Background: an optimization exercise with open tools, aiming at small area. Do not read the settings as production practice. Function was checked by simulation only, so behaviour that the tests miss may differ from the original. The series may have gaps, and a smaller design here may also do less where the tests do not look.

### config.mk
export PLATFORM = sky130hd
export DESIGN_NAME = mf_alu
export DESIGN_NICKNAME = mf_alu
export VERILOG_FILES = /design/flow/design.v
export SDC_FILE = /design/flow/constraint.sdc
export NUM_CORES = 4
export LEC_CHECK = 0
export ABC_AREA = 1
export CAP_MARGIN = 20
export CORE_MARGIN = 2
export CORE_UTILIZATION = 45
export SLEW_MARGIN = 20
### constraint.sdc
create_clock -name core_clock -period 70.0 [get_ports {clk}]
set_input_delay 14.0000 -clock core_clock [delete_from_list [all_inputs] [get_ports {clk}]]
set_output_delay 14.0000 -clock core_clock [all_outputs]
set_load 0.01 [all_outputs]
### design.v
`timescale 1ns/1ps
module mf_alu #(parameter WIDTH = 16) (
    input clk,     
    input rst_n,   
    input signed [WIDTH-1:0] a1, a2, b1, b2,
    input op, is_complex, use_cop,
    output logic signed [WIDTH-1:0] out1, out2
);
  wire cx = is_complex;
  wire rd = op & ~is_complex;
  wire n1 = a2[0] ^ op;
  wire n2 = a2[1] ^ op;
  wire n3 = a2[2] ^ op;
  wire n4 = a2[3] ^ op;
  wire n5 = a2[4] ^ op;
  wire n6 = a2[5] ^ op;
  wire n7 = a2[6] ^ op;
  wire n8 = a2[7] ^ op;
  wire n9 = a2[8] ^ op;
  wire n10 = a2[9] ^ op;
  wire n11 = a2[10] ^ op;
  wire n12 = a2[11] ^ op;
  wire n13 = a2[12] ^ op;
  wire n14 = a2[13] ^ op;
  wire n15 = a2[14] ^ op;
  wire n16 = a2[15] ^ op;
  wire s17 = a1[0] ^ n1 ^ op;
  wire c18 = (a1[0] & n1) | (a1[0] & op) | (n1 & op);
  wire s19 = a1[1] ^ n2 ^ c18;
  wire c20 = (a1[1] & n2) | (a1[1] & c18) | (n2 & c18);
  wire s21 = a1[2] ^ n3 ^ c20;
  wire c22 = (a1[2] & n3) | (a1[2] & c20) | (n3 & c20);
  wire s23 = a1[3] ^ n4 ^ c22;
  wire c24 = (a1[3] & n4) | (a1[3] & c22) | (n4 & c22);
  wire s25 = a1[4] ^ n5 ^ c24;
  wire c26 = (a1[4] & n5) | (a1[4] & c24) | (n5 & c24);
  wire s27 = a1[5] ^ n6 ^ c26;
  wire c28 = (a1[5] & n6) | (a1[5] & c26) | (n6 & c26);
  wire s29 = a1[6] ^ n7 ^ c28;
  wire c30 = (a1[6] & n7) | (a1[6] & c28) | (n7 & c28);
  wire s31 = a1[7] ^ n8 ^ c30;
  wire c32 = (a1[7] & n8) | (a1[7] & c30) | (n8 & c30);
  wire s33 = a1[8] ^ n9 ^ c32;
  wire c34 = (a1[8] & n9) | (a1[8] & c32) | (n9 & c32);
  wire s35 = a1[9] ^ n10 ^ c34;
  wire c36 = (a1[9] & n10) | (a1[9] & c34) | (n10 & c34);
  wire s37 = a1[10] ^ n11 ^ c36;
  wire c38 = (a1[10] & n11) | (a1[10] & c36) | (n11 & c36);
  wire s39 = a1[11] ^ n12 ^ c38;
  wire c40 = (a1[11] & n12) | (a1[11] & c38) | (n12 & c38);
  wire s41 = a1[12] ^ n13 ^ c40;
  wire c42 = (a1[12] & n13) | (a1[12] & c40) | (n13 & c40);
  wire s43 = a1[13] ^ n14 ^ c42;
  wire c44 = (a1[13] & n14) | (a1[13] & c42) | (n14 & c42);
  wire s45 = a1[14] ^ n15 ^ c44;
  wire c46 = (a1[14] & n15) | (a1[14] & c44) | (n15 & c44);
  wire s47 = a1[15] ^ n16 ^ c46;
  wire [15:0] add1 = {s47, s45, s43, s41, s39, s37, s35, s33, s31, s29, s27, s25, s23, s21, s19, s17};
  wire n48 = b2[0] ^ op;
  wire n49 = b2[1] ^ op;
  wire n50 = b2[2] ^ op;
  wire n51 = b2[3] ^ op;
  wire n52 = b2[4] ^ op;
  wire n53 = b2[5] ^ op;
  wire n54 = b2[6] ^ op;
  wire n55 = b2[7] ^ op;
  wire n56 = b2[8] ^ op;
  wire n57 = b2[9] ^ op;
  wire n58 = b2[10] ^ op;
  wire n59 = b2[11] ^ op;
  wire n60 = b2[12] ^ op;
  wire n61 = b2[13] ^ op;
  wire n62 = b2[14] ^ op;
  wire n63 = b2[15] ^ op;
  wire s64 = b1[0] ^ n48 ^ op;
  wire c65 = (b1[0] & n48) | (b1[0] & op) | (n48 & op);
  wire s66 = b1[1] ^ n49 ^ c65;
  wire c67 = (b1[1] & n49) | (b1[1] & c65) | (n49 & c65);
  wire s68 = b1[2] ^ n50 ^ c67;
  wire c69 = (b1[2] & n50) | (b1[2] & c67) | (n50 & c67);
  wire s70 = b1[3] ^ n51 ^ c69;
  wire c71 = (b1[3] & n51) | (b1[3] & c69) | (n51 & c69);
  wire s72 = b1[4] ^ n52 ^ c71;
  wire c73 = (b1[4] & n52) | (b1[4] & c71) | (n52 & c71);
  wire s74 = b1[5] ^ n53 ^ c73;
  wire c75 = (b1[5] & n53) | (b1[5] & c73) | (n53 & c73);
  wire s76 = b1[6] ^ n54 ^ c75;
  wire c77 = (b1[6] & n54) | (b1[6] & c75) | (n54 & c75);
  wire s78 = b1[7] ^ n55 ^ c77;
  wire c79 = (b1[7] & n55) | (b1[7] & c77) | (n55 & c77);
  wire s80 = b1[8] ^ n56 ^ c79;
  wire c81 = (b1[8] & n56) | (b1[8] & c79) | (n56 & c79);
  wire s82 = b1[9] ^ n57 ^ c81;
  wire c83 = (b1[9] & n57) | (b1[9] & c81) | (n57 & c81);
  wire s84 = b1[10] ^ n58 ^ c83;
  wire c85 = (b1[10] & n58) | (b1[10] & c83) | (n58 & c83);
  wire s86 = b1[11] ^ n59 ^ c85;
  wire c87 = (b1[11] & n59) | (b1[11] & c85) | (n59 & c85);
  wire s88 = b1[12] ^ n60 ^ c87;
  wire c89 = (b1[12] & n60) | (b1[12] & c87) | (n60 & c87);
  wire s90 = b1[13] ^ n61 ^ c89;
  wire c91 = (b1[13] & n61) | (b1[13] & c89) | (n61 & c89);
  wire s92 = b1[14] ^ n62 ^ c91;
  wire c93 = (b1[14] & n62) | (b1[14] & c91) | (n62 & c91);
  wire s94 = b1[15] ^ n63 ^ c93;
  wire [15:0] add2 = {s94, s92, s90, s88, s86, s84, s82, s80, s78, s76, s74, s72, s70, s68, s66, s64};
  wire n95 = cx & (b2[0] ^ op);
  wire n96 = cx & (b2[1] ^ op);
  wire n97 = cx & (b2[2] ^ op);
  wire n98 = cx & (b2[3] ^ op);
  wire n99 = cx & (b2[4] ^ op);
  wire n100 = cx & (b2[5] ^ op);
  wire n101 = cx & (b2[6] ^ op);
  wire n102 = cx & (b2[7] ^ op);
  wire n103 = cx & (b2[8] ^ op);
  wire n104 = cx & (b2[9] ^ op);
  wire n105 = cx & (b2[10] ^ op);
  wire n106 = cx & (b2[11] ^ op);
  wire n107 = cx & (b2[12] ^ op);
  wire n108 = cx & (b2[13] ^ op);
  wire n109 = cx & (b2[14] ^ op);
  wire n110 = cx & (b2[15] ^ op);
  wire n111 = cx & op;
  wire s112 = a2[0] ^ n95 ^ n111;
  wire c113 = (a2[0] & n95) | (a2[0] & n111) | (n95 & n111);
  wire s114 = a2[1] ^ n96 ^ c113;
  wire c115 = (a2[1] & n96) | (a2[1] & c113) | (n96 & c113);
  wire s116 = a2[2] ^ n97 ^ c115;
  wire c117 = (a2[2] & n97) | (a2[2] & c115) | (n97 & c115);
  wire s118 = a2[3] ^ n98 ^ c117;
  wire c119 = (a2[3] & n98) | (a2[3] & c117) | (n98 & c117);
  wire s120 = a2[4] ^ n99 ^ c119;
  wire c121 = (a2[4] & n99) | (a2[4] & c119) | (n99 & c119);
  wire s122 = a2[5] ^ n100 ^ c121;
  wire c123 = (a2[5] & n100) | (a2[5] & c121) | (n100 & c121);
  wire s124 = a2[6] ^ n101 ^ c123;
  wire c125 = (a2[6] & n101) | (a2[6] & c123) | (n101 & c123);
  wire s126 = a2[7] ^ n102 ^ c125;
  wire c127 = (a2[7] & n102) | (a2[7] & c125) | (n102 & c125);
  wire s128 = a2[8] ^ n103 ^ c127;
  wire c129 = (a2[8] & n103) | (a2[8] & c127) | (n103 & c127);
  wire s130 = a2[9] ^ n104 ^ c129;
  wire c131 = (a2[9] & n104) | (a2[9] & c129) | (n104 & c129);
  wire s132 = a2[10] ^ n105 ^ c131;
  wire c133 = (a2[10] & n105) | (a2[10] & c131) | (n105 & c131);
  wire s134 = a2[11] ^ n106 ^ c133;
  wire c135 = (a2[11] & n106) | (a2[11] & c133) | (n106 & c133);
  wire s136 = a2[12] ^ n107 ^ c135;
  wire c137 = (a2[12] & n107) | (a2[12] & c135) | (n107 & c135);
  wire s138 = a2[13] ^ n108 ^ c137;
  wire c139 = (a2[13] & n108) | (a2[13] & c137) | (n108 & c137);
  wire s140 = a2[14] ^ n109 ^ c139;
  wire c141 = (a2[14] & n109) | (a2[14] & c139) | (n109 & c139);
  wire s142 = a2[15] ^ n110 ^ c141;
  wire n143 = (s112) | rd;
  wire n144 = (s114) & ~rd;
  wire n145 = (s116) & ~rd;
  wire n146 = (s118) & ~rd;
  wire n147 = (s120) & ~rd;
  wire n148 = (s122) & ~rd;
  wire n149 = (s124) & ~rd;
  wire n150 = (s126) & ~rd;
  wire n151 = (s128) & ~rd;
  wire n152 = (s130) & ~rd;
  wire n153 = (s132) & ~rd;
  wire n154 = (s134) & ~rd;
  wire n155 = (s136) & ~rd;
  wire n156 = (s138) & ~rd;
  wire n157 = (s140) & ~rd;
  wire n158 = (s142) & ~rd;
  wire [15:0] p1 = {n158, n157, n156, n155, n154, n153, n152, n151, n150, n149, n148, n147, n146, n145, n144, n143};
  wire n159 = cx & a1[0];
  wire n160 = cx & a1[1];
  wire n161 = cx & a1[2];
  wire n162 = cx & a1[3];
  wire n163 = cx & a1[4];
  wire n164 = cx & a1[5];
  wire n165 = cx & a1[6];
  wire n166 = cx & a1[7];
  wire n167 = cx & a1[8];
  wire n168 = cx & a1[9];
  wire n169 = cx & a1[10];
  wire n170 = cx & a1[11];
  wire n171 = cx & a1[12];
  wire n172 = cx & a1[13];
  wire n173 = cx & a1[14];
  wire n174 = cx & a1[15];
  wire s175 = n159 ^ b1[0];
  wire c176 = n159 & b1[0];
  wire s177 = n160 ^ b1[1] ^ c176;
  wire c178 = (n160 & b1[1]) | (n160 & c176) | (b1[1] & c176);
  wire s179 = n161 ^ b1[2] ^ c178;
  wire c180 = (n161 & b1[2]) | (n161 & c178) | (b1[2] & c178);
  wire s181 = n162 ^ b1[3] ^ c180;
  wire c182 = (n162 & b1[3]) | (n162 & c180) | (b1[3] & c180);
  wire s183 = n163 ^ b1[4] ^ c182;
  wire c184 = (n163 & b1[4]) | (n163 & c182) | (b1[4] & c182);
  wire s185 = n164 ^ b1[5] ^ c184;
  wire c186 = (n164 & b1[5]) | (n164 & c184) | (b1[5] & c184);
  wire s187 = n165 ^ b1[6] ^ c186;
  wire c188 = (n165 & b1[6]) | (n165 & c186) | (b1[6] & c186);
  wire s189 = n166 ^ b1[7] ^ c188;
  wire c190 = (n166 & b1[7]) | (n166 & c188) | (b1[7] & c188);
  wire s191 = n167 ^ b1[8] ^ c190;
  wire c192 = (n167 & b1[8]) | (n167 & c190) | (b1[8] & c190);
  wire s193 = n168 ^ b1[9] ^ c192;
  wire c194 = (n168 & b1[9]) | (n168 & c192) | (b1[9] & c192);
  wire s195 = n169 ^ b1[10] ^ c194;
  wire c196 = (n169 & b1[10]) | (n169 & c194) | (b1[10] & c194);
  wire s197 = n170 ^ b1[11] ^ c196;
  wire c198 = (n170 & b1[11]) | (n170 & c196) | (b1[11] & c196);
  wire s199 = n171 ^ b1[12] ^ c198;
  wire c200 = (n171 & b1[12]) | (n171 & c198) | (b1[12] & c198);
  wire s201 = n172 ^ b1[13] ^ c200;
  wire c202 = (n172 & b1[13]) | (n172 & c200) | (b1[13] & c200);
  wire s203 = n173 ^ b1[14] ^ c202;
  wire c204 = (n173 & b1[14]) | (n173 & c202) | (b1[14] & c202);
  wire s205 = n174 ^ b1[15] ^ c204;
  wire [15:0] p2 = {s205, s203, s201, s199, s197, s195, s193, s191, s189, s187, s185, s183, s181, s179, s177, s175};
  wire n206 = ~a1[0];
  wire n207 = ~a1[1];
  wire n208 = ~a1[2];
  wire n209 = ~a1[3];
  wire n210 = ~a1[4];
  wire n211 = ~a1[5];
  wire n212 = ~a1[6];
  wire n213 = ~a1[7];
  wire n214 = ~a1[8];
  wire n215 = ~a1[9];
  wire n216 = ~a1[10];
  wire n217 = ~a1[11];
  wire n218 = ~a1[12];
  wire n219 = ~a1[13];
  wire n220 = ~a1[14];
  wire n221 = ~a1[15];
  wire s222 = b1[0] ^ n206 ^ 1'b1;
  wire c223 = (b1[0] & n206) | (b1[0] & 1'b1) | (n206 & 1'b1);
  wire s224 = b1[1] ^ n207 ^ c223;
  wire c225 = (b1[1] & n207) | (b1[1] & c223) | (n207 & c223);
  wire s226 = b1[2] ^ n208 ^ c225;
  wire c227 = (b1[2] & n208) | (b1[2] & c225) | (n208 & c225);
  wire s228 = b1[3] ^ n209 ^ c227;
  wire c229 = (b1[3] & n209) | (b1[3] & c227) | (n209 & c227);
  wire s230 = b1[4] ^ n210 ^ c229;
  wire c231 = (b1[4] & n210) | (b1[4] & c229) | (n210 & c229);
  wire s232 = b1[5] ^ n211 ^ c231;
  wire c233 = (b1[5] & n211) | (b1[5] & c231) | (n211 & c231);
  wire s234 = b1[6] ^ n212 ^ c233;
  wire c235 = (b1[6] & n212) | (b1[6] & c233) | (n212 & c233);
  wire s236 = b1[7] ^ n213 ^ c235;
  wire c237 = (b1[7] & n213) | (b1[7] & c235) | (n213 & c235);
  wire s238 = b1[8] ^ n214 ^ c237;
  wire c239 = (b1[8] & n214) | (b1[8] & c237) | (n214 & c237);
  wire s240 = b1[9] ^ n215 ^ c239;
  wire c241 = (b1[9] & n215) | (b1[9] & c239) | (n215 & c239);
  wire s242 = b1[10] ^ n216 ^ c241;
  wire c243 = (b1[10] & n216) | (b1[10] & c241) | (n216 & c241);
  wire s244 = b1[11] ^ n217 ^ c243;
  wire c245 = (b1[11] & n217) | (b1[11] & c243) | (n217 & c243);
  wire s246 = b1[12] ^ n218 ^ c245;
  wire c247 = (b1[12] & n218) | (b1[12] & c245) | (n218 & c245);
  wire s248 = b1[13] ^ n219 ^ c247;
  wire c249 = (b1[13] & n219) | (b1[13] & c247) | (n219 & c247);
  wire s250 = b1[14] ^ n220 ^ c249;
  wire c251 = (b1[14] & n220) | (b1[14] & c249) | (n220 & c249);
  wire s252 = b1[15] ^ n221 ^ c251;
  wire [15:0] p3 = {s252, s250, s248, s246, s244, s242, s240, s238, s236, s234, s232, s230, s228, s226, s224, s222};
  wire n253 = a2[0] | rd;
  wire n254 = a2[1] & ~rd;
  wire n255 = a2[2] & ~rd;
  wire n256 = a2[3] & ~rd;
  wire n257 = a2[4] & ~rd;
  wire n258 = a2[5] & ~rd;
  wire n259 = a2[6] & ~rd;
  wire n260 = a2[7] & ~rd;
  wire n261 = a2[8] & ~rd;
  wire n262 = a2[9] & ~rd;
  wire n263 = a2[10] & ~rd;
  wire n264 = a2[11] & ~rd;
  wire n265 = a2[12] & ~rd;
  wire n266 = a2[13] & ~rd;
  wire n267 = a2[14] & ~rd;
  wire n268 = a2[15] & ~rd;
  wire [15:0] a2f = {n268, n267, n266, n265, n264, n263, n262, n261, n260, n259, n258, n257, n256, n255, n254, n253};
  wire p269 = a1[0] & p1[0];
  wire p270 = a1[0] & p1[1];
  wire p271 = a1[0] & p1[2];
  wire p272 = a1[0] & p1[3];
  wire p273 = a1[0] & p1[4];
  wire p274 = a1[0] & p1[5];
  wire p275 = a1[0] & p1[6];
  wire p276 = a1[0] & p1[7];
  wire p277 = a1[0] & p1[8];
  wire p278 = a1[0] & p1[9];
  wire p279 = a1[0] & p1[10];
  wire p280 = a1[0] & p1[11];
  wire p281 = a1[0] & p1[12];
  wire p282 = a1[0] & p1[13];
  wire p283 = a1[0] & p1[14];
  wire p284 = a1[0] & p1[15];
  wire p285 = a1[1] & p1[0];
  wire p286 = a1[1] & p1[1];
  wire p287 = a1[1] & p1[2];
  wire p288 = a1[1] & p1[3];
  wire p289 = a1[1] & p1[4];
  wire p290 = a1[1] & p1[5];
  wire p291 = a1[1] & p1[6];
  wire p292 = a1[1] & p1[7];
  wire p293 = a1[1] & p1[8];
  wire p294 = a1[1] & p1[9];
  wire p295 = a1[1] & p1[10];
  wire p296 = a1[1] & p1[11];
  wire p297 = a1[1] & p1[12];
  wire p298 = a1[1] & p1[13];
  wire p299 = a1[1] & p1[14];
  wire p300 = a1[2] & p1[0];
  wire p301 = a1[2] & p1[1];
  wire p302 = a1[2] & p1[2];
  wire p303 = a1[2] & p1[3];
  wire p304 = a1[2] & p1[4];
  wire p305 = a1[2] & p1[5];
  wire p306 = a1[2] & p1[6];
  wire p307 = a1[2] & p1[7];
  wire p308 = a1[2] & p1[8];
  wire p309 = a1[2] & p1[9];
  wire p310 = a1[2] & p1[10];
  wire p311 = a1[2] & p1[11];
  wire p312 = a1[2] & p1[12];
  wire p313 = a1[2] & p1[13];
  wire p314 = a1[3] & p1[0];
  wire p315 = a1[3] & p1[1];
  wire p316 = a1[3] & p1[2];
  wire p317 = a1[3] & p1[3];
  wire p318 = a1[3] & p1[4];
  wire p319 = a1[3] & p1[5];
  wire p320 = a1[3] & p1[6];
  wire p321 = a1[3] & p1[7];
  wire p322 = a1[3] & p1[8];
  wire p323 = a1[3] & p1[9];
  wire p324 = a1[3] & p1[10];
  wire p325 = a1[3] & p1[11];
  wire p326 = a1[3] & p1[12];
  wire p327 = a1[4] & p1[0];
  wire p328 = a1[4] & p1[1];
  wire p329 = a1[4] & p1[2];
  wire p330 = a1[4] & p1[3];
  wire p331 = a1[4] & p1[4];
  wire p332 = a1[4] & p1[5];
  wire p333 = a1[4] & p1[6];
  wire p334 = a1[4] & p1[7];
  wire p335 = a1[4] & p1[8];
  wire p336 = a1[4] & p1[9];
  wire p337 = a1[4] & p1[10];
  wire p338 = a1[4] & p1[11];
  wire p339 = a1[5] & p1[0];
  wire p340 = a1[5] & p1[1];
  wire p341 = a1[5] & p1[2];
  wire p342 = a1[5] & p1[3];
  wire p343 = a1[5] & p1[4];
  wire p344 = a1[5] & p1[5];
  wire p345 = a1[5] & p1[6];
  wire p346 = a1[5] & p1[7];
  wire p347 = a1[5] & p1[8];
  wire p348 = a1[5] & p1[9];
  wire p349 = a1[5] & p1[10];
  wire p350 = a1[6] & p1[0];
  wire p351 = a1[6] & p1[1];
  wire p352 = a1[6] & p1[2];
  wire p353 = a1[6] & p1[3];
  wire p354 = a1[6] & p1[4];
  wire p355 = a1[6] & p1[5];
  wire p356 = a1[6] & p1[6];
  wire p357 = a1[6] & p1[7];
  wire p358 = a1[6] & p1[8];
  wire p359 = a1[6] & p1[9];
  wire p360 = a1[7] & p1[0];
  wire p361 = a1[7] & p1[1];
  wire p362 = a1[7] & p1[2];
  wire p363 = a1[7] & p1[3];
  wire p364 = a1[7] & p1[4];
  wire p365 = a1[7] & p1[5];
  wire p366 = a1[7] & p1[6];
  wire p367 = a1[7] & p1[7];
  wire p368 = a1[7] & p1[8];
  wire p369 = a1[8] & p1[0];
  wire p370 = a1[8] & p1[1];
  wire p371 = a1[8] & p1[2];
  wire p372 = a1[8] & p1[3];
  wire p373 = a1[8] & p1[4];
  wire p374 = a1[8] & p1[5];
  wire p375 = a1[8] & p1[6];
  wire p376 = a1[8] & p1[7];
  wire p377 = a1[9] & p1[0];
  wire p378 = a1[9] & p1[1];
  wire p379 = a1[9] & p1[2];
  wire p380 = a1[9] & p1[3];
  wire p381 = a1[9] & p1[4];
  wire p382 = a1[9] & p1[5];
  wire p383 = a1[9] & p1[6];
  wire p384 = a1[10] & p1[0];
  wire p385 = a1[10] & p1[1];
  wire p386 = a1[10] & p1[2];
  wire p387 = a1[10] & p1[3];
  wire p388 = a1[10] & p1[4];
  wire p389 = a1[10] & p1[5];
  wire p390 = a1[11] & p1[0];
  wire p391 = a1[11] & p1[1];
  wire p392 = a1[11] & p1[2];
  wire p393 = a1[11] & p1[3];
  wire p394 = a1[11] & p1[4];
  wire p395 = a1[12] & p1[0];
  wire p396 = a1[12] & p1[1];
  wire p397 = a1[12] & p1[2];
  wire p398 = a1[12] & p1[3];
  wire p399 = a1[13] & p1[0];
  wire p400 = a1[13] & p1[1];
  wire p401 = a1[13] & p1[2];
  wire p402 = a1[14] & p1[0];
  wire p403 = a1[14] & p1[1];
  wire p404 = a1[15] & p1[0];
  wire s405 = p282 ^ p297;
  wire c406 = p282 & p297;
  wire s407 = p283 ^ p298 ^ p312;
  wire c408 = (p283 & p298) | (p283 & p312) | (p298 & p312);
  wire s409 = p325 ^ p337;
  wire c410 = p325 & p337;
  wire s411 = p284 ^ p299 ^ p313;
  wire s412 = p326 ^ p338 ^ p349;
  wire s413 = p359 ^ p368;
  wire s414 = p278 ^ p293;
  wire c415 = p278 & p293;
  wire s416 = p279 ^ p294 ^ p308;
  wire c417 = (p279 & p294) | (p279 & p308) | (p294 & p308);
  wire s418 = p321 ^ p333;
  wire c419 = p321 & p333;
  wire s420 = p280 ^ p295 ^ p309;
  wire c421 = (p280 & p295) | (p280 & p309) | (p295 & p309);
  wire s422 = p322 ^ p334 ^ p345;
  wire c423 = (p322 & p334) | (p322 & p345) | (p334 & p345);
  wire s424 = p355 ^ p364;
  wire c425 = p355 & p364;
  wire s426 = p281 ^ p296 ^ p310;
  wire c427 = (p281 & p296) | (p281 & p310) | (p296 & p310);
  wire s428 = p323 ^ p335 ^ p346;
  wire c429 = (p323 & p335) | (p323 & p346) | (p335 & p346);
  wire s430 = p356 ^ p365 ^ p373;
  wire c431 = (p356 & p365) | (p356 & p373) | (p365 & p373);
  wire s432 = p380 ^ p386;
  wire c433 = p380 & p386;
  wire s434 = s405 ^ p311 ^ p324;
  wire c435 = (s405 & p311) | (s405 & p324) | (p311 & p324);
  wire s436 = p336 ^ p347 ^ p357;
  wire c437 = (p336 & p347) | (p336 & p357) | (p347 & p357);
  wire s438 = p366 ^ p374 ^ p381;
  wire c439 = (p366 & p374) | (p366 & p381) | (p374 & p381);
  wire s440 = p387 ^ p392 ^ p396;
  wire c441 = (p387 & p392) | (p387 & p396) | (p392 & p396);
  wire s442 = c406 ^ s407 ^ s409;
  wire c443 = (c406 & s407) | (c406 & s409) | (s407 & s409);
  wire s444 = p348 ^ p358 ^ p367;
  wire c445 = (p348 & p358) | (p348 & p367) | (p358 & p367);
  wire s446 = p375 ^ p382 ^ p388;
  wire c447 = (p375 & p382) | (p375 & p388) | (p382 & p388);
  wire s448 = p393 ^ p397 ^ p400;
  wire c449 = (p393 & p397) | (p393 & p400) | (p397 & p400);
  wire s450 = c408 ^ c410 ^ s411;
  wire s451 = s412 ^ s413 ^ p376;
  wire s452 = p383 ^ p389 ^ p394;
  wire s453 = p398 ^ p401 ^ p403;
  wire s454 = p275 ^ p290;
  wire c455 = p275 & p290;
  wire s456 = p276 ^ p291 ^ p305;
  wire c457 = (p276 & p291) | (p276 & p305) | (p291 & p305);
  wire s458 = p318 ^ p330;
  wire c459 = p318 & p330;
  wire s460 = p277 ^ p292 ^ p306;
  wire c461 = (p277 & p292) | (p277 & p306) | (p292 & p306);
  wire s462 = p319 ^ p331 ^ p342;
  wire c463 = (p319 & p331) | (p319 & p342) | (p331 & p342);
  wire s464 = p352 ^ p361;
  wire c465 = p352 & p361;
  wire s466 = s414 ^ p307 ^ p320;
  wire c467 = (s414 & p307) | (s414 & p320) | (p307 & p320);
  wire s468 = p332 ^ p343 ^ p353;
  wire c469 = (p332 & p343) | (p332 & p353) | (p343 & p353);
  wire s470 = p362 ^ p370 ^ p377;
  wire c471 = (p362 & p370) | (p362 & p377) | (p370 & p377);
  wire s472 = c415 ^ s416 ^ s418;
  wire c473 = (c415 & s416) | (c415 & s418) | (s416 & s418);
  wire s474 = p344 ^ p354 ^ p363;
  wire c475 = (p344 & p354) | (p344 & p363) | (p354 & p363);
  wire s476 = p371 ^ p378 ^ p384;
  wire c477 = (p371 & p378) | (p371 & p384) | (p378 & p384);
  wire s478 = c417 ^ c419 ^ s420;
  wire c479 = (c417 & c419) | (c417 & s420) | (c419 & s420);
  wire s480 = s422 ^ s424 ^ p372;
  wire c481 = (s422 & s424) | (s422 & p372) | (s424 & p372);
  wire s482 = p379 ^ p385 ^ p390;
  wire c483 = (p379 & p385) | (p379 & p390) | (p385 & p390);
  wire s484 = c421 ^ c423 ^ c425;
  wire c485 = (c421 & c423) | (c421 & c425) | (c423 & c425);
  wire s486 = s426 ^ s428 ^ s430;
  wire c487 = (s426 & s428) | (s426 & s430) | (s428 & s430);
  wire s488 = s432 ^ p391 ^ p395;
  wire c489 = (s432 & p391) | (s432 & p395) | (p391 & p395);
  wire s490 = c427 ^ c429 ^ c431;
  wire c491 = (c427 & c429) | (c427 & c431) | (c429 & c431);
  wire s492 = c433 ^ s434 ^ s436;
  wire c493 = (c433 & s434) | (c433 & s436) | (s434 & s436);
  wire s494 = s438 ^ s440 ^ p399;
  wire c495 = (s438 & s440) | (s438 & p399) | (s440 & p399);
  wire s496 = c435 ^ c437 ^ c439;
  wire c497 = (c435 & c437) | (c435 & c439) | (c437 & c439);
  wire s498 = c441 ^ s442 ^ s444;
  wire c499 = (c441 & s442) | (c441 & s444) | (s442 & s444);
  wire s500 = s446 ^ s448 ^ p402;
  wire c501 = (s446 & s448) | (s446 & p402) | (s448 & p402);
  wire s502 = c443 ^ c445 ^ c447;
  wire s503 = c449 ^ s450 ^ s451;
  wire s504 = s452 ^ s453 ^ p404;
  wire s505 = p273 ^ p288;
  wire c506 = p273 & p288;
  wire s507 = p274 ^ p289 ^ p303;
  wire c508 = (p274 & p289) | (p274 & p303) | (p289 & p303);
  wire s509 = p316 ^ p328;
  wire c510 = p316 & p328;
  wire s511 = s454 ^ p304 ^ p317;
  wire c512 = (s454 & p304) | (s454 & p317) | (p304 & p317);
  wire s513 = p329 ^ p340 ^ p350;
  wire c514 = (p329 & p340) | (p329 & p350) | (p340 & p350);
  wire s515 = c455 ^ s456 ^ s458;
  wire c516 = (c455 & s456) | (c455 & s458) | (s456 & s458);
  wire s517 = p341 ^ p351 ^ p360;
  wire c518 = (p341 & p351) | (p341 & p360) | (p351 & p360);
  wire s519 = c457 ^ c459 ^ s460;
  wire c520 = (c457 & c459) | (c457 & s460) | (c459 & s460);
  wire s521 = s462 ^ s464 ^ p369;
  wire c522 = (s462 & s464) | (s462 & p369) | (s464 & p369);
  wire s523 = c461 ^ c463 ^ c465;
  wire c524 = (c461 & c463) | (c461 & c465) | (c463 & c465);
  wire s525 = s466 ^ s468 ^ s470;
  wire c526 = (s466 & s468) | (s466 & s470) | (s468 & s470);
  wire s527 = c467 ^ c469 ^ c471;
  wire c528 = (c467 & c469) | (c467 & c471) | (c469 & c471);
  wire s529 = s472 ^ s474 ^ s476;
  wire c530 = (s472 & s474) | (s472 & s476) | (s474 & s476);
  wire s531 = c473 ^ c475 ^ c477;
  wire c532 = (c473 & c475) | (c473 & c477) | (c475 & c477);
  wire s533 = s478 ^ s480 ^ s482;
  wire c534 = (s478 & s480) | (s478 & s482) | (s480 & s482);
  wire s535 = c479 ^ c481 ^ c483;
  wire c536 = (c479 & c481) | (c479 & c483) | (c481 & c483);
  wire s537 = s484 ^ s486 ^ s488;
  wire c538 = (s484 & s486) | (s484 & s488) | (s486 & s488);
  wire s539 = c485 ^ c487 ^ c489;
  wire c540 = (c485 & c487) | (c485 & c489) | (c487 & c489);
  wire s541 = s490 ^ s492 ^ s494;
  wire c542 = (s490 & s492) | (s490 & s494) | (s492 & s494);
  wire s543 = c491 ^ c493 ^ c495;
  wire c544 = (c491 & c493) | (c491 & c495) | (c493 & c495);
  wire s545 = s496 ^ s498 ^ s500;
  wire c546 = (s496 & s498) | (s496 & s500) | (s498 & s500);
  wire s547 = c497 ^ c499 ^ c501;
  wire s548 = s502 ^ s503 ^ s504;
  wire s549 = p272 ^ p287;
  wire c550 = p272 & p287;
  wire s551 = s505 ^ p302 ^ p315;
  wire c552 = (s505 & p302) | (s505 & p315) | (p302 & p315);
  wire s553 = c506 ^ s507 ^ s509;
  wire c554 = (c506 & s507) | (c506 & s509) | (s507 & s509);
  wire s555 = c508 ^ c510 ^ s511;
  wire c556 = (c508 & c510) | (c508 & s511) | (c510 & s511);
  wire s557 = c512 ^ c514 ^ s515;
  wire c558 = (c512 & c514) | (c512 & s515) | (c514 & s515);
  wire s559 = c516 ^ c518 ^ s519;
  wire c560 = (c516 & c518) | (c516 & s519) | (c518 & s519);
  wire s561 = c520 ^ c522 ^ s523;
  wire c562 = (c520 & c522) | (c520 & s523) | (c522 & s523);
  wire s563 = c524 ^ c526 ^ s527;
  wire c564 = (c524 & c526) | (c524 & s527) | (c526 & s527);
  wire s565 = c528 ^ c530 ^ s531;
  wire c566 = (c528 & c530) | (c528 & s531) | (c530 & s531);
  wire s567 = c532 ^ c534 ^ s535;
  wire c568 = (c532 & c534) | (c532 & s535) | (c534 & s535);
  wire s569 = c536 ^ c538 ^ s539;
  wire c570 = (c536 & c538) | (c536 & s539) | (c538 & s539);
  wire s571 = c540 ^ c542 ^ s543;
  wire c572 = (c540 & c542) | (c540 & s543) | (c542 & s543);
  wire s573 = c544 ^ c546 ^ s547;
  wire s574 = p271 ^ p286;
  wire c575 = p271 & p286;
  wire s576 = s549 ^ p301 ^ p314;
  wire c577 = (s549 & p301) | (s549 & p314) | (p301 & p314);
  wire s578 = c550 ^ s551 ^ p327;
  wire c579 = (c550 & s551) | (c550 & p327) | (s551 & p327);
  wire s580 = c552 ^ s553 ^ p339;
  wire c581 = (c552 & s553) | (c552 & p339) | (s553 & p339);
  wire s582 = c554 ^ s555 ^ s513;
  wire c583 = (c554 & s555) | (c554 & s513) | (s555 & s513);
  wire s584 = c556 ^ s557 ^ s517;
  wire c585 = (c556 & s557) | (c556 & s517) | (s557 & s517);
  wire s586 = c558 ^ s559 ^ s521;
  wire c587 = (c558 & s559) | (c558 & s521) | (s559 & s521);
  wire s588 = c560 ^ s561 ^ s525;
  wire c589 = (c560 & s561) | (c560 & s525) | (s561 & s525);
  wire s590 = c562 ^ s563 ^ s529;
  wire c591 = (c562 & s563) | (c562 & s529) | (s563 & s529);
  wire s592 = c564 ^ s565 ^ s533;
  wire c593 = (c564 & s565) | (c564 & s533) | (s565 & s533);
  wire s594 = c566 ^ s567 ^ s537;
  wire c595 = (c566 & s567) | (c566 & s537) | (s567 & s537);
  wire s596 = c568 ^ s569 ^ s541;
  wire c597 = (c568 & s569) | (c568 & s541) | (s569 & s541);
  wire s598 = c570 ^ s571 ^ s545;
  wire c599 = (c570 & s571) | (c570 & s545) | (s571 & s545);
  wire s600 = c572 ^ s573 ^ s548;
  wire s601 = p270 ^ p285;
  wire c602 = p270 & p285;
  wire s603 = s574 ^ p300 ^ c602;
  wire c604 = (s574 & p300) | (s574 & c602) | (p300 & c602);
  wire s605 = c575 ^ s576 ^ c604;
  wire c606 = (c575 & s576) | (c575 & c604) | (s576 & c604);
  wire s607 = c577 ^ s578 ^ c606;
  wire c608 = (c577 & s578) | (c577 & c606) | (s578 & c606);
  wire s609 = c579 ^ s580 ^ c608;
  wire c610 = (c579 & s580) | (c579 & c608) | (s580 & c608);
  wire s611 = c581 ^ s582 ^ c610;
  wire c612 = (c581 & s582) | (c581 & c610) | (s582 & c610);
  wire s613 = c583 ^ s584 ^ c612;
  wire c614 = (c583 & s584) | (c583 & c612) | (s584 & c612);
  wire s615 = c585 ^ s586 ^ c614;
  wire c616 = (c585 & s586) | (c585 & c614) | (s586 & c614);
  wire s617 = c587 ^ s588 ^ c616;
  wire c618 = (c587 & s588) | (c587 & c616) | (s588 & c616);
  wire s619 = c589 ^ s590 ^ c618;
  wire c620 = (c589 & s590) | (c589 & c618) | (s590 & c618);
  wire s621 = c591 ^ s592 ^ c620;
  wire c622 = (c591 & s592) | (c591 & c620) | (s592 & c620);
  wire s623 = c593 ^ s594 ^ c622;
  wire c624 = (c593 & s594) | (c593 & c622) | (s594 & c622);
  wire s625 = c595 ^ s596 ^ c624;
  wire c626 = (c595 & s596) | (c595 & c624) | (s596 & c624);
  wire s627 = c597 ^ s598 ^ c626;
  wire c628 = (c597 & s598) | (c597 & c626) | (s598 & c626);
  wire s629 = c599 ^ s600 ^ c628;
  wire [15:0] k1 = {s629, s627, s625, s623, s621, s619, s617, s615, s613, s611, s609, s607, s605, s603, s601, p269};
  wire p630 = b2[0] & p2[0];
  wire p631 = b2[0] & p2[1];
  wire p632 = b2[0] & p2[2];
  wire p633 = b2[0] & p2[3];
  wire p634 = b2[0] & p2[4];
  wire p635 = b2[0] & p2[5];
  wire p636 = b2[0] & p2[6];
  wire p637 = b2[0] & p2[7];
  wire p638 = b2[0] & p2[8];
  wire p639 = b2[0] & p2[9];
  wire p640 = b2[0] & p2[10];
  wire p641 = b2[0] & p2[11];
  wire p642 = b2[0] & p2[12];
  wire p643 = b2[0] & p2[13];
  wire p644 = b2[0] & p2[14];
  wire p645 = b2[0] & p2[15];
  wire p646 = b2[1] & p2[0];
  wire p647 = b2[1] & p2[1];
  wire p648 = b2[1] & p2[2];
  wire p649 = b2[1] & p2[3];
  wire p650 = b2[1] & p2[4];
  wire p651 = b2[1] & p2[5];
  wire p652 = b2[1] & p2[6];
  wire p653 = b2[1] & p2[7];
  wire p654 = b2[1] & p2[8];
  wire p655 = b2[1] & p2[9];
  wire p656 = b2[1] & p2[10];
  wire p657 = b2[1] & p2[11];
  wire p658 = b2[1] & p2[12];
  wire p659 = b2[1] & p2[13];
  wire p660 = b2[1] & p2[14];
  wire p661 = b2[2] & p2[0];
  wire p662 = b2[2] & p2[1];
  wire p663 = b2[2] & p2[2];
  wire p664 = b2[2] & p2[3];
  wire p665 = b2[2] & p2[4];
  wire p666 = b2[2] & p2[5];
  wire p667 = b2[2] & p2[6];
  wire p668 = b2[2] & p2[7];
  wire p669 = b2[2] & p2[8];
  wire p670 = b2[2] & p2[9];
  wire p671 = b2[2] & p2[10];
  wire p672 = b2[2] & p2[11];
  wire p673 = b2[2] & p2[12];
  wire p674 = b2[2] & p2[13];
  wire p675 = b2[3] & p2[0];
  wire p676 = b2[3] & p2[1];
  wire p677 = b2[3] & p2[2];
  wire p678 = b2[3] & p2[3];
  wire p679 = b2[3] & p2[4];
  wire p680 = b2[3] & p2[5];
  wire p681 = b2[3] & p2[6];
  wire p682 = b2[3] & p2[7];
  wire p683 = b2[3] & p2[8];
  wire p684 = b2[3] & p2[9];
  wire p685 = b2[3] & p2[10];
  wire p686 = b2[3] & p2[11];
  wire p687 = b2[3] & p2[12];
  wire p688 = b2[4] & p2[0];
  wire p689 = b2[4] & p2[1];
  wire p690 = b2[4] & p2[2];
  wire p691 = b2[4] & p2[3];
  wire p692 = b2[4] & p2[4];
  wire p693 = b2[4] & p2[5];
  wire p694 = b2[4] & p2[6];
  wire p695 = b2[4] & p2[7];
  wire p696 = b2[4] & p2[8];
  wire p697 = b2[4] & p2[9];
  wire p698 = b2[4] & p2[10];
  wire p699 = b2[4] & p2[11];
  wire p700 = b2[5] & p2[0];
  wire p701 = b2[5] & p2[1];
  wire p702 = b2[5] & p2[2];
  wire p703 = b2[5] & p2[3];
  wire p704 = b2[5] & p2[4];
  wire p705 = b2[5] & p2[5];
  wire p706 = b2[5] & p2[6];
  wire p707 = b2[5] & p2[7];
  wire p708 = b2[5] & p2[8];
  wire p709 = b2[5] & p2[9];
  wire p710 = b2[5] & p2[10];
  wire p711 = b2[6] & p2[0];
  wire p712 = b2[6] & p2[1];
  wire p713 = b2[6] & p2[2];
  wire p714 = b2[6] & p2[3];
  wire p715 = b2[6] & p2[4];
  wire p716 = b2[6] & p2[5];
  wire p717 = b2[6] & p2[6];
  wire p718 = b2[6] & p2[7];
  wire p719 = b2[6] & p2[8];
  wire p720 = b2[6] & p2[9];
  wire p721 = b2[7] & p2[0];
  wire p722 = b2[7] & p2[1];
  wire p723 = b2[7] & p2[2];
  wire p724 = b2[7] & p2[3];
  wire p725 = b2[7] & p2[4];
  wire p726 = b2[7] & p2[5];
  wire p727 = b2[7] & p2[6];
  wire p728 = b2[7] & p2[7];
  wire p729 = b2[7] & p2[8];
  wire p730 = b2[8] & p2[0];
  wire p731 = b2[8] & p2[1];
  wire p732 = b2[8] & p2[2];
  wire p733 = b2[8] & p2[3];
  wire p734 = b2[8] & p2[4];
  wire p735 = b2[8] & p2[5];
  wire p736 = b2[8] & p2[6];
  wire p737 = b2[8] & p2[7];
  wire p738 = b2[9] & p2[0];
  wire p739 = b2[9] & p2[1];
  wire p740 = b2[9] & p2[2];
  wire p741 = b2[9] & p2[3];
  wire p742 = b2[9] & p2[4];
  wire p743 = b2[9] & p2[5];
  wire p744 = b2[9] & p2[6];
  wire p745 = b2[10] & p2[0];
  wire p746 = b2[10] & p2[1];
  wire p747 = b2[10] & p2[2];
  wire p748 = b2[10] & p2[3];
  wire p749 = b2[10] & p2[4];
  wire p750 = b2[10] & p2[5];
  wire p751 = b2[11] & p2[0];
  wire p752 = b2[11] & p2[1];
  wire p753 = b2[11] & p2[2];
  wire p754 = b2[11] & p2[3];
  wire p755 = b2[11] & p2[4];
  wire p756 = b2[12] & p2[0];
  wire p757 = b2[12] & p2[1];
  wire p758 = b2[12] & p2[2];
  wire p759 = b2[12] & p2[3];
  wire p760 = b2[13] & p2[0];
  wire p761 = b2[13] & p2[1];
  wire p762 = b2[13] & p2[2];
  wire p763 = b2[14] & p2[0];
  wire p764 = b2[14] & p2[1];
  wire p765 = b2[15] & p2[0];
  wire s766 = p643 ^ p658;
  wire c767 = p643 & p658;
  wire s768 = p644 ^ p659 ^ p673;
  wire c769 = (p644 & p659) | (p644 & p673) | (p659 & p673);
  wire s770 = p686 ^ p698;
  wire c771 = p686 & p698;
  wire s772 = p645 ^ p660 ^ p674;
  wire s773 = p687 ^ p699 ^ p710;
  wire s774 = p720 ^ p729;
  wire s775 = p639 ^ p654;
  wire c776 = p639 & p654;
  wire s777 = p640 ^ p655 ^ p669;
  wire c778 = (p640 & p655) | (p640 & p669) | (p655 & p669);
  wire s779 = p682 ^ p694;
  wire c780 = p682 & p694;
  wire s781 = p641 ^ p656 ^ p670;
  wire c782 = (p641 & p656) | (p641 & p670) | (p656 & p670);
  wire s783 = p683 ^ p695 ^ p706;
  wire c784 = (p683 & p695) | (p683 & p706) | (p695 & p706);
  wire s785 = p716 ^ p725;
  wire c786 = p716 & p725;
  wire s787 = p642 ^ p657 ^ p671;
  wire c788 = (p642 & p657) | (p642 & p671) | (p657 & p671);
  wire s789 = p684 ^ p696 ^ p707;
  wire c790 = (p684 & p696) | (p684 & p707) | (p696 & p707);
  wire s791 = p717 ^ p726 ^ p734;
  wire c792 = (p717 & p726) | (p717 & p734) | (p726 & p734);
  wire s793 = p741 ^ p747;
  wire c794 = p741 & p747;
  wire s795 = s766 ^ p672 ^ p685;
  wire c796 = (s766 & p672) | (s766 & p685) | (p672 & p685);
  wire s797 = p697 ^ p708 ^ p718;
  wire c798 = (p697 & p708) | (p697 & p718) | (p708 & p718);
  wire s799 = p727 ^ p735 ^ p742;
  wire c800 = (p727 & p735) | (p727 & p742) | (p735 & p742);
  wire s801 = p748 ^ p753 ^ p757;
  wire c802 = (p748 & p753) | (p748 & p757) | (p753 & p757);
  wire s803 = c767 ^ s768 ^ s770;
  wire c804 = (c767 & s768) | (c767 & s770) | (s768 & s770);
  wire s805 = p709 ^ p719 ^ p728;
  wire c806 = (p709 & p719) | (p709 & p728) | (p719 & p728);
  wire s807 = p736 ^ p743 ^ p749;
  wire c808 = (p736 & p743) | (p736 & p749) | (p743 & p749);
  wire s809 = p754 ^ p758 ^ p761;
  wire c810 = (p754 & p758) | (p754 & p761) | (p758 & p761);
  wire s811 = c769 ^ c771 ^ s772;
  wire s812 = s773 ^ s774 ^ p737;
  wire s813 = p744 ^ p750 ^ p755;
  wire s814 = p759 ^ p762 ^ p764;
  wire s815 = p636 ^ p651;
  wire c816 = p636 & p651;
  wire s817 = p637 ^ p652 ^ p666;
  wire c818 = (p637 & p652) | (p637 & p666) | (p652 & p666);
  wire s819 = p679 ^ p691;
  wire c820 = p679 & p691;
  wire s821 = p638 ^ p653 ^ p667;
  wire c822 = (p638 & p653) | (p638 & p667) | (p653 & p667);
  wire s823 = p680 ^ p692 ^ p703;
  wire c824 = (p680 & p692) | (p680 & p703) | (p692 & p703);
  wire s825 = p713 ^ p722;
  wire c826 = p713 & p722;
  wire s827 = s775 ^ p668 ^ p681;
  wire c828 = (s775 & p668) | (s775 & p681) | (p668 & p681);
  wire s829 = p693 ^ p704 ^ p714;
  wire c830 = (p693 & p704) | (p693 & p714) | (p704 & p714);
  wire s831 = p723 ^ p731 ^ p738;
  wire c832 = (p723 & p731) | (p723 & p738) | (p731 & p738);
  wire s833 = c776 ^ s777 ^ s779;
  wire c834 = (c776 & s777) | (c776 & s779) | (s777 & s779);
  wire s835 = p705 ^ p715 ^ p724;
  wire c836 = (p705 & p715) | (p705 & p724) | (p715 & p724);
  wire s837 = p732 ^ p739 ^ p745;
  wire c838 = (p732 & p739) | (p732 & p745) | (p739 & p745);
  wire s839 = c778 ^ c780 ^ s781;
  wire c840 = (c778 & c780) | (c778 & s781) | (c780 & s781);
  wire s841 = s783 ^ s785 ^ p733;
  wire c842 = (s783 & s785) | (s783 & p733) | (s785 & p733);
  wire s843 = p740 ^ p746 ^ p751;
  wire c844 = (p740 & p746) | (p740 & p751) | (p746 & p751);
  wire s845 = c782 ^ c784 ^ c786;
  wire c846 = (c782 & c784) | (c782 & c786) | (c784 & c786);
  wire s847 = s787 ^ s789 ^ s791;
  wire c848 = (s787 & s789) | (s787 & s791) | (s789 & s791);
  wire s849 = s793 ^ p752 ^ p756;
  wire c850 = (s793 & p752) | (s793 & p756) | (p752 & p756);
  wire s851 = c788 ^ c790 ^ c792;
  wire c852 = (c788 & c790) | (c788 & c792) | (c790 & c792);
  wire s853 = c794 ^ s795 ^ s797;
  wire c854 = (c794 & s795) | (c794 & s797) | (s795 & s797);
  wire s855 = s799 ^ s801 ^ p760;
  wire c856 = (s799 & s801) | (s799 & p760) | (s801 & p760);
  wire s857 = c796 ^ c798 ^ c800;
  wire c858 = (c796 & c798) | (c796 & c800) | (c798 & c800);
  wire s859 = c802 ^ s803 ^ s805;
  wire c860 = (c802 & s803) | (c802 & s805) | (s803 & s805);
  wire s861 = s807 ^ s809 ^ p763;
  wire c862 = (s807 & s809) | (s807 & p763) | (s809 & p763);
  wire s863 = c804 ^ c806 ^ c808;
  wire s864 = c810 ^ s811 ^ s812;
  wire s865 = s813 ^ s814 ^ p765;
  wire s866 = p634 ^ p649;
  wire c867 = p634 & p649;
  wire s868 = p635 ^ p650 ^ p664;
  wire c869 = (p635 & p650) | (p635 & p664) | (p650 & p664);
  wire s870 = p677 ^ p689;
  wire c871 = p677 & p689;
  wire s872 = s815 ^ p665 ^ p678;
  wire c873 = (s815 & p665) | (s815 & p678) | (p665 & p678);
  wire s874 = p690 ^ p701 ^ p711;
  wire c875 = (p690 & p701) | (p690 & p711) | (p701 & p711);
  wire s876 = c816 ^ s817 ^ s819;
  wire c877 = (c816 & s817) | (c816 & s819) | (s817 & s819);
  wire s878 = p702 ^ p712 ^ p721;
  wire c879 = (p702 & p712) | (p702 & p721) | (p712 & p721);
  wire s880 = c818 ^ c820 ^ s821;
  wire c881 = (c818 & c820) | (c818 & s821) | (c820 & s821);
  wire s882 = s823 ^ s825 ^ p730;
  wire c883 = (s823 & s825) | (s823 & p730) | (s825 & p730);
  wire s884 = c822 ^ c824 ^ c826;
  wire c885 = (c822 & c824) | (c822 & c826) | (c824 & c826);
  wire s886 = s827 ^ s829 ^ s831;
  wire c887 = (s827 & s829) | (s827 & s831) | (s829 & s831);
  wire s888 = c828 ^ c830 ^ c832;
  wire c889 = (c828 & c830) | (c828 & c832) | (c830 & c832);
  wire s890 = s833 ^ s835 ^ s837;
  wire c891 = (s833 & s835) | (s833 & s837) | (s835 & s837);
  wire s892 = c834 ^ c836 ^ c838;
  wire c893 = (c834 & c836) | (c834 & c838) | (c836 & c838);
  wire s894 = s839 ^ s841 ^ s843;
  wire c895 = (s839 & s841) | (s839 & s843) | (s841 & s843);
  wire s896 = c840 ^ c842 ^ c844;
  wire c897 = (c840 & c842) | (c840 & c844) | (c842 & c844);
  wire s898 = s845 ^ s847 ^ s849;
  wire c899 = (s845 & s847) | (s845 & s849) | (s847 & s849);
  wire s900 = c846 ^ c848 ^ c850;
  wire c901 = (c846 & c848) | (c846 & c850) | (c848 & c850);
  wire s902 = s851 ^ s853 ^ s855;
  wire c903 = (s851 & s853) | (s851 & s855) | (s853 & s855);
  wire s904 = c852 ^ c854 ^ c856;
  wire c905 = (c852 & c854) | (c852 & c856) | (c854 & c856);
  wire s906 = s857 ^ s859 ^ s861;
  wire c907 = (s857 & s859) | (s857 & s861) | (s859 & s861);
  wire s908 = c858 ^ c860 ^ c862;
  wire s909 = s863 ^ s864 ^ s865;
  wire s910 = p633 ^ p648;
  wire c911 = p633 & p648;
  wire s912 = s866 ^ p663 ^ p676;
  wire c913 = (s866 & p663) | (s866 & p676) | (p663 & p676);
  wire s914 = c867 ^ s868 ^ s870;
  wire c915 = (c867 & s868) | (c867 & s870) | (s868 & s870);
  wire s916 = c869 ^ c871 ^ s872;
  wire c917 = (c869 & c871) | (c869 & s872) | (c871 & s872);
  wire s918 = c873 ^ c875 ^ s876;
  wire c919 = (c873 & c875) | (c873 & s876) | (c875 & s876);
  wire s920 = c877 ^ c879 ^ s880;
  wire c921 = (c877 & c879) | (c877 & s880) | (c879 & s880);
  wire s922 = c881 ^ c883 ^ s884;
  wire c923 = (c881 & c883) | (c881 & s884) | (c883 & s884);
  wire s924 = c885 ^ c887 ^ s888;
  wire c925 = (c885 & c887) | (c885 & s888) | (c887 & s888);
  wire s926 = c889 ^ c891 ^ s892;
  wire c927 = (c889 & c891) | (c889 & s892) | (c891 & s892);
  wire s928 = c893 ^ c895 ^ s896;
  wire c929 = (c893 & c895) | (c893 & s896) | (c895 & s896);
  wire s930 = c897 ^ c899 ^ s900;
  wire c931 = (c897 & c899) | (c897 & s900) | (c899 & s900);
  wire s932 = c901 ^ c903 ^ s904;
  wire c933 = (c901 & c903) | (c901 & s904) | (c903 & s904);
  wire s934 = c905 ^ c907 ^ s908;
  wire s935 = p632 ^ p647;
  wire c936 = p632 & p647;
  wire s937 = s910 ^ p662 ^ p675;
  wire c938 = (s910 & p662) | (s910 & p675) | (p662 & p675);
  wire s939 = c911 ^ s912 ^ p688;
  wire c940 = (c911 & s912) | (c911 & p688) | (s912 & p688);
  wire s941 = c913 ^ s914 ^ p700;
  wire c942 = (c913 & s914) | (c913 & p700) | (s914 & p700);
  wire s943 = c915 ^ s916 ^ s874;
  wire c944 = (c915 & s916) | (c915 & s874) | (s916 & s874);
  wire s945 = c917 ^ s918 ^ s878;
  wire c946 = (c917 & s918) | (c917 & s878) | (s918 & s878);
  wire s947 = c919 ^ s920 ^ s882;
  wire c948 = (c919 & s920) | (c919 & s882) | (s920 & s882);
  wire s949 = c921 ^ s922 ^ s886;
  wire c950 = (c921 & s922) | (c921 & s886) | (s922 & s886);
  wire s951 = c923 ^ s924 ^ s890;
  wire c952 = (c923 & s924) | (c923 & s890) | (s924 & s890);
  wire s953 = c925 ^ s926 ^ s894;
  wire c954 = (c925 & s926) | (c925 & s894) | (s926 & s894);
  wire s955 = c927 ^ s928 ^ s898;
  wire c956 = (c927 & s928) | (c927 & s898) | (s928 & s898);
  wire s957 = c929 ^ s930 ^ s902;
  wire c958 = (c929 & s930) | (c929 & s902) | (s930 & s902);
  wire s959 = c931 ^ s932 ^ s906;
  wire c960 = (c931 & s932) | (c931 & s906) | (s932 & s906);
  wire s961 = c933 ^ s934 ^ s909;
  wire s962 = p631 ^ p646;
  wire c963 = p631 & p646;
  wire s964 = s935 ^ p661 ^ c963;
  wire c965 = (s935 & p661) | (s935 & c963) | (p661 & c963);
  wire s966 = c936 ^ s937 ^ c965;
  wire c967 = (c936 & s937) | (c936 & c965) | (s937 & c965);
  wire s968 = c938 ^ s939 ^ c967;
  wire c969 = (c938 & s939) | (c938 & c967) | (s939 & c967);
  wire s970 = c940 ^ s941 ^ c969;
  wire c971 = (c940 & s941) | (c940 & c969) | (s941 & c969);
  wire s972 = c942 ^ s943 ^ c971;
  wire c973 = (c942 & s943) | (c942 & c971) | (s943 & c971);
  wire s974 = c944 ^ s945 ^ c973;
  wire c975 = (c944 & s945) | (c944 & c973) | (s945 & c973);
  wire s976 = c946 ^ s947 ^ c975;
  wire c977 = (c946 & s947) | (c946 & c975) | (s947 & c975);
  wire s978 = c948 ^ s949 ^ c977;
  wire c979 = (c948 & s949) | (c948 & c977) | (s949 & c977);
  wire s980 = c950 ^ s951 ^ c979;
  wire c981 = (c950 & s951) | (c950 & c979) | (s951 & c979);
  wire s982 = c952 ^ s953 ^ c981;
  wire c983 = (c952 & s953) | (c952 & c981) | (s953 & c981);
  wire s984 = c954 ^ s955 ^ c983;
  wire c985 = (c954 & s955) | (c954 & c983) | (s955 & c983);
  wire s986 = c956 ^ s957 ^ c985;
  wire c987 = (c956 & s957) | (c956 & c985) | (s957 & c985);
  wire s988 = c958 ^ s959 ^ c987;
  wire c989 = (c958 & s959) | (c958 & c987) | (s959 & c987);
  wire s990 = c960 ^ s961 ^ c989;
  wire [15:0] kk2 = {s990, s988, s986, s984, s982, s980, s978, s976, s974, s972, s970, s968, s966, s964, s962, p630};
  wire p991 = a2f[0] & p3[0];
  wire p992 = a2f[0] & p3[1];
  wire p993 = a2f[0] & p3[2];
  wire p994 = a2f[0] & p3[3];
  wire p995 = a2f[0] & p3[4];
  wire p996 = a2f[0] & p3[5];
  wire p997 = a2f[0] & p3[6];
  wire p998 = a2f[0] & p3[7];
  wire p999 = a2f[0] & p3[8];
  wire p1000 = a2f[0] & p3[9];
  wire p1001 = a2f[0] & p3[10];
  wire p1002 = a2f[0] & p3[11];
  wire p1003 = a2f[0] & p3[12];
  wire p1004 = a2f[0] & p3[13];
  wire p1005 = a2f[0] & p3[14];
  wire p1006 = a2f[0] & p3[15];
  wire p1007 = a2f[1] & p3[0];
  wire p1008 = a2f[1] & p3[1];
  wire p1009 = a2f[1] & p3[2];
  wire p1010 = a2f[1] & p3[3];
  wire p1011 = a2f[1] & p3[4];
  wire p1012 = a2f[1] & p3[5];
  wire p1013 = a2f[1] & p3[6];
  wire p1014 = a2f[1] & p3[7];
  wire p1015 = a2f[1] & p3[8];
  wire p1016 = a2f[1] & p3[9];
  wire p1017 = a2f[1] & p3[10];
  wire p1018 = a2f[1] & p3[11];
  wire p1019 = a2f[1] & p3[12];
  wire p1020 = a2f[1] & p3[13];
  wire p1021 = a2f[1] & p3[14];
  wire p1022 = a2f[2] & p3[0];
  wire p1023 = a2f[2] & p3[1];
  wire p1024 = a2f[2] & p3[2];
  wire p1025 = a2f[2] & p3[3];
  wire p1026 = a2f[2] & p3[4];
  wire p1027 = a2f[2] & p3[5];
  wire p1028 = a2f[2] & p3[6];
  wire p1029 = a2f[2] & p3[7];
  wire p1030 = a2f[2] & p3[8];
  wire p1031 = a2f[2] & p3[9];
  wire p1032 = a2f[2] & p3[10];
  wire p1033 = a2f[2] & p3[11];
  wire p1034 = a2f[2] & p3[12];
  wire p1035 = a2f[2] & p3[13];
  wire p1036 = a2f[3] & p3[0];
  wire p1037 = a2f[3] & p3[1];
  wire p1038 = a2f[3] & p3[2];
  wire p1039 = a2f[3] & p3[3];
  wire p1040 = a2f[3] & p3[4];
  wire p1041 = a2f[3] & p3[5];
  wire p1042 = a2f[3] & p3[6];
  wire p1043 = a2f[3] & p3[7];
  wire p1044 = a2f[3] & p3[8];
  wire p1045 = a2f[3] & p3[9];
  wire p1046 = a2f[3] & p3[10];
  wire p1047 = a2f[3] & p3[11];
  wire p1048 = a2f[3] & p3[12];
  wire p1049 = a2f[4] & p3[0];
  wire p1050 = a2f[4] & p3[1];
  wire p1051 = a2f[4] & p3[2];
  wire p1052 = a2f[4] & p3[3];
  wire p1053 = a2f[4] & p3[4];
  wire p1054 = a2f[4] & p3[5];
  wire p1055 = a2f[4] & p3[6];
  wire p1056 = a2f[4] & p3[7];
  wire p1057 = a2f[4] & p3[8];
  wire p1058 = a2f[4] & p3[9];
  wire p1059 = a2f[4] & p3[10];
  wire p1060 = a2f[4] & p3[11];
  wire p1061 = a2f[5] & p3[0];
  wire p1062 = a2f[5] & p3[1];
  wire p1063 = a2f[5] & p3[2];
  wire p1064 = a2f[5] & p3[3];
  wire p1065 = a2f[5] & p3[4];
  wire p1066 = a2f[5] & p3[5];
  wire p1067 = a2f[5] & p3[6];
  wire p1068 = a2f[5] & p3[7];
  wire p1069 = a2f[5] & p3[8];
  wire p1070 = a2f[5] & p3[9];
  wire p1071 = a2f[5] & p3[10];
  wire p1072 = a2f[6] & p3[0];
  wire p1073 = a2f[6] & p3[1];
  wire p1074 = a2f[6] & p3[2];
  wire p1075 = a2f[6] & p3[3];
  wire p1076 = a2f[6] & p3[4];
  wire p1077 = a2f[6] & p3[5];
  wire p1078 = a2f[6] & p3[6];
  wire p1079 = a2f[6] & p3[7];
  wire p1080 = a2f[6] & p3[8];
  wire p1081 = a2f[6] & p3[9];
  wire p1082 = a2f[7] & p3[0];
  wire p1083 = a2f[7] & p3[1];
  wire p1084 = a2f[7] & p3[2];
  wire p1085 = a2f[7] & p3[3];
  wire p1086 = a2f[7] & p3[4];
  wire p1087 = a2f[7] & p3[5];
  wire p1088 = a2f[7] & p3[6];
  wire p1089 = a2f[7] & p3[7];
  wire p1090 = a2f[7] & p3[8];
  wire p1091 = a2f[8] & p3[0];
  wire p1092 = a2f[8] & p3[1];
  wire p1093 = a2f[8] & p3[2];
  wire p1094 = a2f[8] & p3[3];
  wire p1095 = a2f[8] & p3[4];
  wire p1096 = a2f[8] & p3[5];
  wire p1097 = a2f[8] & p3[6];
  wire p1098 = a2f[8] & p3[7];
  wire p1099 = a2f[9] & p3[0];
  wire p1100 = a2f[9] & p3[1];
  wire p1101 = a2f[9] & p3[2];
  wire p1102 = a2f[9] & p3[3];
  wire p1103 = a2f[9] & p3[4];
  wire p1104 = a2f[9] & p3[5];
  wire p1105 = a2f[9] & p3[6];
  wire p1106 = a2f[10] & p3[0];
  wire p1107 = a2f[10] & p3[1];
  wire p1108 = a2f[10] & p3[2];
  wire p1109 = a2f[10] & p3[3];
  wire p1110 = a2f[10] & p3[4];
  wire p1111 = a2f[10] & p3[5];
  wire p1112 = a2f[11] & p3[0];
  wire p1113 = a2f[11] & p3[1];
  wire p1114 = a2f[11] & p3[2];
  wire p1115 = a2f[11] & p3[3];
  wire p1116 = a2f[11] & p3[4];
  wire p1117 = a2f[12] & p3[0];
  wire p1118 = a2f[12] & p3[1];
  wire p1119 = a2f[12] & p3[2];
  wire p1120 = a2f[12] & p3[3];
  wire p1121 = a2f[13] & p3[0];
  wire p1122 = a2f[13] & p3[1];
  wire p1123 = a2f[13] & p3[2];
  wire p1124 = a2f[14] & p3[0];
  wire p1125 = a2f[14] & p3[1];
  wire p1126 = a2f[15] & p3[0];
  wire s1127 = p1004 ^ p1019;
  wire c1128 = p1004 & p1019;
  wire s1129 = p1005 ^ p1020 ^ p1034;
  wire c1130 = (p1005 & p1020) | (p1005 & p1034) | (p1020 & p1034);
  wire s1131 = p1047 ^ p1059;
  wire c1132 = p1047 & p1059;
  wire s1133 = p1006 ^ p1021 ^ p1035;
  wire s1134 = p1048 ^ p1060 ^ p1071;
  wire s1135 = p1081 ^ p1090;
  wire s1136 = p1000 ^ p1015;
  wire c1137 = p1000 & p1015;
  wire s1138 = p1001 ^ p1016 ^ p1030;
  wire c1139 = (p1001 & p1016) | (p1001 & p1030) | (p1016 & p1030);
  wire s1140 = p1043 ^ p1055;
  wire c1141 = p1043 & p1055;
  wire s1142 = p1002 ^ p1017 ^ p1031;
  wire c1143 = (p1002 & p1017) | (p1002 & p1031) | (p1017 & p1031);
  wire s1144 = p1044 ^ p1056 ^ p1067;
  wire c1145 = (p1044 & p1056) | (p1044 & p1067) | (p1056 & p1067);
  wire s1146 = p1077 ^ p1086;
  wire c1147 = p1077 & p1086;
  wire s1148 = p1003 ^ p1018 ^ p1032;
  wire c1149 = (p1003 & p1018) | (p1003 & p1032) | (p1018 & p1032);
  wire s1150 = p1045 ^ p1057 ^ p1068;
  wire c1151 = (p1045 & p1057) | (p1045 & p1068) | (p1057 & p1068);
  wire s1152 = p1078 ^ p1087 ^ p1095;
  wire c1153 = (p1078 & p1087) | (p1078 & p1095) | (p1087 & p1095);
  wire s1154 = p1102 ^ p1108;
  wire c1155 = p1102 & p1108;
  wire s1156 = s1127 ^ p1033 ^ p1046;
  wire c1157 = (s1127 & p1033) | (s1127 & p1046) | (p1033 & p1046);
  wire s1158 = p1058 ^ p1069 ^ p1079;
  wire c1159 = (p1058 & p1069) | (p1058 & p1079) | (p1069 & p1079);
  wire s1160 = p1088 ^ p1096 ^ p1103;
  wire c1161 = (p1088 & p1096) | (p1088 & p1103) | (p1096 & p1103);
  wire s1162 = p1109 ^ p1114 ^ p1118;
  wire c1163 = (p1109 & p1114) | (p1109 & p1118) | (p1114 & p1118);
  wire s1164 = c1128 ^ s1129 ^ s1131;
  wire c1165 = (c1128 & s1129) | (c1128 & s1131) | (s1129 & s1131);
  wire s1166 = p1070 ^ p1080 ^ p1089;
  wire c1167 = (p1070 & p1080) | (p1070 & p1089) | (p1080 & p1089);
  wire s1168 = p1097 ^ p1104 ^ p1110;
  wire c1169 = (p1097 & p1104) | (p1097 & p1110) | (p1104 & p1110);
  wire s1170 = p1115 ^ p1119 ^ p1122;
  wire c1171 = (p1115 & p1119) | (p1115 & p1122) | (p1119 & p1122);
  wire s1172 = c1130 ^ c1132 ^ s1133;
  wire s1173 = s1134 ^ s1135 ^ p1098;
  wire s1174 = p1105 ^ p1111 ^ p1116;
  wire s1175 = p1120 ^ p1123 ^ p1125;
  wire s1176 = p997 ^ p1012;
  wire c1177 = p997 & p1012;
  wire s1178 = p998 ^ p1013 ^ p1027;
  wire c1179 = (p998 & p1013) | (p998 & p1027) | (p1013 & p1027);
  wire s1180 = p1040 ^ p1052;
  wire c1181 = p1040 & p1052;
  wire s1182 = p999 ^ p1014 ^ p1028;
  wire c1183 = (p999 & p1014) | (p999 & p1028) | (p1014 & p1028);
  wire s1184 = p1041 ^ p1053 ^ p1064;
  wire c1185 = (p1041 & p1053) | (p1041 & p1064) | (p1053 & p1064);
  wire s1186 = p1074 ^ p1083;
  wire c1187 = p1074 & p1083;
  wire s1188 = s1136 ^ p1029 ^ p1042;
  wire c1189 = (s1136 & p1029) | (s1136 & p1042) | (p1029 & p1042);
  wire s1190 = p1054 ^ p1065 ^ p1075;
  wire c1191 = (p1054 & p1065) | (p1054 & p1075) | (p1065 & p1075);
  wire s1192 = p1084 ^ p1092 ^ p1099;
  wire c1193 = (p1084 & p1092) | (p1084 & p1099) | (p1092 & p1099);
  wire s1194 = c1137 ^ s1138 ^ s1140;
  wire c1195 = (c1137 & s1138) | (c1137 & s1140) | (s1138 & s1140);
  wire s1196 = p1066 ^ p1076 ^ p1085;
  wire c1197 = (p1066 & p1076) | (p1066 & p1085) | (p1076 & p1085);
  wire s1198 = p1093 ^ p1100 ^ p1106;
  wire c1199 = (p1093 & p1100) | (p1093 & p1106) | (p1100 & p1106);
  wire s1200 = c1139 ^ c1141 ^ s1142;
  wire c1201 = (c1139 & c1141) | (c1139 & s1142) | (c1141 & s1142);
  wire s1202 = s1144 ^ s1146 ^ p1094;
  wire c1203 = (s1144 & s1146) | (s1144 & p1094) | (s1146 & p1094);
  wire s1204 = p1101 ^ p1107 ^ p1112;
  wire c1205 = (p1101 & p1107) | (p1101 & p1112) | (p1107 & p1112);
  wire s1206 = c1143 ^ c1145 ^ c1147;
  wire c1207 = (c1143 & c1145) | (c1143 & c1147) | (c1145 & c1147);
  wire s1208 = s1148 ^ s1150 ^ s1152;
  wire c1209 = (s1148 & s1150) | (s1148 & s1152) | (s1150 & s1152);
  wire s1210 = s1154 ^ p1113 ^ p1117;
  wire c1211 = (s1154 & p1113) | (s1154 & p1117) | (p1113 & p1117);
  wire s1212 = c1149 ^ c1151 ^ c1153;
  wire c1213 = (c1149 & c1151) | (c1149 & c1153) | (c1151 & c1153);
  wire s1214 = c1155 ^ s1156 ^ s1158;
  wire c1215 = (c1155 & s1156) | (c1155 & s1158) | (s1156 & s1158);
  wire s1216 = s1160 ^ s1162 ^ p1121;
  wire c1217 = (s1160 & s1162) | (s1160 & p1121) | (s1162 & p1121);
  wire s1218 = c1157 ^ c1159 ^ c1161;
  wire c1219 = (c1157 & c1159) | (c1157 & c1161) | (c1159 & c1161);
  wire s1220 = c1163 ^ s1164 ^ s1166;
  wire c1221 = (c1163 & s1164) | (c1163 & s1166) | (s1164 & s1166);
  wire s1222 = s1168 ^ s1170 ^ p1124;
  wire c1223 = (s1168 & s1170) | (s1168 & p1124) | (s1170 & p1124);
  wire s1224 = c1165 ^ c1167 ^ c1169;
  wire s1225 = c1171 ^ s1172 ^ s1173;
  wire s1226 = s1174 ^ s1175 ^ p1126;
  wire s1227 = p995 ^ p1010;
  wire c1228 = p995 & p1010;
  wire s1229 = p996 ^ p1011 ^ p1025;
  wire c1230 = (p996 & p1011) | (p996 & p1025) | (p1011 & p1025);
  wire s1231 = p1038 ^ p1050;
  wire c1232 = p1038 & p1050;
  wire s1233 = s1176 ^ p1026 ^ p1039;
  wire c1234 = (s1176 & p1026) | (s1176 & p1039) | (p1026 & p1039);
  wire s1235 = p1051 ^ p1062 ^ p1072;
  wire c1236 = (p1051 & p1062) | (p1051 & p1072) | (p1062 & p1072);
  wire s1237 = c1177 ^ s1178 ^ s1180;
  wire c1238 = (c1177 & s1178) | (c1177 & s1180) | (s1178 & s1180);
  wire s1239 = p1063 ^ p1073 ^ p1082;
  wire c1240 = (p1063 & p1073) | (p1063 & p1082) | (p1073 & p1082);
  wire s1241 = c1179 ^ c1181 ^ s1182;
  wire c1242 = (c1179 & c1181) | (c1179 & s1182) | (c1181 & s1182);
  wire s1243 = s1184 ^ s1186 ^ p1091;
  wire c1244 = (s1184 & s1186) | (s1184 & p1091) | (s1186 & p1091);
  wire s1245 = c1183 ^ c1185 ^ c1187;
  wire c1246 = (c1183 & c1185) | (c1183 & c1187) | (c1185 & c1187);
  wire s1247 = s1188 ^ s1190 ^ s1192;
  wire c1248 = (s1188 & s1190) | (s1188 & s1192) | (s1190 & s1192);
  wire s1249 = c1189 ^ c1191 ^ c1193;
  wire c1250 = (c1189 & c1191) | (c1189 & c1193) | (c1191 & c1193);
  wire s1251 = s1194 ^ s1196 ^ s1198;
  wire c1252 = (s1194 & s1196) | (s1194 & s1198) | (s1196 & s1198);
  wire s1253 = c1195 ^ c1197 ^ c1199;
  wire c1254 = (c1195 & c1197) | (c1195 & c1199) | (c1197 & c1199);
  wire s1255 = s1200 ^ s1202 ^ s1204;
  wire c1256 = (s1200 & s1202) | (s1200 & s1204) | (s1202 & s1204);
  wire s1257 = c1201 ^ c1203 ^ c1205;
  wire c1258 = (c1201 & c1203) | (c1201 & c1205) | (c1203 & c1205);
  wire s1259 = s1206 ^ s1208 ^ s1210;
  wire c1260 = (s1206 & s1208) | (s1206 & s1210) | (s1208 & s1210);
  wire s1261 = c1207 ^ c1209 ^ c1211;
  wire c1262 = (c1207 & c1209) | (c1207 & c1211) | (c1209 & c1211);
  wire s1263 = s1212 ^ s1214 ^ s1216;
  wire c1264 = (s1212 & s1214) | (s1212 & s1216) | (s1214 & s1216);
  wire s1265 = c1213 ^ c1215 ^ c1217;
  wire c1266 = (c1213 & c1215) | (c1213 & c1217) | (c1215 & c1217);
  wire s1267 = s1218 ^ s1220 ^ s1222;
  wire c1268 = (s1218 & s1220) | (s1218 & s1222) | (s1220 & s1222);
  wire s1269 = c1219 ^ c1221 ^ c1223;
  wire s1270 = s1224 ^ s1225 ^ s1226;
  wire s1271 = p994 ^ p1009;
  wire c1272 = p994 & p1009;
  wire s1273 = s1227 ^ p1024 ^ p1037;
  wire c1274 = (s1227 & p1024) | (s1227 & p1037) | (p1024 & p1037);
  wire s1275 = c1228 ^ s1229 ^ s1231;
  wire c1276 = (c1228 & s1229) | (c1228 & s1231) | (s1229 & s1231);
  wire s1277 = c1230 ^ c1232 ^ s1233;
  wire c1278 = (c1230 & c1232) | (c1230 & s1233) | (c1232 & s1233);
  wire s1279 = c1234 ^ c1236 ^ s1237;
  wire c1280 = (c1234 & c1236) | (c1234 & s1237) | (c1236 & s1237);
  wire s1281 = c1238 ^ c1240 ^ s1241;
  wire c1282 = (c1238 & c1240) | (c1238 & s1241) | (c1240 & s1241);
  wire s1283 = c1242 ^ c1244 ^ s1245;
  wire c1284 = (c1242 & c1244) | (c1242 & s1245) | (c1244 & s1245);
  wire s1285 = c1246 ^ c1248 ^ s1249;
  wire c1286 = (c1246 & c1248) | (c1246 & s1249) | (c1248 & s1249);
  wire s1287 = c1250 ^ c1252 ^ s1253;
  wire c1288 = (c1250 & c1252) | (c1250 & s1253) | (c1252 & s1253);
  wire s1289 = c1254 ^ c1256 ^ s1257;
  wire c1290 = (c1254 & c1256) | (c1254 & s1257) | (c1256 & s1257);
  wire s1291 = c1258 ^ c1260 ^ s1261;
  wire c1292 = (c1258 & c1260) | (c1258 & s1261) | (c1260 & s1261);
  wire s1293 = c1262 ^ c1264 ^ s1265;
  wire c1294 = (c1262 & c1264) | (c1262 & s1265) | (c1264 & s1265);
  wire s1295 = c1266 ^ c1268 ^ s1269;
  wire s1296 = p993 ^ p1008;
  wire c1297 = p993 & p1008;
  wire s1298 = s1271 ^ p1023 ^ p1036;
  wire c1299 = (s1271 & p1023) | (s1271 & p1036) | (p1023 & p1036);
  wire s1300 = c1272 ^ s1273 ^ p1049;
  wire c1301 = (c1272 & s1273) | (c1272 & p1049) | (s1273 & p1049);
  wire s1302 = c1274 ^ s1275 ^ p1061;
  wire c1303 = (c1274 & s1275) | (c1274 & p1061) | (s1275 & p1061);
  wire s1304 = c1276 ^ s1277 ^ s1235;
  wire c1305 = (c1276 & s1277) | (c1276 & s1235) | (s1277 & s1235);
  wire s1306 = c1278 ^ s1279 ^ s1239;
  wire c1307 = (c1278 & s1279) | (c1278 & s1239) | (s1279 & s1239);
  wire s1308 = c1280 ^ s1281 ^ s1243;
  wire c1309 = (c1280 & s1281) | (c1280 & s1243) | (s1281 & s1243);
  wire s1310 = c1282 ^ s1283 ^ s1247;
  wire c1311 = (c1282 & s1283) | (c1282 & s1247) | (s1283 & s1247);
  wire s1312 = c1284 ^ s1285 ^ s1251;
  wire c1313 = (c1284 & s1285) | (c1284 & s1251) | (s1285 & s1251);
  wire s1314 = c1286 ^ s1287 ^ s1255;
  wire c1315 = (c1286 & s1287) | (c1286 & s1255) | (s1287 & s1255);
  wire s1316 = c1288 ^ s1289 ^ s1259;
  wire c1317 = (c1288 & s1289) | (c1288 & s1259) | (s1289 & s1259);
  wire s1318 = c1290 ^ s1291 ^ s1263;
  wire c1319 = (c1290 & s1291) | (c1290 & s1263) | (s1291 & s1263);
  wire s1320 = c1292 ^ s1293 ^ s1267;
  wire c1321 = (c1292 & s1293) | (c1292 & s1267) | (s1293 & s1267);
  wire s1322 = c1294 ^ s1295 ^ s1270;
  wire s1323 = p992 ^ p1007;
  wire c1324 = p992 & p1007;
  wire s1325 = s1296 ^ p1022 ^ c1324;
  wire c1326 = (s1296 & p1022) | (s1296 & c1324) | (p1022 & c1324);
  wire s1327 = c1297 ^ s1298 ^ c1326;
  wire c1328 = (c1297 & s1298) | (c1297 & c1326) | (s1298 & c1326);
  wire s1329 = c1299 ^ s1300 ^ c1328;
  wire c1330 = (c1299 & s1300) | (c1299 & c1328) | (s1300 & c1328);
  wire s1331 = c1301 ^ s1302 ^ c1330;
  wire c1332 = (c1301 & s1302) | (c1301 & c1330) | (s1302 & c1330);
  wire s1333 = c1303 ^ s1304 ^ c1332;
  wire c1334 = (c1303 & s1304) | (c1303 & c1332) | (s1304 & c1332);
  wire s1335 = c1305 ^ s1306 ^ c1334;
  wire c1336 = (c1305 & s1306) | (c1305 & c1334) | (s1306 & c1334);
  wire s1337 = c1307 ^ s1308 ^ c1336;
  wire c1338 = (c1307 & s1308) | (c1307 & c1336) | (s1308 & c1336);
  wire s1339 = c1309 ^ s1310 ^ c1338;
  wire c1340 = (c1309 & s1310) | (c1309 & c1338) | (s1310 & c1338);
  wire s1341 = c1311 ^ s1312 ^ c1340;
  wire c1342 = (c1311 & s1312) | (c1311 & c1340) | (s1312 & c1340);
  wire s1343 = c1313 ^ s1314 ^ c1342;
  wire c1344 = (c1313 & s1314) | (c1313 & c1342) | (s1314 & c1342);
  wire s1345 = c1315 ^ s1316 ^ c1344;
  wire c1346 = (c1315 & s1316) | (c1315 & c1344) | (s1316 & c1344);
  wire s1347 = c1317 ^ s1318 ^ c1346;
  wire c1348 = (c1317 & s1318) | (c1317 & c1346) | (s1318 & c1346);
  wire s1349 = c1319 ^ s1320 ^ c1348;
  wire c1350 = (c1319 & s1320) | (c1319 & c1348) | (s1320 & c1348);
  wire s1351 = c1321 ^ s1322 ^ c1350;
  wire [15:0] k3 = {s1351, s1349, s1347, s1345, s1343, s1341, s1339, s1337, s1335, s1333, s1331, s1329, s1327, s1325, s1323, p991};
  wire p1352 = a2[0] & a2[1];
  wire p1353 = a2[0] & a2[2];
  wire p1354 = a2[0] & a2[3];
  wire p1355 = a2[0] & a2[4];
  wire p1356 = a2[0] & a2[5];
  wire p1357 = a2[0] & a2[6];
  wire p1358 = a2[0] & a2[7];
  wire p1359 = a2[0] & a2[8];
  wire p1360 = a2[0] & a2[9];
  wire p1361 = a2[0] & a2[10];
  wire p1362 = a2[0] & a2[11];
  wire p1363 = a2[0] & a2[12];
  wire p1364 = a2[0] & a2[13];
  wire p1365 = a2[0] & a2[14];
  wire p1366 = a2[1] & a2[2];
  wire p1367 = a2[1] & a2[3];
  wire p1368 = a2[1] & a2[4];
  wire p1369 = a2[1] & a2[5];
  wire p1370 = a2[1] & a2[6];
  wire p1371 = a2[1] & a2[7];
  wire p1372 = a2[1] & a2[8];
  wire p1373 = a2[1] & a2[9];
  wire p1374 = a2[1] & a2[10];
  wire p1375 = a2[1] & a2[11];
  wire p1376 = a2[1] & a2[12];
  wire p1377 = a2[1] & a2[13];
  wire p1378 = a2[2] & a2[3];
  wire p1379 = a2[2] & a2[4];
  wire p1380 = a2[2] & a2[5];
  wire p1381 = a2[2] & a2[6];
  wire p1382 = a2[2] & a2[7];
  wire p1383 = a2[2] & a2[8];
  wire p1384 = a2[2] & a2[9];
  wire p1385 = a2[2] & a2[10];
  wire p1386 = a2[2] & a2[11];
  wire p1387 = a2[2] & a2[12];
  wire p1388 = a2[3] & a2[4];
  wire p1389 = a2[3] & a2[5];
  wire p1390 = a2[3] & a2[6];
  wire p1391 = a2[3] & a2[7];
  wire p1392 = a2[3] & a2[8];
  wire p1393 = a2[3] & a2[9];
  wire p1394 = a2[3] & a2[10];
  wire p1395 = a2[3] & a2[11];
  wire p1396 = a2[4] & a2[5];
  wire p1397 = a2[4] & a2[6];
  wire p1398 = a2[4] & a2[7];
  wire p1399 = a2[4] & a2[8];
  wire p1400 = a2[4] & a2[9];
  wire p1401 = a2[4] & a2[10];
  wire p1402 = a2[5] & a2[6];
  wire p1403 = a2[5] & a2[7];
  wire p1404 = a2[5] & a2[8];
  wire p1405 = a2[5] & a2[9];
  wire p1406 = a2[6] & a2[7];
  wire p1407 = a2[6] & a2[8];
  wire p1408 = b2[0] & b2[1];
  wire p1409 = b2[0] & b2[2];
  wire p1410 = b2[0] & b2[3];
  wire p1411 = b2[0] & b2[4];
  wire p1412 = b2[0] & b2[5];
  wire p1413 = b2[0] & b2[6];
  wire p1414 = b2[0] & b2[7];
  wire p1415 = b2[0] & b2[8];
  wire p1416 = b2[0] & b2[9];
  wire p1417 = b2[0] & b2[10];
  wire p1418 = b2[0] & b2[11];
  wire p1419 = b2[0] & b2[12];
  wire p1420 = b2[0] & b2[13];
  wire p1421 = b2[0] & b2[14];
  wire p1422 = b2[1] & b2[2];
  wire p1423 = b2[1] & b2[3];
  wire p1424 = b2[1] & b2[4];
  wire p1425 = b2[1] & b2[5];
  wire p1426 = b2[1] & b2[6];
  wire p1427 = b2[1] & b2[7];
  wire p1428 = b2[1] & b2[8];
  wire p1429 = b2[1] & b2[9];
  wire p1430 = b2[1] & b2[10];
  wire p1431 = b2[1] & b2[11];
  wire p1432 = b2[1] & b2[12];
  wire p1433 = b2[1] & b2[13];
  wire p1434 = b2[2] & b2[3];
  wire p1435 = b2[2] & b2[4];
  wire p1436 = b2[2] & b2[5];
  wire p1437 = b2[2] & b2[6];
  wire p1438 = b2[2] & b2[7];
  wire p1439 = b2[2] & b2[8];
  wire p1440 = b2[2] & b2[9];
  wire p1441 = b2[2] & b2[10];
  wire p1442 = b2[2] & b2[11];
  wire p1443 = b2[2] & b2[12];
  wire p1444 = b2[3] & b2[4];
  wire p1445 = b2[3] & b2[5];
  wire p1446 = b2[3] & b2[6];
  wire p1447 = b2[3] & b2[7];
  wire p1448 = b2[3] & b2[8];
  wire p1449 = b2[3] & b2[9];
  wire p1450 = b2[3] & b2[10];
  wire p1451 = b2[3] & b2[11];
  wire p1452 = b2[4] & b2[5];
  wire p1453 = b2[4] & b2[6];
  wire p1454 = b2[4] & b2[7];
  wire p1455 = b2[4] & b2[8];
  wire p1456 = b2[4] & b2[9];
  wire p1457 = b2[4] & b2[10];
  wire p1458 = b2[5] & b2[6];
  wire p1459 = b2[5] & b2[7];
  wire p1460 = b2[5] & b2[8];
  wire p1461 = b2[5] & b2[9];
  wire p1462 = b2[6] & b2[7];
  wire p1463 = b2[6] & b2[8];
  wire s1464 = p1362 ^ p1374;
  wire c1465 = p1362 & p1374;
  wire s1466 = p1364 ^ p1376 ^ p1386;
  wire c1467 = (p1364 & p1376) | (p1364 & p1386) | (p1376 & p1386);
  wire s1468 = p1394 ^ p1400;
  wire c1469 = p1394 & p1400;
  wire s1470 = p1365 ^ p1377 ^ p1387;
  wire s1471 = p1395 ^ p1401;
  wire s1472 = p1358 ^ p1370;
  wire c1473 = p1358 & p1370;
  wire s1474 = p1360 ^ p1372 ^ p1382;
  wire c1475 = (p1360 & p1372) | (p1360 & p1382) | (p1372 & p1382);
  wire s1476 = p1390 ^ p1396;
  wire c1477 = p1390 & p1396;
  wire s1478 = p1361 ^ p1373 ^ p1383;
  wire c1479 = (p1361 & p1373) | (p1361 & p1383) | (p1373 & p1383);
  wire s1480 = p1391 ^ p1397;
  wire c1481 = p1391 & p1397;
  wire s1482 = s1464 ^ p1384 ^ p1392;
  wire c1483 = (s1464 & p1384) | (s1464 & p1392) | (p1384 & p1392);
  wire s1484 = p1398 ^ p1402 ^ a2[6];
  wire c1485 = (p1398 & p1402) | (p1398 & a2[6]) | (p1402 & a2[6]);
  wire s1486 = p1418 ^ p1430 ^ p1440;
  wire c1487 = (p1418 & p1430) | (p1418 & p1440) | (p1430 & p1440);
  wire s1488 = c1465 ^ p1363 ^ p1375;
  wire c1489 = (c1465 & p1363) | (c1465 & p1375) | (p1363 & p1375);
  wire s1490 = p1385 ^ p1393 ^ p1399;
  wire c1491 = (p1385 & p1393) | (p1385 & p1399) | (p1393 & p1399);
  wire s1492 = p1403 ^ p1419 ^ p1431;
  wire c1493 = (p1403 & p1419) | (p1403 & p1431) | (p1419 & p1431);
  wire s1494 = p1441 ^ p1449;
  wire c1495 = p1441 & p1449;
  wire s1496 = s1466 ^ s1468 ^ p1404;
  wire c1497 = (s1466 & s1468) | (s1466 & p1404) | (s1468 & p1404);
  wire s1498 = p1406 ^ a2[7] ^ p1420;
  wire c1499 = (p1406 & a2[7]) | (p1406 & p1420) | (a2[7] & p1420);
  wire s1500 = p1432 ^ p1442 ^ p1450;
  wire c1501 = (p1432 & p1442) | (p1432 & p1450) | (p1442 & p1450);
  wire s1502 = p1456 ^ p1460 ^ p1462;
  wire c1503 = (p1456 & p1460) | (p1456 & p1462) | (p1460 & p1462);
  wire s1504 = c1467 ^ c1469 ^ s1470;
  wire s1505 = s1471 ^ p1405 ^ p1407;
  wire s1506 = p1421 ^ p1433 ^ p1443;
  wire s1507 = p1451 ^ p1457 ^ p1461;
  wire s1508 = p1356 ^ p1368 ^ p1378;
  wire c1509 = (p1356 & p1368) | (p1356 & p1378) | (p1368 & p1378);
  wire s1510 = p1357 ^ p1369;
  wire c1511 = p1357 & p1369;
  wire s1512 = s1472 ^ p1380 ^ p1388;
  wire c1513 = (s1472 & p1380) | (s1472 & p1388) | (p1380 & p1388);
  wire s1514 = a2[4] ^ p1414 ^ p1426;
  wire c1515 = (a2[4] & p1414) | (a2[4] & p1426) | (p1414 & p1426);
  wire s1516 = c1473 ^ p1359 ^ p1371;
  wire c1517 = (c1473 & p1359) | (c1473 & p1371) | (p1359 & p1371);
  wire s1518 = p1381 ^ p1389 ^ p1415;
  wire c1519 = (p1381 & p1389) | (p1381 & p1415) | (p1389 & p1415);
  wire s1520 = p1427 ^ p1437;
  wire c1521 = p1427 & p1437;
  wire s1522 = s1474 ^ s1476 ^ a2[5];
  wire c1523 = (s1474 & s1476) | (s1474 & a2[5]) | (s1476 & a2[5]);
  wire s1524 = p1416 ^ p1428 ^ p1438;
  wire c1525 = (p1416 & p1428) | (p1416 & p1438) | (p1428 & p1438);
  wire s1526 = p1446 ^ p1452 ^ b2[5];
  wire c1527 = (p1446 & p1452) | (p1446 & b2[5]) | (p1452 & b2[5]);
  wire s1528 = c1475 ^ c1477 ^ s1478;
  wire c1529 = (c1475 & c1477) | (c1475 & s1478) | (c1477 & s1478);
  wire s1530 = s1480 ^ p1417 ^ p1429;
  wire c1531 = (s1480 & p1417) | (s1480 & p1429) | (p1417 & p1429);
  wire s1532 = p1439 ^ p1447 ^ p1453;
  wire c1533 = (p1439 & p1447) | (p1439 & p1453) | (p1447 & p1453);
  wire s1534 = c1479 ^ c1481 ^ s1482;
  wire c1535 = (c1479 & c1481) | (c1479 & s1482) | (c1481 & s1482);
  wire s1536 = s1484 ^ s1486 ^ p1448;
  wire c1537 = (s1484 & s1486) | (s1484 & p1448) | (s1486 & p1448);
  wire s1538 = p1454 ^ p1458 ^ b2[6];
  wire c1539 = (p1454 & p1458) | (p1454 & b2[6]) | (p1458 & b2[6]);
  wire s1540 = c1483 ^ c1485 ^ c1487;
  wire c1541 = (c1483 & c1485) | (c1483 & c1487) | (c1485 & c1487);
  wire s1542 = s1488 ^ s1490 ^ s1492;
  wire c1543 = (s1488 & s1490) | (s1488 & s1492) | (s1490 & s1492);
  wire s1544 = s1494 ^ p1455 ^ p1459;
  wire c1545 = (s1494 & p1455) | (s1494 & p1459) | (p1455 & p1459);
  wire s1546 = c1489 ^ c1491 ^ c1493;
  wire c1547 = (c1489 & c1491) | (c1489 & c1493) | (c1491 & c1493);
  wire s1548 = c1495 ^ s1496 ^ s1498;
  wire c1549 = (c1495 & s1496) | (c1495 & s1498) | (s1496 & s1498);
  wire s1550 = s1500 ^ s1502 ^ b2[7];
  wire c1551 = (s1500 & s1502) | (s1500 & b2[7]) | (s1502 & b2[7]);
  wire s1552 = c1497 ^ c1499 ^ c1501;
  wire s1553 = c1503 ^ s1504 ^ s1505;
  wire s1554 = s1506 ^ s1507 ^ p1463;
  wire s1555 = p1354 ^ p1366 ^ a2[2];
  wire c1556 = (p1354 & p1366) | (p1354 & a2[2]) | (p1366 & a2[2]);
  wire s1557 = p1355 ^ p1367;
  wire c1558 = p1355 & p1367;
  wire s1559 = s1508 ^ a2[3] ^ p1412;
  wire c1560 = (s1508 & a2[3]) | (s1508 & p1412) | (a2[3] & p1412);
  wire s1561 = p1424 ^ p1434;
  wire c1562 = p1424 & p1434;
  wire s1563 = c1509 ^ s1510 ^ p1379;
  wire c1564 = (c1509 & s1510) | (c1509 & p1379) | (s1510 & p1379);
  wire s1565 = p1413 ^ p1425 ^ p1435;
  wire c1566 = (p1413 & p1425) | (p1413 & p1435) | (p1425 & p1435);
  wire s1567 = c1511 ^ s1512 ^ s1514;
  wire c1568 = (c1511 & s1512) | (c1511 & s1514) | (s1512 & s1514);
  wire s1569 = p1436 ^ p1444 ^ b2[4];
  wire c1570 = (p1436 & p1444) | (p1436 & b2[4]) | (p1444 & b2[4]);
  wire s1571 = c1513 ^ c1515 ^ s1516;
  wire c1572 = (c1513 & c1515) | (c1513 & s1516) | (c1515 & s1516);
  wire s1573 = s1518 ^ s1520 ^ p1445;
  wire c1574 = (s1518 & s1520) | (s1518 & p1445) | (s1520 & p1445);
  wire s1575 = c1517 ^ c1519 ^ c1521;
  wire c1576 = (c1517 & c1519) | (c1517 & c1521) | (c1519 & c1521);
  wire s1577 = s1522 ^ s1524 ^ s1526;
  wire c1578 = (s1522 & s1524) | (s1522 & s1526) | (s1524 & s1526);
  wire s1579 = c1523 ^ c1525 ^ c1527;
  wire c1580 = (c1523 & c1525) | (c1523 & c1527) | (c1525 & c1527);
  wire s1581 = s1528 ^ s1530 ^ s1532;
  wire c1582 = (s1528 & s1530) | (s1528 & s1532) | (s1530 & s1532);
  wire s1583 = c1529 ^ c1531 ^ c1533;
  wire c1584 = (c1529 & c1531) | (c1529 & c1533) | (c1531 & c1533);
  wire s1585 = s1534 ^ s1536 ^ s1538;
  wire c1586 = (s1534 & s1536) | (s1534 & s1538) | (s1536 & s1538);
  wire s1587 = c1535 ^ c1537 ^ c1539;
  wire c1588 = (c1535 & c1537) | (c1535 & c1539) | (c1537 & c1539);
  wire s1589 = s1540 ^ s1542 ^ s1544;
  wire c1590 = (s1540 & s1542) | (s1540 & s1544) | (s1542 & s1544);
  wire s1591 = c1541 ^ c1543 ^ c1545;
  wire c1592 = (c1541 & c1543) | (c1541 & c1545) | (c1543 & c1545);
  wire s1593 = s1546 ^ s1548 ^ s1550;
  wire c1594 = (s1546 & s1548) | (s1546 & s1550) | (s1548 & s1550);
  wire s1595 = c1547 ^ c1549 ^ c1551;
  wire s1596 = s1552 ^ s1553 ^ s1554;
  wire s1597 = p1352 ^ a2[1];
  wire c1598 = p1352 & a2[1];
  wire s1599 = s1555 ^ p1410;
  wire c1600 = s1555 & p1410;
  wire s1601 = c1556 ^ s1557 ^ p1411;
  wire c1602 = (c1556 & s1557) | (c1556 & p1411) | (s1557 & p1411);
  wire s1603 = c1558 ^ s1559 ^ s1561;
  wire c1604 = (c1558 & s1559) | (c1558 & s1561) | (s1559 & s1561);
  wire s1605 = c1560 ^ c1562 ^ s1563;
  wire c1606 = (c1560 & c1562) | (c1560 & s1563) | (c1562 & s1563);
  wire s1607 = c1564 ^ c1566 ^ s1567;
  wire c1608 = (c1564 & c1566) | (c1564 & s1567) | (c1566 & s1567);
  wire s1609 = c1568 ^ c1570 ^ s1571;
  wire c1610 = (c1568 & c1570) | (c1568 & s1571) | (c1570 & s1571);
  wire s1611 = c1572 ^ c1574 ^ s1575;
  wire c1612 = (c1572 & c1574) | (c1572 & s1575) | (c1574 & s1575);
  wire s1613 = c1576 ^ c1578 ^ s1579;
  wire c1614 = (c1576 & c1578) | (c1576 & s1579) | (c1578 & s1579);
  wire s1615 = c1580 ^ c1582 ^ s1583;
  wire c1616 = (c1580 & c1582) | (c1580 & s1583) | (c1582 & s1583);
  wire s1617 = c1584 ^ c1586 ^ s1587;
  wire c1618 = (c1584 & c1586) | (c1584 & s1587) | (c1586 & s1587);
  wire s1619 = c1588 ^ c1590 ^ s1591;
  wire c1620 = (c1588 & c1590) | (c1588 & s1591) | (c1590 & s1591);
  wire s1621 = c1592 ^ c1594 ^ s1595;
  wire s1622 = s1597 ^ p1408;
  wire c1623 = s1597 & p1408;
  wire s1624 = c1598 ^ p1353 ^ p1409;
  wire c1625 = (c1598 & p1353) | (c1598 & p1409) | (p1353 & p1409);
  wire s1626 = s1599 ^ p1422 ^ b2[2];
  wire c1627 = (s1599 & p1422) | (s1599 & b2[2]) | (p1422 & b2[2]);
  wire s1628 = c1600 ^ s1601 ^ p1423;
  wire c1629 = (c1600 & s1601) | (c1600 & p1423) | (s1601 & p1423);
  wire s1630 = c1602 ^ s1603 ^ b2[3];
  wire c1631 = (c1602 & s1603) | (c1602 & b2[3]) | (s1603 & b2[3]);
  wire s1632 = c1604 ^ s1605 ^ s1565;
  wire c1633 = (c1604 & s1605) | (c1604 & s1565) | (s1605 & s1565);
  wire s1634 = c1606 ^ s1607 ^ s1569;
  wire c1635 = (c1606 & s1607) | (c1606 & s1569) | (s1607 & s1569);
  wire s1636 = c1608 ^ s1609 ^ s1573;
  wire c1637 = (c1608 & s1609) | (c1608 & s1573) | (s1609 & s1573);
  wire s1638 = c1610 ^ s1611 ^ s1577;
  wire c1639 = (c1610 & s1611) | (c1610 & s1577) | (s1611 & s1577);
  wire s1640 = c1612 ^ s1613 ^ s1581;
  wire c1641 = (c1612 & s1613) | (c1612 & s1581) | (s1613 & s1581);
  wire s1642 = c1614 ^ s1615 ^ s1585;
  wire c1643 = (c1614 & s1615) | (c1614 & s1585) | (s1615 & s1585);
  wire s1644 = c1616 ^ s1617 ^ s1589;
  wire c1645 = (c1616 & s1617) | (c1616 & s1589) | (s1617 & s1589);
  wire s1646 = c1618 ^ s1619 ^ s1593;
  wire c1647 = (c1618 & s1619) | (c1618 & s1593) | (s1619 & s1593);
  wire s1648 = c1620 ^ s1621 ^ s1596;
  wire s1649 = a2[0] ^ b2[0];
  wire c1650 = a2[0] & b2[0];
  wire s1651 = s1622 ^ b2[1];
  wire c1652 = s1622 & b2[1];
  wire s1653 = c1623 ^ s1624 ^ c1652;
  wire c1654 = (c1623 & s1624) | (c1623 & c1652) | (s1624 & c1652);
  wire s1655 = c1625 ^ s1626 ^ c1654;
  wire c1656 = (c1625 & s1626) | (c1625 & c1654) | (s1626 & c1654);
  wire s1657 = c1627 ^ s1628 ^ c1656;
  wire c1658 = (c1627 & s1628) | (c1627 & c1656) | (s1628 & c1656);
  wire s1659 = c1629 ^ s1630 ^ c1658;
  wire c1660 = (c1629 & s1630) | (c1629 & c1658) | (s1630 & c1658);
  wire s1661 = c1631 ^ s1632 ^ c1660;
  wire c1662 = (c1631 & s1632) | (c1631 & c1660) | (s1632 & c1660);
  wire s1663 = c1633 ^ s1634 ^ c1662;
  wire c1664 = (c1633 & s1634) | (c1633 & c1662) | (s1634 & c1662);
  wire s1665 = c1635 ^ s1636 ^ c1664;
  wire c1666 = (c1635 & s1636) | (c1635 & c1664) | (s1636 & c1664);
  wire s1667 = c1637 ^ s1638 ^ c1666;
  wire c1668 = (c1637 & s1638) | (c1637 & c1666) | (s1638 & c1666);
  wire s1669 = c1639 ^ s1640 ^ c1668;
  wire c1670 = (c1639 & s1640) | (c1639 & c1668) | (s1640 & c1668);
  wire s1671 = c1641 ^ s1642 ^ c1670;
  wire c1672 = (c1641 & s1642) | (c1641 & c1670) | (s1642 & c1670);
  wire s1673 = c1643 ^ s1644 ^ c1672;
  wire c1674 = (c1643 & s1644) | (c1643 & c1672) | (s1644 & c1672);
  wire s1675 = c1645 ^ s1646 ^ c1674;
  wire c1676 = (c1645 & s1646) | (c1645 & c1674) | (s1646 & c1674);
  wire s1677 = c1647 ^ s1648 ^ c1676;
  wire [15:0] dd = {s1677, s1675, s1673, s1671, s1669, s1667, s1665, s1663, s1661, s1659, s1657, s1655, s1653, s1651, c1650, s1649};
  wire n1678 = cx & ~op;
  wire n1679 = (cx & kk2[0]) ^ n1678;
  wire n1680 = (cx & kk2[1]) ^ n1678;
  wire n1681 = (cx & kk2[2]) ^ n1678;
  wire n1682 = (cx & kk2[3]) ^ n1678;
  wire n1683 = (cx & kk2[4]) ^ n1678;
  wire n1684 = (cx & kk2[5]) ^ n1678;
  wire n1685 = (cx & kk2[6]) ^ n1678;
  wire n1686 = (cx & kk2[7]) ^ n1678;
  wire n1687 = (cx & kk2[8]) ^ n1678;
  wire n1688 = (cx & kk2[9]) ^ n1678;
  wire n1689 = (cx & kk2[10]) ^ n1678;
  wire n1690 = (cx & kk2[11]) ^ n1678;
  wire n1691 = (cx & kk2[12]) ^ n1678;
  wire n1692 = (cx & kk2[13]) ^ n1678;
  wire n1693 = (cx & kk2[14]) ^ n1678;
  wire n1694 = (cx & kk2[15]) ^ n1678;
  wire s1695 = k1[0] ^ n1679 ^ n1678;
  wire c1696 = (k1[0] & n1679) | (k1[0] & n1678) | (n1679 & n1678);
  wire s1697 = k1[1] ^ n1680 ^ c1696;
  wire c1698 = (k1[1] & n1680) | (k1[1] & c1696) | (n1680 & c1696);
  wire s1699 = k1[2] ^ n1681 ^ c1698;
  wire c1700 = (k1[2] & n1681) | (k1[2] & c1698) | (n1681 & c1698);
  wire s1701 = k1[3] ^ n1682 ^ c1700;
  wire c1702 = (k1[3] & n1682) | (k1[3] & c1700) | (n1682 & c1700);
  wire s1703 = k1[4] ^ n1683 ^ c1702;
  wire c1704 = (k1[4] & n1683) | (k1[4] & c1702) | (n1683 & c1702);
  wire s1705 = k1[5] ^ n1684 ^ c1704;
  wire c1706 = (k1[5] & n1684) | (k1[5] & c1704) | (n1684 & c1704);
  wire s1707 = k1[6] ^ n1685 ^ c1706;
  wire c1708 = (k1[6] & n1685) | (k1[6] & c1706) | (n1685 & c1706);
  wire s1709 = k1[7] ^ n1686 ^ c1708;
  wire c1710 = (k1[7] & n1686) | (k1[7] & c1708) | (n1686 & c1708);
  wire s1711 = k1[8] ^ n1687 ^ c1710;
  wire c1712 = (k1[8] & n1687) | (k1[8] & c1710) | (n1687 & c1710);
  wire s1713 = k1[9] ^ n1688 ^ c1712;
  wire c1714 = (k1[9] & n1688) | (k1[9] & c1712) | (n1688 & c1712);
  wire s1715 = k1[10] ^ n1689 ^ c1714;
  wire c1716 = (k1[10] & n1689) | (k1[10] & c1714) | (n1689 & c1714);
  wire s1717 = k1[11] ^ n1690 ^ c1716;
  wire c1718 = (k1[11] & n1690) | (k1[11] & c1716) | (n1690 & c1716);
  wire s1719 = k1[12] ^ n1691 ^ c1718;
  wire c1720 = (k1[12] & n1691) | (k1[12] & c1718) | (n1691 & c1718);
  wire s1721 = k1[13] ^ n1692 ^ c1720;
  wire c1722 = (k1[13] & n1692) | (k1[13] & c1720) | (n1692 & c1720);
  wire s1723 = k1[14] ^ n1693 ^ c1722;
  wire c1724 = (k1[14] & n1693) | (k1[14] & c1722) | (n1693 & c1722);
  wire s1725 = k1[15] ^ n1694 ^ c1724;
  wire [15:0] re = {s1725, s1723, s1721, s1719, s1717, s1715, s1713, s1711, s1709, s1707, s1705, s1703, s1701, s1699, s1697, s1695};
  wire s1726 = k1[0] ^ k3[0];
  wire c1727 = k1[0] & k3[0];
  wire s1728 = k1[1] ^ k3[1] ^ c1727;
  wire c1729 = (k1[1] & k3[1]) | (k1[1] & c1727) | (k3[1] & c1727);
  wire s1730 = k1[2] ^ k3[2] ^ c1729;
  wire c1731 = (k1[2] & k3[2]) | (k1[2] & c1729) | (k3[2] & c1729);
  wire s1732 = k1[3] ^ k3[3] ^ c1731;
  wire c1733 = (k1[3] & k3[3]) | (k1[3] & c1731) | (k3[3] & c1731);
  wire s1734 = k1[4] ^ k3[4] ^ c1733;
  wire c1735 = (k1[4] & k3[4]) | (k1[4] & c1733) | (k3[4] & c1733);
  wire s1736 = k1[5] ^ k3[5] ^ c1735;
  wire c1737 = (k1[5] & k3[5]) | (k1[5] & c1735) | (k3[5] & c1735);
  wire s1738 = k1[6] ^ k3[6] ^ c1737;
  wire c1739 = (k1[6] & k3[6]) | (k1[6] & c1737) | (k3[6] & c1737);
  wire s1740 = k1[7] ^ k3[7] ^ c1739;
  wire c1741 = (k1[7] & k3[7]) | (k1[7] & c1739) | (k3[7] & c1739);
  wire s1742 = k1[8] ^ k3[8] ^ c1741;
  wire c1743 = (k1[8] & k3[8]) | (k1[8] & c1741) | (k3[8] & c1741);
  wire s1744 = k1[9] ^ k3[9] ^ c1743;
  wire c1745 = (k1[9] & k3[9]) | (k1[9] & c1743) | (k3[9] & c1743);
  wire s1746 = k1[10] ^ k3[10] ^ c1745;
  wire c1747 = (k1[10] & k3[10]) | (k1[10] & c1745) | (k3[10] & c1745);
  wire s1748 = k1[11] ^ k3[11] ^ c1747;
  wire c1749 = (k1[11] & k3[11]) | (k1[11] & c1747) | (k3[11] & c1747);
  wire s1750 = k1[12] ^ k3[12] ^ c1749;
  wire c1751 = (k1[12] & k3[12]) | (k1[12] & c1749) | (k3[12] & c1749);
  wire s1752 = k1[13] ^ k3[13] ^ c1751;
  wire c1753 = (k1[13] & k3[13]) | (k1[13] & c1751) | (k3[13] & c1751);
  wire s1754 = k1[14] ^ k3[14] ^ c1753;
  wire c1755 = (k1[14] & k3[14]) | (k1[14] & c1753) | (k3[14] & c1753);
  wire s1756 = k1[15] ^ k3[15] ^ c1755;
  wire [15:0] im = {s1756, s1754, s1752, s1750, s1748, s1746, s1744, s1742, s1740, s1738, s1736, s1734, s1732, s1730, s1728, s1726};
  wire n1757 = cx ? dd[0] : a2[0];
  wire n1758 = cx ? dd[1] : a2[1];
  wire n1759 = cx ? dd[2] : a2[2];
  wire n1760 = cx ? dd[3] : a2[3];
  wire n1761 = cx ? dd[4] : a2[4];
  wire n1762 = cx ? dd[5] : a2[5];
  wire n1763 = cx ? dd[6] : a2[6];
  wire n1764 = cx ? dd[7] : a2[7];
  wire n1765 = cx ? dd[8] : a2[8];
  wire n1766 = cx ? dd[9] : a2[9];
  wire n1767 = cx ? dd[10] : a2[10];
  wire n1768 = cx ? dd[11] : a2[11];
  wire n1769 = cx ? dd[12] : a2[12];
  wire n1770 = cx ? dd[13] : a2[13];
  wire n1771 = cx ? dd[14] : a2[14];
  wire n1772 = cx ? dd[15] : a2[15];
  wire [15:0] dv1 = {n1772, n1771, n1770, n1769, n1768, n1767, n1766, n1765, n1764, n1763, n1762, n1761, n1760, n1759, n1758, n1757};
  wire n1773 = cx ? dd[0] : b2[0];
  wire n1774 = cx ? dd[1] : b2[1];
  wire n1775 = cx ? dd[2] : b2[2];
  wire n1776 = cx ? dd[3] : b2[3];
  wire n1777 = cx ? dd[4] : b2[4];
  wire n1778 = cx ? dd[5] : b2[5];
  wire n1779 = cx ? dd[6] : b2[6];
  wire n1780 = cx ? dd[7] : b2[7];
  wire n1781 = cx ? dd[8] : b2[8];
  wire n1782 = cx ? dd[9] : b2[9];
  wire n1783 = cx ? dd[10] : b2[10];
  wire n1784 = cx ? dd[11] : b2[11];
  wire n1785 = cx ? dd[12] : b2[12];
  wire n1786 = cx ? dd[13] : b2[13];
  wire n1787 = cx ? dd[14] : b2[14];
  wire n1788 = cx ? dd[15] : b2[15];
  wire [15:0] dv2 = {n1788, n1787, n1786, n1785, n1784, n1783, n1782, n1781, n1780, n1779, n1778, n1777, n1776, n1775, n1774, n1773};
  wire m1789 = re[1] ^ (re[15] & re[0]);
  wire o1790 = re[0] | re[1];
  wire m1791 = re[2] ^ (re[15] & o1790);
  wire o1792 = o1790 | re[2];
  wire m1793 = re[3] ^ (re[15] & o1792);
  wire o1794 = o1792 | re[3];
  wire m1795 = re[4] ^ (re[15] & o1794);
  wire o1796 = o1794 | re[4];
  wire m1797 = re[5] ^ (re[15] & o1796);
  wire o1798 = o1796 | re[5];
  wire m1799 = re[6] ^ (re[15] & o1798);
  wire o1800 = o1798 | re[6];
  wire m1801 = re[7] ^ (re[15] & o1800);
  wire o1802 = o1800 | re[7];
  wire m1803 = re[8] ^ (re[15] & o1802);
  wire o1804 = o1802 | re[8];
  wire m1805 = re[9] ^ (re[15] & o1804);
  wire o1806 = o1804 | re[9];
  wire m1807 = re[10] ^ (re[15] & o1806);
  wire o1808 = o1806 | re[10];
  wire m1809 = re[11] ^ (re[15] & o1808);
  wire o1810 = o1808 | re[11];
  wire m1811 = re[12] ^ (re[15] & o1810);
  wire o1812 = o1810 | re[12];
  wire m1813 = re[13] ^ (re[15] & o1812);
  wire o1814 = o1812 | re[13];
  wire m1815 = re[14] ^ (re[15] & o1814);
  wire o1816 = o1814 | re[14];
  wire m1817 = re[15] ^ (re[15] & o1816);
  wire [15:0] d1_nm = {m1817, m1815, m1813, m1811, m1809, m1807, m1805, m1803, m1801, m1799, m1797, m1795, m1793, m1791, m1789, re[0]};
  wire m1818 = dv1[1] ^ (dv1[15] & dv1[0]);
  wire o1819 = dv1[0] | dv1[1];
  wire m1820 = dv1[2] ^ (dv1[15] & o1819);
  wire o1821 = o1819 | dv1[2];
  wire m1822 = dv1[3] ^ (dv1[15] & o1821);
  wire o1823 = o1821 | dv1[3];
  wire m1824 = dv1[4] ^ (dv1[15] & o1823);
  wire o1825 = o1823 | dv1[4];
  wire m1826 = dv1[5] ^ (dv1[15] & o1825);
  wire o1827 = o1825 | dv1[5];
  wire m1828 = dv1[6] ^ (dv1[15] & o1827);
  wire o1829 = o1827 | dv1[6];
  wire m1830 = dv1[7] ^ (dv1[15] & o1829);
  wire o1831 = o1829 | dv1[7];
  wire m1832 = dv1[8] ^ (dv1[15] & o1831);
  wire o1833 = o1831 | dv1[8];
  wire m1834 = dv1[9] ^ (dv1[15] & o1833);
  wire o1835 = o1833 | dv1[9];
  wire m1836 = dv1[10] ^ (dv1[15] & o1835);
  wire o1837 = o1835 | dv1[10];
  wire m1838 = dv1[11] ^ (dv1[15] & o1837);
  wire o1839 = o1837 | dv1[11];
  wire m1840 = dv1[12] ^ (dv1[15] & o1839);
  wire o1841 = o1839 | dv1[12];
  wire m1842 = dv1[13] ^ (dv1[15] & o1841);
  wire o1843 = o1841 | dv1[13];
  wire m1844 = dv1[14] ^ (dv1[15] & o1843);
  wire o1845 = o1843 | dv1[14];
  wire m1846 = dv1[15] ^ (dv1[15] & o1845);
  wire [15:0] d1_dm = {m1846, m1844, m1842, m1840, m1838, m1836, m1834, m1832, m1830, m1828, m1826, m1824, m1822, m1820, m1818, dv1[0]};
  wire z1847 = 1'b1 & ~d1_dm[15];
  wire z1848 = z1847 & ~d1_dm[14];
  wire z1849 = z1848 & ~d1_dm[13];
  wire z1850 = z1849 & ~d1_dm[12];
  wire z1851 = z1850 & ~d1_dm[11];
  wire z1852 = z1851 & ~d1_dm[10];
  wire z1853 = z1852 & ~d1_dm[9];
  wire z1854 = z1853 & ~d1_dm[8];
  wire z1855 = z1854 & ~d1_dm[7];
  wire z1856 = z1855 & ~d1_dm[6];
  wire z1857 = z1856 & ~d1_dm[5];
  wire z1858 = z1857 & ~d1_dm[4];
  wire z1859 = z1858 & ~d1_dm[3];
  wire z1860 = z1859 & ~d1_dm[2];
  wire z1861 = z1860 & ~d1_dm[1];
  wire z1862 = z1861 & ~d1_dm[0];
  wire b1863 = ~d1_nm[15] & d1_dm[0];
  wire q1864 = ~b1863 & z1861;
  wire r1865 = d1_nm[15] ^ (q1864 & (d1_dm[0] ^ 1'b0));
  wire b1866 = ~d1_nm[14] & d1_dm[0];
  wire b1867 = (~r1865 & d1_dm[1]) | (~(r1865 ^ d1_dm[1]) & b1866);
  wire q1868 = ~b1867 & z1860;
  wire r1869 = d1_nm[14] ^ (q1868 & (d1_dm[0] ^ 1'b0));
  wire r1870 = r1865 ^ (q1868 & (d1_dm[1] ^ b1866));
  wire b1871 = ~d1_nm[13] & d1_dm[0];
  wire b1872 = (~r1869 & d1_dm[1]) | (~(r1869 ^ d1_dm[1]) & b1871);
  wire b1873 = (~r1870 & d1_dm[2]) | (~(r1870 ^ d1_dm[2]) & b1872);
  wire q1874 = ~b1873 & z1859;
  wire r1875 = d1_nm[13] ^ (q1874 & (d1_dm[0] ^ 1'b0));
  wire r1876 = r1869 ^ (q1874 & (d1_dm[1] ^ b1871));
  wire r1877 = r1870 ^ (q1874 & (d1_dm[2] ^ b1872));
  wire b1878 = ~d1_nm[12] & d1_dm[0];
  wire b1879 = (~r1875 & d1_dm[1]) | (~(r1875 ^ d1_dm[1]) & b1878);
  wire b1880 = (~r1876 & d1_dm[2]) | (~(r1876 ^ d1_dm[2]) & b1879);
  wire b1881 = (~r1877 & d1_dm[3]) | (~(r1877 ^ d1_dm[3]) & b1880);
  wire q1882 = ~b1881 & z1858;
  wire r1883 = d1_nm[12] ^ (q1882 & (d1_dm[0] ^ 1'b0));
  wire r1884 = r1875 ^ (q1882 & (d1_dm[1] ^ b1878));
  wire r1885 = r1876 ^ (q1882 & (d1_dm[2] ^ b1879));
  wire r1886 = r1877 ^ (q1882 & (d1_dm[3] ^ b1880));
  wire b1887 = ~d1_nm[11] & d1_dm[0];
  wire b1888 = (~r1883 & d1_dm[1]) | (~(r1883 ^ d1_dm[1]) & b1887);
  wire b1889 = (~r1884 & d1_dm[2]) | (~(r1884 ^ d1_dm[2]) & b1888);
  wire b1890 = (~r1885 & d1_dm[3]) | (~(r1885 ^ d1_dm[3]) & b1889);
  wire b1891 = (~r1886 & d1_dm[4]) | (~(r1886 ^ d1_dm[4]) & b1890);
  wire q1892 = ~b1891 & z1857;
  wire r1893 = d1_nm[11] ^ (q1892 & (d1_dm[0] ^ 1'b0));
  wire r1894 = r1883 ^ (q1892 & (d1_dm[1] ^ b1887));
  wire r1895 = r1884 ^ (q1892 & (d1_dm[2] ^ b1888));
  wire r1896 = r1885 ^ (q1892 & (d1_dm[3] ^ b1889));
  wire r1897 = r1886 ^ (q1892 & (d1_dm[4] ^ b1890));
  wire b1898 = ~d1_nm[10] & d1_dm[0];
  wire b1899 = (~r1893 & d1_dm[1]) | (~(r1893 ^ d1_dm[1]) & b1898);
  wire b1900 = (~r1894 & d1_dm[2]) | (~(r1894 ^ d1_dm[2]) & b1899);
  wire b1901 = (~r1895 & d1_dm[3]) | (~(r1895 ^ d1_dm[3]) & b1900);
  wire b1902 = (~r1896 & d1_dm[4]) | (~(r1896 ^ d1_dm[4]) & b1901);
  wire b1903 = (~r1897 & d1_dm[5]) | (~(r1897 ^ d1_dm[5]) & b1902);
  wire q1904 = ~b1903 & z1856;
  wire r1905 = d1_nm[10] ^ (q1904 & (d1_dm[0] ^ 1'b0));
  wire r1906 = r1893 ^ (q1904 & (d1_dm[1] ^ b1898));
  wire r1907 = r1894 ^ (q1904 & (d1_dm[2] ^ b1899));
  wire r1908 = r1895 ^ (q1904 & (d1_dm[3] ^ b1900));
  wire r1909 = r1896 ^ (q1904 & (d1_dm[4] ^ b1901));
  wire r1910 = r1897 ^ (q1904 & (d1_dm[5] ^ b1902));
  wire b1911 = ~d1_nm[9] & d1_dm[0];
  wire b1912 = (~r1905 & d1_dm[1]) | (~(r1905 ^ d1_dm[1]) & b1911);
  wire b1913 = (~r1906 & d1_dm[2]) | (~(r1906 ^ d1_dm[2]) & b1912);
  wire b1914 = (~r1907 & d1_dm[3]) | (~(r1907 ^ d1_dm[3]) & b1913);
  wire b1915 = (~r1908 & d1_dm[4]) | (~(r1908 ^ d1_dm[4]) & b1914);
  wire b1916 = (~r1909 & d1_dm[5]) | (~(r1909 ^ d1_dm[5]) & b1915);
  wire b1917 = (~r1910 & d1_dm[6]) | (~(r1910 ^ d1_dm[6]) & b1916);
  wire q1918 = ~b1917 & z1855;
  wire r1919 = d1_nm[9] ^ (q1918 & (d1_dm[0] ^ 1'b0));
  wire r1920 = r1905 ^ (q1918 & (d1_dm[1] ^ b1911));
  wire r1921 = r1906 ^ (q1918 & (d1_dm[2] ^ b1912));
  wire r1922 = r1907 ^ (q1918 & (d1_dm[3] ^ b1913));
  wire r1923 = r1908 ^ (q1918 & (d1_dm[4] ^ b1914));
  wire r1924 = r1909 ^ (q1918 & (d1_dm[5] ^ b1915));
  wire r1925 = r1910 ^ (q1918 & (d1_dm[6] ^ b1916));
  wire b1926 = ~d1_nm[8] & d1_dm[0];
  wire b1927 = (~r1919 & d1_dm[1]) | (~(r1919 ^ d1_dm[1]) & b1926);
  wire b1928 = (~r1920 & d1_dm[2]) | (~(r1920 ^ d1_dm[2]) & b1927);
  wire b1929 = (~r1921 & d1_dm[3]) | (~(r1921 ^ d1_dm[3]) & b1928);
  wire b1930 = (~r1922 & d1_dm[4]) | (~(r1922 ^ d1_dm[4]) & b1929);
  wire b1931 = (~r1923 & d1_dm[5]) | (~(r1923 ^ d1_dm[5]) & b1930);
  wire b1932 = (~r1924 & d1_dm[6]) | (~(r1924 ^ d1_dm[6]) & b1931);
  wire b1933 = (~r1925 & d1_dm[7]) | (~(r1925 ^ d1_dm[7]) & b1932);
  wire q1934 = ~b1933 & z1854;
  wire r1935 = d1_nm[8] ^ (q1934 & (d1_dm[0] ^ 1'b0));
  wire r1936 = r1919 ^ (q1934 & (d1_dm[1] ^ b1926));
  wire r1937 = r1920 ^ (q1934 & (d1_dm[2] ^ b1927));
  wire r1938 = r1921 ^ (q1934 & (d1_dm[3] ^ b1928));
  wire r1939 = r1922 ^ (q1934 & (d1_dm[4] ^ b1929));
  wire r1940 = r1923 ^ (q1934 & (d1_dm[5] ^ b1930));
  wire r1941 = r1924 ^ (q1934 & (d1_dm[6] ^ b1931));
  wire r1942 = r1925 ^ (q1934 & (d1_dm[7] ^ b1932));
  wire b1943 = ~d1_nm[7] & d1_dm[0];
  wire b1944 = (~r1935 & d1_dm[1]) | (~(r1935 ^ d1_dm[1]) & b1943);
  wire b1945 = (~r1936 & d1_dm[2]) | (~(r1936 ^ d1_dm[2]) & b1944);
  wire b1946 = (~r1937 & d1_dm[3]) | (~(r1937 ^ d1_dm[3]) & b1945);
  wire b1947 = (~r1938 & d1_dm[4]) | (~(r1938 ^ d1_dm[4]) & b1946);
  wire b1948 = (~r1939 & d1_dm[5]) | (~(r1939 ^ d1_dm[5]) & b1947);
  wire b1949 = (~r1940 & d1_dm[6]) | (~(r1940 ^ d1_dm[6]) & b1948);
  wire b1950 = (~r1941 & d1_dm[7]) | (~(r1941 ^ d1_dm[7]) & b1949);
  wire b1951 = (~r1942 & d1_dm[8]) | (~(r1942 ^ d1_dm[8]) & b1950);
  wire q1952 = ~b1951 & z1853;
  wire r1953 = d1_nm[7] ^ (q1952 & (d1_dm[0] ^ 1'b0));
  wire r1954 = r1935 ^ (q1952 & (d1_dm[1] ^ b1943));
  wire r1955 = r1936 ^ (q1952 & (d1_dm[2] ^ b1944));
  wire r1956 = r1937 ^ (q1952 & (d1_dm[3] ^ b1945));
  wire r1957 = r1938 ^ (q1952 & (d1_dm[4] ^ b1946));
  wire r1958 = r1939 ^ (q1952 & (d1_dm[5] ^ b1947));
  wire r1959 = r1940 ^ (q1952 & (d1_dm[6] ^ b1948));
  wire r1960 = r1941 ^ (q1952 & (d1_dm[7] ^ b1949));
  wire r1961 = r1942 ^ (q1952 & (d1_dm[8] ^ b1950));
  wire b1962 = ~d1_nm[6] & d1_dm[0];
  wire b1963 = (~r1953 & d1_dm[1]) | (~(r1953 ^ d1_dm[1]) & b1962);
  wire b1964 = (~r1954 & d1_dm[2]) | (~(r1954 ^ d1_dm[2]) & b1963);
  wire b1965 = (~r1955 & d1_dm[3]) | (~(r1955 ^ d1_dm[3]) & b1964);
  wire b1966 = (~r1956 & d1_dm[4]) | (~(r1956 ^ d1_dm[4]) & b1965);
  wire b1967 = (~r1957 & d1_dm[5]) | (~(r1957 ^ d1_dm[5]) & b1966);
  wire b1968 = (~r1958 & d1_dm[6]) | (~(r1958 ^ d1_dm[6]) & b1967);
  wire b1969 = (~r1959 & d1_dm[7]) | (~(r1959 ^ d1_dm[7]) & b1968);
  wire b1970 = (~r1960 & d1_dm[8]) | (~(r1960 ^ d1_dm[8]) & b1969);
  wire b1971 = (~r1961 & d1_dm[9]) | (~(r1961 ^ d1_dm[9]) & b1970);
  wire q1972 = ~b1971 & z1852;
  wire r1973 = d1_nm[6] ^ (q1972 & (d1_dm[0] ^ 1'b0));
  wire r1974 = r1953 ^ (q1972 & (d1_dm[1] ^ b1962));
  wire r1975 = r1954 ^ (q1972 & (d1_dm[2] ^ b1963));
  wire r1976 = r1955 ^ (q1972 & (d1_dm[3] ^ b1964));
  wire r1977 = r1956 ^ (q1972 & (d1_dm[4] ^ b1965));
  wire r1978 = r1957 ^ (q1972 & (d1_dm[5] ^ b1966));
  wire r1979 = r1958 ^ (q1972 & (d1_dm[6] ^ b1967));
  wire r1980 = r1959 ^ (q1972 & (d1_dm[7] ^ b1968));
  wire r1981 = r1960 ^ (q1972 & (d1_dm[8] ^ b1969));
  wire r1982 = r1961 ^ (q1972 & (d1_dm[9] ^ b1970));
  wire b1983 = ~d1_nm[5] & d1_dm[0];
  wire b1984 = (~r1973 & d1_dm[1]) | (~(r1973 ^ d1_dm[1]) & b1983);
  wire b1985 = (~r1974 & d1_dm[2]) | (~(r1974 ^ d1_dm[2]) & b1984);
  wire b1986 = (~r1975 & d1_dm[3]) | (~(r1975 ^ d1_dm[3]) & b1985);
  wire b1987 = (~r1976 & d1_dm[4]) | (~(r1976 ^ d1_dm[4]) & b1986);
  wire b1988 = (~r1977 & d1_dm[5]) | (~(r1977 ^ d1_dm[5]) & b1987);
  wire b1989 = (~r1978 & d1_dm[6]) | (~(r1978 ^ d1_dm[6]) & b1988);
  wire b1990 = (~r1979 & d1_dm[7]) | (~(r1979 ^ d1_dm[7]) & b1989);
  wire b1991 = (~r1980 & d1_dm[8]) | (~(r1980 ^ d1_dm[8]) & b1990);
  wire b1992 = (~r1981 & d1_dm[9]) | (~(r1981 ^ d1_dm[9]) & b1991);
  wire b1993 = (~r1982 & d1_dm[10]) | (~(r1982 ^ d1_dm[10]) & b1992);
  wire q1994 = ~b1993 & z1851;
  wire r1995 = d1_nm[5] ^ (q1994 & (d1_dm[0] ^ 1'b0));
  wire r1996 = r1973 ^ (q1994 & (d1_dm[1] ^ b1983));
  wire r1997 = r1974 ^ (q1994 & (d1_dm[2] ^ b1984));
  wire r1998 = r1975 ^ (q1994 & (d1_dm[3] ^ b1985));
  wire r1999 = r1976 ^ (q1994 & (d1_dm[4] ^ b1986));
  wire r2000 = r1977 ^ (q1994 & (d1_dm[5] ^ b1987));
  wire r2001 = r1978 ^ (q1994 & (d1_dm[6] ^ b1988));
  wire r2002 = r1979 ^ (q1994 & (d1_dm[7] ^ b1989));
  wire r2003 = r1980 ^ (q1994 & (d1_dm[8] ^ b1990));
  wire r2004 = r1981 ^ (q1994 & (d1_dm[9] ^ b1991));
  wire r2005 = r1982 ^ (q1994 & (d1_dm[10] ^ b1992));
  wire b2006 = ~d1_nm[4] & d1_dm[0];
  wire b2007 = (~r1995 & d1_dm[1]) | (~(r1995 ^ d1_dm[1]) & b2006);
  wire b2008 = (~r1996 & d1_dm[2]) | (~(r1996 ^ d1_dm[2]) & b2007);
  wire b2009 = (~r1997 & d1_dm[3]) | (~(r1997 ^ d1_dm[3]) & b2008);
  wire b2010 = (~r1998 & d1_dm[4]) | (~(r1998 ^ d1_dm[4]) & b2009);
  wire b2011 = (~r1999 & d1_dm[5]) | (~(r1999 ^ d1_dm[5]) & b2010);
  wire b2012 = (~r2000 & d1_dm[6]) | (~(r2000 ^ d1_dm[6]) & b2011);
  wire b2013 = (~r2001 & d1_dm[7]) | (~(r2001 ^ d1_dm[7]) & b2012);
  wire b2014 = (~r2002 & d1_dm[8]) | (~(r2002 ^ d1_dm[8]) & b2013);
  wire b2015 = (~r2003 & d1_dm[9]) | (~(r2003 ^ d1_dm[9]) & b2014);
  wire b2016 = (~r2004 & d1_dm[10]) | (~(r2004 ^ d1_dm[10]) & b2015);
  wire b2017 = (~r2005 & d1_dm[11]) | (~(r2005 ^ d1_dm[11]) & b2016);
  wire q2018 = ~b2017 & z1850;
  wire r2019 = d1_nm[4] ^ (q2018 & (d1_dm[0] ^ 1'b0));
  wire r2020 = r1995 ^ (q2018 & (d1_dm[1] ^ b2006));
  wire r2021 = r1996 ^ (q2018 & (d1_dm[2] ^ b2007));
  wire r2022 = r1997 ^ (q2018 & (d1_dm[3] ^ b2008));
  wire r2023 = r1998 ^ (q2018 & (d1_dm[4] ^ b2009));
  wire r2024 = r1999 ^ (q2018 & (d1_dm[5] ^ b2010));
  wire r2025 = r2000 ^ (q2018 & (d1_dm[6] ^ b2011));
  wire r2026 = r2001 ^ (q2018 & (d1_dm[7] ^ b2012));
  wire r2027 = r2002 ^ (q2018 & (d1_dm[8] ^ b2013));
  wire r2028 = r2003 ^ (q2018 & (d1_dm[9] ^ b2014));
  wire r2029 = r2004 ^ (q2018 & (d1_dm[10] ^ b2015));
  wire r2030 = r2005 ^ (q2018 & (d1_dm[11] ^ b2016));
  wire b2031 = ~d1_nm[3] & d1_dm[0];
  wire b2032 = (~r2019 & d1_dm[1]) | (~(r2019 ^ d1_dm[1]) & b2031);
  wire b2033 = (~r2020 & d1_dm[2]) | (~(r2020 ^ d1_dm[2]) & b2032);
  wire b2034 = (~r2021 & d1_dm[3]) | (~(r2021 ^ d1_dm[3]) & b2033);
  wire b2035 = (~r2022 & d1_dm[4]) | (~(r2022 ^ d1_dm[4]) & b2034);
  wire b2036 = (~r2023 & d1_dm[5]) | (~(r2023 ^ d1_dm[5]) & b2035);
  wire b2037 = (~r2024 & d1_dm[6]) | (~(r2024 ^ d1_dm[6]) & b2036);
  wire b2038 = (~r2025 & d1_dm[7]) | (~(r2025 ^ d1_dm[7]) & b2037);
  wire b2039 = (~r2026 & d1_dm[8]) | (~(r2026 ^ d1_dm[8]) & b2038);
  wire b2040 = (~r2027 & d1_dm[9]) | (~(r2027 ^ d1_dm[9]) & b2039);
  wire b2041 = (~r2028 & d1_dm[10]) | (~(r2028 ^ d1_dm[10]) & b2040);
  wire b2042 = (~r2029 & d1_dm[11]) | (~(r2029 ^ d1_dm[11]) & b2041);
  wire b2043 = (~r2030 & d1_dm[12]) | (~(r2030 ^ d1_dm[12]) & b2042);
  wire q2044 = ~b2043 & z1849;
  wire r2045 = d1_nm[3] ^ (q2044 & (d1_dm[0] ^ 1'b0));
  wire r2046 = r2019 ^ (q2044 & (d1_dm[1] ^ b2031));
  wire r2047 = r2020 ^ (q2044 & (d1_dm[2] ^ b2032));
  wire r2048 = r2021 ^ (q2044 & (d1_dm[3] ^ b2033));
  wire r2049 = r2022 ^ (q2044 & (d1_dm[4] ^ b2034));
  wire r2050 = r2023 ^ (q2044 & (d1_dm[5] ^ b2035));
  wire r2051 = r2024 ^ (q2044 & (d1_dm[6] ^ b2036));
  wire r2052 = r2025 ^ (q2044 & (d1_dm[7] ^ b2037));
  wire r2053 = r2026 ^ (q2044 & (d1_dm[8] ^ b2038));
  wire r2054 = r2027 ^ (q2044 & (d1_dm[9] ^ b2039));
  wire r2055 = r2028 ^ (q2044 & (d1_dm[10] ^ b2040));
  wire r2056 = r2029 ^ (q2044 & (d1_dm[11] ^ b2041));
  wire r2057 = r2030 ^ (q2044 & (d1_dm[12] ^ b2042));
  wire b2058 = ~d1_nm[2] & d1_dm[0];
  wire b2059 = (~r2045 & d1_dm[1]) | (~(r2045 ^ d1_dm[1]) & b2058);
  wire b2060 = (~r2046 & d1_dm[2]) | (~(r2046 ^ d1_dm[2]) & b2059);
  wire b2061 = (~r2047 & d1_dm[3]) | (~(r2047 ^ d1_dm[3]) & b2060);
  wire b2062 = (~r2048 & d1_dm[4]) | (~(r2048 ^ d1_dm[4]) & b2061);
  wire b2063 = (~r2049 & d1_dm[5]) | (~(r2049 ^ d1_dm[5]) & b2062);
  wire b2064 = (~r2050 & d1_dm[6]) | (~(r2050 ^ d1_dm[6]) & b2063);
  wire b2065 = (~r2051 & d1_dm[7]) | (~(r2051 ^ d1_dm[7]) & b2064);
  wire b2066 = (~r2052 & d1_dm[8]) | (~(r2052 ^ d1_dm[8]) & b2065);
  wire b2067 = (~r2053 & d1_dm[9]) | (~(r2053 ^ d1_dm[9]) & b2066);
  wire b2068 = (~r2054 & d1_dm[10]) | (~(r2054 ^ d1_dm[10]) & b2067);
  wire b2069 = (~r2055 & d1_dm[11]) | (~(r2055 ^ d1_dm[11]) & b2068);
  wire b2070 = (~r2056 & d1_dm[12]) | (~(r2056 ^ d1_dm[12]) & b2069);
  wire b2071 = (~r2057 & d1_dm[13]) | (~(r2057 ^ d1_dm[13]) & b2070);
  wire q2072 = ~b2071 & z1848;
  wire r2073 = d1_nm[2] ^ (q2072 & (d1_dm[0] ^ 1'b0));
  wire r2074 = r2045 ^ (q2072 & (d1_dm[1] ^ b2058));
  wire r2075 = r2046 ^ (q2072 & (d1_dm[2] ^ b2059));
  wire r2076 = r2047 ^ (q2072 & (d1_dm[3] ^ b2060));
  wire r2077 = r2048 ^ (q2072 & (d1_dm[4] ^ b2061));
  wire r2078 = r2049 ^ (q2072 & (d1_dm[5] ^ b2062));
  wire r2079 = r2050 ^ (q2072 & (d1_dm[6] ^ b2063));
  wire r2080 = r2051 ^ (q2072 & (d1_dm[7] ^ b2064));
  wire r2081 = r2052 ^ (q2072 & (d1_dm[8] ^ b2065));
  wire r2082 = r2053 ^ (q2072 & (d1_dm[9] ^ b2066));
  wire r2083 = r2054 ^ (q2072 & (d1_dm[10] ^ b2067));
  wire r2084 = r2055 ^ (q2072 & (d1_dm[11] ^ b2068));
  wire r2085 = r2056 ^ (q2072 & (d1_dm[12] ^ b2069));
  wire r2086 = r2057 ^ (q2072 & (d1_dm[13] ^ b2070));
  wire b2087 = ~d1_nm[1] & d1_dm[0];
  wire b2088 = (~r2073 & d1_dm[1]) | (~(r2073 ^ d1_dm[1]) & b2087);
  wire b2089 = (~r2074 & d1_dm[2]) | (~(r2074 ^ d1_dm[2]) & b2088);
  wire b2090 = (~r2075 & d1_dm[3]) | (~(r2075 ^ d1_dm[3]) & b2089);
  wire b2091 = (~r2076 & d1_dm[4]) | (~(r2076 ^ d1_dm[4]) & b2090);
  wire b2092 = (~r2077 & d1_dm[5]) | (~(r2077 ^ d1_dm[5]) & b2091);
  wire b2093 = (~r2078 & d1_dm[6]) | (~(r2078 ^ d1_dm[6]) & b2092);
  wire b2094 = (~r2079 & d1_dm[7]) | (~(r2079 ^ d1_dm[7]) & b2093);
  wire b2095 = (~r2080 & d1_dm[8]) | (~(r2080 ^ d1_dm[8]) & b2094);
  wire b2096 = (~r2081 & d1_dm[9]) | (~(r2081 ^ d1_dm[9]) & b2095);
  wire b2097 = (~r2082 & d1_dm[10]) | (~(r2082 ^ d1_dm[10]) & b2096);
  wire b2098 = (~r2083 & d1_dm[11]) | (~(r2083 ^ d1_dm[11]) & b2097);
  wire b2099 = (~r2084 & d1_dm[12]) | (~(r2084 ^ d1_dm[12]) & b2098);
  wire b2100 = (~r2085 & d1_dm[13]) | (~(r2085 ^ d1_dm[13]) & b2099);
  wire b2101 = (~r2086 & d1_dm[14]) | (~(r2086 ^ d1_dm[14]) & b2100);
  wire q2102 = ~b2101 & z1847;
  wire r2103 = d1_nm[1] ^ (q2102 & (d1_dm[0] ^ 1'b0));
  wire r2104 = r2073 ^ (q2102 & (d1_dm[1] ^ b2087));
  wire r2105 = r2074 ^ (q2102 & (d1_dm[2] ^ b2088));
  wire r2106 = r2075 ^ (q2102 & (d1_dm[3] ^ b2089));
  wire r2107 = r2076 ^ (q2102 & (d1_dm[4] ^ b2090));
  wire r2108 = r2077 ^ (q2102 & (d1_dm[5] ^ b2091));
  wire r2109 = r2078 ^ (q2102 & (d1_dm[6] ^ b2092));
  wire r2110 = r2079 ^ (q2102 & (d1_dm[7] ^ b2093));
  wire r2111 = r2080 ^ (q2102 & (d1_dm[8] ^ b2094));
  wire r2112 = r2081 ^ (q2102 & (d1_dm[9] ^ b2095));
  wire r2113 = r2082 ^ (q2102 & (d1_dm[10] ^ b2096));
  wire r2114 = r2083 ^ (q2102 & (d1_dm[11] ^ b2097));
  wire r2115 = r2084 ^ (q2102 & (d1_dm[12] ^ b2098));
  wire r2116 = r2085 ^ (q2102 & (d1_dm[13] ^ b2099));
  wire r2117 = r2086 ^ (q2102 & (d1_dm[14] ^ b2100));
  wire b2118 = ~d1_nm[0] & d1_dm[0];
  wire b2119 = (~r2103 & d1_dm[1]) | (~(r2103 ^ d1_dm[1]) & b2118);
  wire b2120 = (~r2104 & d1_dm[2]) | (~(r2104 ^ d1_dm[2]) & b2119);
  wire b2121 = (~r2105 & d1_dm[3]) | (~(r2105 ^ d1_dm[3]) & b2120);
  wire b2122 = (~r2106 & d1_dm[4]) | (~(r2106 ^ d1_dm[4]) & b2121);
  wire b2123 = (~r2107 & d1_dm[5]) | (~(r2107 ^ d1_dm[5]) & b2122);
  wire b2124 = (~r2108 & d1_dm[6]) | (~(r2108 ^ d1_dm[6]) & b2123);
  wire b2125 = (~r2109 & d1_dm[7]) | (~(r2109 ^ d1_dm[7]) & b2124);
  wire b2126 = (~r2110 & d1_dm[8]) | (~(r2110 ^ d1_dm[8]) & b2125);
  wire b2127 = (~r2111 & d1_dm[9]) | (~(r2111 ^ d1_dm[9]) & b2126);
  wire b2128 = (~r2112 & d1_dm[10]) | (~(r2112 ^ d1_dm[10]) & b2127);
  wire b2129 = (~r2113 & d1_dm[11]) | (~(r2113 ^ d1_dm[11]) & b2128);
  wire b2130 = (~r2114 & d1_dm[12]) | (~(r2114 ^ d1_dm[12]) & b2129);
  wire b2131 = (~r2115 & d1_dm[13]) | (~(r2115 ^ d1_dm[13]) & b2130);
  wire b2132 = (~r2116 & d1_dm[14]) | (~(r2116 ^ d1_dm[14]) & b2131);
  wire b2133 = (~r2117 & d1_dm[15]) | (~(r2117 ^ d1_dm[15]) & b2132);
  wire q2134 = ~b2133;
  wire [15:0] d1_q = {q1864, q1868, q1874, q1882, q1892, q1904, q1918, q1934, q1952, q1972, q1994, q2018, q2044, q2072, q2102, q2134};
  wire g2135 = (re[15] ^ dv1[15]) & ~z1862;
  wire m2136 = d1_q[1] ^ (g2135 & d1_q[0]);
  wire o2137 = d1_q[0] | d1_q[1];
  wire m2138 = d1_q[2] ^ (g2135 & o2137);
  wire o2139 = o2137 | d1_q[2];
  wire m2140 = d1_q[3] ^ (g2135 & o2139);
  wire o2141 = o2139 | d1_q[3];
  wire m2142 = d1_q[4] ^ (g2135 & o2141);
  wire o2143 = o2141 | d1_q[4];
  wire m2144 = d1_q[5] ^ (g2135 & o2143);
  wire o2145 = o2143 | d1_q[5];
  wire m2146 = d1_q[6] ^ (g2135 & o2145);
  wire o2147 = o2145 | d1_q[6];
  wire m2148 = d1_q[7] ^ (g2135 & o2147);
  wire o2149 = o2147 | d1_q[7];
  wire m2150 = d1_q[8] ^ (g2135 & o2149);
  wire o2151 = o2149 | d1_q[8];
  wire m2152 = d1_q[9] ^ (g2135 & o2151);
  wire o2153 = o2151 | d1_q[9];
  wire m2154 = d1_q[10] ^ (g2135 & o2153);
  wire o2155 = o2153 | d1_q[10];
  wire m2156 = d1_q[11] ^ (g2135 & o2155);
  wire o2157 = o2155 | d1_q[11];
  wire m2158 = d1_q[12] ^ (g2135 & o2157);
  wire o2159 = o2157 | d1_q[12];
  wire m2160 = d1_q[13] ^ (g2135 & o2159);
  wire o2161 = o2159 | d1_q[13];
  wire m2162 = d1_q[14] ^ (g2135 & o2161);
  wire o2163 = o2161 | d1_q[14];
  wire m2164 = d1_q[15] ^ (g2135 & o2163);
  wire [15:0] d1_res = {m2164, m2162, m2160, m2158, m2156, m2154, m2152, m2150, m2148, m2146, m2144, m2142, m2140, m2138, m2136, d1_q[0]};
  wire m2165 = im[1] ^ (im[15] & im[0]);
  wire o2166 = im[0] | im[1];
  wire m2167 = im[2] ^ (im[15] & o2166);
  wire o2168 = o2166 | im[2];
  wire m2169 = im[3] ^ (im[15] & o2168);
  wire o2170 = o2168 | im[3];
  wire m2171 = im[4] ^ (im[15] & o2170);
  wire o2172 = o2170 | im[4];
  wire m2173 = im[5] ^ (im[15] & o2172);
  wire o2174 = o2172 | im[5];
  wire m2175 = im[6] ^ (im[15] & o2174);
  wire o2176 = o2174 | im[6];
  wire m2177 = im[7] ^ (im[15] & o2176);
  wire o2178 = o2176 | im[7];
  wire m2179 = im[8] ^ (im[15] & o2178);
  wire o2180 = o2178 | im[8];
  wire m2181 = im[9] ^ (im[15] & o2180);
  wire o2182 = o2180 | im[9];
  wire m2183 = im[10] ^ (im[15] & o2182);
  wire o2184 = o2182 | im[10];
  wire m2185 = im[11] ^ (im[15] & o2184);
  wire o2186 = o2184 | im[11];
  wire m2187 = im[12] ^ (im[15] & o2186);
  wire o2188 = o2186 | im[12];
  wire m2189 = im[13] ^ (im[15] & o2188);
  wire o2190 = o2188 | im[13];
  wire m2191 = im[14] ^ (im[15] & o2190);
  wire o2192 = o2190 | im[14];
  wire m2193 = im[15] ^ (im[15] & o2192);
  wire [15:0] d2_nm = {m2193, m2191, m2189, m2187, m2185, m2183, m2181, m2179, m2177, m2175, m2173, m2171, m2169, m2167, m2165, im[0]};
  wire m2194 = dv2[1] ^ (dv2[15] & dv2[0]);
  wire o2195 = dv2[0] | dv2[1];
  wire m2196 = dv2[2] ^ (dv2[15] & o2195);
  wire o2197 = o2195 | dv2[2];
  wire m2198 = dv2[3] ^ (dv2[15] & o2197);
  wire o2199 = o2197 | dv2[3];
  wire m2200 = dv2[4] ^ (dv2[15] & o2199);
  wire o2201 = o2199 | dv2[4];
  wire m2202 = dv2[5] ^ (dv2[15] & o2201);
  wire o2203 = o2201 | dv2[5];
  wire m2204 = dv2[6] ^ (dv2[15] & o2203);
  wire o2205 = o2203 | dv2[6];
  wire m2206 = dv2[7] ^ (dv2[15] & o2205);
  wire o2207 = o2205 | dv2[7];
  wire m2208 = dv2[8] ^ (dv2[15] & o2207);
  wire o2209 = o2207 | dv2[8];
  wire m2210 = dv2[9] ^ (dv2[15] & o2209);
  wire o2211 = o2209 | dv2[9];
  wire m2212 = dv2[10] ^ (dv2[15] & o2211);
  wire o2213 = o2211 | dv2[10];
  wire m2214 = dv2[11] ^ (dv2[15] & o2213);
  wire o2215 = o2213 | dv2[11];
  wire m2216 = dv2[12] ^ (dv2[15] & o2215);
  wire o2217 = o2215 | dv2[12];
  wire m2218 = dv2[13] ^ (dv2[15] & o2217);
  wire o2219 = o2217 | dv2[13];
  wire m2220 = dv2[14] ^ (dv2[15] & o2219);
  wire o2221 = o2219 | dv2[14];
  wire m2222 = dv2[15] ^ (dv2[15] & o2221);
  wire [15:0] d2_dm = {m2222, m2220, m2218, m2216, m2214, m2212, m2210, m2208, m2206, m2204, m2202, m2200, m2198, m2196, m2194, dv2[0]};
  wire z2223 = 1'b1 & ~d2_dm[15];
  wire z2224 = z2223 & ~d2_dm[14];
  wire z2225 = z2224 & ~d2_dm[13];
  wire z2226 = z2225 & ~d2_dm[12];
  wire z2227 = z2226 & ~d2_dm[11];
  wire z2228 = z2227 & ~d2_dm[10];
  wire z2229 = z2228 & ~d2_dm[9];
  wire z2230 = z2229 & ~d2_dm[8];
  wire z2231 = z2230 & ~d2_dm[7];
  wire z2232 = z2231 & ~d2_dm[6];
  wire z2233 = z2232 & ~d2_dm[5];
  wire z2234 = z2233 & ~d2_dm[4];
  wire z2235 = z2234 & ~d2_dm[3];
  wire z2236 = z2235 & ~d2_dm[2];
  wire z2237 = z2236 & ~d2_dm[1];
  wire z2238 = z2237 & ~d2_dm[0];
  wire b2239 = ~d2_nm[15] & d2_dm[0];
  wire q2240 = ~b2239 & z2237;
  wire r2241 = d2_nm[15] ^ (q2240 & (d2_dm[0] ^ 1'b0));
  wire b2242 = ~d2_nm[14] & d2_dm[0];
  wire b2243 = (~r2241 & d2_dm[1]) | (~(r2241 ^ d2_dm[1]) & b2242);
  wire q2244 = ~b2243 & z2236;
  wire r2245 = d2_nm[14] ^ (q2244 & (d2_dm[0] ^ 1'b0));
  wire r2246 = r2241 ^ (q2244 & (d2_dm[1] ^ b2242));
  wire b2247 = ~d2_nm[13] & d2_dm[0];
  wire b2248 = (~r2245 & d2_dm[1]) | (~(r2245 ^ d2_dm[1]) & b2247);
  wire b2249 = (~r2246 & d2_dm[2]) | (~(r2246 ^ d2_dm[2]) & b2248);
  wire q2250 = ~b2249 & z2235;
  wire r2251 = d2_nm[13] ^ (q2250 & (d2_dm[0] ^ 1'b0));
  wire r2252 = r2245 ^ (q2250 & (d2_dm[1] ^ b2247));
  wire r2253 = r2246 ^ (q2250 & (d2_dm[2] ^ b2248));
  wire b2254 = ~d2_nm[12] & d2_dm[0];
  wire b2255 = (~r2251 & d2_dm[1]) | (~(r2251 ^ d2_dm[1]) & b2254);
  wire b2256 = (~r2252 & d2_dm[2]) | (~(r2252 ^ d2_dm[2]) & b2255);
  wire b2257 = (~r2253 & d2_dm[3]) | (~(r2253 ^ d2_dm[3]) & b2256);
  wire q2258 = ~b2257 & z2234;
  wire r2259 = d2_nm[12] ^ (q2258 & (d2_dm[0] ^ 1'b0));
  wire r2260 = r2251 ^ (q2258 & (d2_dm[1] ^ b2254));
  wire r2261 = r2252 ^ (q2258 & (d2_dm[2] ^ b2255));
  wire r2262 = r2253 ^ (q2258 & (d2_dm[3] ^ b2256));
  wire b2263 = ~d2_nm[11] & d2_dm[0];
  wire b2264 = (~r2259 & d2_dm[1]) | (~(r2259 ^ d2_dm[1]) & b2263);
  wire b2265 = (~r2260 & d2_dm[2]) | (~(r2260 ^ d2_dm[2]) & b2264);
  wire b2266 = (~r2261 & d2_dm[3]) | (~(r2261 ^ d2_dm[3]) & b2265);
  wire b2267 = (~r2262 & d2_dm[4]) | (~(r2262 ^ d2_dm[4]) & b2266);
  wire q2268 = ~b2267 & z2233;
  wire r2269 = d2_nm[11] ^ (q2268 & (d2_dm[0] ^ 1'b0));
  wire r2270 = r2259 ^ (q2268 & (d2_dm[1] ^ b2263));
  wire r2271 = r2260 ^ (q2268 & (d2_dm[2] ^ b2264));
  wire r2272 = r2261 ^ (q2268 & (d2_dm[3] ^ b2265));
  wire r2273 = r2262 ^ (q2268 & (d2_dm[4] ^ b2266));
  wire b2274 = ~d2_nm[10] & d2_dm[0];
  wire b2275 = (~r2269 & d2_dm[1]) | (~(r2269 ^ d2_dm[1]) & b2274);
  wire b2276 = (~r2270 & d2_dm[2]) | (~(r2270 ^ d2_dm[2]) & b2275);
  wire b2277 = (~r2271 & d2_dm[3]) | (~(r2271 ^ d2_dm[3]) & b2276);
  wire b2278 = (~r2272 & d2_dm[4]) | (~(r2272 ^ d2_dm[4]) & b2277);
  wire b2279 = (~r2273 & d2_dm[5]) | (~(r2273 ^ d2_dm[5]) & b2278);
  wire q2280 = ~b2279 & z2232;
  wire r2281 = d2_nm[10] ^ (q2280 & (d2_dm[0] ^ 1'b0));
  wire r2282 = r2269 ^ (q2280 & (d2_dm[1] ^ b2274));
  wire r2283 = r2270 ^ (q2280 & (d2_dm[2] ^ b2275));
  wire r2284 = r2271 ^ (q2280 & (d2_dm[3] ^ b2276));
  wire r2285 = r2272 ^ (q2280 & (d2_dm[4] ^ b2277));
  wire r2286 = r2273 ^ (q2280 & (d2_dm[5] ^ b2278));
  wire b2287 = ~d2_nm[9] & d2_dm[0];
  wire b2288 = (~r2281 & d2_dm[1]) | (~(r2281 ^ d2_dm[1]) & b2287);
  wire b2289 = (~r2282 & d2_dm[2]) | (~(r2282 ^ d2_dm[2]) & b2288);
  wire b2290 = (~r2283 & d2_dm[3]) | (~(r2283 ^ d2_dm[3]) & b2289);
  wire b2291 = (~r2284 & d2_dm[4]) | (~(r2284 ^ d2_dm[4]) & b2290);
  wire b2292 = (~r2285 & d2_dm[5]) | (~(r2285 ^ d2_dm[5]) & b2291);
  wire b2293 = (~r2286 & d2_dm[6]) | (~(r2286 ^ d2_dm[6]) & b2292);
  wire q2294 = ~b2293 & z2231;
  wire r2295 = d2_nm[9] ^ (q2294 & (d2_dm[0] ^ 1'b0));
  wire r2296 = r2281 ^ (q2294 & (d2_dm[1] ^ b2287));
  wire r2297 = r2282 ^ (q2294 & (d2_dm[2] ^ b2288));
  wire r2298 = r2283 ^ (q2294 & (d2_dm[3] ^ b2289));
  wire r2299 = r2284 ^ (q2294 & (d2_dm[4] ^ b2290));
  wire r2300 = r2285 ^ (q2294 & (d2_dm[5] ^ b2291));
  wire r2301 = r2286 ^ (q2294 & (d2_dm[6] ^ b2292));
  wire b2302 = ~d2_nm[8] & d2_dm[0];
  wire b2303 = (~r2295 & d2_dm[1]) | (~(r2295 ^ d2_dm[1]) & b2302);
  wire b2304 = (~r2296 & d2_dm[2]) | (~(r2296 ^ d2_dm[2]) & b2303);
  wire b2305 = (~r2297 & d2_dm[3]) | (~(r2297 ^ d2_dm[3]) & b2304);
  wire b2306 = (~r2298 & d2_dm[4]) | (~(r2298 ^ d2_dm[4]) & b2305);
  wire b2307 = (~r2299 & d2_dm[5]) | (~(r2299 ^ d2_dm[5]) & b2306);
  wire b2308 = (~r2300 & d2_dm[6]) | (~(r2300 ^ d2_dm[6]) & b2307);
  wire b2309 = (~r2301 & d2_dm[7]) | (~(r2301 ^ d2_dm[7]) & b2308);
  wire q2310 = ~b2309 & z2230;
  wire r2311 = d2_nm[8] ^ (q2310 & (d2_dm[0] ^ 1'b0));
  wire r2312 = r2295 ^ (q2310 & (d2_dm[1] ^ b2302));
  wire r2313 = r2296 ^ (q2310 & (d2_dm[2] ^ b2303));
  wire r2314 = r2297 ^ (q2310 & (d2_dm[3] ^ b2304));
  wire r2315 = r2298 ^ (q2310 & (d2_dm[4] ^ b2305));
  wire r2316 = r2299 ^ (q2310 & (d2_dm[5] ^ b2306));
  wire r2317 = r2300 ^ (q2310 & (d2_dm[6] ^ b2307));
  wire r2318 = r2301 ^ (q2310 & (d2_dm[7] ^ b2308));
  wire b2319 = ~d2_nm[7] & d2_dm[0];
  wire b2320 = (~r2311 & d2_dm[1]) | (~(r2311 ^ d2_dm[1]) & b2319);
  wire b2321 = (~r2312 & d2_dm[2]) | (~(r2312 ^ d2_dm[2]) & b2320);
  wire b2322 = (~r2313 & d2_dm[3]) | (~(r2313 ^ d2_dm[3]) & b2321);
  wire b2323 = (~r2314 & d2_dm[4]) | (~(r2314 ^ d2_dm[4]) & b2322);
  wire b2324 = (~r2315 & d2_dm[5]) | (~(r2315 ^ d2_dm[5]) & b2323);
  wire b2325 = (~r2316 & d2_dm[6]) | (~(r2316 ^ d2_dm[6]) & b2324);
  wire b2326 = (~r2317 & d2_dm[7]) | (~(r2317 ^ d2_dm[7]) & b2325);
  wire b2327 = (~r2318 & d2_dm[8]) | (~(r2318 ^ d2_dm[8]) & b2326);
  wire q2328 = ~b2327 & z2229;
  wire r2329 = d2_nm[7] ^ (q2328 & (d2_dm[0] ^ 1'b0));
  wire r2330 = r2311 ^ (q2328 & (d2_dm[1] ^ b2319));
  wire r2331 = r2312 ^ (q2328 & (d2_dm[2] ^ b2320));
  wire r2332 = r2313 ^ (q2328 & (d2_dm[3] ^ b2321));
  wire r2333 = r2314 ^ (q2328 & (d2_dm[4] ^ b2322));
  wire r2334 = r2315 ^ (q2328 & (d2_dm[5] ^ b2323));
  wire r2335 = r2316 ^ (q2328 & (d2_dm[6] ^ b2324));
  wire r2336 = r2317 ^ (q2328 & (d2_dm[7] ^ b2325));
  wire r2337 = r2318 ^ (q2328 & (d2_dm[8] ^ b2326));
  wire b2338 = ~d2_nm[6] & d2_dm[0];
  wire b2339 = (~r2329 & d2_dm[1]) | (~(r2329 ^ d2_dm[1]) & b2338);
  wire b2340 = (~r2330 & d2_dm[2]) | (~(r2330 ^ d2_dm[2]) & b2339);
  wire b2341 = (~r2331 & d2_dm[3]) | (~(r2331 ^ d2_dm[3]) & b2340);
  wire b2342 = (~r2332 & d2_dm[4]) | (~(r2332 ^ d2_dm[4]) & b2341);
  wire b2343 = (~r2333 & d2_dm[5]) | (~(r2333 ^ d2_dm[5]) & b2342);
  wire b2344 = (~r2334 & d2_dm[6]) | (~(r2334 ^ d2_dm[6]) & b2343);
  wire b2345 = (~r2335 & d2_dm[7]) | (~(r2335 ^ d2_dm[7]) & b2344);
  wire b2346 = (~r2336 & d2_dm[8]) | (~(r2336 ^ d2_dm[8]) & b2345);
  wire b2347 = (~r2337 & d2_dm[9]) | (~(r2337 ^ d2_dm[9]) & b2346);
  wire q2348 = ~b2347 & z2228;
  wire r2349 = d2_nm[6] ^ (q2348 & (d2_dm[0] ^ 1'b0));
  wire r2350 = r2329 ^ (q2348 & (d2_dm[1] ^ b2338));
  wire r2351 = r2330 ^ (q2348 & (d2_dm[2] ^ b2339));
  wire r2352 = r2331 ^ (q2348 & (d2_dm[3] ^ b2340));
  wire r2353 = r2332 ^ (q2348 & (d2_dm[4] ^ b2341));
  wire r2354 = r2333 ^ (q2348 & (d2_dm[5] ^ b2342));
  wire r2355 = r2334 ^ (q2348 & (d2_dm[6] ^ b2343));
  wire r2356 = r2335 ^ (q2348 & (d2_dm[7] ^ b2344));
  wire r2357 = r2336 ^ (q2348 & (d2_dm[8] ^ b2345));
  wire r2358 = r2337 ^ (q2348 & (d2_dm[9] ^ b2346));
  wire b2359 = ~d2_nm[5] & d2_dm[0];
  wire b2360 = (~r2349 & d2_dm[1]) | (~(r2349 ^ d2_dm[1]) & b2359);
  wire b2361 = (~r2350 & d2_dm[2]) | (~(r2350 ^ d2_dm[2]) & b2360);
  wire b2362 = (~r2351 & d2_dm[3]) | (~(r2351 ^ d2_dm[3]) & b2361);
  wire b2363 = (~r2352 & d2_dm[4]) | (~(r2352 ^ d2_dm[4]) & b2362);
  wire b2364 = (~r2353 & d2_dm[5]) | (~(r2353 ^ d2_dm[5]) & b2363);
  wire b2365 = (~r2354 & d2_dm[6]) | (~(r2354 ^ d2_dm[6]) & b2364);
  wire b2366 = (~r2355 & d2_dm[7]) | (~(r2355 ^ d2_dm[7]) & b2365);
  wire b2367 = (~r2356 & d2_dm[8]) | (~(r2356 ^ d2_dm[8]) & b2366);
  wire b2368 = (~r2357 & d2_dm[9]) | (~(r2357 ^ d2_dm[9]) & b2367);
  wire b2369 = (~r2358 & d2_dm[10]) | (~(r2358 ^ d2_dm[10]) & b2368);
  wire q2370 = ~b2369 & z2227;
  wire r2371 = d2_nm[5] ^ (q2370 & (d2_dm[0] ^ 1'b0));
  wire r2372 = r2349 ^ (q2370 & (d2_dm[1] ^ b2359));
  wire r2373 = r2350 ^ (q2370 & (d2_dm[2] ^ b2360));
  wire r2374 = r2351 ^ (q2370 & (d2_dm[3] ^ b2361));
  wire r2375 = r2352 ^ (q2370 & (d2_dm[4] ^ b2362));
  wire r2376 = r2353 ^ (q2370 & (d2_dm[5] ^ b2363));
  wire r2377 = r2354 ^ (q2370 & (d2_dm[6] ^ b2364));
  wire r2378 = r2355 ^ (q2370 & (d2_dm[7] ^ b2365));
  wire r2379 = r2356 ^ (q2370 & (d2_dm[8] ^ b2366));
  wire r2380 = r2357 ^ (q2370 & (d2_dm[9] ^ b2367));
  wire r2381 = r2358 ^ (q2370 & (d2_dm[10] ^ b2368));
  wire b2382 = ~d2_nm[4] & d2_dm[0];
  wire b2383 = (~r2371 & d2_dm[1]) | (~(r2371 ^ d2_dm[1]) & b2382);
  wire b2384 = (~r2372 & d2_dm[2]) | (~(r2372 ^ d2_dm[2]) & b2383);
  wire b2385 = (~r2373 & d2_dm[3]) | (~(r2373 ^ d2_dm[3]) & b2384);
  wire b2386 = (~r2374 & d2_dm[4]) | (~(r2374 ^ d2_dm[4]) & b2385);
  wire b2387 = (~r2375 & d2_dm[5]) | (~(r2375 ^ d2_dm[5]) & b2386);
  wire b2388 = (~r2376 & d2_dm[6]) | (~(r2376 ^ d2_dm[6]) & b2387);
  wire b2389 = (~r2377 & d2_dm[7]) | (~(r2377 ^ d2_dm[7]) & b2388);
  wire b2390 = (~r2378 & d2_dm[8]) | (~(r2378 ^ d2_dm[8]) & b2389);
  wire b2391 = (~r2379 & d2_dm[9]) | (~(r2379 ^ d2_dm[9]) & b2390);
  wire b2392 = (~r2380 & d2_dm[10]) | (~(r2380 ^ d2_dm[10]) & b2391);
  wire b2393 = (~r2381 & d2_dm[11]) | (~(r2381 ^ d2_dm[11]) & b2392);
  wire q2394 = ~b2393 & z2226;
  wire r2395 = d2_nm[4] ^ (q2394 & (d2_dm[0] ^ 1'b0));
  wire r2396 = r2371 ^ (q2394 & (d2_dm[1] ^ b2382));
  wire r2397 = r2372 ^ (q2394 & (d2_dm[2] ^ b2383));
  wire r2398 = r2373 ^ (q2394 & (d2_dm[3] ^ b2384));
  wire r2399 = r2374 ^ (q2394 & (d2_dm[4] ^ b2385));
  wire r2400 = r2375 ^ (q2394 & (d2_dm[5] ^ b2386));
  wire r2401 = r2376 ^ (q2394 & (d2_dm[6] ^ b2387));
  wire r2402 = r2377 ^ (q2394 & (d2_dm[7] ^ b2388));
  wire r2403 = r2378 ^ (q2394 & (d2_dm[8] ^ b2389));
  wire r2404 = r2379 ^ (q2394 & (d2_dm[9] ^ b2390));
  wire r2405 = r2380 ^ (q2394 & (d2_dm[10] ^ b2391));
  wire r2406 = r2381 ^ (q2394 & (d2_dm[11] ^ b2392));
  wire b2407 = ~d2_nm[3] & d2_dm[0];
  wire b2408 = (~r2395 & d2_dm[1]) | (~(r2395 ^ d2_dm[1]) & b2407);
  wire b2409 = (~r2396 & d2_dm[2]) | (~(r2396 ^ d2_dm[2]) & b2408);
  wire b2410 = (~r2397 & d2_dm[3]) | (~(r2397 ^ d2_dm[3]) & b2409);
  wire b2411 = (~r2398 & d2_dm[4]) | (~(r2398 ^ d2_dm[4]) & b2410);
  wire b2412 = (~r2399 & d2_dm[5]) | (~(r2399 ^ d2_dm[5]) & b2411);
  wire b2413 = (~r2400 & d2_dm[6]) | (~(r2400 ^ d2_dm[6]) & b2412);
  wire b2414 = (~r2401 & d2_dm[7]) | (~(r2401 ^ d2_dm[7]) & b2413);
  wire b2415 = (~r2402 & d2_dm[8]) | (~(r2402 ^ d2_dm[8]) & b2414);
  wire b2416 = (~r2403 & d2_dm[9]) | (~(r2403 ^ d2_dm[9]) & b2415);
  wire b2417 = (~r2404 & d2_dm[10]) | (~(r2404 ^ d2_dm[10]) & b2416);
  wire b2418 = (~r2405 & d2_dm[11]) | (~(r2405 ^ d2_dm[11]) & b2417);
  wire b2419 = (~r2406 & d2_dm[12]) | (~(r2406 ^ d2_dm[12]) & b2418);
  wire q2420 = ~b2419 & z2225;
  wire r2421 = d2_nm[3] ^ (q2420 & (d2_dm[0] ^ 1'b0));
  wire r2422 = r2395 ^ (q2420 & (d2_dm[1] ^ b2407));
  wire r2423 = r2396 ^ (q2420 & (d2_dm[2] ^ b2408));
  wire r2424 = r2397 ^ (q2420 & (d2_dm[3] ^ b2409));
  wire r2425 = r2398 ^ (q2420 & (d2_dm[4] ^ b2410));
  wire r2426 = r2399 ^ (q2420 & (d2_dm[5] ^ b2411));
  wire r2427 = r2400 ^ (q2420 & (d2_dm[6] ^ b2412));
  wire r2428 = r2401 ^ (q2420 & (d2_dm[7] ^ b2413));
  wire r2429 = r2402 ^ (q2420 & (d2_dm[8] ^ b2414));
  wire r2430 = r2403 ^ (q2420 & (d2_dm[9] ^ b2415));
  wire r2431 = r2404 ^ (q2420 & (d2_dm[10] ^ b2416));
  wire r2432 = r2405 ^ (q2420 & (d2_dm[11] ^ b2417));
  wire r2433 = r2406 ^ (q2420 & (d2_dm[12] ^ b2418));
  wire b2434 = ~d2_nm[2] & d2_dm[0];
  wire b2435 = (~r2421 & d2_dm[1]) | (~(r2421 ^ d2_dm[1]) & b2434);
  wire b2436 = (~r2422 & d2_dm[2]) | (~(r2422 ^ d2_dm[2]) & b2435);
  wire b2437 = (~r2423 & d2_dm[3]) | (~(r2423 ^ d2_dm[3]) & b2436);
  wire b2438 = (~r2424 & d2_dm[4]) | (~(r2424 ^ d2_dm[4]) & b2437);
  wire b2439 = (~r2425 & d2_dm[5]) | (~(r2425 ^ d2_dm[5]) & b2438);
  wire b2440 = (~r2426 & d2_dm[6]) | (~(r2426 ^ d2_dm[6]) & b2439);
  wire b2441 = (~r2427 & d2_dm[7]) | (~(r2427 ^ d2_dm[7]) & b2440);
  wire b2442 = (~r2428 & d2_dm[8]) | (~(r2428 ^ d2_dm[8]) & b2441);
  wire b2443 = (~r2429 & d2_dm[9]) | (~(r2429 ^ d2_dm[9]) & b2442);
  wire b2444 = (~r2430 & d2_dm[10]) | (~(r2430 ^ d2_dm[10]) & b2443);
  wire b2445 = (~r2431 & d2_dm[11]) | (~(r2431 ^ d2_dm[11]) & b2444);
  wire b2446 = (~r2432 & d2_dm[12]) | (~(r2432 ^ d2_dm[12]) & b2445);
  wire b2447 = (~r2433 & d2_dm[13]) | (~(r2433 ^ d2_dm[13]) & b2446);
  wire q2448 = ~b2447 & z2224;
  wire r2449 = d2_nm[2] ^ (q2448 & (d2_dm[0] ^ 1'b0));
  wire r2450 = r2421 ^ (q2448 & (d2_dm[1] ^ b2434));
  wire r2451 = r2422 ^ (q2448 & (d2_dm[2] ^ b2435));
  wire r2452 = r2423 ^ (q2448 & (d2_dm[3] ^ b2436));
  wire r2453 = r2424 ^ (q2448 & (d2_dm[4] ^ b2437));
  wire r2454 = r2425 ^ (q2448 & (d2_dm[5] ^ b2438));
  wire r2455 = r2426 ^ (q2448 & (d2_dm[6] ^ b2439));
  wire r2456 = r2427 ^ (q2448 & (d2_dm[7] ^ b2440));
  wire r2457 = r2428 ^ (q2448 & (d2_dm[8] ^ b2441));
  wire r2458 = r2429 ^ (q2448 & (d2_dm[9] ^ b2442));
  wire r2459 = r2430 ^ (q2448 & (d2_dm[10] ^ b2443));
  wire r2460 = r2431 ^ (q2448 & (d2_dm[11] ^ b2444));
  wire r2461 = r2432 ^ (q2448 & (d2_dm[12] ^ b2445));
  wire r2462 = r2433 ^ (q2448 & (d2_dm[13] ^ b2446));
  wire b2463 = ~d2_nm[1] & d2_dm[0];
  wire b2464 = (~r2449 & d2_dm[1]) | (~(r2449 ^ d2_dm[1]) & b2463);
  wire b2465 = (~r2450 & d2_dm[2]) | (~(r2450 ^ d2_dm[2]) & b2464);
  wire b2466 = (~r2451 & d2_dm[3]) | (~(r2451 ^ d2_dm[3]) & b2465);
  wire b2467 = (~r2452 & d2_dm[4]) | (~(r2452 ^ d2_dm[4]) & b2466);
  wire b2468 = (~r2453 & d2_dm[5]) | (~(r2453 ^ d2_dm[5]) & b2467);
  wire b2469 = (~r2454 & d2_dm[6]) | (~(r2454 ^ d2_dm[6]) & b2468);
  wire b2470 = (~r2455 & d2_dm[7]) | (~(r2455 ^ d2_dm[7]) & b2469);
  wire b2471 = (~r2456 & d2_dm[8]) | (~(r2456 ^ d2_dm[8]) & b2470);
  wire b2472 = (~r2457 & d2_dm[9]) | (~(r2457 ^ d2_dm[9]) & b2471);
  wire b2473 = (~r2458 & d2_dm[10]) | (~(r2458 ^ d2_dm[10]) & b2472);
  wire b2474 = (~r2459 & d2_dm[11]) | (~(r2459 ^ d2_dm[11]) & b2473);
  wire b2475 = (~r2460 & d2_dm[12]) | (~(r2460 ^ d2_dm[12]) & b2474);
  wire b2476 = (~r2461 & d2_dm[13]) | (~(r2461 ^ d2_dm[13]) & b2475);
  wire b2477 = (~r2462 & d2_dm[14]) | (~(r2462 ^ d2_dm[14]) & b2476);
  wire q2478 = ~b2477 & z2223;
  wire r2479 = d2_nm[1] ^ (q2478 & (d2_dm[0] ^ 1'b0));
  wire r2480 = r2449 ^ (q2478 & (d2_dm[1] ^ b2463));
  wire r2481 = r2450 ^ (q2478 & (d2_dm[2] ^ b2464));
  wire r2482 = r2451 ^ (q2478 & (d2_dm[3] ^ b2465));
  wire r2483 = r2452 ^ (q2478 & (d2_dm[4] ^ b2466));
  wire r2484 = r2453 ^ (q2478 & (d2_dm[5] ^ b2467));
  wire r2485 = r2454 ^ (q2478 & (d2_dm[6] ^ b2468));
  wire r2486 = r2455 ^ (q2478 & (d2_dm[7] ^ b2469));
  wire r2487 = r2456 ^ (q2478 & (d2_dm[8] ^ b2470));
  wire r2488 = r2457 ^ (q2478 & (d2_dm[9] ^ b2471));
  wire r2489 = r2458 ^ (q2478 & (d2_dm[10] ^ b2472));
  wire r2490 = r2459 ^ (q2478 & (d2_dm[11] ^ b2473));
  wire r2491 = r2460 ^ (q2478 & (d2_dm[12] ^ b2474));
  wire r2492 = r2461 ^ (q2478 & (d2_dm[13] ^ b2475));
  wire r2493 = r2462 ^ (q2478 & (d2_dm[14] ^ b2476));
  wire b2494 = ~d2_nm[0] & d2_dm[0];
  wire b2495 = (~r2479 & d2_dm[1]) | (~(r2479 ^ d2_dm[1]) & b2494);
  wire b2496 = (~r2480 & d2_dm[2]) | (~(r2480 ^ d2_dm[2]) & b2495);
  wire b2497 = (~r2481 & d2_dm[3]) | (~(r2481 ^ d2_dm[3]) & b2496);
  wire b2498 = (~r2482 & d2_dm[4]) | (~(r2482 ^ d2_dm[4]) & b2497);
  wire b2499 = (~r2483 & d2_dm[5]) | (~(r2483 ^ d2_dm[5]) & b2498);
  wire b2500 = (~r2484 & d2_dm[6]) | (~(r2484 ^ d2_dm[6]) & b2499);
  wire b2501 = (~r2485 & d2_dm[7]) | (~(r2485 ^ d2_dm[7]) & b2500);
  wire b2502 = (~r2486 & d2_dm[8]) | (~(r2486 ^ d2_dm[8]) & b2501);
  wire b2503 = (~r2487 & d2_dm[9]) | (~(r2487 ^ d2_dm[9]) & b2502);
  wire b2504 = (~r2488 & d2_dm[10]) | (~(r2488 ^ d2_dm[10]) & b2503);
  wire b2505 = (~r2489 & d2_dm[11]) | (~(r2489 ^ d2_dm[11]) & b2504);
  wire b2506 = (~r2490 & d2_dm[12]) | (~(r2490 ^ d2_dm[12]) & b2505);
  wire b2507 = (~r2491 & d2_dm[13]) | (~(r2491 ^ d2_dm[13]) & b2506);
  wire b2508 = (~r2492 & d2_dm[14]) | (~(r2492 ^ d2_dm[14]) & b2507);
  wire b2509 = (~r2493 & d2_dm[15]) | (~(r2493 ^ d2_dm[15]) & b2508);
  wire q2510 = ~b2509;
  wire [15:0] d2_q = {q2240, q2244, q2250, q2258, q2268, q2280, q2294, q2310, q2328, q2348, q2370, q2394, q2420, q2448, q2478, q2510};
  wire g2511 = (im[15] ^ dv2[15]) & ~z2238;
  wire m2512 = d2_q[1] ^ (g2511 & d2_q[0]);
  wire o2513 = d2_q[0] | d2_q[1];
  wire m2514 = d2_q[2] ^ (g2511 & o2513);
  wire o2515 = o2513 | d2_q[2];
  wire m2516 = d2_q[3] ^ (g2511 & o2515);
  wire o2517 = o2515 | d2_q[3];
  wire m2518 = d2_q[4] ^ (g2511 & o2517);
  wire o2519 = o2517 | d2_q[4];
  wire m2520 = d2_q[5] ^ (g2511 & o2519);
  wire o2521 = o2519 | d2_q[5];
  wire m2522 = d2_q[6] ^ (g2511 & o2521);
  wire o2523 = o2521 | d2_q[6];
  wire m2524 = d2_q[7] ^ (g2511 & o2523);
  wire o2525 = o2523 | d2_q[7];
  wire m2526 = d2_q[8] ^ (g2511 & o2525);
  wire o2527 = o2525 | d2_q[8];
  wire m2528 = d2_q[9] ^ (g2511 & o2527);
  wire o2529 = o2527 | d2_q[9];
  wire m2530 = d2_q[10] ^ (g2511 & o2529);
  wire o2531 = o2529 | d2_q[10];
  wire m2532 = d2_q[11] ^ (g2511 & o2531);
  wire o2533 = o2531 | d2_q[11];
  wire m2534 = d2_q[12] ^ (g2511 & o2533);
  wire o2535 = o2533 | d2_q[12];
  wire m2536 = d2_q[13] ^ (g2511 & o2535);
  wire o2537 = o2535 | d2_q[13];
  wire m2538 = d2_q[14] ^ (g2511 & o2537);
  wire o2539 = o2537 | d2_q[14];
  wire m2540 = d2_q[15] ^ (g2511 & o2539);
  wire [15:0] d2_res = {m2540, m2538, m2536, m2534, m2532, m2530, m2528, m2526, m2524, m2522, m2520, m2518, m2516, m2514, m2512, d2_q[0]};
  wire [15:0] cop1 = op ? d1_res : re;
  wire [15:0] cop2 = op ? d2_res : (cx ? im : kk2);
  reg [15:0] res1_add, res2_add, res1_cop, res2_cop;
  always_ff @(posedge clk or negedge rst_n) begin
    if (~rst_n) begin
      res1_add <= '0;
      res2_add <= '0;
      res1_cop <= '0;
      res2_cop <= '0;
    end else begin
      res1_add <= add1;
      res2_add <= add2;
      res1_cop <= cop1;
      res2_cop <= cop2;
    end
  end
  assign out1 = use_cop ? res1_cop : res1_add;
  assign out2 = use_cop ? res2_cop : res2_add;
endmodule
### run.sh
#!/bin/bash
# synth_recipe.tcl (not shown) runs the flow's synth.tcl, then flattens the netlist and writes it again
# the make line also repeats each setting of config.mk as NAME=value (left out here)
make -C /OpenROAD-flow-scripts/flow DESIGN_CONFIG=/design/flow/config.mk WORK_HOME=/design/flow/orfs CLKGATE_MAP_FILE= SYNTH_SCRIPT=/design/flow/synth_recipe.tcl finish
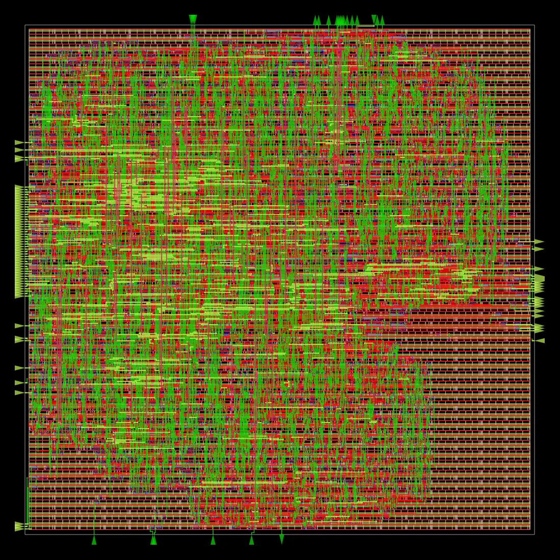
Run 1: the routed nets
GRT Total Usage: 27.5%
DR WL met2: 49400 um

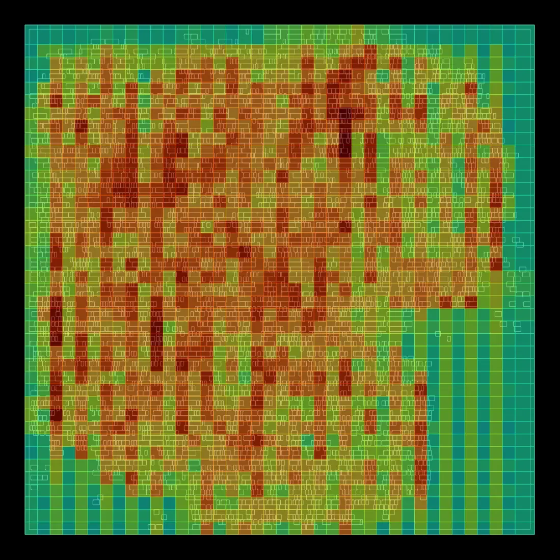
Run 1: routing congestion
routed length per instance: 18.5 um
met3 GRT Util: 3.01%
GR peak layer: met2
met1 Track Usage GR: 37.1%
Core Util, Final: 47.7%

==> flow_summary.json, run 1 <==
{
  "run_status": "complete, no violations",
  "worst-path-buf-inv": 34,
  "synth_cell_types": 61,
  "first_global_vias": 29200,
  "ys_seq_elements": 64,
  "syn_nets": 5477,
  "fmax_mhz": 17.5,
  "crit_slowest_cell": "fa_1",
  "yosysTopAreaCellShare_pct": 26.3,
  "syn_area_per_cell_um2": 7.31,
  "firstDrtPassIters": 6,
  "synth.yosys.seq_area_share_pct": 4.68,
  "tightestPinTransition_ns": 0.948,
  "met1_length_um": 45100,
  "num_rows": 101,
  "setup_viol": 0,
  "highest_layer": "met4",
  "grt_start_max_net_pins": 70,
  "cpPeakStageDelay_ns": 0.56,
  "hold_viol": 0,
  "synth-main-ff-cell": "dfrtp_1",
  "die_w_um": 280,
  "final_cell_mix": "inv_1 (929), nand2_1 (732), fa_1 (450)",
  "postSynth.asyncResetShare_pct": 100,
  "netlist_area_um2": 34200,
  "fin_crit_ns": 57.25,
  "synthTopCellsByArea": "fa_1 (26%), inv_1 (10%), ha_1 (10%)",
  "clockBufferDepth": 2,
  "postCtsSetupBuffers": 0,
  "cts.clk_slew.worst_paths_ns": 0.06,
  "routed_wirelength_um": 105000,
  "hold_path.class": "primary input to async pin",
  "io_buffer_count": 100,
  "cts_hold_buf": 0,
  "cts_buffers": 9,
  "fin_hold_ws_ns": 13.84,
  "mostFrequentLayoutCell": "inv_1",
  "fin_tns_setup_ns": 0,
  "cp_common_cell": "nand2_2",
  "cts_tree": "yes",
  "grt_pass1_wl_um": 167000,
  "clock_sinks": 64,
  "synth_edf_count": 0,
  "worstSetupEndpointType": "register",
  "grt_util_met2_pct": 46.4,
  "drtAntennaViolNets": 0,
  "critPathMaxFanout": 25,
  "via_count": 29300,
  "rsz0062_at_grt": "false",
  "viasPerCell": 5.15,
  "yosys_warnings": 1,
  "start_kind": "primary input",
  "area_growth_pct": 5.42,
  "yosysTopAreaCell": "fa_1",
  "wl_met3_um": 7350,
  "dieArea_um2": 78300,
  "drv_cap": 0,
  "cts_resized": 0,
  "cts_root_buf": "clkbuf_16",
  "ioPinCount": 101,
  "synthCells": 4681,
  "final_nets": 5506,
  "post-route-period-util_pct": 81.8,
  "antenna_found_initial": 2,
  "die_h_um": 280,
  "required_ns": 70.24,
  "cp.arrival_ns": 57.49,
  "crit_family": "simple AND/OR/NAND/NOR gates",
  "drtIter0Drc": 2147,
  "drive_gt1_share_pct": 12.6,
  "drc": 0,
  "critPathKind": "primary input to register",
  "report.final.slew_viol_count": 0
}
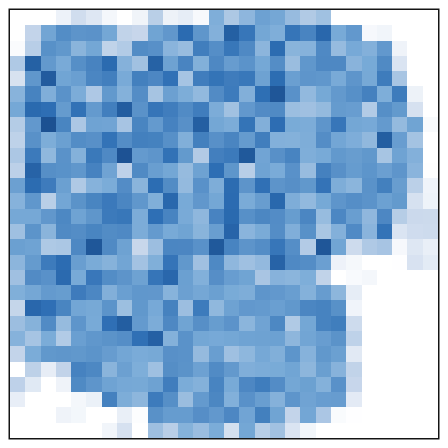
Run 1: cell density map
The die is cut into 28 by 28 equal tiles; white is low, dark blue is high, 0 to 100% covered.
mean over tiles: 45%
emptiest ninth of the die: south-east
nearly empty tiles: 14%
Core ar.: 75600 um^2
Initial Utilization: 45.3%

run 1: final cells by class:
class,count,area (um^2)
Fill cell,7680,39500
Multi-Input combinational cell,3496,27800
Inverter,974,3680
Sequential cell,64,1600
Timing Repair Buffer,165,1470
Tap cell,978,1220
Clock buffer,9,225
Clock inverter,7,71.3
Antenna cell,2,5.00
run 1: synth_stat cells, drive strengths merged, types with 3 or more instances:
cell type / number
a31o: 3
or2: 18
o21bai: 6
nand3: 430
buf: 53
a21oi: 76
clkbuf: 91
nor2: 490
mux2: 32
o21a: 11
a22oi: 6
ha: 277
clkinv: 25
nand2: 1086
xor2: 200
dfrtp: 64
fa: 450
o221ai: 10
xnor2: 227
nand4: 39
nand3b: 4
a21o: 5
inv: 949
a31oi: 3
nor3: 34
o21ai: 81
run 1: flip-flops by register name, summed over array words and instances, names as in the netlist:
| signal | count |
|---|---|
| res2_add | 16 |
| res1_add | 16 |
| res2_cop | 16 |
| res1_cop | 16 |
run 1: kinds of logic (layout without fill, tap and decap cells):
group	after synthesis	after routing	share of synthesized area, %
compound gates	207	207	3.54
xor+xnor	427	427	11.0
fa+ha+maj	727	727	36.5
buf+inv	1121	1155	14.1
flops	64	64	4.68
mux	33	33	1.08
other cells	0	2	0
simple gates	2102	2102	29.1
run 1: per-stage QoR:
step                utilization (%)  area [um^2]  setup slack, ns  instances
floorplan                         -        34200            18.49       4681
global placement               47.3        35800            12.99       5677
detailed placement             47.3        35800            12.41       5677
CTS                            47.7        36100            12.68       5693
global route                   47.7        36100             8.60       5693
finish                         47.7        36100            12.75       5695
run 1: worst paths after layout:
kind / start / endpoint / slack (ns) / depth (start not counted)
worst max-delay path: b2[0] / res2_cop[14] / 12.75 / 306
worst min-delay path: rst_n / res2_cop[10] / 13.84 / 2
max in group asynchronous: rst_n / res1_add[11] / 55.54 / 2
min in group core_clock: op / res2_cop[13] / 14.10 / 3
Run 1, signal wires by layer:
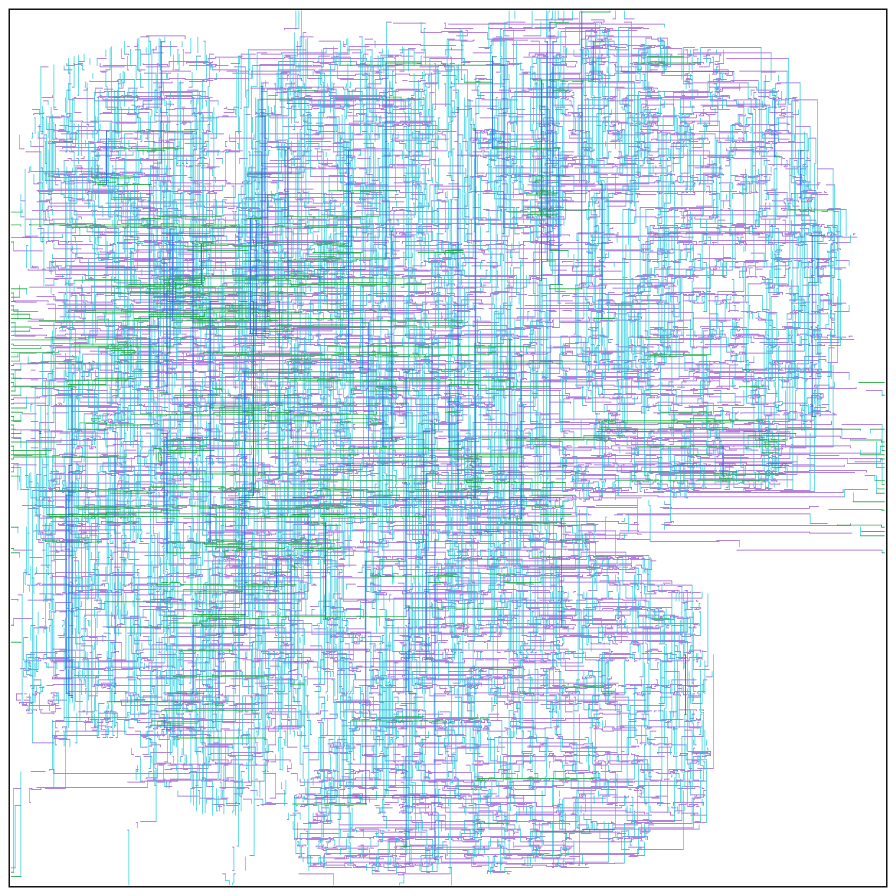

==> run 2, diff against run 1 <==
==> flow/run.sh (new file) <==
#!/bin/bash
# Standard synthesis, then a netlist clean-up, then the standard layout.
#  1. the standard synthesis (standard.sh) up to 1_2_yosys.v
#  2. fa_flip.py: complement full-adder cells where that removes inverters
#  3. reabc.ys: re-map the logic between adders and flip-flops for area with ABC
#     (adders, flip-flops and tie cells are kept as they are)
#  4. the rest of the standard layout from the new netlist
set -euo pipefail
here=$(pwd)
res=$here/orfs/results/$FLOW_PLATFORM/mf_alu/base
lib=$FLOW_HOME/platforms/$FLOW_PLATFORM/lib/sky130_fd_sc_hd__tt_025C_1v80.lib

bash standard.sh $res/1_2_yosys.v > synth_standard.log 2>&1
cp $res/1_2_yosys.v $here/netlist_standard.v

python3 flow/fa_flip.py $here/netlist_standard.v $here/netlist_flip.v > fa_flip.log 2>&1

sed -e "s#@LIB@#$lib#g" -e "s#@IN@#$here/netlist_flip.v#g" -e "s#@OUT@#$here/netlist_reabc.v#g" \
    -e "s#@ABC@#$here/flow/area.abc#g" flow/reabc.ys > reabc_run.ys
yosys -s reabc_run.ys > yosys_reabc.log 2>&1
python3 flow/check_netlist.py $here/netlist_standard.v $here/netlist_reabc.v > check_netlist.log 2>&1

cp $here/netlist_reabc.v $res/1_2_yosys.v
touch $res/1_2_yosys.v
bash standard.sh finish > layout_standard.log 2>&1
==> flow/area.abc (new file) <==
strash; dch; map -a; strash; dch; map -a; topo; stime -c
==> flow/check_netlist.py (new file) <==
#!/usr/bin/env python3
"""Check the re-mapped netlist: same flip-flops (names, cell types), only platform cells,
no don't-use cells, no assign statements."""
import re
import sys

def cells(f):
    t = open(f).read()
    assert not re.search(r"^\s*assign\b", t, re.M), "assign in " + f
    return re.findall(r"^\s*(sky130_fd_sc_hd__\w+)\s+(\S+)\s*\(", t, re.M)

a = cells(sys.argv[1])
b = cells(sys.argv[2])
fa = sorted((n, c) for c, n in a if "__df" in c)
fb = sorted((n, c) for c, n in b if "__df" in c)
assert fa == fb, "flip-flops differ"
for c, n in b:
    assert "lpflow" not in c and "probe" not in c, c
print("ok: %d cells before, %d after, %d flip-flops" % (len(a), len(b), len(fb)))
==> flow/fa_flip.py (new file) <==
#!/usr/bin/env python3
"""Remove inverters around full-adder cells in a mapped Yosys netlist.

A full adder is self-dual: FA(~a, ~b, ~c) = (~cout, ~sum). Yosys's extract_fa
often leaves a cell with inverted inputs and outputs. This pass collapses all
inverters, chooses for each fa cell whether to complement it, and re-inserts
one inverter per net that still needs the complement.

usage: fa_flip.py in.v out.v
"""
import re
import sys

INV = re.compile(r"sky130_fd_sc_hd__(inv|clkinv)_\d+$")
FA = re.compile(r"sky130_fd_sc_hd__fa_\d+$")
OUTPINS = {"X", "Y", "SUM", "COUT", "Q", "Q_N", "HI", "LO"}

src = open(sys.argv[1]).read()
m = re.search(r"^module\s+(\w+)\s*\((.*?)\);(.*?)^endmodule", src, re.S | re.M)
head_end = m.start(3)
body = m.group(3)

cell_re = re.compile(r"^\s*(sky130_fd_sc_hd__\w+)\s+(\S+)\s*\((.*?)\);\s*$", re.S | re.M)
cells = []
decls = []
pos = 0
for cm in cell_re.finditer(body):
    decls.append(body[pos:cm.start()])
    pos = cm.end()
    pins = [(p, n.strip()) for p, n in re.findall(r"\.(\w+)\(([^()]*)\)", cm.group(3))]
    cells.append([cm.group(1), cm.group(2), pins])
tail = body[pos:]
decl_text = "".join(decls)
assert "assign" not in decl_text and "assign" not in tail, "assign statements not supported"

ports = set()
for d in re.findall(r"^\s*(?:input|output)\s+(?:\[(\d+):(\d+)\]\s+)?(\w+);", decl_text, re.M):
    if d[0]:
        for i in range(int(d[1]), int(d[0]) + 1):
            ports.add(f"{d[2]}[{i}]")
    else:
        ports.add(d[2])
outports = set()
for d in re.findall(r"^\s*output\s+(?:\[(\d+):(\d+)\]\s+)?(\w+);", decl_text, re.M):
    if d[0]:
        for i in range(int(d[1]), int(d[0]) + 1):
            outports.add(f"{d[2]}[{i}]")
    else:
        outports.add(d[2])

# inverters that can be collapsed: output not a port
invmap = {}  # out net -> in net
for typ, name, pins in cells:
    if INV.match(typ):
        pd = dict(pins)
        if pd["Y"] not in outports:
            invmap[pd["Y"]] = pd["A"]


def root(n):
    p = 0
    while n in invmap:
        n = invmap[n]
        p ^= 1
    return n, p


driver = {}
for ci, (typ, name, pins) in enumerate(cells):
    for p, n in pins:
        if p in OUTPINS:
            driver[n] = ci

keep = [ci for ci, (typ, name, pins) in enumerate(cells)
        if not (INV.match(typ) and dict(pins)["Y"] in invmap)]
isfa = {ci: bool(FA.match(cells[ci][0])) for ci in keep}
flip = {ci: 0 for ci in keep}

# load list: (cell, pinidx, root, pol)
loads = {}
cellins = {ci: [] for ci in keep}
for ci in keep:
    typ, name, pins = cells[ci]
    for k, (p, n) in enumerate(pins):
        if p in OUTPINS:
            continue
        r, pol = root(n)
        loads.setdefault(r, []).append((ci, k, pol))
        cellins[ci].append(r)
# output ports driven through collapsed inverters are kept (not in invmap)


def drvflip(r):
    ci = driver.get(r)
    if ci is None or ci not in flip:
        return 0
    return flip[ci]


def cost(r):
    fd = drvflip(r)
    for ci, k, pol in loads.get(r, []):
        if pol ^ flip[ci] ^ fd:
            return 1
    return 0


def touched(ci):
    rs = set(cellins[ci])
    for p, n in cells[ci][2]:
        if p in OUTPINS:
            rs.add(n)
    return rs


base = sum(cost(r) for r in loads)
changed = True
it = 0
while changed and it < 50:
    changed = False
    it += 1
    for ci in keep:
        if not isfa[ci]:
            continue
        rs = touched(ci)
        before = sum(cost(r) for r in rs)
        flip[ci] ^= 1
        after = sum(cost(r) for r in rs)
        if after < before:
            changed = True
        else:
            flip[ci] ^= 1
final = sum(cost(r) for r in loads)
ninv = sum(1 for typ, name, pins in cells if INV.match(typ))
print(f"fa_flip: inverters before {ninv}, collapsed-net need {base}, after flipping {final}, "
      f"flipped {sum(flip.values())} fa cells", file=sys.stderr)

# rewrite
def esc(n):
    return n + " " if n.startswith("\\") else n


newnets = []
out = []
negname = {}
for r in loads:
    if cost(r):
        nn = "_faflip_n%d_" % len(negname)
        negname[r] = nn
        newnets.append(nn)
for ci in keep:
    typ, name, pins = cells[ci]
    newpins = []
    for p, n in pins:
        if p in OUTPINS:
            newpins.append((p, n))
        else:
            r, pol = root(n)
            need = pol ^ flip[ci] ^ drvflip(r)
            newpins.append((p, negname[r] if need else r))
    out.append(f"  {typ} {name} (\n" + ",\n".join(f"    .{p}({esc(n)})" for p, n in newpins) + "\n  );\n")
for i, (r, nn) in enumerate(negname.items()):
    out.append(f"  sky130_fd_sc_hd__inv_1 _faflip_inv{i}_ (\n    .A({esc(r)}),\n    .Y({nn})\n  );\n")
newdecl = "".join(f"  wire {n};\n" for n in newnets)
res = src[:head_end] + decl_text + newdecl + "".join(out) + tail + src[m.end(3):]
open(sys.argv[2], "w").write(res)
==> flow/reabc.ys (new file) <==
read_liberty -ignore_miss_func @LIB@
read_verilog @IN@
hierarchy -top mf_alu
# keep multi-output, sequential and tie cells as they are
blackbox =sky130_fd_sc_hd__fa_* =sky130_fd_sc_hd__ha_* =sky130_fd_sc_hd__df* =sky130_fd_sc_hd__conb_*
flatten -wb
opt_clean
delete t:$scopeinfo
techmap
opt -purge
abc -liberty @LIB@ -script @ABC@ -dont_use sky130_fd_sc_hd__probe_p_8 -dont_use sky130_fd_sc_hd__probec_p_8 -dont_use sky130_fd_sc_hd__lpflow_*
opt_clean -purge
hilomap -singleton -hicell sky130_fd_sc_hd__conb_1 HI -locell sky130_fd_sc_hd__conb_1 LO
insbuf -buf sky130_fd_sc_hd__buf_4 A X
splitnets
opt_clean -purge
stat -liberty @LIB@
read_liberty -lib -overwrite -ignore_miss_func @LIB@
check -assert
write_verilog -noattr -noexpr -nohex -nodec @OUT@
==> standard.sh (new file) <==
#!/bin/bash
# synth_recipe.tcl (not shown) runs the flow's synth.tcl, then flattens the netlist and writes it again
# the make line also repeats each setting of config.mk as NAME=value (left out here)
make -C /OpenROAD-flow-scripts/flow DESIGN_CONFIG=/design/flow/config.mk WORK_HOME=/design/flow/orfs CLKGATE_MAP_FILE= SYNTH_SCRIPT=/design/flow/synth_recipe.tcl "${@:-finish}"
removed: run.sh
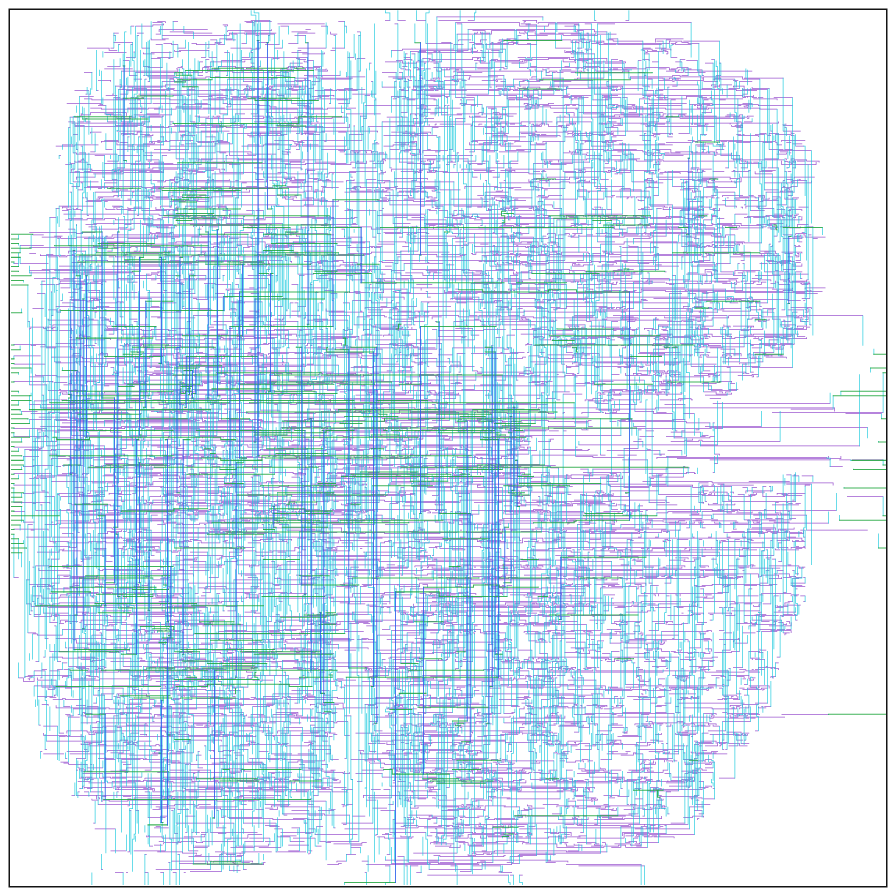
Run 2: signal wires by layer
| layer | color | wire length |
|---|---|---|
| met4 | blue | 3690 um |
| met3 | green | 6380 um |
| met1 | purple | 42.1 mm |
| met2 | cyan | 43.2 mm |
GRT Total Usage: 29.2%
routed length per instance: 19.8 um
DR vias: 25700
final WL: 95400 um

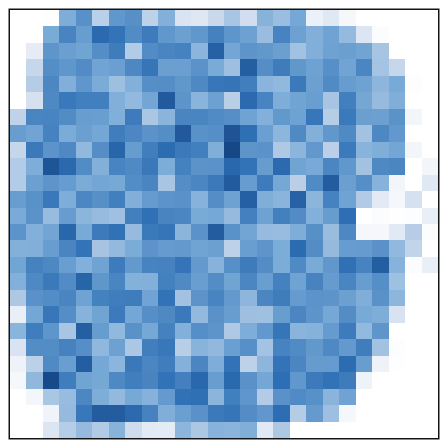
Run 2: cell density map
The die is cut into 26 by 26 equal tiles; white is low, dark blue is high, 0 to 100% covered.
mean over tiles: 47%
nearly empty tiles: 12%
tiles over 75% full: 5.2%
Core ar.: 64200 um^2
Initial Utilization: 45.3%
Core Util, Final: 50.5%

==> flow_summary.json, run 2 <==
{
  "drv_cap": 0,
  "fin_tns_setup_ns": 0,
  "cts_root_buf": "clkbuf_16",
  "tightestPinTransition_ns": 0.994,
  "firstDrtPassIters": 5,
  "required_ns": 70.22,
  "fin_hold_ws_ns": 13.74,
  "antenna_found_initial": 0,
  "dp_hpwl_um": 78000,
  "start_kind": "primary input",
  "die_w_um": 258,
  "grt_start_max_net_pins": 65,
  "crit_slowest_cell": "fa_1",
  "grt_pass1_wl_um": 150000,
  "antenna_cells": 0,
  "finalNonFillerCells": 4825,
  "fin_area_um2": 32400,
  "first_global_vias": 25200,
  "dpl_cell_area_um2": 31600,
  "die_h_um": 258,
  "critPathKind": "primary input to register",
  "area_growth_pct": 11.4,
  "cts_tree": "yes",
  "cts_buffers": 9,
  "gp_congestion": 0.993,
  "clockBufferDepth": 2,
  "final_cell_mix": "nor2_1 (607), clkinv_1 (576), nand2_1 (570)",
  "fmax_mhz": 15.6,
  "io_buffer_count": 100,
  "cts.clk_slew.worst_paths_ns": 0.06,
  "ioPinCount": 101,
  "run_status": "complete, no violations",
  "report.final.slew_viol_count": 0,
  "pre_cts_ws_ns": 1.95,
  "syn_area_per_cell_um2": 7.70,
  "final_nets": 4761,
  "drtAntennaViolNets": 0,
  "yosys_warnings": 1,
  "cp_common_cell": "clkinv_1",
  "cpPeakStageDelay_ns": 0.57,
  "fin_crit_ns": 64.23,
  "setup_viol": 0,
  "h-tree-depth": 3,
  "drive_gt1_share_pct": 5.79,
  "netlist_area_um2": 29100,
  "drc": 0,
  "clock_sinks": 64,
  "worstSetupEndpointType": "register",
  "syn_nets": 4573,
  "dp.cells": 4784,
  "grt_remaining_overflow": 0,
  "synthCells": 3777,
  "hold_viol": 0,
  "dieArea_um2": 66700,
  "mostFrequentLayoutCell": "nor2_1",
  "relSlewSlack_pct": 33.7,
  "hold_path.class": "primary input to async pin",
  "cp.arrival_ns": 64.46,
  "drtIter0Drc": 1931,
  "critPathMaxFanout": 20,
  "setup_ws_ns": 5.77,
  "post-route-period-util_pct": 91.8,
  "viasPerCell": 5.33,
  "num_rows": 93
}
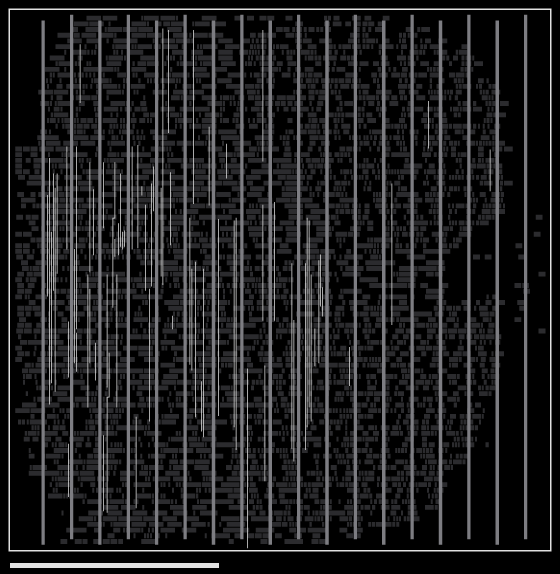
Run 2: met4 routing
Scale bar: 100 um. Supply wires on this layer in gray.
main direction: vertical
nets with wire on the layer: 64
wire length on this layer: 3690 um
share of all routed wire: 3.9%

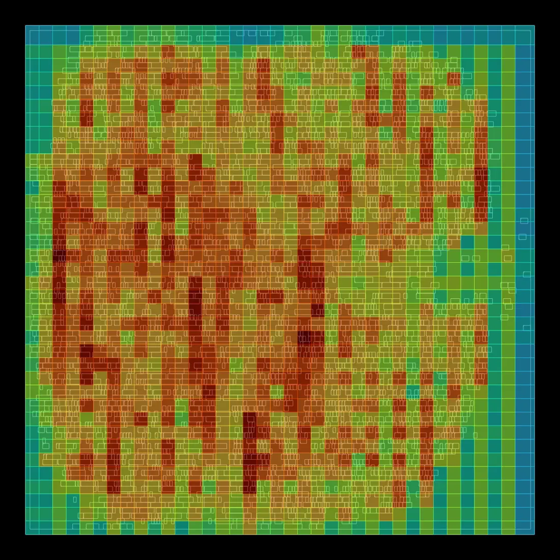
Run 2: routing congestion
grt met2 use: 47.0%
met3 GRT Util: 3.72%
met1 Track Usage GR: 41.0%

run 2: cell count changes in the layout (fill, tap and decap cells not counted), sizes merged, moves of 87 or more:
| cell | change |
|---|---|
| a21oi | +197 |
| clkinv | +547 |
| inv | -941 |
| nand2 | -509 |
| nand3 | -327 |
| nor2 | +122 |
| o21ai | +87 |
run 2: final timing paths:
check	from	endpoint	cells after the start
min	rst_n	res2_add[8]	1
max in group asynchronous	rst_n	res1_cop[0]	1
min in group core_clock	a1[0]	res1_add[0]	3
max	b2[0]	res2_cop[15]	287
run 2: routing by layer:
metal / part of all wire, % / GRT usage [%] / vias to the layer above / wire length [um]
li1: - / - / 12300 / -
met1: 44 / 41.0 / 12400 / 42100
met2: 45 / 47.0 / 894 / 43200
met3: 6.7 / 3.72 / 155 / 6380
met4: 3.9 / 9.62 / 0 / 3690
met5: 0 / 0 / - / 0
run 2: critical path: cells and delay by family:
kind | cells | cell delay, ns
simple gates | 55 | 6.73
fa+ha+maj | 35 | 13.36
buf+inv | 80 | 9.75
xor+xnor | 17 | 3.16
compound gates | 100 | 17.38
run 2: layout make-up:
class                   instances  area (um^2)
fillers                      6422        31800
multi-input cells            3124        25600
inverters                     589         2240
flip-flops and latches         64         1600
repair buffers                176         1570
well taps                     855         1070
clock buffers                   9          225
clock inverters                 7          125
repair inverters                1         5.00
run 2: timing repair:
item | in CTS | in global routing
resized for setup | 0 | 77
hold buffers | 0 | 0
buffers inserted | 0 | 24
setup endpoints to repair | 0 | 32
Run 2, sizing map:
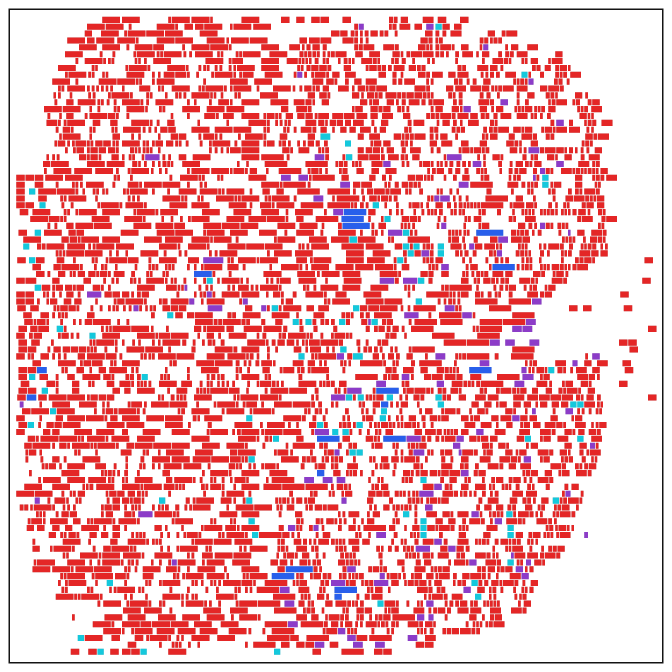

==> run 3: too many edits to list; what changed since run 2 <==
design.v: 2591 -> 2591 lines; modules unchanged: 0
  mf_alu: edited, 2590 -> 2590 lines
--- a/flow/run.sh
+++ b/flow/run.sh
@@ -23,3 +23,3 @@
 cp $here/netlist_reabc.v $res/1_2_yosys.v
 touch $res/1_2_yosys.v
-bash standard.sh finish > layout_standard.log 2>&1
+bash standard.sh "BUFFER_PORTS_ARGS=-buffer_cell sky130_fd_sc_hd__buf_1" finish > layout_standard.log 2>&1
==> flow/area.abc (replaced) <==
strash; dch; map -a; strash; dch; map -a; strash; dch; map -a; topo; stime -c
--- a/config.mk
+++ b/config.mk
@@ -10,3 +10,5 @@
 export CORE_MARGIN = 2
 export CORE_UTILIZATION = 45
+export CTS_CLUSTER_DIAMETER = 300
+export CTS_CLUSTER_SIZE = 64
 export SLEW_MARGIN = 20
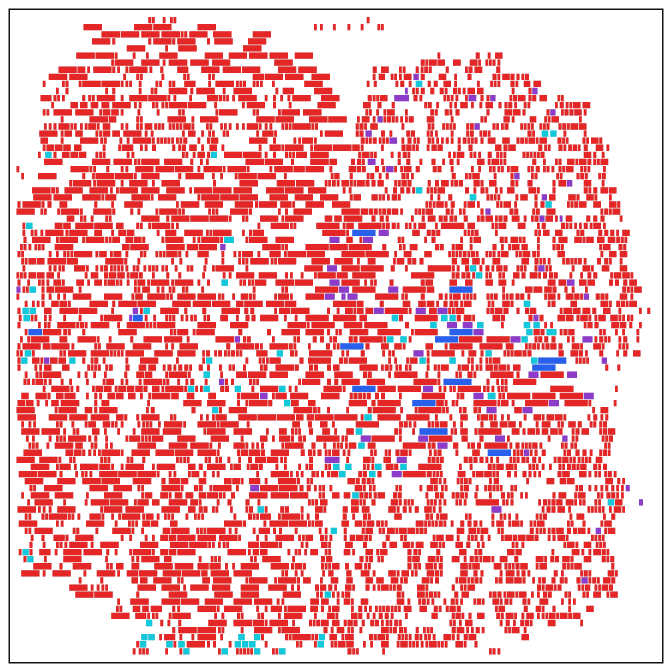
Run 3: sizing map
| size | color | cells |
|---|---|---|
| drive 1 or less | red | 3797 |
| drive 2 | purple | 74 |
| drive 3 to 4 | cyan | 81 |
| drive 6 and up | blue | 14 |
bufs w/o clock: 173
Area Overhead vs Synth: 8.62%
final instance area: 29600 um^2
Final Worst Setup Slack: 6.12 ns

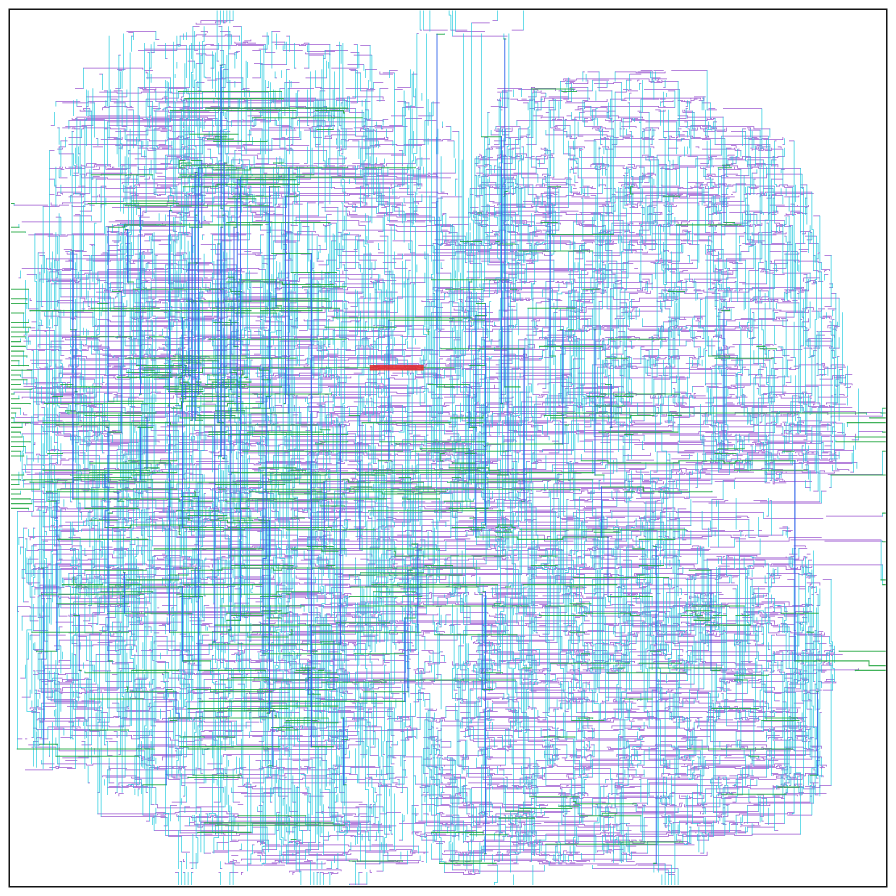
Run 3: signal wires by layer
| layer | color | wire length |
|---|---|---|
| met3 | green | 6930 um |
| met5 | red | 13.8 um |
| met4 | blue | 3500 um |
| met2 | cyan | 43.1 mm |
| met1 | purple | 41.0 mm |

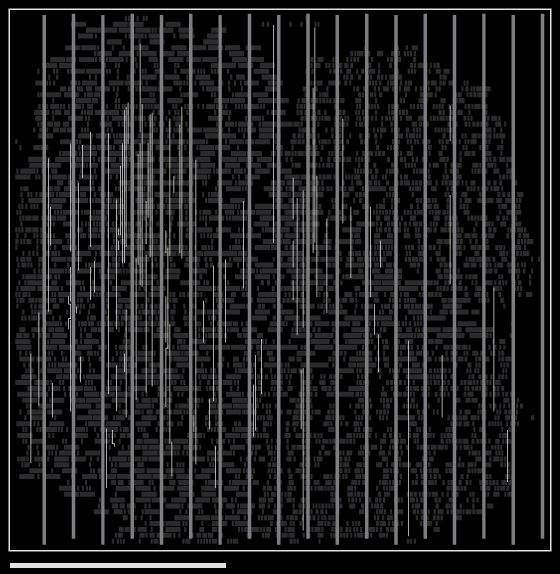
Run 3: met4 routing
Scale bar: 100 um. Supply wires on this layer in gray.
share of all routed wire: 3.7%
longest straight run: 141 um
main direction: vertical
nets with wire on the layer: 67
wire length on this layer: 3500 um

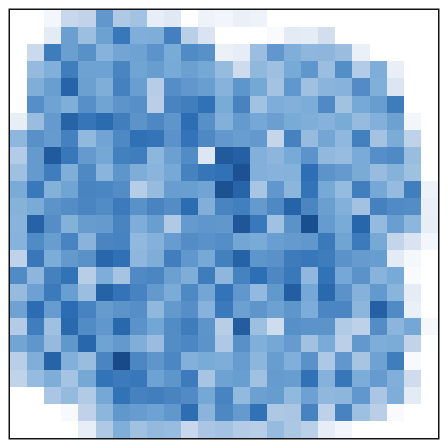
Run 3: cell density map
The die is cut into 25 by 25 equal tiles; white is low, dark blue is high, 0 to 100% covered.
mean over tiles: 46%
nearly empty tiles: 11%
fullest tile: 90%
tiles over 75% full: 5.1%
emptiest ninth of the die: north-east

==> flow_summary.json, run 3 <==
{
  "run_status": "complete, no violations",
  "grt_remaining_overflow": 0,
  "antenna_found_initial": 2,
  "regArea_um2": 1600,
  "hold_viol": 0,
  "gp_congestion": 0.987,
  "fillCellCount": 6210,
  "drv_cap": 0,
  "core_um2": 60100,
  "cpPeakStageDelay_ns": 0.59,
  "fin_hold_ws_ns": 13.85,
  "syn_nets": 4361,
  "cts_tree": "yes",
  "finalNonFillerCells": 4748,
  "cts.clk_slew.worst_paths_ns": 0.06,
  "die_h_um": 250,
  "grt_use_total_pct": 30.7,
  "fin_crit_ns": 63.88,
  "crit_slowest_cell": "fa_1",
  "cts_buffers": 9,
  "cts_hold_buf": 0,
  "dieArea_um2": 62500,
  "tightestPinTransition_ns": 0.988,
  "synthCells": 3777,
  "relSlewSlack_pct": 34.1,
  "antenna_cells": 0,
  "io_buffer_count": 100,
  "final_cell_mix": "nor2_1 (765), nand2_1 (650), clkinv_1 (616)",
  "startpoint": "b2[0]",
  "clockBufferDepth": 2,
  "final_nets": 4545,
  "ioPinCount": 101,
  "via_count": 25600,
  "dp.cells": 4726,
  "start_kind": "primary input",
  "pre_cts_ws_ns": 3.60,
  "first_global_vias": 24900,
  "die_w_um": 250,
  "mostFrequentLayoutCell": "nor2_1",
  "report.final.slew_viol_count": 0,
  "fmax_mhz": 15.7,
  "h-tree-depth": 3,
  "clock_sinks": 64,
  "required_ns": 70.20,
  "hold_path.class": "primary input to async pin",
  "grt_pass1_wl_um": 148000,
  "grt_start_max_net_pins": 65,
  "drc": 0,
  "dp_hpwl_um": 77700,
  "drtIter0Drc": 2172,
  "multi_input_area_um2": 23400,
  "start_util_pct": 45.3,
  "cp.arrival_ns": 64.08,
  "critPathMaxFanout": 21,
  "syn_area_per_cell_um2": 7.21,
  "wl_per_cell_um": 19.9,
  "num_rows": 90,
  "setup_viol": 0,
  "routed_wirelength_um": 94600,
  "yosys_warnings": 1,
  "cp_common_cell": "o21ai_0",
  "viasPerCell": 5.40,
  "cts_root_buf": "clkbuf_16",
  "drive_gt1_share_pct": 4.26,
  "post-route-period-util_pct": 91.3,
  "firstDrtPassIters": 6,
  "critPathKind": "primary input to register",
  "drtAntennaViolNets": 0,
  "worstSetupEndpointType": "register",
  "netlist_area_um2": 27200
}
==> run 3: layer usage <==
layer	GRT usage [%]	vias up	part of all wire [%]
met5	0	-	0.014
met4	9.55	2	3.7
met3	3.14	187	7.3
met2	49.8	1026	46
met1	43.2	12400	43
li1	-	12100	-
==> run 3: timing repair <==
item | 4_1_cts | 5_1_grt
gates resized for setup | 0 | 32
setup endpoints to repair | 0 | 19
setup buffers | 0 | 6
endpoints found under the hold margin | 0 | 0
==> run 3: area by class of cell <==
| cell class | count | share of cell area [%] |
|---|---|---|
| repair buffers | 173 | 3.18 |
| clock inverters | 7 | 0.406 |
| multi-input cells | 3090 | 79.0 |
| clock buffers | 9 | 0.761 |
| well taps | 782 | 3.31 |
| flip-flops and latches | 64 | 5.41 |
| inverters | 623 | 7.95 |
==> run 3: worst max-delay path by stage <==
stage / slack [ns] / cells after the start / endpoint
3_5_place_dp: 3.60 / 320 / res2_cop[13]
6_report: 6.12 / 326 / res2_cop[13]
3_3_place_gp: 4.01 / 320 / res2_cop[13]
5_1_grt: -0.002 / 326 / res2_cop[13]
4_1_cts: 3.79 / 320 / res2_cop[13]
2_1_floorplan: 9.99 / 322 / res2_cop[13]
==> run 3: critical path: cells and delay by family <==
| family | cells | cell delay [ns] |
|---|---|---|
| AOI/OAI and AO/OA | 119 | 16.51 |
| xor gates and xnor gates | 20 | 3.78 |
| adders and majority gates | 26 | 11.12 |
| buffers and inverters | 48 | 5.33 |
| and+or+nand+nor | 113 | 13.31 |
==> run 3: through the flow <==
step	utilization (%)	TNS (ns)	cell area, um^2
2_1_floorplan	-	0	27200
3_3_place_gp	48.4	0	29100
3_5_place_dp	48.4	0	29100
4_1_cts	49.0	0	29500
5_1_grt	49.2	-0.00227	29600
6_report	49.2	0	29600
==> run 4, diff against run 3 <==
--- a/config.mk
+++ b/config.mk
@@ -11,4 +11,2 @@
 export CORE_UTILIZATION = 45
-export CTS_CLUSTER_DIAMETER = 300
-export CTS_CLUSTER_SIZE = 64
 export SLEW_MARGIN = 20
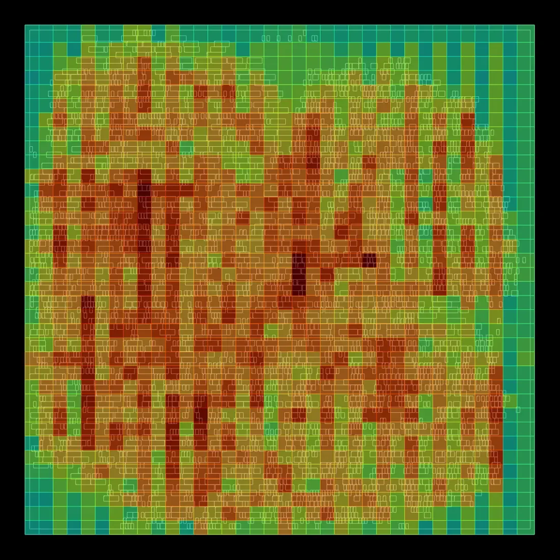
Run 4: routing congestion
met1 Track Usage GR: 43.2%
Core Util, Final: 49.2%
GRT Total Usage: 30.7%
met3 GRT Util: 3.14%
routed length per instance: 19.9 um

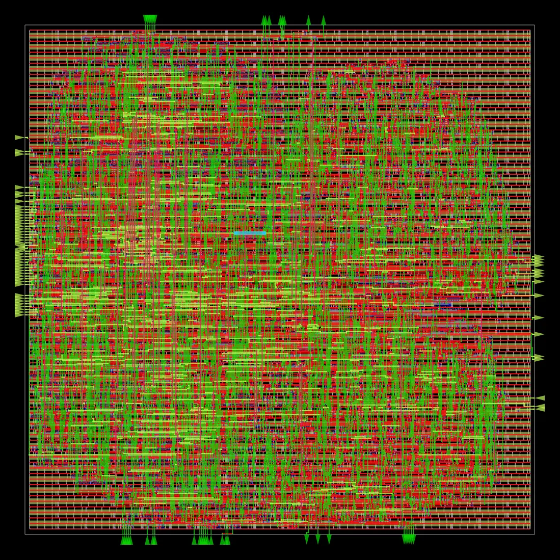
Run 4: the routed nets
wire length on met1: 41000 um
final WL: 94600 um
top sig layer: met5

==> flow_summary.json, run 4 <==
{
  "post-route-period-util_pct": 91.3,
  "fin_tns_setup_ns": 0,
  "finalNonFillerCells": 4748,
  "fmax_mhz": 15.7,
  "gp_congestion": 0.987,
  "io_buffer_count": 100,
  "die_w_um": 250,
  "dp.cells": 4726,
  "clock_sinks": 64,
  "drv_cap": 0,
  "grt_pass1_wl_um": 148000,
  "report.final.slew_viol_count": 0,
  "hold_viol": 0,
  "drive_gt1_share_pct": 4.26,
  "antenna_cells": 0,
  "fin_crit_ns": 63.88,
  "mostFrequentLayoutCell": "nor2_1",
  "grt_remaining_overflow": 0,
  "drtIter0Drc": 2172,
  "core_um2": 60100,
  "firstDrtPassIters": 6,
  "synthCells": 3777,
  "fillCellCount": 6210,
  "critPathKind": "primary input to register",
  "cts.clk_slew.worst_paths_ns": 0.06,
  "fin_hold_ws_ns": 13.85,
  "relSlewSlack_pct": 34.1,
  "die_h_um": 250,
  "run_status": "complete, no violations",
  "setup_ws_ns": 6.12,
  "syn_nets": 4361,
  "cp_common_cell": "o21ai_0",
  "viasPerCell": 5.40,
  "syn_area_per_cell_um2": 7.21,
  "start_util_pct": 45.3,
  "yosys_warnings": 1,
  "worstSetupEndpointType": "register",
  "netlist_area_um2": 27200,
  "dieArea_um2": 62500,
  "cpPeakStageDelay_ns": 0.59,
  "cts_tree": "yes",
  "h-tree-depth": 3,
  "first_global_vias": 24900,
  "fin_area_um2": 29600,
  "cts_buffers": 9,
  "drtAntennaViolNets": 0,
  "num_rows": 90,
  "cp.arrival_ns": 64.08,
  "tightestPinTransition_ns": 0.988,
  "setup_viol": 0,
  "critPathMaxFanout": 21,
  "clockBufferDepth": 2,
  "pre_cts_ws_ns": 3.60,
  "drc": 0,
  "antenna_found_initial": 2,
  "grt_start_max_net_pins": 65,
  "hold_path.class": "primary input to async pin",
  "final_cell_mix": "nor2_1 (765), nand2_1 (650), clkinv_1 (616)",
  "start_kind": "primary input",
  "dp_hpwl_um": 77700,
  "area_growth_pct": 8.62,
  "dpl_cell_area_um2": 29100,
  "cts_hold_buf": 0,
  "crit_slowest_cell": "fa_1",
  "ioPinCount": 101,
  "cts_root_buf": "clkbuf_16",
  "via_count": 25600,
  "required_ns": 70.20,
  "final_nets": 4545
}
==> run 4: worst max-delay path by stage <==
stage                     cells past startpoint           end  slack (ns)  start
final                                       326  res2_cop[13]        6.12  b2[0]
after global routing                        326  res2_cop[13]      -0.002  b2[0]
after CTS                                   320  res2_cop[13]        3.79     op
after detailed placement                    320  res2_cop[13]        3.60     op
after global placement                      320  res2_cop[13]        4.01     op
after floorplan                             322  res2_cop[13]        9.99     op
==> run 4: critical path, delay by kind of cell <==
family	cells	cell delay (ns)
AOI/OAI and AO/OA	119	16.51
xor gates and xnor gates	20	3.78
adders and majority gates	26	11.12
buffers and inverters	48	5.33
and+or+nand+nor	113	13.31
==> run 4: area by class of cell <==
| class | instances | area (um^2) | share of cell area, % |
|---|---|---|---|
| clock buffers | 9 | 225 | 0.761 |
| clock inverters | 7 | 120 | 0.406 |
| inverters | 623 | 2350 | 7.95 |
| multi-input cells | 3090 | 23400 | 79.0 |
| flip-flops and latches | 64 | 1600 | 5.41 |
| well taps | 782 | 978 | 3.31 |
| repair buffers | 173 | 942 | 3.18 |
==> run 4: what timing repair did <==
action / CTS / global route
setup buffers: 0 / 6
gates resized for setup: 0 / 32
endpoints found under the setup margin: 0 / 19
==> run 4: metal layers <==
layer / part of all wire (%) / GRT usage [%] / routed length (um)
met1: 43 / 43.2 / 41000
met2: 46 / 49.8 / 43100
met3: 7.3 / 3.14 / 6930
met4: 3.7 / 9.55 / 3500
met5: 0.014 / 0 / 13
==> run 5, diff against run 4 <==
==> flow/area.abc (replaced) <==
strash; dch; amap; strash; dch; amap; topo; stime -c
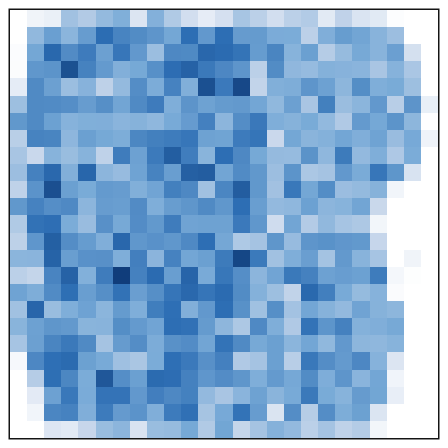
Run 5: cell density map
The die is cut into 25 by 25 equal tiles; white is low, dark blue is high, 0 to 100% covered.
nearly empty tiles: 8.8%
fullest tile: 95%
mean over tiles: 47%
tiles over 75% full: 5.9%
Core ar.: 57800 um^2
Initial Utilization: 45.6%
Core Util, Final: 51.0%

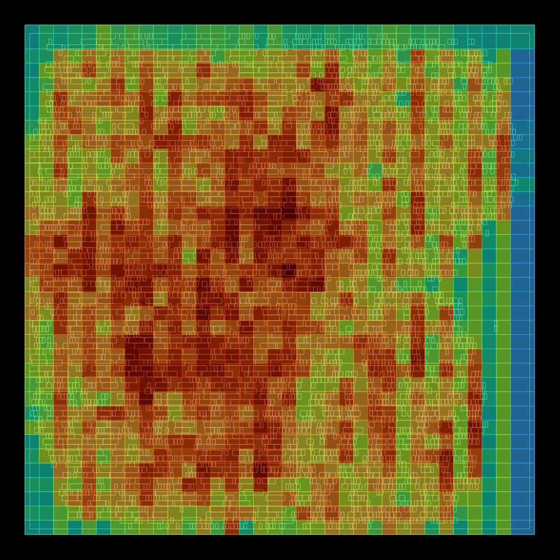
Run 5: routing congestion
grt met2 use: 54.4%
met3 GRT Util: 3.99%
met1 Track Usage GR: 43.0%
routed length per instance: 20.8 um
GRT Total Usage: 33.1%

==> flow_summary.json, run 5 <==
{
  "run_status": "complete, no violations",
  "fmax_mhz": 15.5,
  "cpPeakStageDelay_ns": 0.64,
  "gp_congestion": 0.983,
  "viasPerCell": 5.77,
  "setup_viol": 0,
  "worstSetupEndpointType": "register",
  "crit_slowest_cell": "o21ai_0",
  "synthCells": 3771,
  "critPathKind": "primary input to register",
  "syn_nets": 4355,
  "drv_cap": 0,
  "cts_root_buf": "clkbuf_16",
  "area_growth_pct": 11.7,
  "critPathMaxFanout": 37,
  "fin_hold_ws_ns": 13.81,
  "cp.arrival_ns": 64.55,
  "report.final.slew_viol_count": 0,
  "required_ns": 70.20,
  "mostFrequentLayoutCell": "nor2_1",
  "grt_start_max_net_pins": 65,
  "regArea_um2": 1600,
  "antenna_found_initial": 7,
  "start_kind": "primary input",
  "drtAntennaViolNets": 0,
  "post-route-period-util_pct": 91.9,
  "syn_area_per_cell_um2": 7.00,
  "clock_sinks": 64,
  "final_nets": 4588,
  "die_w_um": 246,
  "num_rows": 88,
  "drtIter0Drc": 2174,
  "die_h_um": 246,
  "multi_input_area_um2": 23500,
  "cts_buffers": 9,
  "cts.clk_slew.worst_paths_ns": 0.06,
  "relSlewSlack_pct": 27.3,
  "ioPinCount": 101,
  "final_cell_mix": "nor2_1 (1021), clkinv_1 (462), fa_1 (450)",
  "fillCellCount": 5909,
  "dp_hpwl_um": 78900,
  "dieArea_um2": 60600,
  "clockBufferDepth": 2,
  "grt_pass1_wl_um": 153000,
  "cp_common_cell": "a21oi_1",
  "grt_remaining_overflow": 0,
  "netlist_area_um2": 26400,
  "first_global_vias": 26000,
  "h-tree-depth": 3,
  "drive_gt1_share_pct": 6.31,
  "drc": 0,
  "io_buffer_count": 100,
  "tightestPinTransition_ns": 1.09,
  "firstDrtPassIters": 5,
  "hold_path.class": "primary input to async pin",
  "hold_viol": 0,
  "yosys_warnings": 1,
  "cts_tree": "yes",
  "fin_crit_ns": 64.35
}
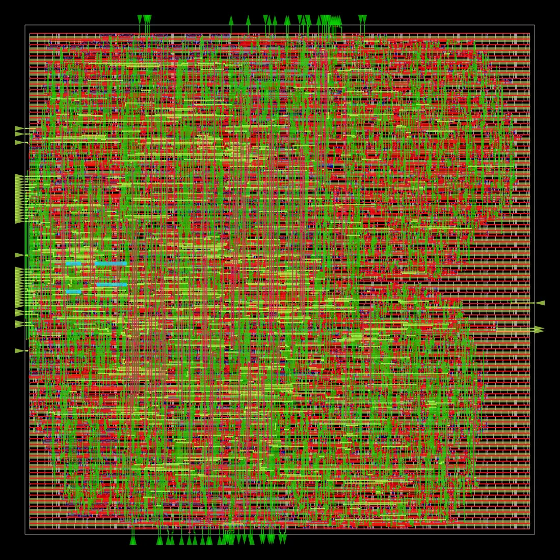
Run 5: the routed nets
wire length on met1: 40700 um
met3 wire length: 6890 um
DR WL met2: 45500 um
DR vias: 27500
final WL: 99100 um

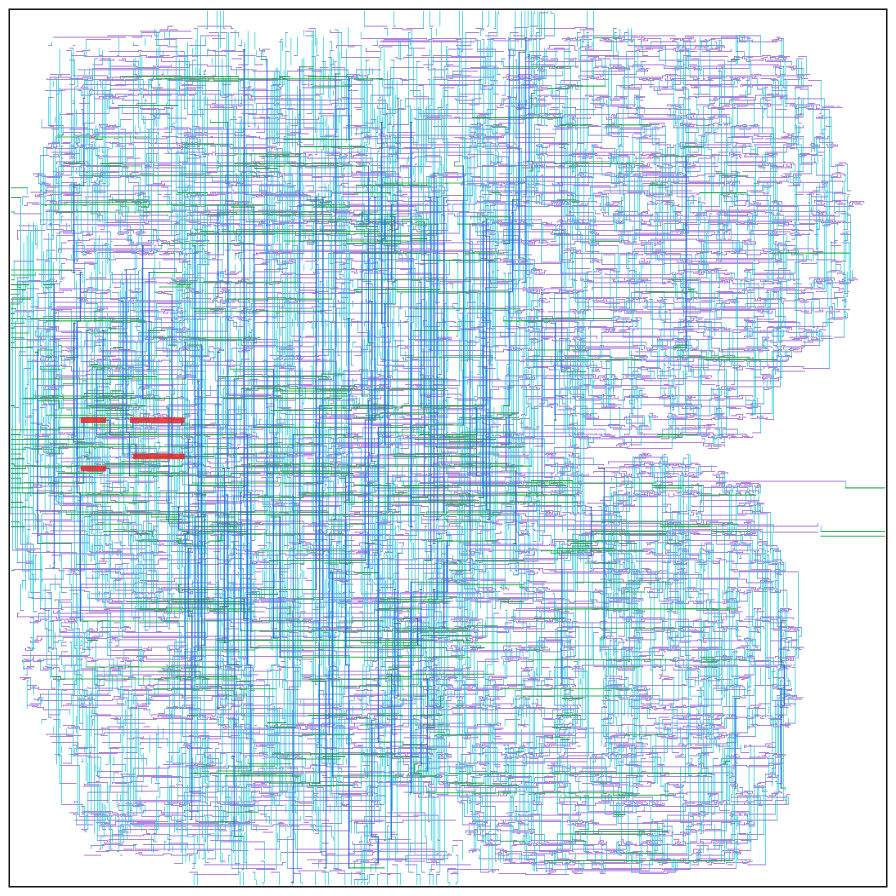
Run 5: signal wires by layer
| layer | color | wire length |
|---|---|---|
| met2 | cyan | 45.5 mm |
| met5 | red | 37.7 um |
| met1 | purple | 40.7 mm |
| met3 | green | 6890 um |
| met4 | blue | 5990 um |

==> run 5: stage by stage <==
step	std cells	area [um^2]	utilization, %	TNS (ns)	setup slack (ns)
global route	4774	29500	51.0	-1.06	-0.317
finish	4776	29500	51.0	0	5.65
floorplan	3771	26400	-	0	3.49
CTS	4744	28800	49.8	0	0.385
detailed placement	4728	28500	49.2	-0.538	-0.305
global placement	4727	28400	49.2	0	0.972
==> run 5: path summary, 6_finish.rpt <==
check / cells after the start / slack, ns / from / end
worst max-delay path: 296 / 5.65 / is_complex / res1_cop[13]
worst min-delay path: 2 / 13.81 / rst_n / res2_add[11]
max in group asynchronous: 2 / 55.52 / rst_n / res1_add[7]
min in group core_clock: 4 / 14.15 / op / res2_add[0]
==> run 5: area by class of cell <==
type / count / area share, %
Tap cell: 765 / 3.25
Clock inverter: 5 / 0.276
Antenna cell: 2 / 0.0170
Timing Repair Buffer: 222 / 4.46
Inverter: 477 / 6.14
Multi-Input combinational cell: 3230 / 79.6
Sequential cell: 64 / 5.43
Clock buffer: 11 / 0.790
==> run 5: per-layer routing <==
layer | part of all wire [%] | GRT usage, %
met1 | 41 | 43.0
met2 | 46 | 54.4
met3 | 7.0 | 3.99
met4 | 6.0 | 16.8
met5 | 0.037 | 0
==> run 5: what timing repair did <==
action	4_1_cts	5_1_grt
buffers inserted	0	30
hold buffers	0	0
endpoints found under the setup margin	1	32
gates resized for setup	1	166
pin swaps	0	17
==> run 5: critical path, delay by kind of cell <==
| family | cells | cell delay [ns] |
|---|---|---|
| buffers and inverters | 33 | 5.07 |
| AO/OA/AOI/OAI | 163 | 26.74 |
| adder cells (fa/ha/maj) | 21 | 9.10 |
| AND/OR/NAND/NOR | 79 | 9.45 |
Run 5, met4 routing:
Scale bar: 50 um. Supply wires on this layer in gray.
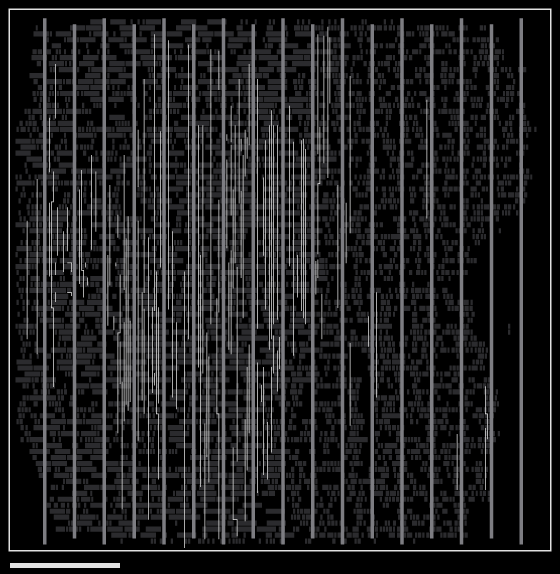

==> run 6, diff against run 5 <==
--- a/config.mk
+++ b/config.mk
@@ -11,2 +11,3 @@
 export CORE_UTILIZATION = 45
+export CTS_BUF_LIST = sky130_fd_sc_hd__clkbuf_8
 export SLEW_MARGIN = 20
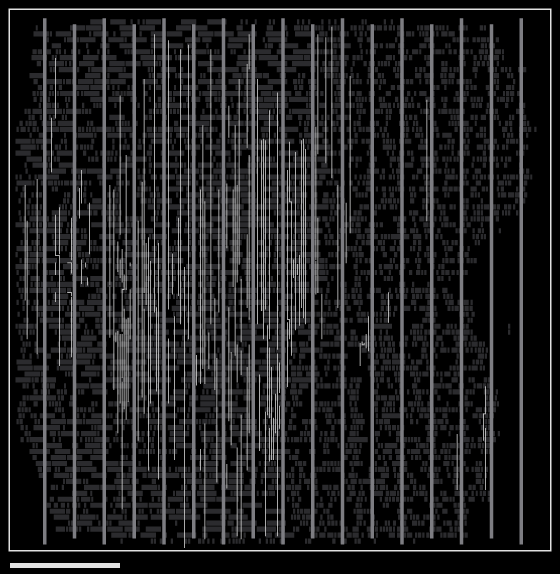
Run 6: met4 routing
Scale bar: 50 um. Supply wires on this layer in gray.
share of all routed wire: 6.3%
main direction: vertical
longest straight run: 134 um
wire length on this layer: 6230 um
final WL: 99000 um
DR vias: 27700

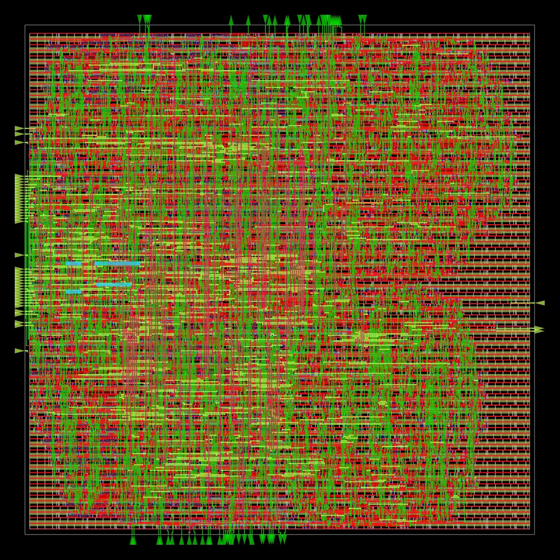
Run 6: the routed nets
DR WL met2: 45100 um
met3 wire length: 6580 um
routed length per instance: 20.7 um
GRT Total Usage: 33.0%
wire length on met1: 41000 um

==> flow_summary.json, run 6 <==
{
  "run_status": "complete, no violations",
  "cts_hold_buf": 0,
  "drtAntennaViolNets": 0,
  "required_ns": 70.23,
  "fmax_mhz": 15.5,
  "cts_buffers": 9,
  "post-route-period-util_pct": 91.9,
  "synthCells": 3771,
  "die_w_um": 246,
  "ioPinCount": 101,
  "netlist_area_um2": 26400,
  "cts_root_buf": "clkbuf_8",
  "setup_ws_ns": 5.69,
  "grt_remaining_overflow": 0,
  "worstSetupEndpointType": "register",
  "dieArea_um2": 60600,
  "h-tree-depth": 3,
  "drv_cap": 0,
  "antenna_found_initial": 7,
  "cp.arrival_ns": 64.54,
  "hold_viol": 0,
  "pre_cts_ws_ns": -0.305,
  "cts.clk_slew.worst_paths_ns": 0.09,
  "firstDrtPassIters": 8,
  "gp_congestion": 0.983,
  "worst-path-buf-inv": 33,
  "drc": 0,
  "yosys_warnings": 1,
  "grt_start_max_net_pins": 65,
  "final_nets": 4588,
  "viasPerCell": 5.79,
  "hold_path.class": "primary input to async pin",
  "relSlewSlack_pct": 26.7,
  "fin_crit_ns": 64.31,
  "syn_area_per_cell_um2": 7.00,
  "critPathMaxFanout": 37,
  "first_global_vias": 26000,
  "drtIter0Drc": 2389,
  "crit_slowest_cell": "o21ai_0",
  "syn_nets": 4355,
  "num_rows": 88,
  "setup_viol": 0,
  "top_usage_layer": "met2",
  "report.final.slew_viol_count": 0,
  "core_um2": 57800,
  "cpPeakStageDelay_ns": 0.59,
  "clockBufferDepth": 2,
  "crit_family": "compound AO/OA/AOI/OAI gates",
  "final_cell_mix": "nor2_1 (1021), clkinv_1 (462), fa_1 (450)",
  "drive_gt1_share_pct": 6.31,
  "io_buffer_count": 100,
  "cts_tree": "yes",
  "start_kind": "primary input",
  "cp_common_cell": "a21oi_1",
  "dp_hpwl_um": 78900,
  "start_util_pct": 45.6,
  "critPathKind": "primary input to register",
  "die_h_um": 246,
  "mostFrequentLayoutCell": "nor2_1",
  "clock_sinks": 64,
  "tightestPinTransition_ns": 1.10,
  "grt_pass1_wl_um": 153000
}
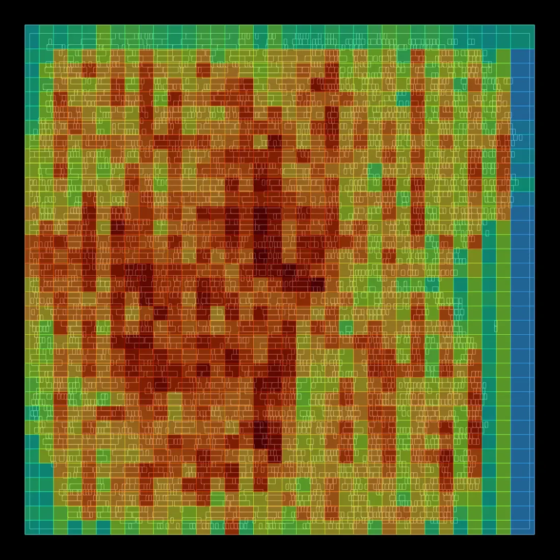
Run 6: routing congestion
grt met2 use: 53.8%
met3 GRT Util: 3.40%
Core Util, Final: 50.8%
met1 Track Usage GR: 43.3%

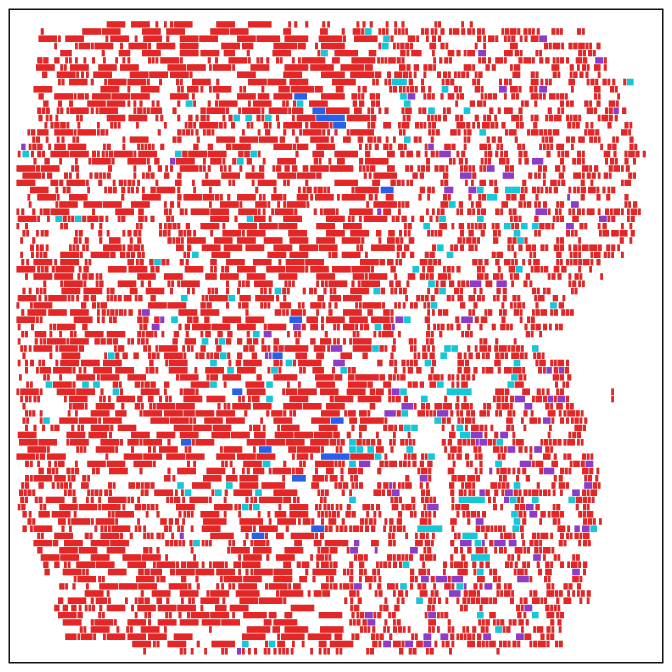
Run 6: sizing map
| size | color | cells |
|---|---|---|
| drive 2 | purple | 104 |
| drive 3 to 4 | cyan | 134 |
| drive 6 and up | blue | 15 |
| drive 1 or less | red | 3756 |
Area Overhead vs Synth: 11.3%
final instance area: 29400 um^2

run 6: cell type report:
type                       count  area [um^2]
tap                          765          957
sequential                    64         1600
clock inverter                 7         88.8
timing repair buffer         222         1320
fill                        5924        28400
clock buffer                   9          124
antenna                        3         7.51
inverter                     477         1810
multi-input combinational   3230        23500
run 6: final timing paths:
kind                            start  depth (start not counted)            to  slack, ns
max in group asynchronous       rst_n                          2   res1_add[8]      55.55
min in group core_clock            op                          4   res2_add[0]      14.14
min                             rst_n                          2  res2_add[11]      13.75
max                        is_complex                        296  res1_cop[13]       5.69
run 6: what timing repair did:
action,in CTS,in global routing
endpoints found under the setup margin,1,32
buffers inserted,0,30
resized for setup,1,166
cloned,0,0
pin swaps,0,17
run 6: stage by stage:
stage	hold WS [ns]	setup TNS, ns	area (um^2)	std cells
global placement	14.23	0	28400	4727
floorplan	13.70	0	26400	3771
finish	13.75	0	29400	4777
CTS	13.81	0	28700	4744
global route	13.86	-1.09	29400	4775
detailed placement	14.23	-0.538	28500	4728
run 6: metal layers:
layer / part of all wire (%) / vias up
li1: - / 13300
met1: 41 / 12900
met2: 46 / 1118
met3: 6.6 / 276
met4: 6.3 / 8
met5: 0.046 / -
Run 6, signal wires by layer:
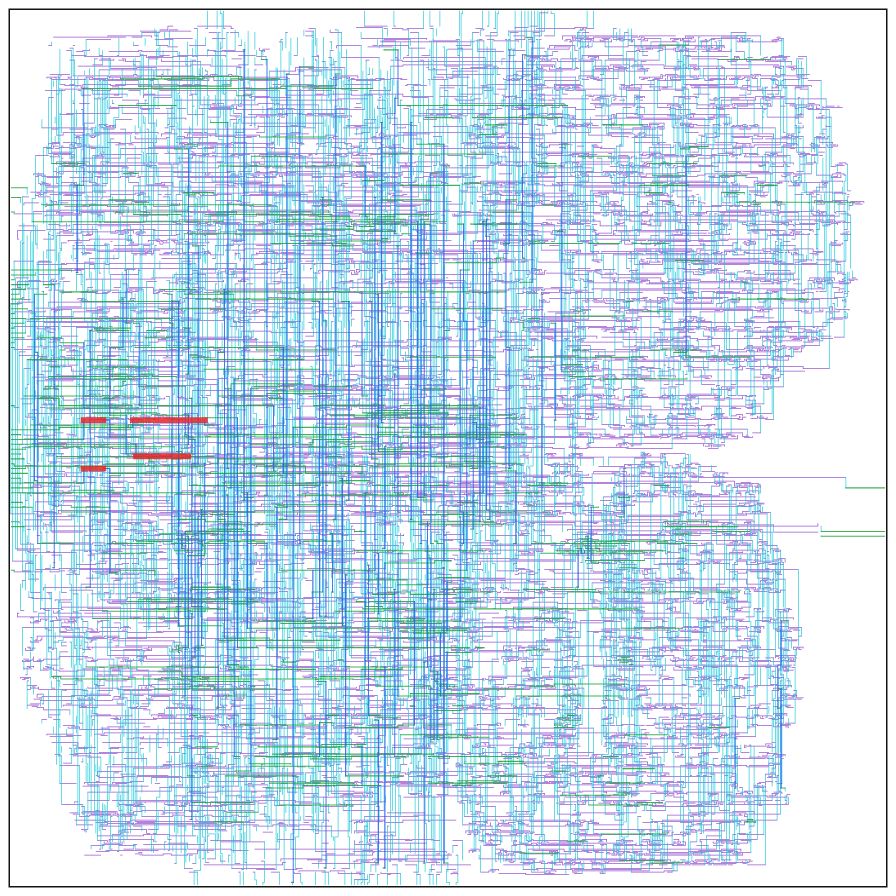

==> run 7, diff against run 6 <==
--- a/config.mk
+++ b/config.mk
@@ -10,4 +10,4 @@
 export CORE_MARGIN = 2
-export CORE_UTILIZATION = 45
-export CTS_BUF_LIST = sky130_fd_sc_hd__clkbuf_8
+export CORE_UTILIZATION = 65
+export PLACE_DENSITY = 0.75
 export SLEW_MARGIN = 20
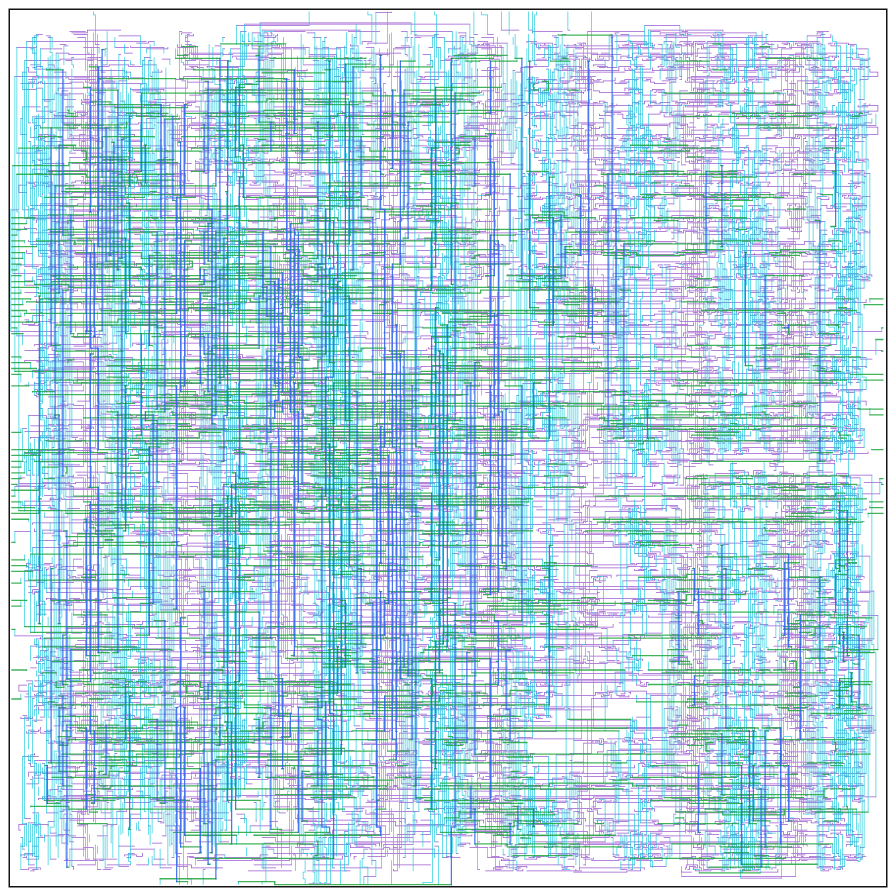
Run 7: signal wires by layer
| layer | color | wire length |
|---|---|---|
| met4 | blue | 8390 um |
| met2 | cyan | 42.3 mm |
| met1 | purple | 34.7 mm |
| met3 | green | 13800 um |
DR vias: 29700
routed length per instance: 21.9 um
final WL: 99200 um
GRT Total Usage: 47.1%

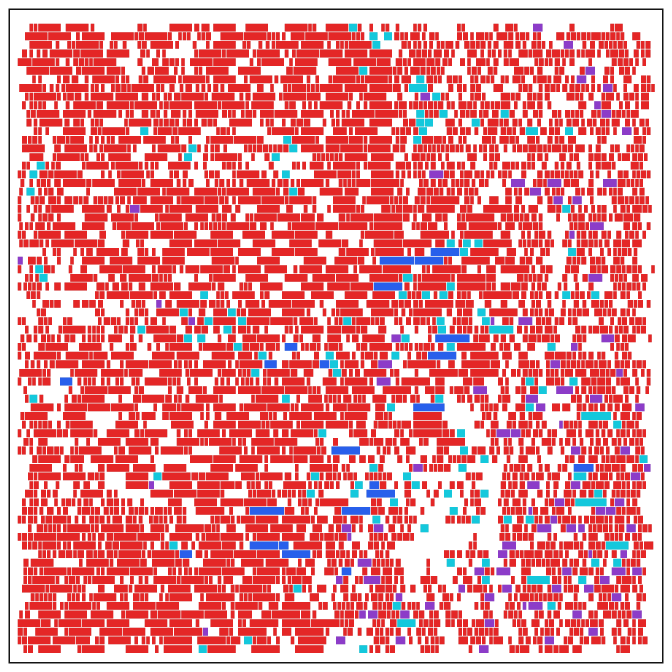
Run 7: sizing map
| size | color | cells |
|---|---|---|
| drive 3 to 4 | cyan | 121 |
| drive 1 or less | red | 3756 |
| drive 6 and up | blue | 22 |
| drive 2 | purple | 97 |
final instance area: 29100 um^2
Final Worst Setup Slack: 4.03 ns
bufs w/o clock: 206

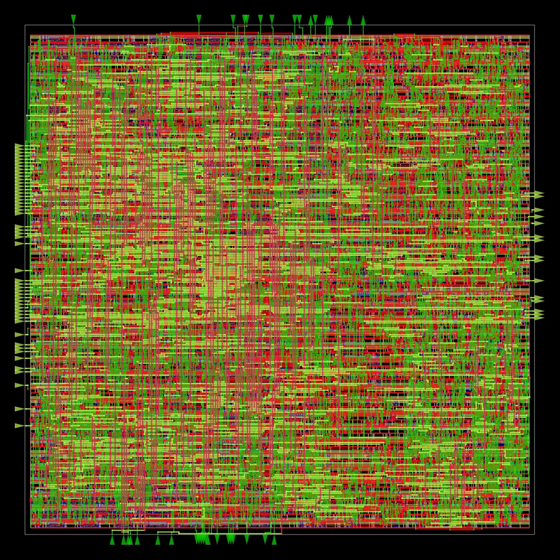
Run 7: the routed nets
DR WL met2: 42300 um
top sig layer: met4
wire length on met1: 34700 um
met3 wire length: 13800 um

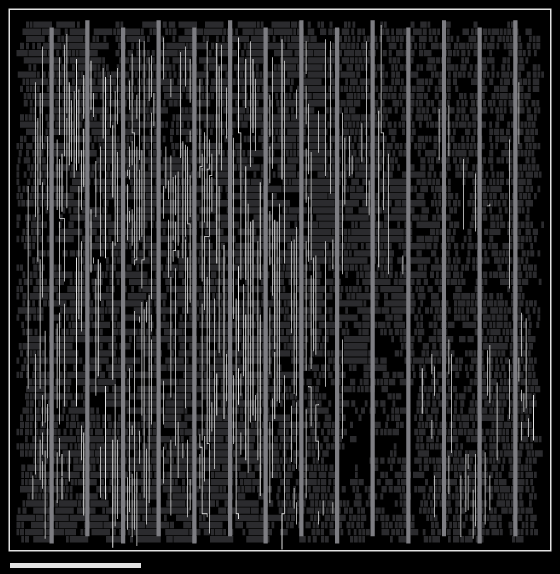
Run 7: met4 routing
Scale bar: 50 um. Supply wires on this layer in gray.
share of all routed wire: 8.5%
longest straight run: 102 um
wire length on this layer: 8390 um

==> flow_summary.json, run 7 <==
{
  "antenna_cells": 0,
  "fin_tns_setup_ns": 0,
  "final_cell_mix": "nor2_1 (1019), clkinv_1 (459), fa_1 (450)",
  "clockBufferDepth": 2,
  "cpPeakStageDelay_ns": 0.70,
  "final_nets": 4575,
  "cp_common_cell": "o21ai_0",
  "multi_input_area_um2": 23500,
  "relSlewSlack_pct": 18.6,
  "first_global_vias": 28300,
  "hold_viol": 0,
  "die_w_um": 205,
  "h-tree-depth": 3,
  "ioPinCount": 101,
  "num_rows": 73,
  "cts_root_buf": "clkbuf_16",
  "antenna_found_initial": 0,
  "post-route-util_pct": 73.0,
  "syn_area_per_cell_um2": 7.00,
  "mostFrequentLayoutCell": "nor2_1",
  "cp.arrival_ns": 66.20,
  "drc": 0,
  "drv_cap": 0,
  "grt_pass1_wl_um": 152000,
  "required_ns": 70.22,
  "drive_gt1_share_pct": 6.01,
  "regArea_um2": 1600,
  "crit_slowest_cell": "fa_1",
  "setup_viol": 0,
  "report.final.slew_viol_count": 0,
  "area_growth_pct": 10.4,
  "firstDrtPassIters": 8,
  "run_status": "complete, no violations",
  "worstSetupEndpointType": "register",
  "cts_buffers": 9,
  "die_h_um": 205,
  "grt_start_max_net_pins": 72,
  "finalNonFillerCells": 4521,
  "drtAntennaViolNets": 0,
  "post-route-period-util_pct": 94.2,
  "grt_remaining_overflow": 0,
  "dpl_cell_area_um2": 27900,
  "crit_path_end": "res2_cop[14]",
  "dieArea_um2": 42200,
  "synthCells": 3771,
  "gp_congestion": 1.08,
  "cts_tree": "yes",
  "drtIter0Drc": 3838,
  "netlist_area_um2": 26400,
  "pre_cts_ws_ns": -1.76,
  "core_um2": 39900,
  "start_util_pct": 66.1,
  "cts.clk_slew.worst_paths_ns": 0.07,
  "fin_crit_ns": 65.97,
  "start_kind": "primary input",
  "fmax_mhz": 15.2,
  "io_buffer_count": 100,
  "viasPerCell": 6.57,
  "fillCellCount": 3323,
  "dp_hpwl_um": 76600,
  "critPathMaxFanout": 15,
  "dp.cells": 4463,
  "fin_hold_ws_ns": 13.82,
  "startpoint": "a2[1]",
  "yosys_warnings": 1,
  "critPathKind": "primary input to register",
  "syn_nets": 4355,
  "hold_path.class": "primary input to async pin",
  "clock_sinks": 64,
  "tightestPinTransition_ns": 1.22
}
-- run 7: changes by cell type in the layout (fill, tap and decap cells not counted), sizes merged --
cell      delta
o221ai       +1
inv          -2
diode        -3
buf         -16
clkinvlp     +6
bufinv       +2
clkinv       -4
-- run 7: worst min path at each step --
stage	startpoint	endpoint	slack, ns	depth (start not counted)
2_1_floorplan	rst_n	res1_add[0]	13.70	0
3_3_place_gp	rst_n	res2_add[10]	14.20	2
3_5_place_dp	rst_n	res2_add[10]	14.22	2
4_1_cts	rst_n	res2_add[10]	13.86	2
5_1_grt	rst_n	res2_add[10]	13.90	2
6_report	rst_n	res2_add[10]	13.82	2
-- run 7: repair_timing --
| action | in CTS | in global routing |
|---|---|---|
| endpoints found under the setup margin | 8 | 32 |
| cloned | 0 | 3 |
| setup buffers | 0 | 37 |
| pin swaps | 0 | 17 |
| endpoints found under the hold margin | 0 | 0 |
| gates resized for setup | 7 | 162 |
| hold buffers | 0 | 0 |
-- run 7: final cells by class --
cell class / instances / area share [%]
clock inverters: 7 / 0.429
flip-flops and latches: 64 / 5.50
repair buffers: 206 / 4.15
clock buffers: 9 / 0.773
multi-input cells: 3231 / 80.5
repair inverters: 2 / 0.0344
inverters: 477 / 6.34
well taps: 525 / 2.25
-- run 7: worst max-delay path: cells and delay by family --
family	cells	cell delay, ns
adder cells (fa/ha/maj)	21	9.84
buffers and inverters	42	6.03
AND/OR/NAND/NOR	87	10.31
AO/OA/AOI/OAI	178	25.60
XOR/XNOR	2	0.29
-- run 7: layer usage --
metal	vias to the layer above	wire length (um)	GRT usage [%]
li1	13300	-	-
met1	13600	34700	58.7
met2	2220	42300	71.6
met3	592	13800	13.1
met4	0	8390	31.3
met5	-	0	0
Run 7, routing congestion:
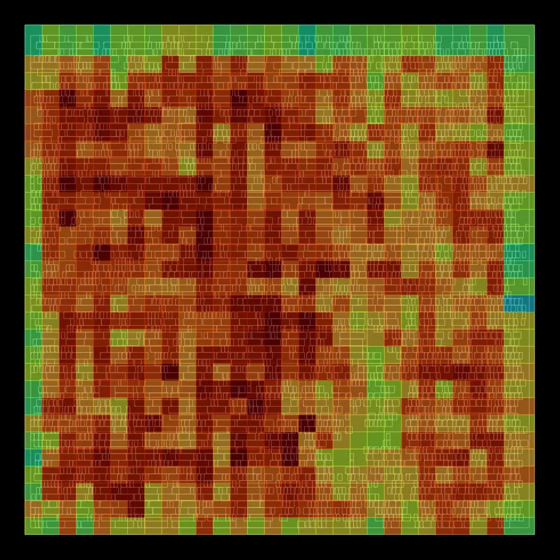

==> run 8, diff against run 7 <==
--- a/flow/run.sh
+++ b/flow/run.sh
@@ -6,3 +6,4 @@
 #     (adders, flip-flops and tie cells are kept as they are)
-#  4. the rest of the standard layout from the new netlist
+#  4. the rest of the standard layout from the new netlist, with the smallest
+#     buffer (buf_1) on each input and output port
 set -euo pipefail
--- a/flow/fa_flip.py
+++ b/flow/fa_flip.py
@@ -6,3 +6,4 @@
 inverters, chooses for each fa cell whether to complement it, and re-inserts
-one inverter per net that still needs the complement.
+one inverter per net that still needs the complement. ABC re-maps the logic
+around the adders afterwards (reabc.ys).
 
@@ -76,3 +77,5 @@
 isfa = {ci: bool(FA.match(cells[ci][0])) for ci in keep}
-flip = {ci: 0 for ci in keep}
+# start from every full adder complemented (partial products then come from NAND gates),
+# then improve greedily
+flip = {ci: (1 if isfa[ci] else 0) for ci in keep}
 
--- a/config.mk
+++ b/config.mk
@@ -10,4 +10,5 @@
 export CORE_MARGIN = 2
-export CORE_UTILIZATION = 65
-export PLACE_DENSITY = 0.75
+export CORE_UTILIZATION = 45
+export CTS_BUF_LIST = sky130_fd_sc_hd__clkbuf_8
+export GPL_TIMING_DRIVEN = 0
 export SLEW_MARGIN = 20
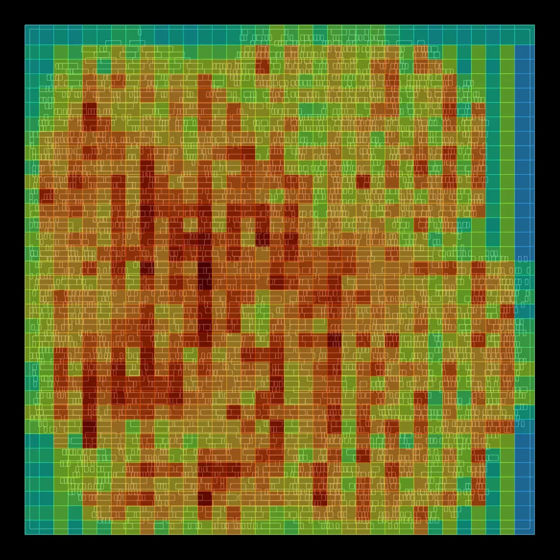
Run 8: routing congestion
Core Util, Final: 51.0%
routed length per instance: 19.9 um
met1 Track Usage GR: 42.4%
grt met2 use: 48.4%
met3 GRT Util: 5.07%

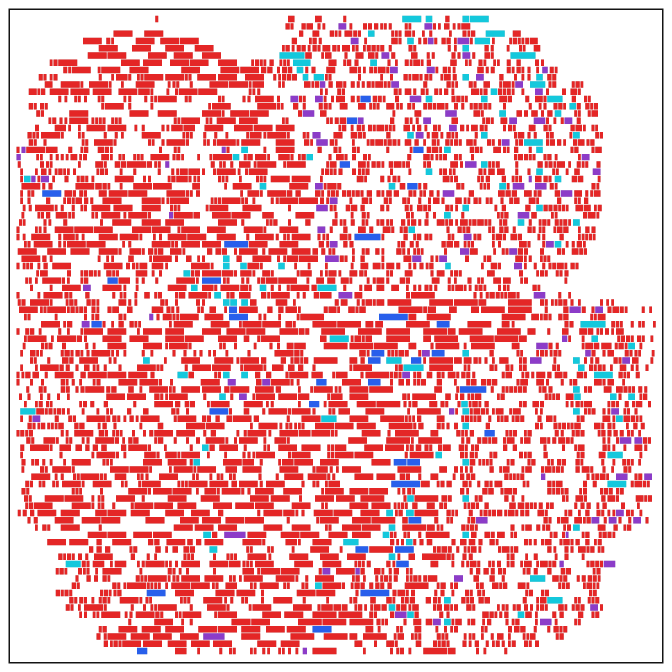
Run 8: sizing map
| size | color | cells |
|---|---|---|
| drive 3 to 4 | cyan | 117 |
| drive 6 and up | blue | 36 |
| drive 1 or less | red | 3645 |
| drive 2 | purple | 102 |
Final Worst Setup Slack: 5.66 ns
bufs w/o clock: 194

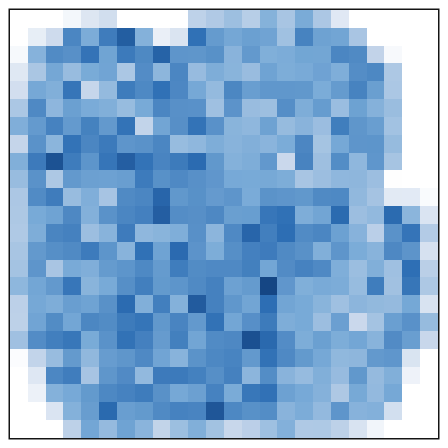
Run 8: cell density map
The die is cut into 24 by 24 equal tiles; white is low, dark blue is high, 0 to 100% covered.
nearly empty tiles: 8.9%
fullest tile: 91%
tiles over 75% full: 3.1%
mean over tiles: 47%

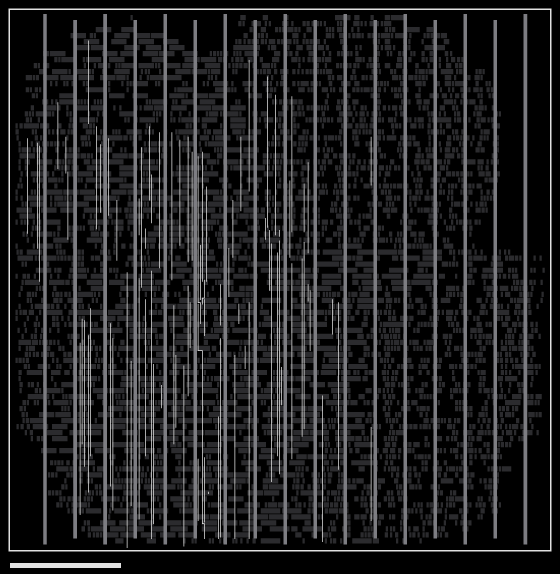
Run 8: met4 routing
Scale bar: 50 um. Supply wires on this layer in gray.
wire length on this layer: 4210 um
share of all routed wire: 4.5%
longest straight run: 124 um
final WL: 92800 um
DR vias: 26800

==> flow_summary.json, run 8 <==
{
  "run_status": "complete, no violations",
  "cp.arrival_ns": 64.55,
  "fin_tns_setup_ns": 0,
  "core_um2": 57400,
  "synthCells": 3686,
  "critPathMaxFanout": 18,
  "dp_hpwl_um": 75100,
  "drive_gt1_share_pct": 6.54,
  "num_rows": 88,
  "final_nets": 4480,
  "grt_start_max_net_pins": 91,
  "drc": 0,
  "die_h_um": 244,
  "cp_common_cell": "a21oi_1",
  "tightestPinTransition_ns": 1.15,
  "h-tree-depth": 3,
  "first_global_vias": 24900,
  "start_kind": "primary input",
  "die_w_um": 244,
  "cts_buffers": 9,
  "report.final.slew_viol_count": 0,
  "post-route-period-util_pct": 91.9,
  "area_growth_pct": 12.7,
  "yosys_warnings": 1,
  "cts.clk_slew.worst_paths_ns": 0.08,
  "antenna_found_initial": 11,
  "setup_viol": 0,
  "critPathKind": "primary input to register",
  "fillCellCount": 5773,
  "cts_root_buf": "clkbuf_8",
  "fmax_mhz": 15.5,
  "clock_sinks": 64,
  "viasPerCell": 5.74,
  "drtAntennaViolNets": 0,
  "dieArea_um2": 59600,
  "grt_remaining_overflow": 0,
  "worstSetupEndpointType": "register",
  "drtIter0Drc": 2165,
  "fin_hold_ws_ns": 13.50,
  "crit_slowest_cell": "fa_1",
  "clockBufferDepth": 2,
  "start_util_pct": 45.2,
  "cts_tree": "yes",
  "syn_area_per_cell_um2": 7.04,
  "hold_path.class": "primary input to async pin",
  "mostFrequentLayoutCell": "nor2_1",
  "netlist_area_um2": 25900,
  "drv_cap": 0,
  "required_ns": 70.21,
  "io_buffer_count": 100,
  "gp_congestion": 0.959,
  "firstDrtPassIters": 8,
  "grt_use_total_pct": 30.6,
  "relSlewSlack_pct": 22.7,
  "syn_nets": 4270,
  "startpoint": "a2[0]",
  "hold_viol": 0,
  "final_cell_mix": "nor2_1 (1058), fa_1 (448), clkinv_1 (389)",
  "grt_pass1_wl_um": 142000,
  "fin_crit_ns": 64.34,
  "pre_cts_ws_ns": -3.91,
  "cpPeakStageDelay_ns": 0.60
}
run 8: worst max path at each step:
| stage | endpoint | slack [ns] | cells past startpoint |
|---|---|---|---|
| 2_1_floorplan | res2_cop[14] | 4.58 | 313 |
| 3_3_place_gp | res2_cop[15] | -13.45 | 312 |
| 3_5_place_dp | res2_cop[15] | -3.91 | 314 |
| 4_1_cts | res2_cop[15] | 0.03 | 316 |
| 5_1_grt | res2_cop[13] | -0.30 | 320 |
| 6_report | res2_cop[15] | 5.66 | 317 |
run 8: final cells by class:
type                       count  area (um^2)  share of cell area (%)
inverter                     406         1600                    5.47
clock inverter                 5         81.3                   0.278
antenna                        6         15.0                  0.0513
clock buffer                  10          138                   0.471
tap                          765          957                    3.27
timing repair buffer         194         1290                    4.41
timing repair inverter         2         16.3                  0.0556
sequential                    64         1600                    5.48
multi-input combinational   3219        23600                    80.5
run 8: critical path: cells and delay by family:
family	cells	cell delay, ns
AOI/OAI and AO/OA	179	26.34
buffers and inverters	37	5.02
adders and majority gates	21	9.37
xor gates and xnor gates	1	0.25
and+or+nand+nor	79	9.48
run 8: stage by stage:
step	std cells	cell area [um^2]
2_1_floorplan	3686	25900
3_3_place_gp	4551	27300
3_5_place_dp	4576	27800
4_1_cts	4591	28100
5_1_grt	4667	29200
6_report	4671	29300
run 8: timing repair:
| action | CTS | global route |
|---|---|---|
| pin swaps | 0 | 24 |
| endpoints found under the hold margin | 0 | 0 |
| gates cloned | 0 | 6 |
| buffers inserted | 0 | 68 |
| hold buffers | 0 | 0 |
| setup endpoints to repair | 32 | 32 |
| resized for setup | 21 | 171 |
run 8: routing by layer:
metal  routed length (um)  track usage, %
met5                   37               0
met4                 4200            11.0
met3                 7640            5.07
met2                41500            48.4
met1                39400            42.4
Run 8, signal wires by layer:
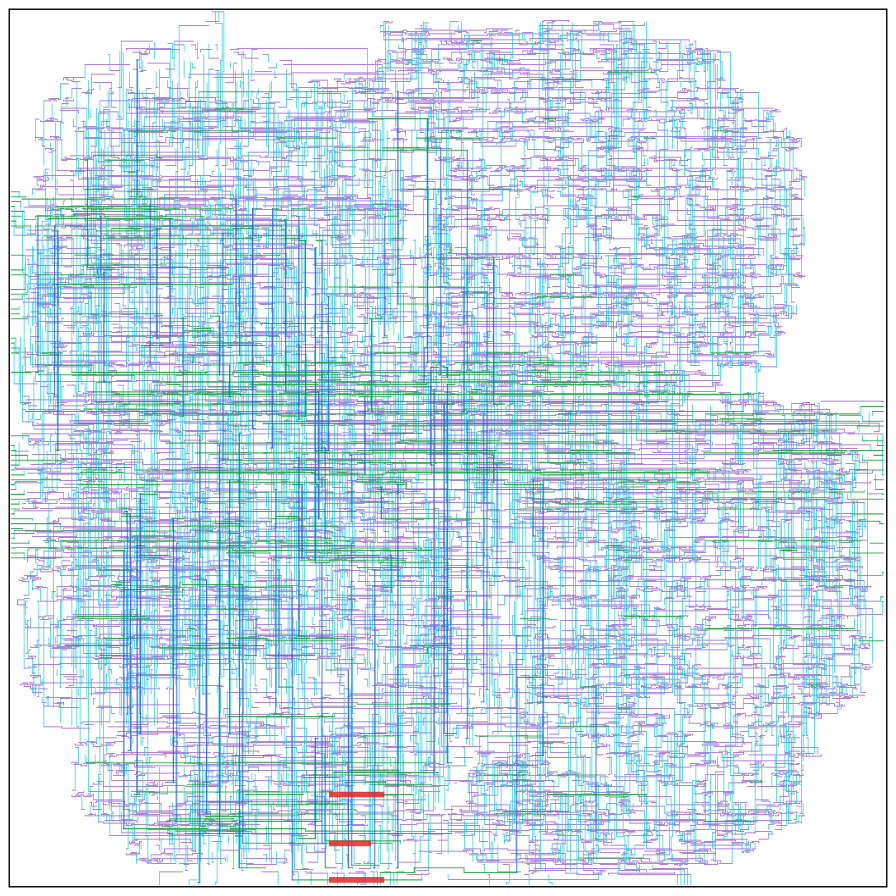

==> run 9, diff against run 8 <==
--- a/config.mk
+++ b/config.mk
@@ -12,3 +12,2 @@
 export CTS_BUF_LIST = sky130_fd_sc_hd__clkbuf_8
-export GPL_TIMING_DRIVEN = 0
 export SLEW_MARGIN = 20
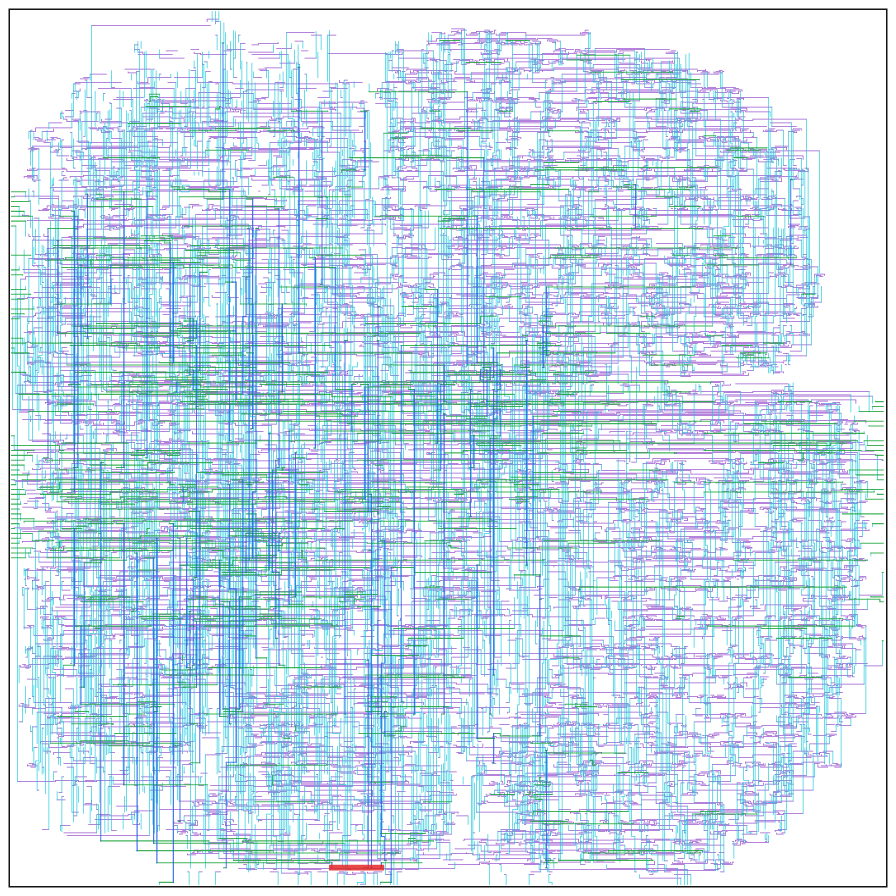
Run 9: signal wires by layer
| layer | color | wire length |
|---|---|---|
| met5 | red | 13.8 um |
| met2 | cyan | 43.5 mm |
| met3 | green | 8760 um |
| met4 | blue | 4660 um |
| met1 | purple | 40.6 mm |
DR vias: 27300
GRT Total Usage: 32.8%
routed length per instance: 20.8 um
final WL: 97500 um

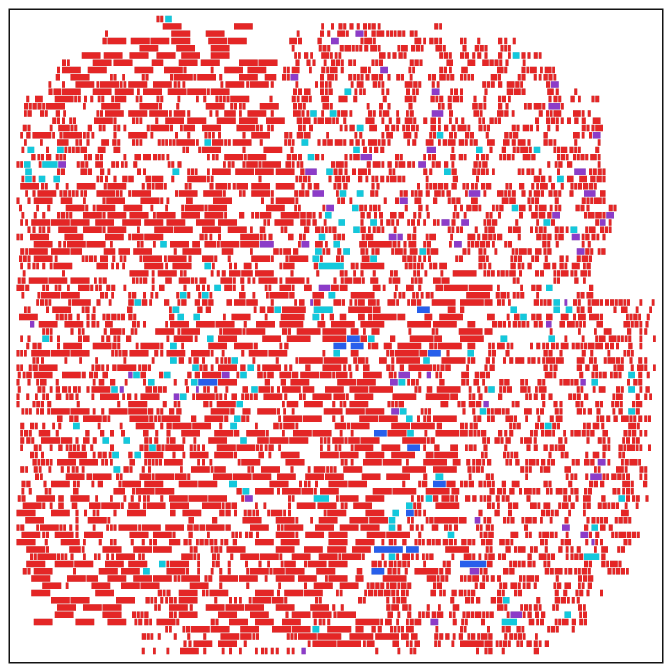
Run 9: sizing map
| size | color | cells |
|---|---|---|
| drive 3 to 4 | cyan | 125 |
| drive 1 or less | red | 3716 |
| drive 6 and up | blue | 14 |
| drive 2 | purple | 59 |
final instance area: 28700 um^2
Area Overhead vs Synth: 10.5%

==> flow_summary.json, run 9 <==
{
  "setup_viol": 0,
  "dpl_cell_area_um2": 28000,
  "start_util_pct": 45.2,
  "drc": 0,
  "drtIter0Drc": 2390,
  "hold_viol": 0,
  "antenna_found_initial": 8,
  "viasPerCell": 5.83,
  "run_status": "complete, no violations",
  "clockBufferDepth": 2,
  "final_cell_mix": "nor2_1 (1060), fa_1 (450), clkinv_1 (396)",
  "crit_slowest_cell": "fa_1",
  "dieArea_um2": 59600,
  "report.final.slew_viol_count": 0,
  "worstSetupEndpointType": "register",
  "cp_common_cell": "a21oi_1",
  "relSlewSlack_pct": 24.2,
  "post-route-period-util_pct": 91.1,
  "drtAntennaViolNets": 0,
  "yosys_warnings": 1,
  "firstDrtPassIters": 6,
  "hold_path.class": "primary input to async pin",
  "io_buffer_count": 100,
  "gp_congestion": 1.01,
  "tightestPinTransition_ns": 1.13,
  "syn_area_per_cell_um2": 7.04,
  "syn_nets": 4270,
  "regArea_um2": 1600,
  "cts_tree": "yes",
  "fin_crit_ns": 63.77,
  "cpPeakStageDelay_ns": 0.57,
  "cts_hold_buf": 0,
  "drv_cap": 0,
  "cts_root_buf": "clkbuf_8",
  "critPathKind": "primary input to register",
  "clock_sinks": 64,
  "required_ns": 70.20,
  "multi_input_area_um2": 23100,
  "h-tree-depth": 3,
  "cp.arrival_ns": 63.96,
  "critPathMaxFanout": 17,
  "fmax_mhz": 15.7,
  "grt_remaining_overflow": 0,
  "drive_gt1_share_pct": 5.06,
  "die_w_um": 244,
  "grt_start_max_net_pins": 75,
  "mostFrequentLayoutCell": "nor2_1",
  "dp_hpwl_um": 78900,
  "cts_buffers": 9,
  "start_kind": "primary input",
  "die_h_um": 244
}
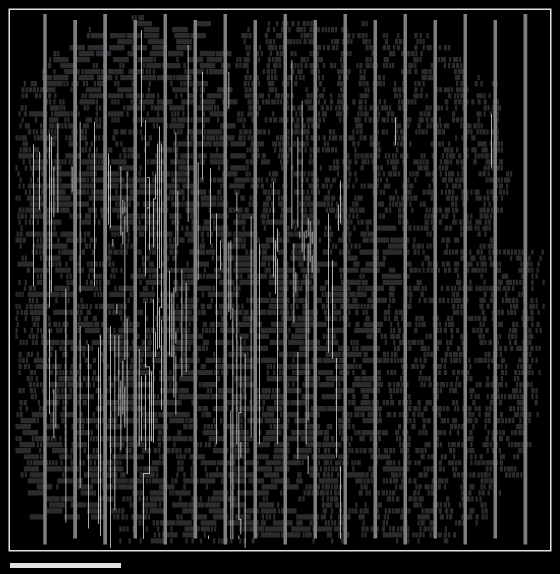
Run 9: met4 routing
Scale bar: 50 um. Supply wires on this layer in gray.
main direction: vertical
share of all routed wire: 4.8%

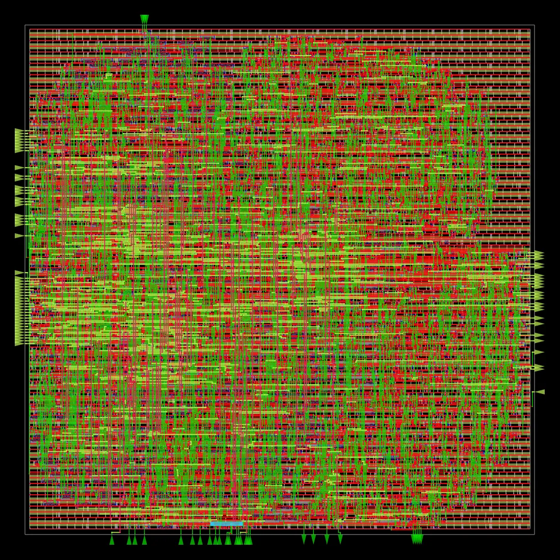
Run 9: the routed nets
wire length on met1: 40600 um
met3 wire length: 8760 um
top sig layer: met5
DR WL met2: 43500 um

-- run 9: layout make-up --
cell class / instances / area share, %
flip-flops and latches: 64 / 5.58
clock buffers: 10 / 0.480
clock inverters: 6 / 0.236
repair buffers: 212 / 4.37
well taps: 765 / 3.34
diodes: 5 / 0.0436
multi-input cells: 3216 / 80.6
inverters: 406 / 5.38
-- run 9: worst max path at each step --
stage | start | to | slack, ns | cells past startpoint
after floorplan | op | res2_cop[14] | 4.58 | 313
after global placement | is_complex | res1_cop[14] | 1.24 | 285
after detailed placement | is_complex | res1_cop[14] | 1.0 | 285
after CTS | is_complex | res1_cop[14] | 1.19 | 285
after global routing | is_complex | res1_cop[14] | -0.07 | 285
final | op | res2_cop[13] | 6.23 | 320
-- run 9: per-layer routing --
layer,share of wire [%],global-route usage [%],wire length [um]
met2,45,51.8,43500
met1,42,45.5,40600
met4,4.8,13.0,4660
met3,9.0,4.70,8760
met5,0.013,0,13
-- run 9: what timing repair did --
item,4_1_cts,5_1_grt
setup endpoints to repair,0,32
resized for setup,0,89
setup buffers,0,16
-- run 9: per-stage QoR --
| step | worst slack, ns | hold WS, ns | instances | TNS, ns |
|---|---|---|---|---|
| floorplan | 4.58 | 13.70 | 3686 | 0 |
| global placement | 1.24 | 14.21 | 4646 | 0 |
| detailed placement | 0.999 | 14.23 | 4646 | 0 |
| CTS | 1.19 | 13.85 | 4662 | 0 |
| global route | -0.0659 | 13.88 | 4680 | -0.0677 |
| finish | 6.23 | 13.81 | 4684 | 0 |
-- run 9: worst max-delay path, delay by kind of cell --
kind                       cells  cell delay (ns)
and+or+nand+nor               77             8.96
AOI/OAI and AO/OA            181            26.40
adders and majority gates     21             9.08
xor gates and xnor gates       1             0.21
buffers and inverters         40             5.20

==> screenshots <==
Cell density map.
panel A
The die is cut into 24 by 24 equal tiles; white is low, dark blue is high, 0 to 100% covered.
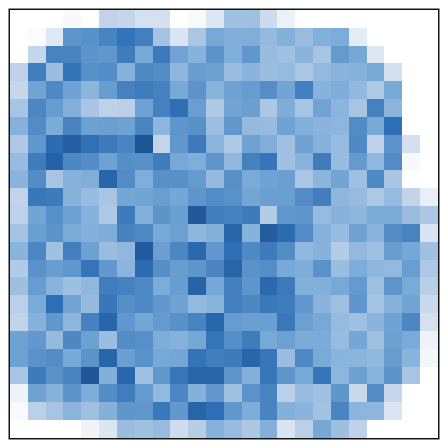
panel B
The die is cut into 21 by 21 equal tiles; white is low, dark blue is high, 0 to 100% covered.
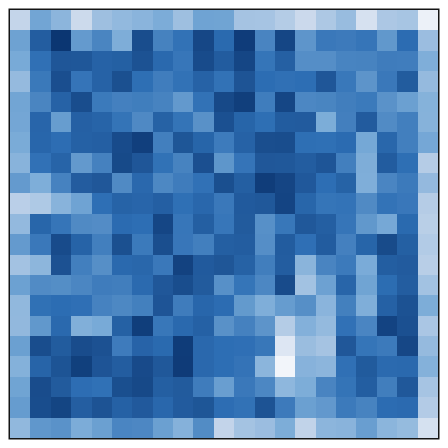
panel C
The die is cut into 25 by 25 equal tiles; white is low, dark blue is high, 0 to 100% covered.
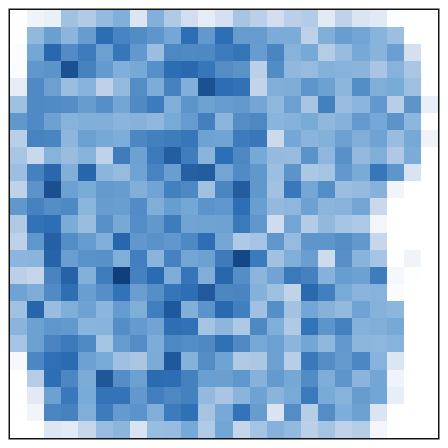
Panel C comes from run 6.
Panel A comes from run 9.
Panel B comes from run 7.

Key to panel C:
nearly empty tiles: 8.8%
tiles over 75% full: 5.8%
fullest tile: 95%
mean over tiles: 47%

afterwards: timing with drivers on the ports:
In the flow no input, the clock included, has a driving cell. The finished layouts below were timed again as built, in two steps.
Step 1 sets driving cells, clkbuf_16 on the clock port and buf_2 on the other inputs (assumed; they add their load-dependent delay and slew).
Step 2 adds t to the input delays and takes it off the output delays; t is the mean of the earliest and latest rising clock arrival at the registers after step 1. Input paths then give back, and output paths get back, about the clock's delay inside the block.
Three values: ideal, step 1, step 2; two values: the first two.
| run | t (ns) | setup slack, ns | worst data-port slew with drivers (ns) | pins driven straight from the clock port |
|---|---|---|---|---|
| run 1 | 0.388 | 12.749 / 12.768 / 12.381 | 0.09 | 1 |
| run 2 | 0.408 | 5.769 / 5.796 / 5.388 | 0.04 | 1 |
| run 3 | 0.393 | 6.117 / 6.143 / 5.750 | 0.03 | 1 |
| run 4 | 0.393 | 6.117 / 6.143 / 5.750 | 0.03 | 1 |
| run 5 | 0.403 | 5.645 / 5.674 / 5.271 | 0.11 | 1 |
| run 6 | 0.433 | 5.689 / 5.691 / 5.258 | 0.11 | 1 |
| run 7 | 0.384 | 4.027 / 4.046 / 3.662 | 0.06 | 1 |
| run 8 | 0.379 | 5.656 / 5.644 / 5.266 | 0.13 | 1 |
| run 9 | 0.395 | 6.232 / 6.194 / 5.799 | 0.11 | 1 |
After both steps setup and hold are still met in every run listed. For run 9, which loses most, drivers alone change the setup slack by -0.038 ns; drivers and shift together by -0.433 ns.
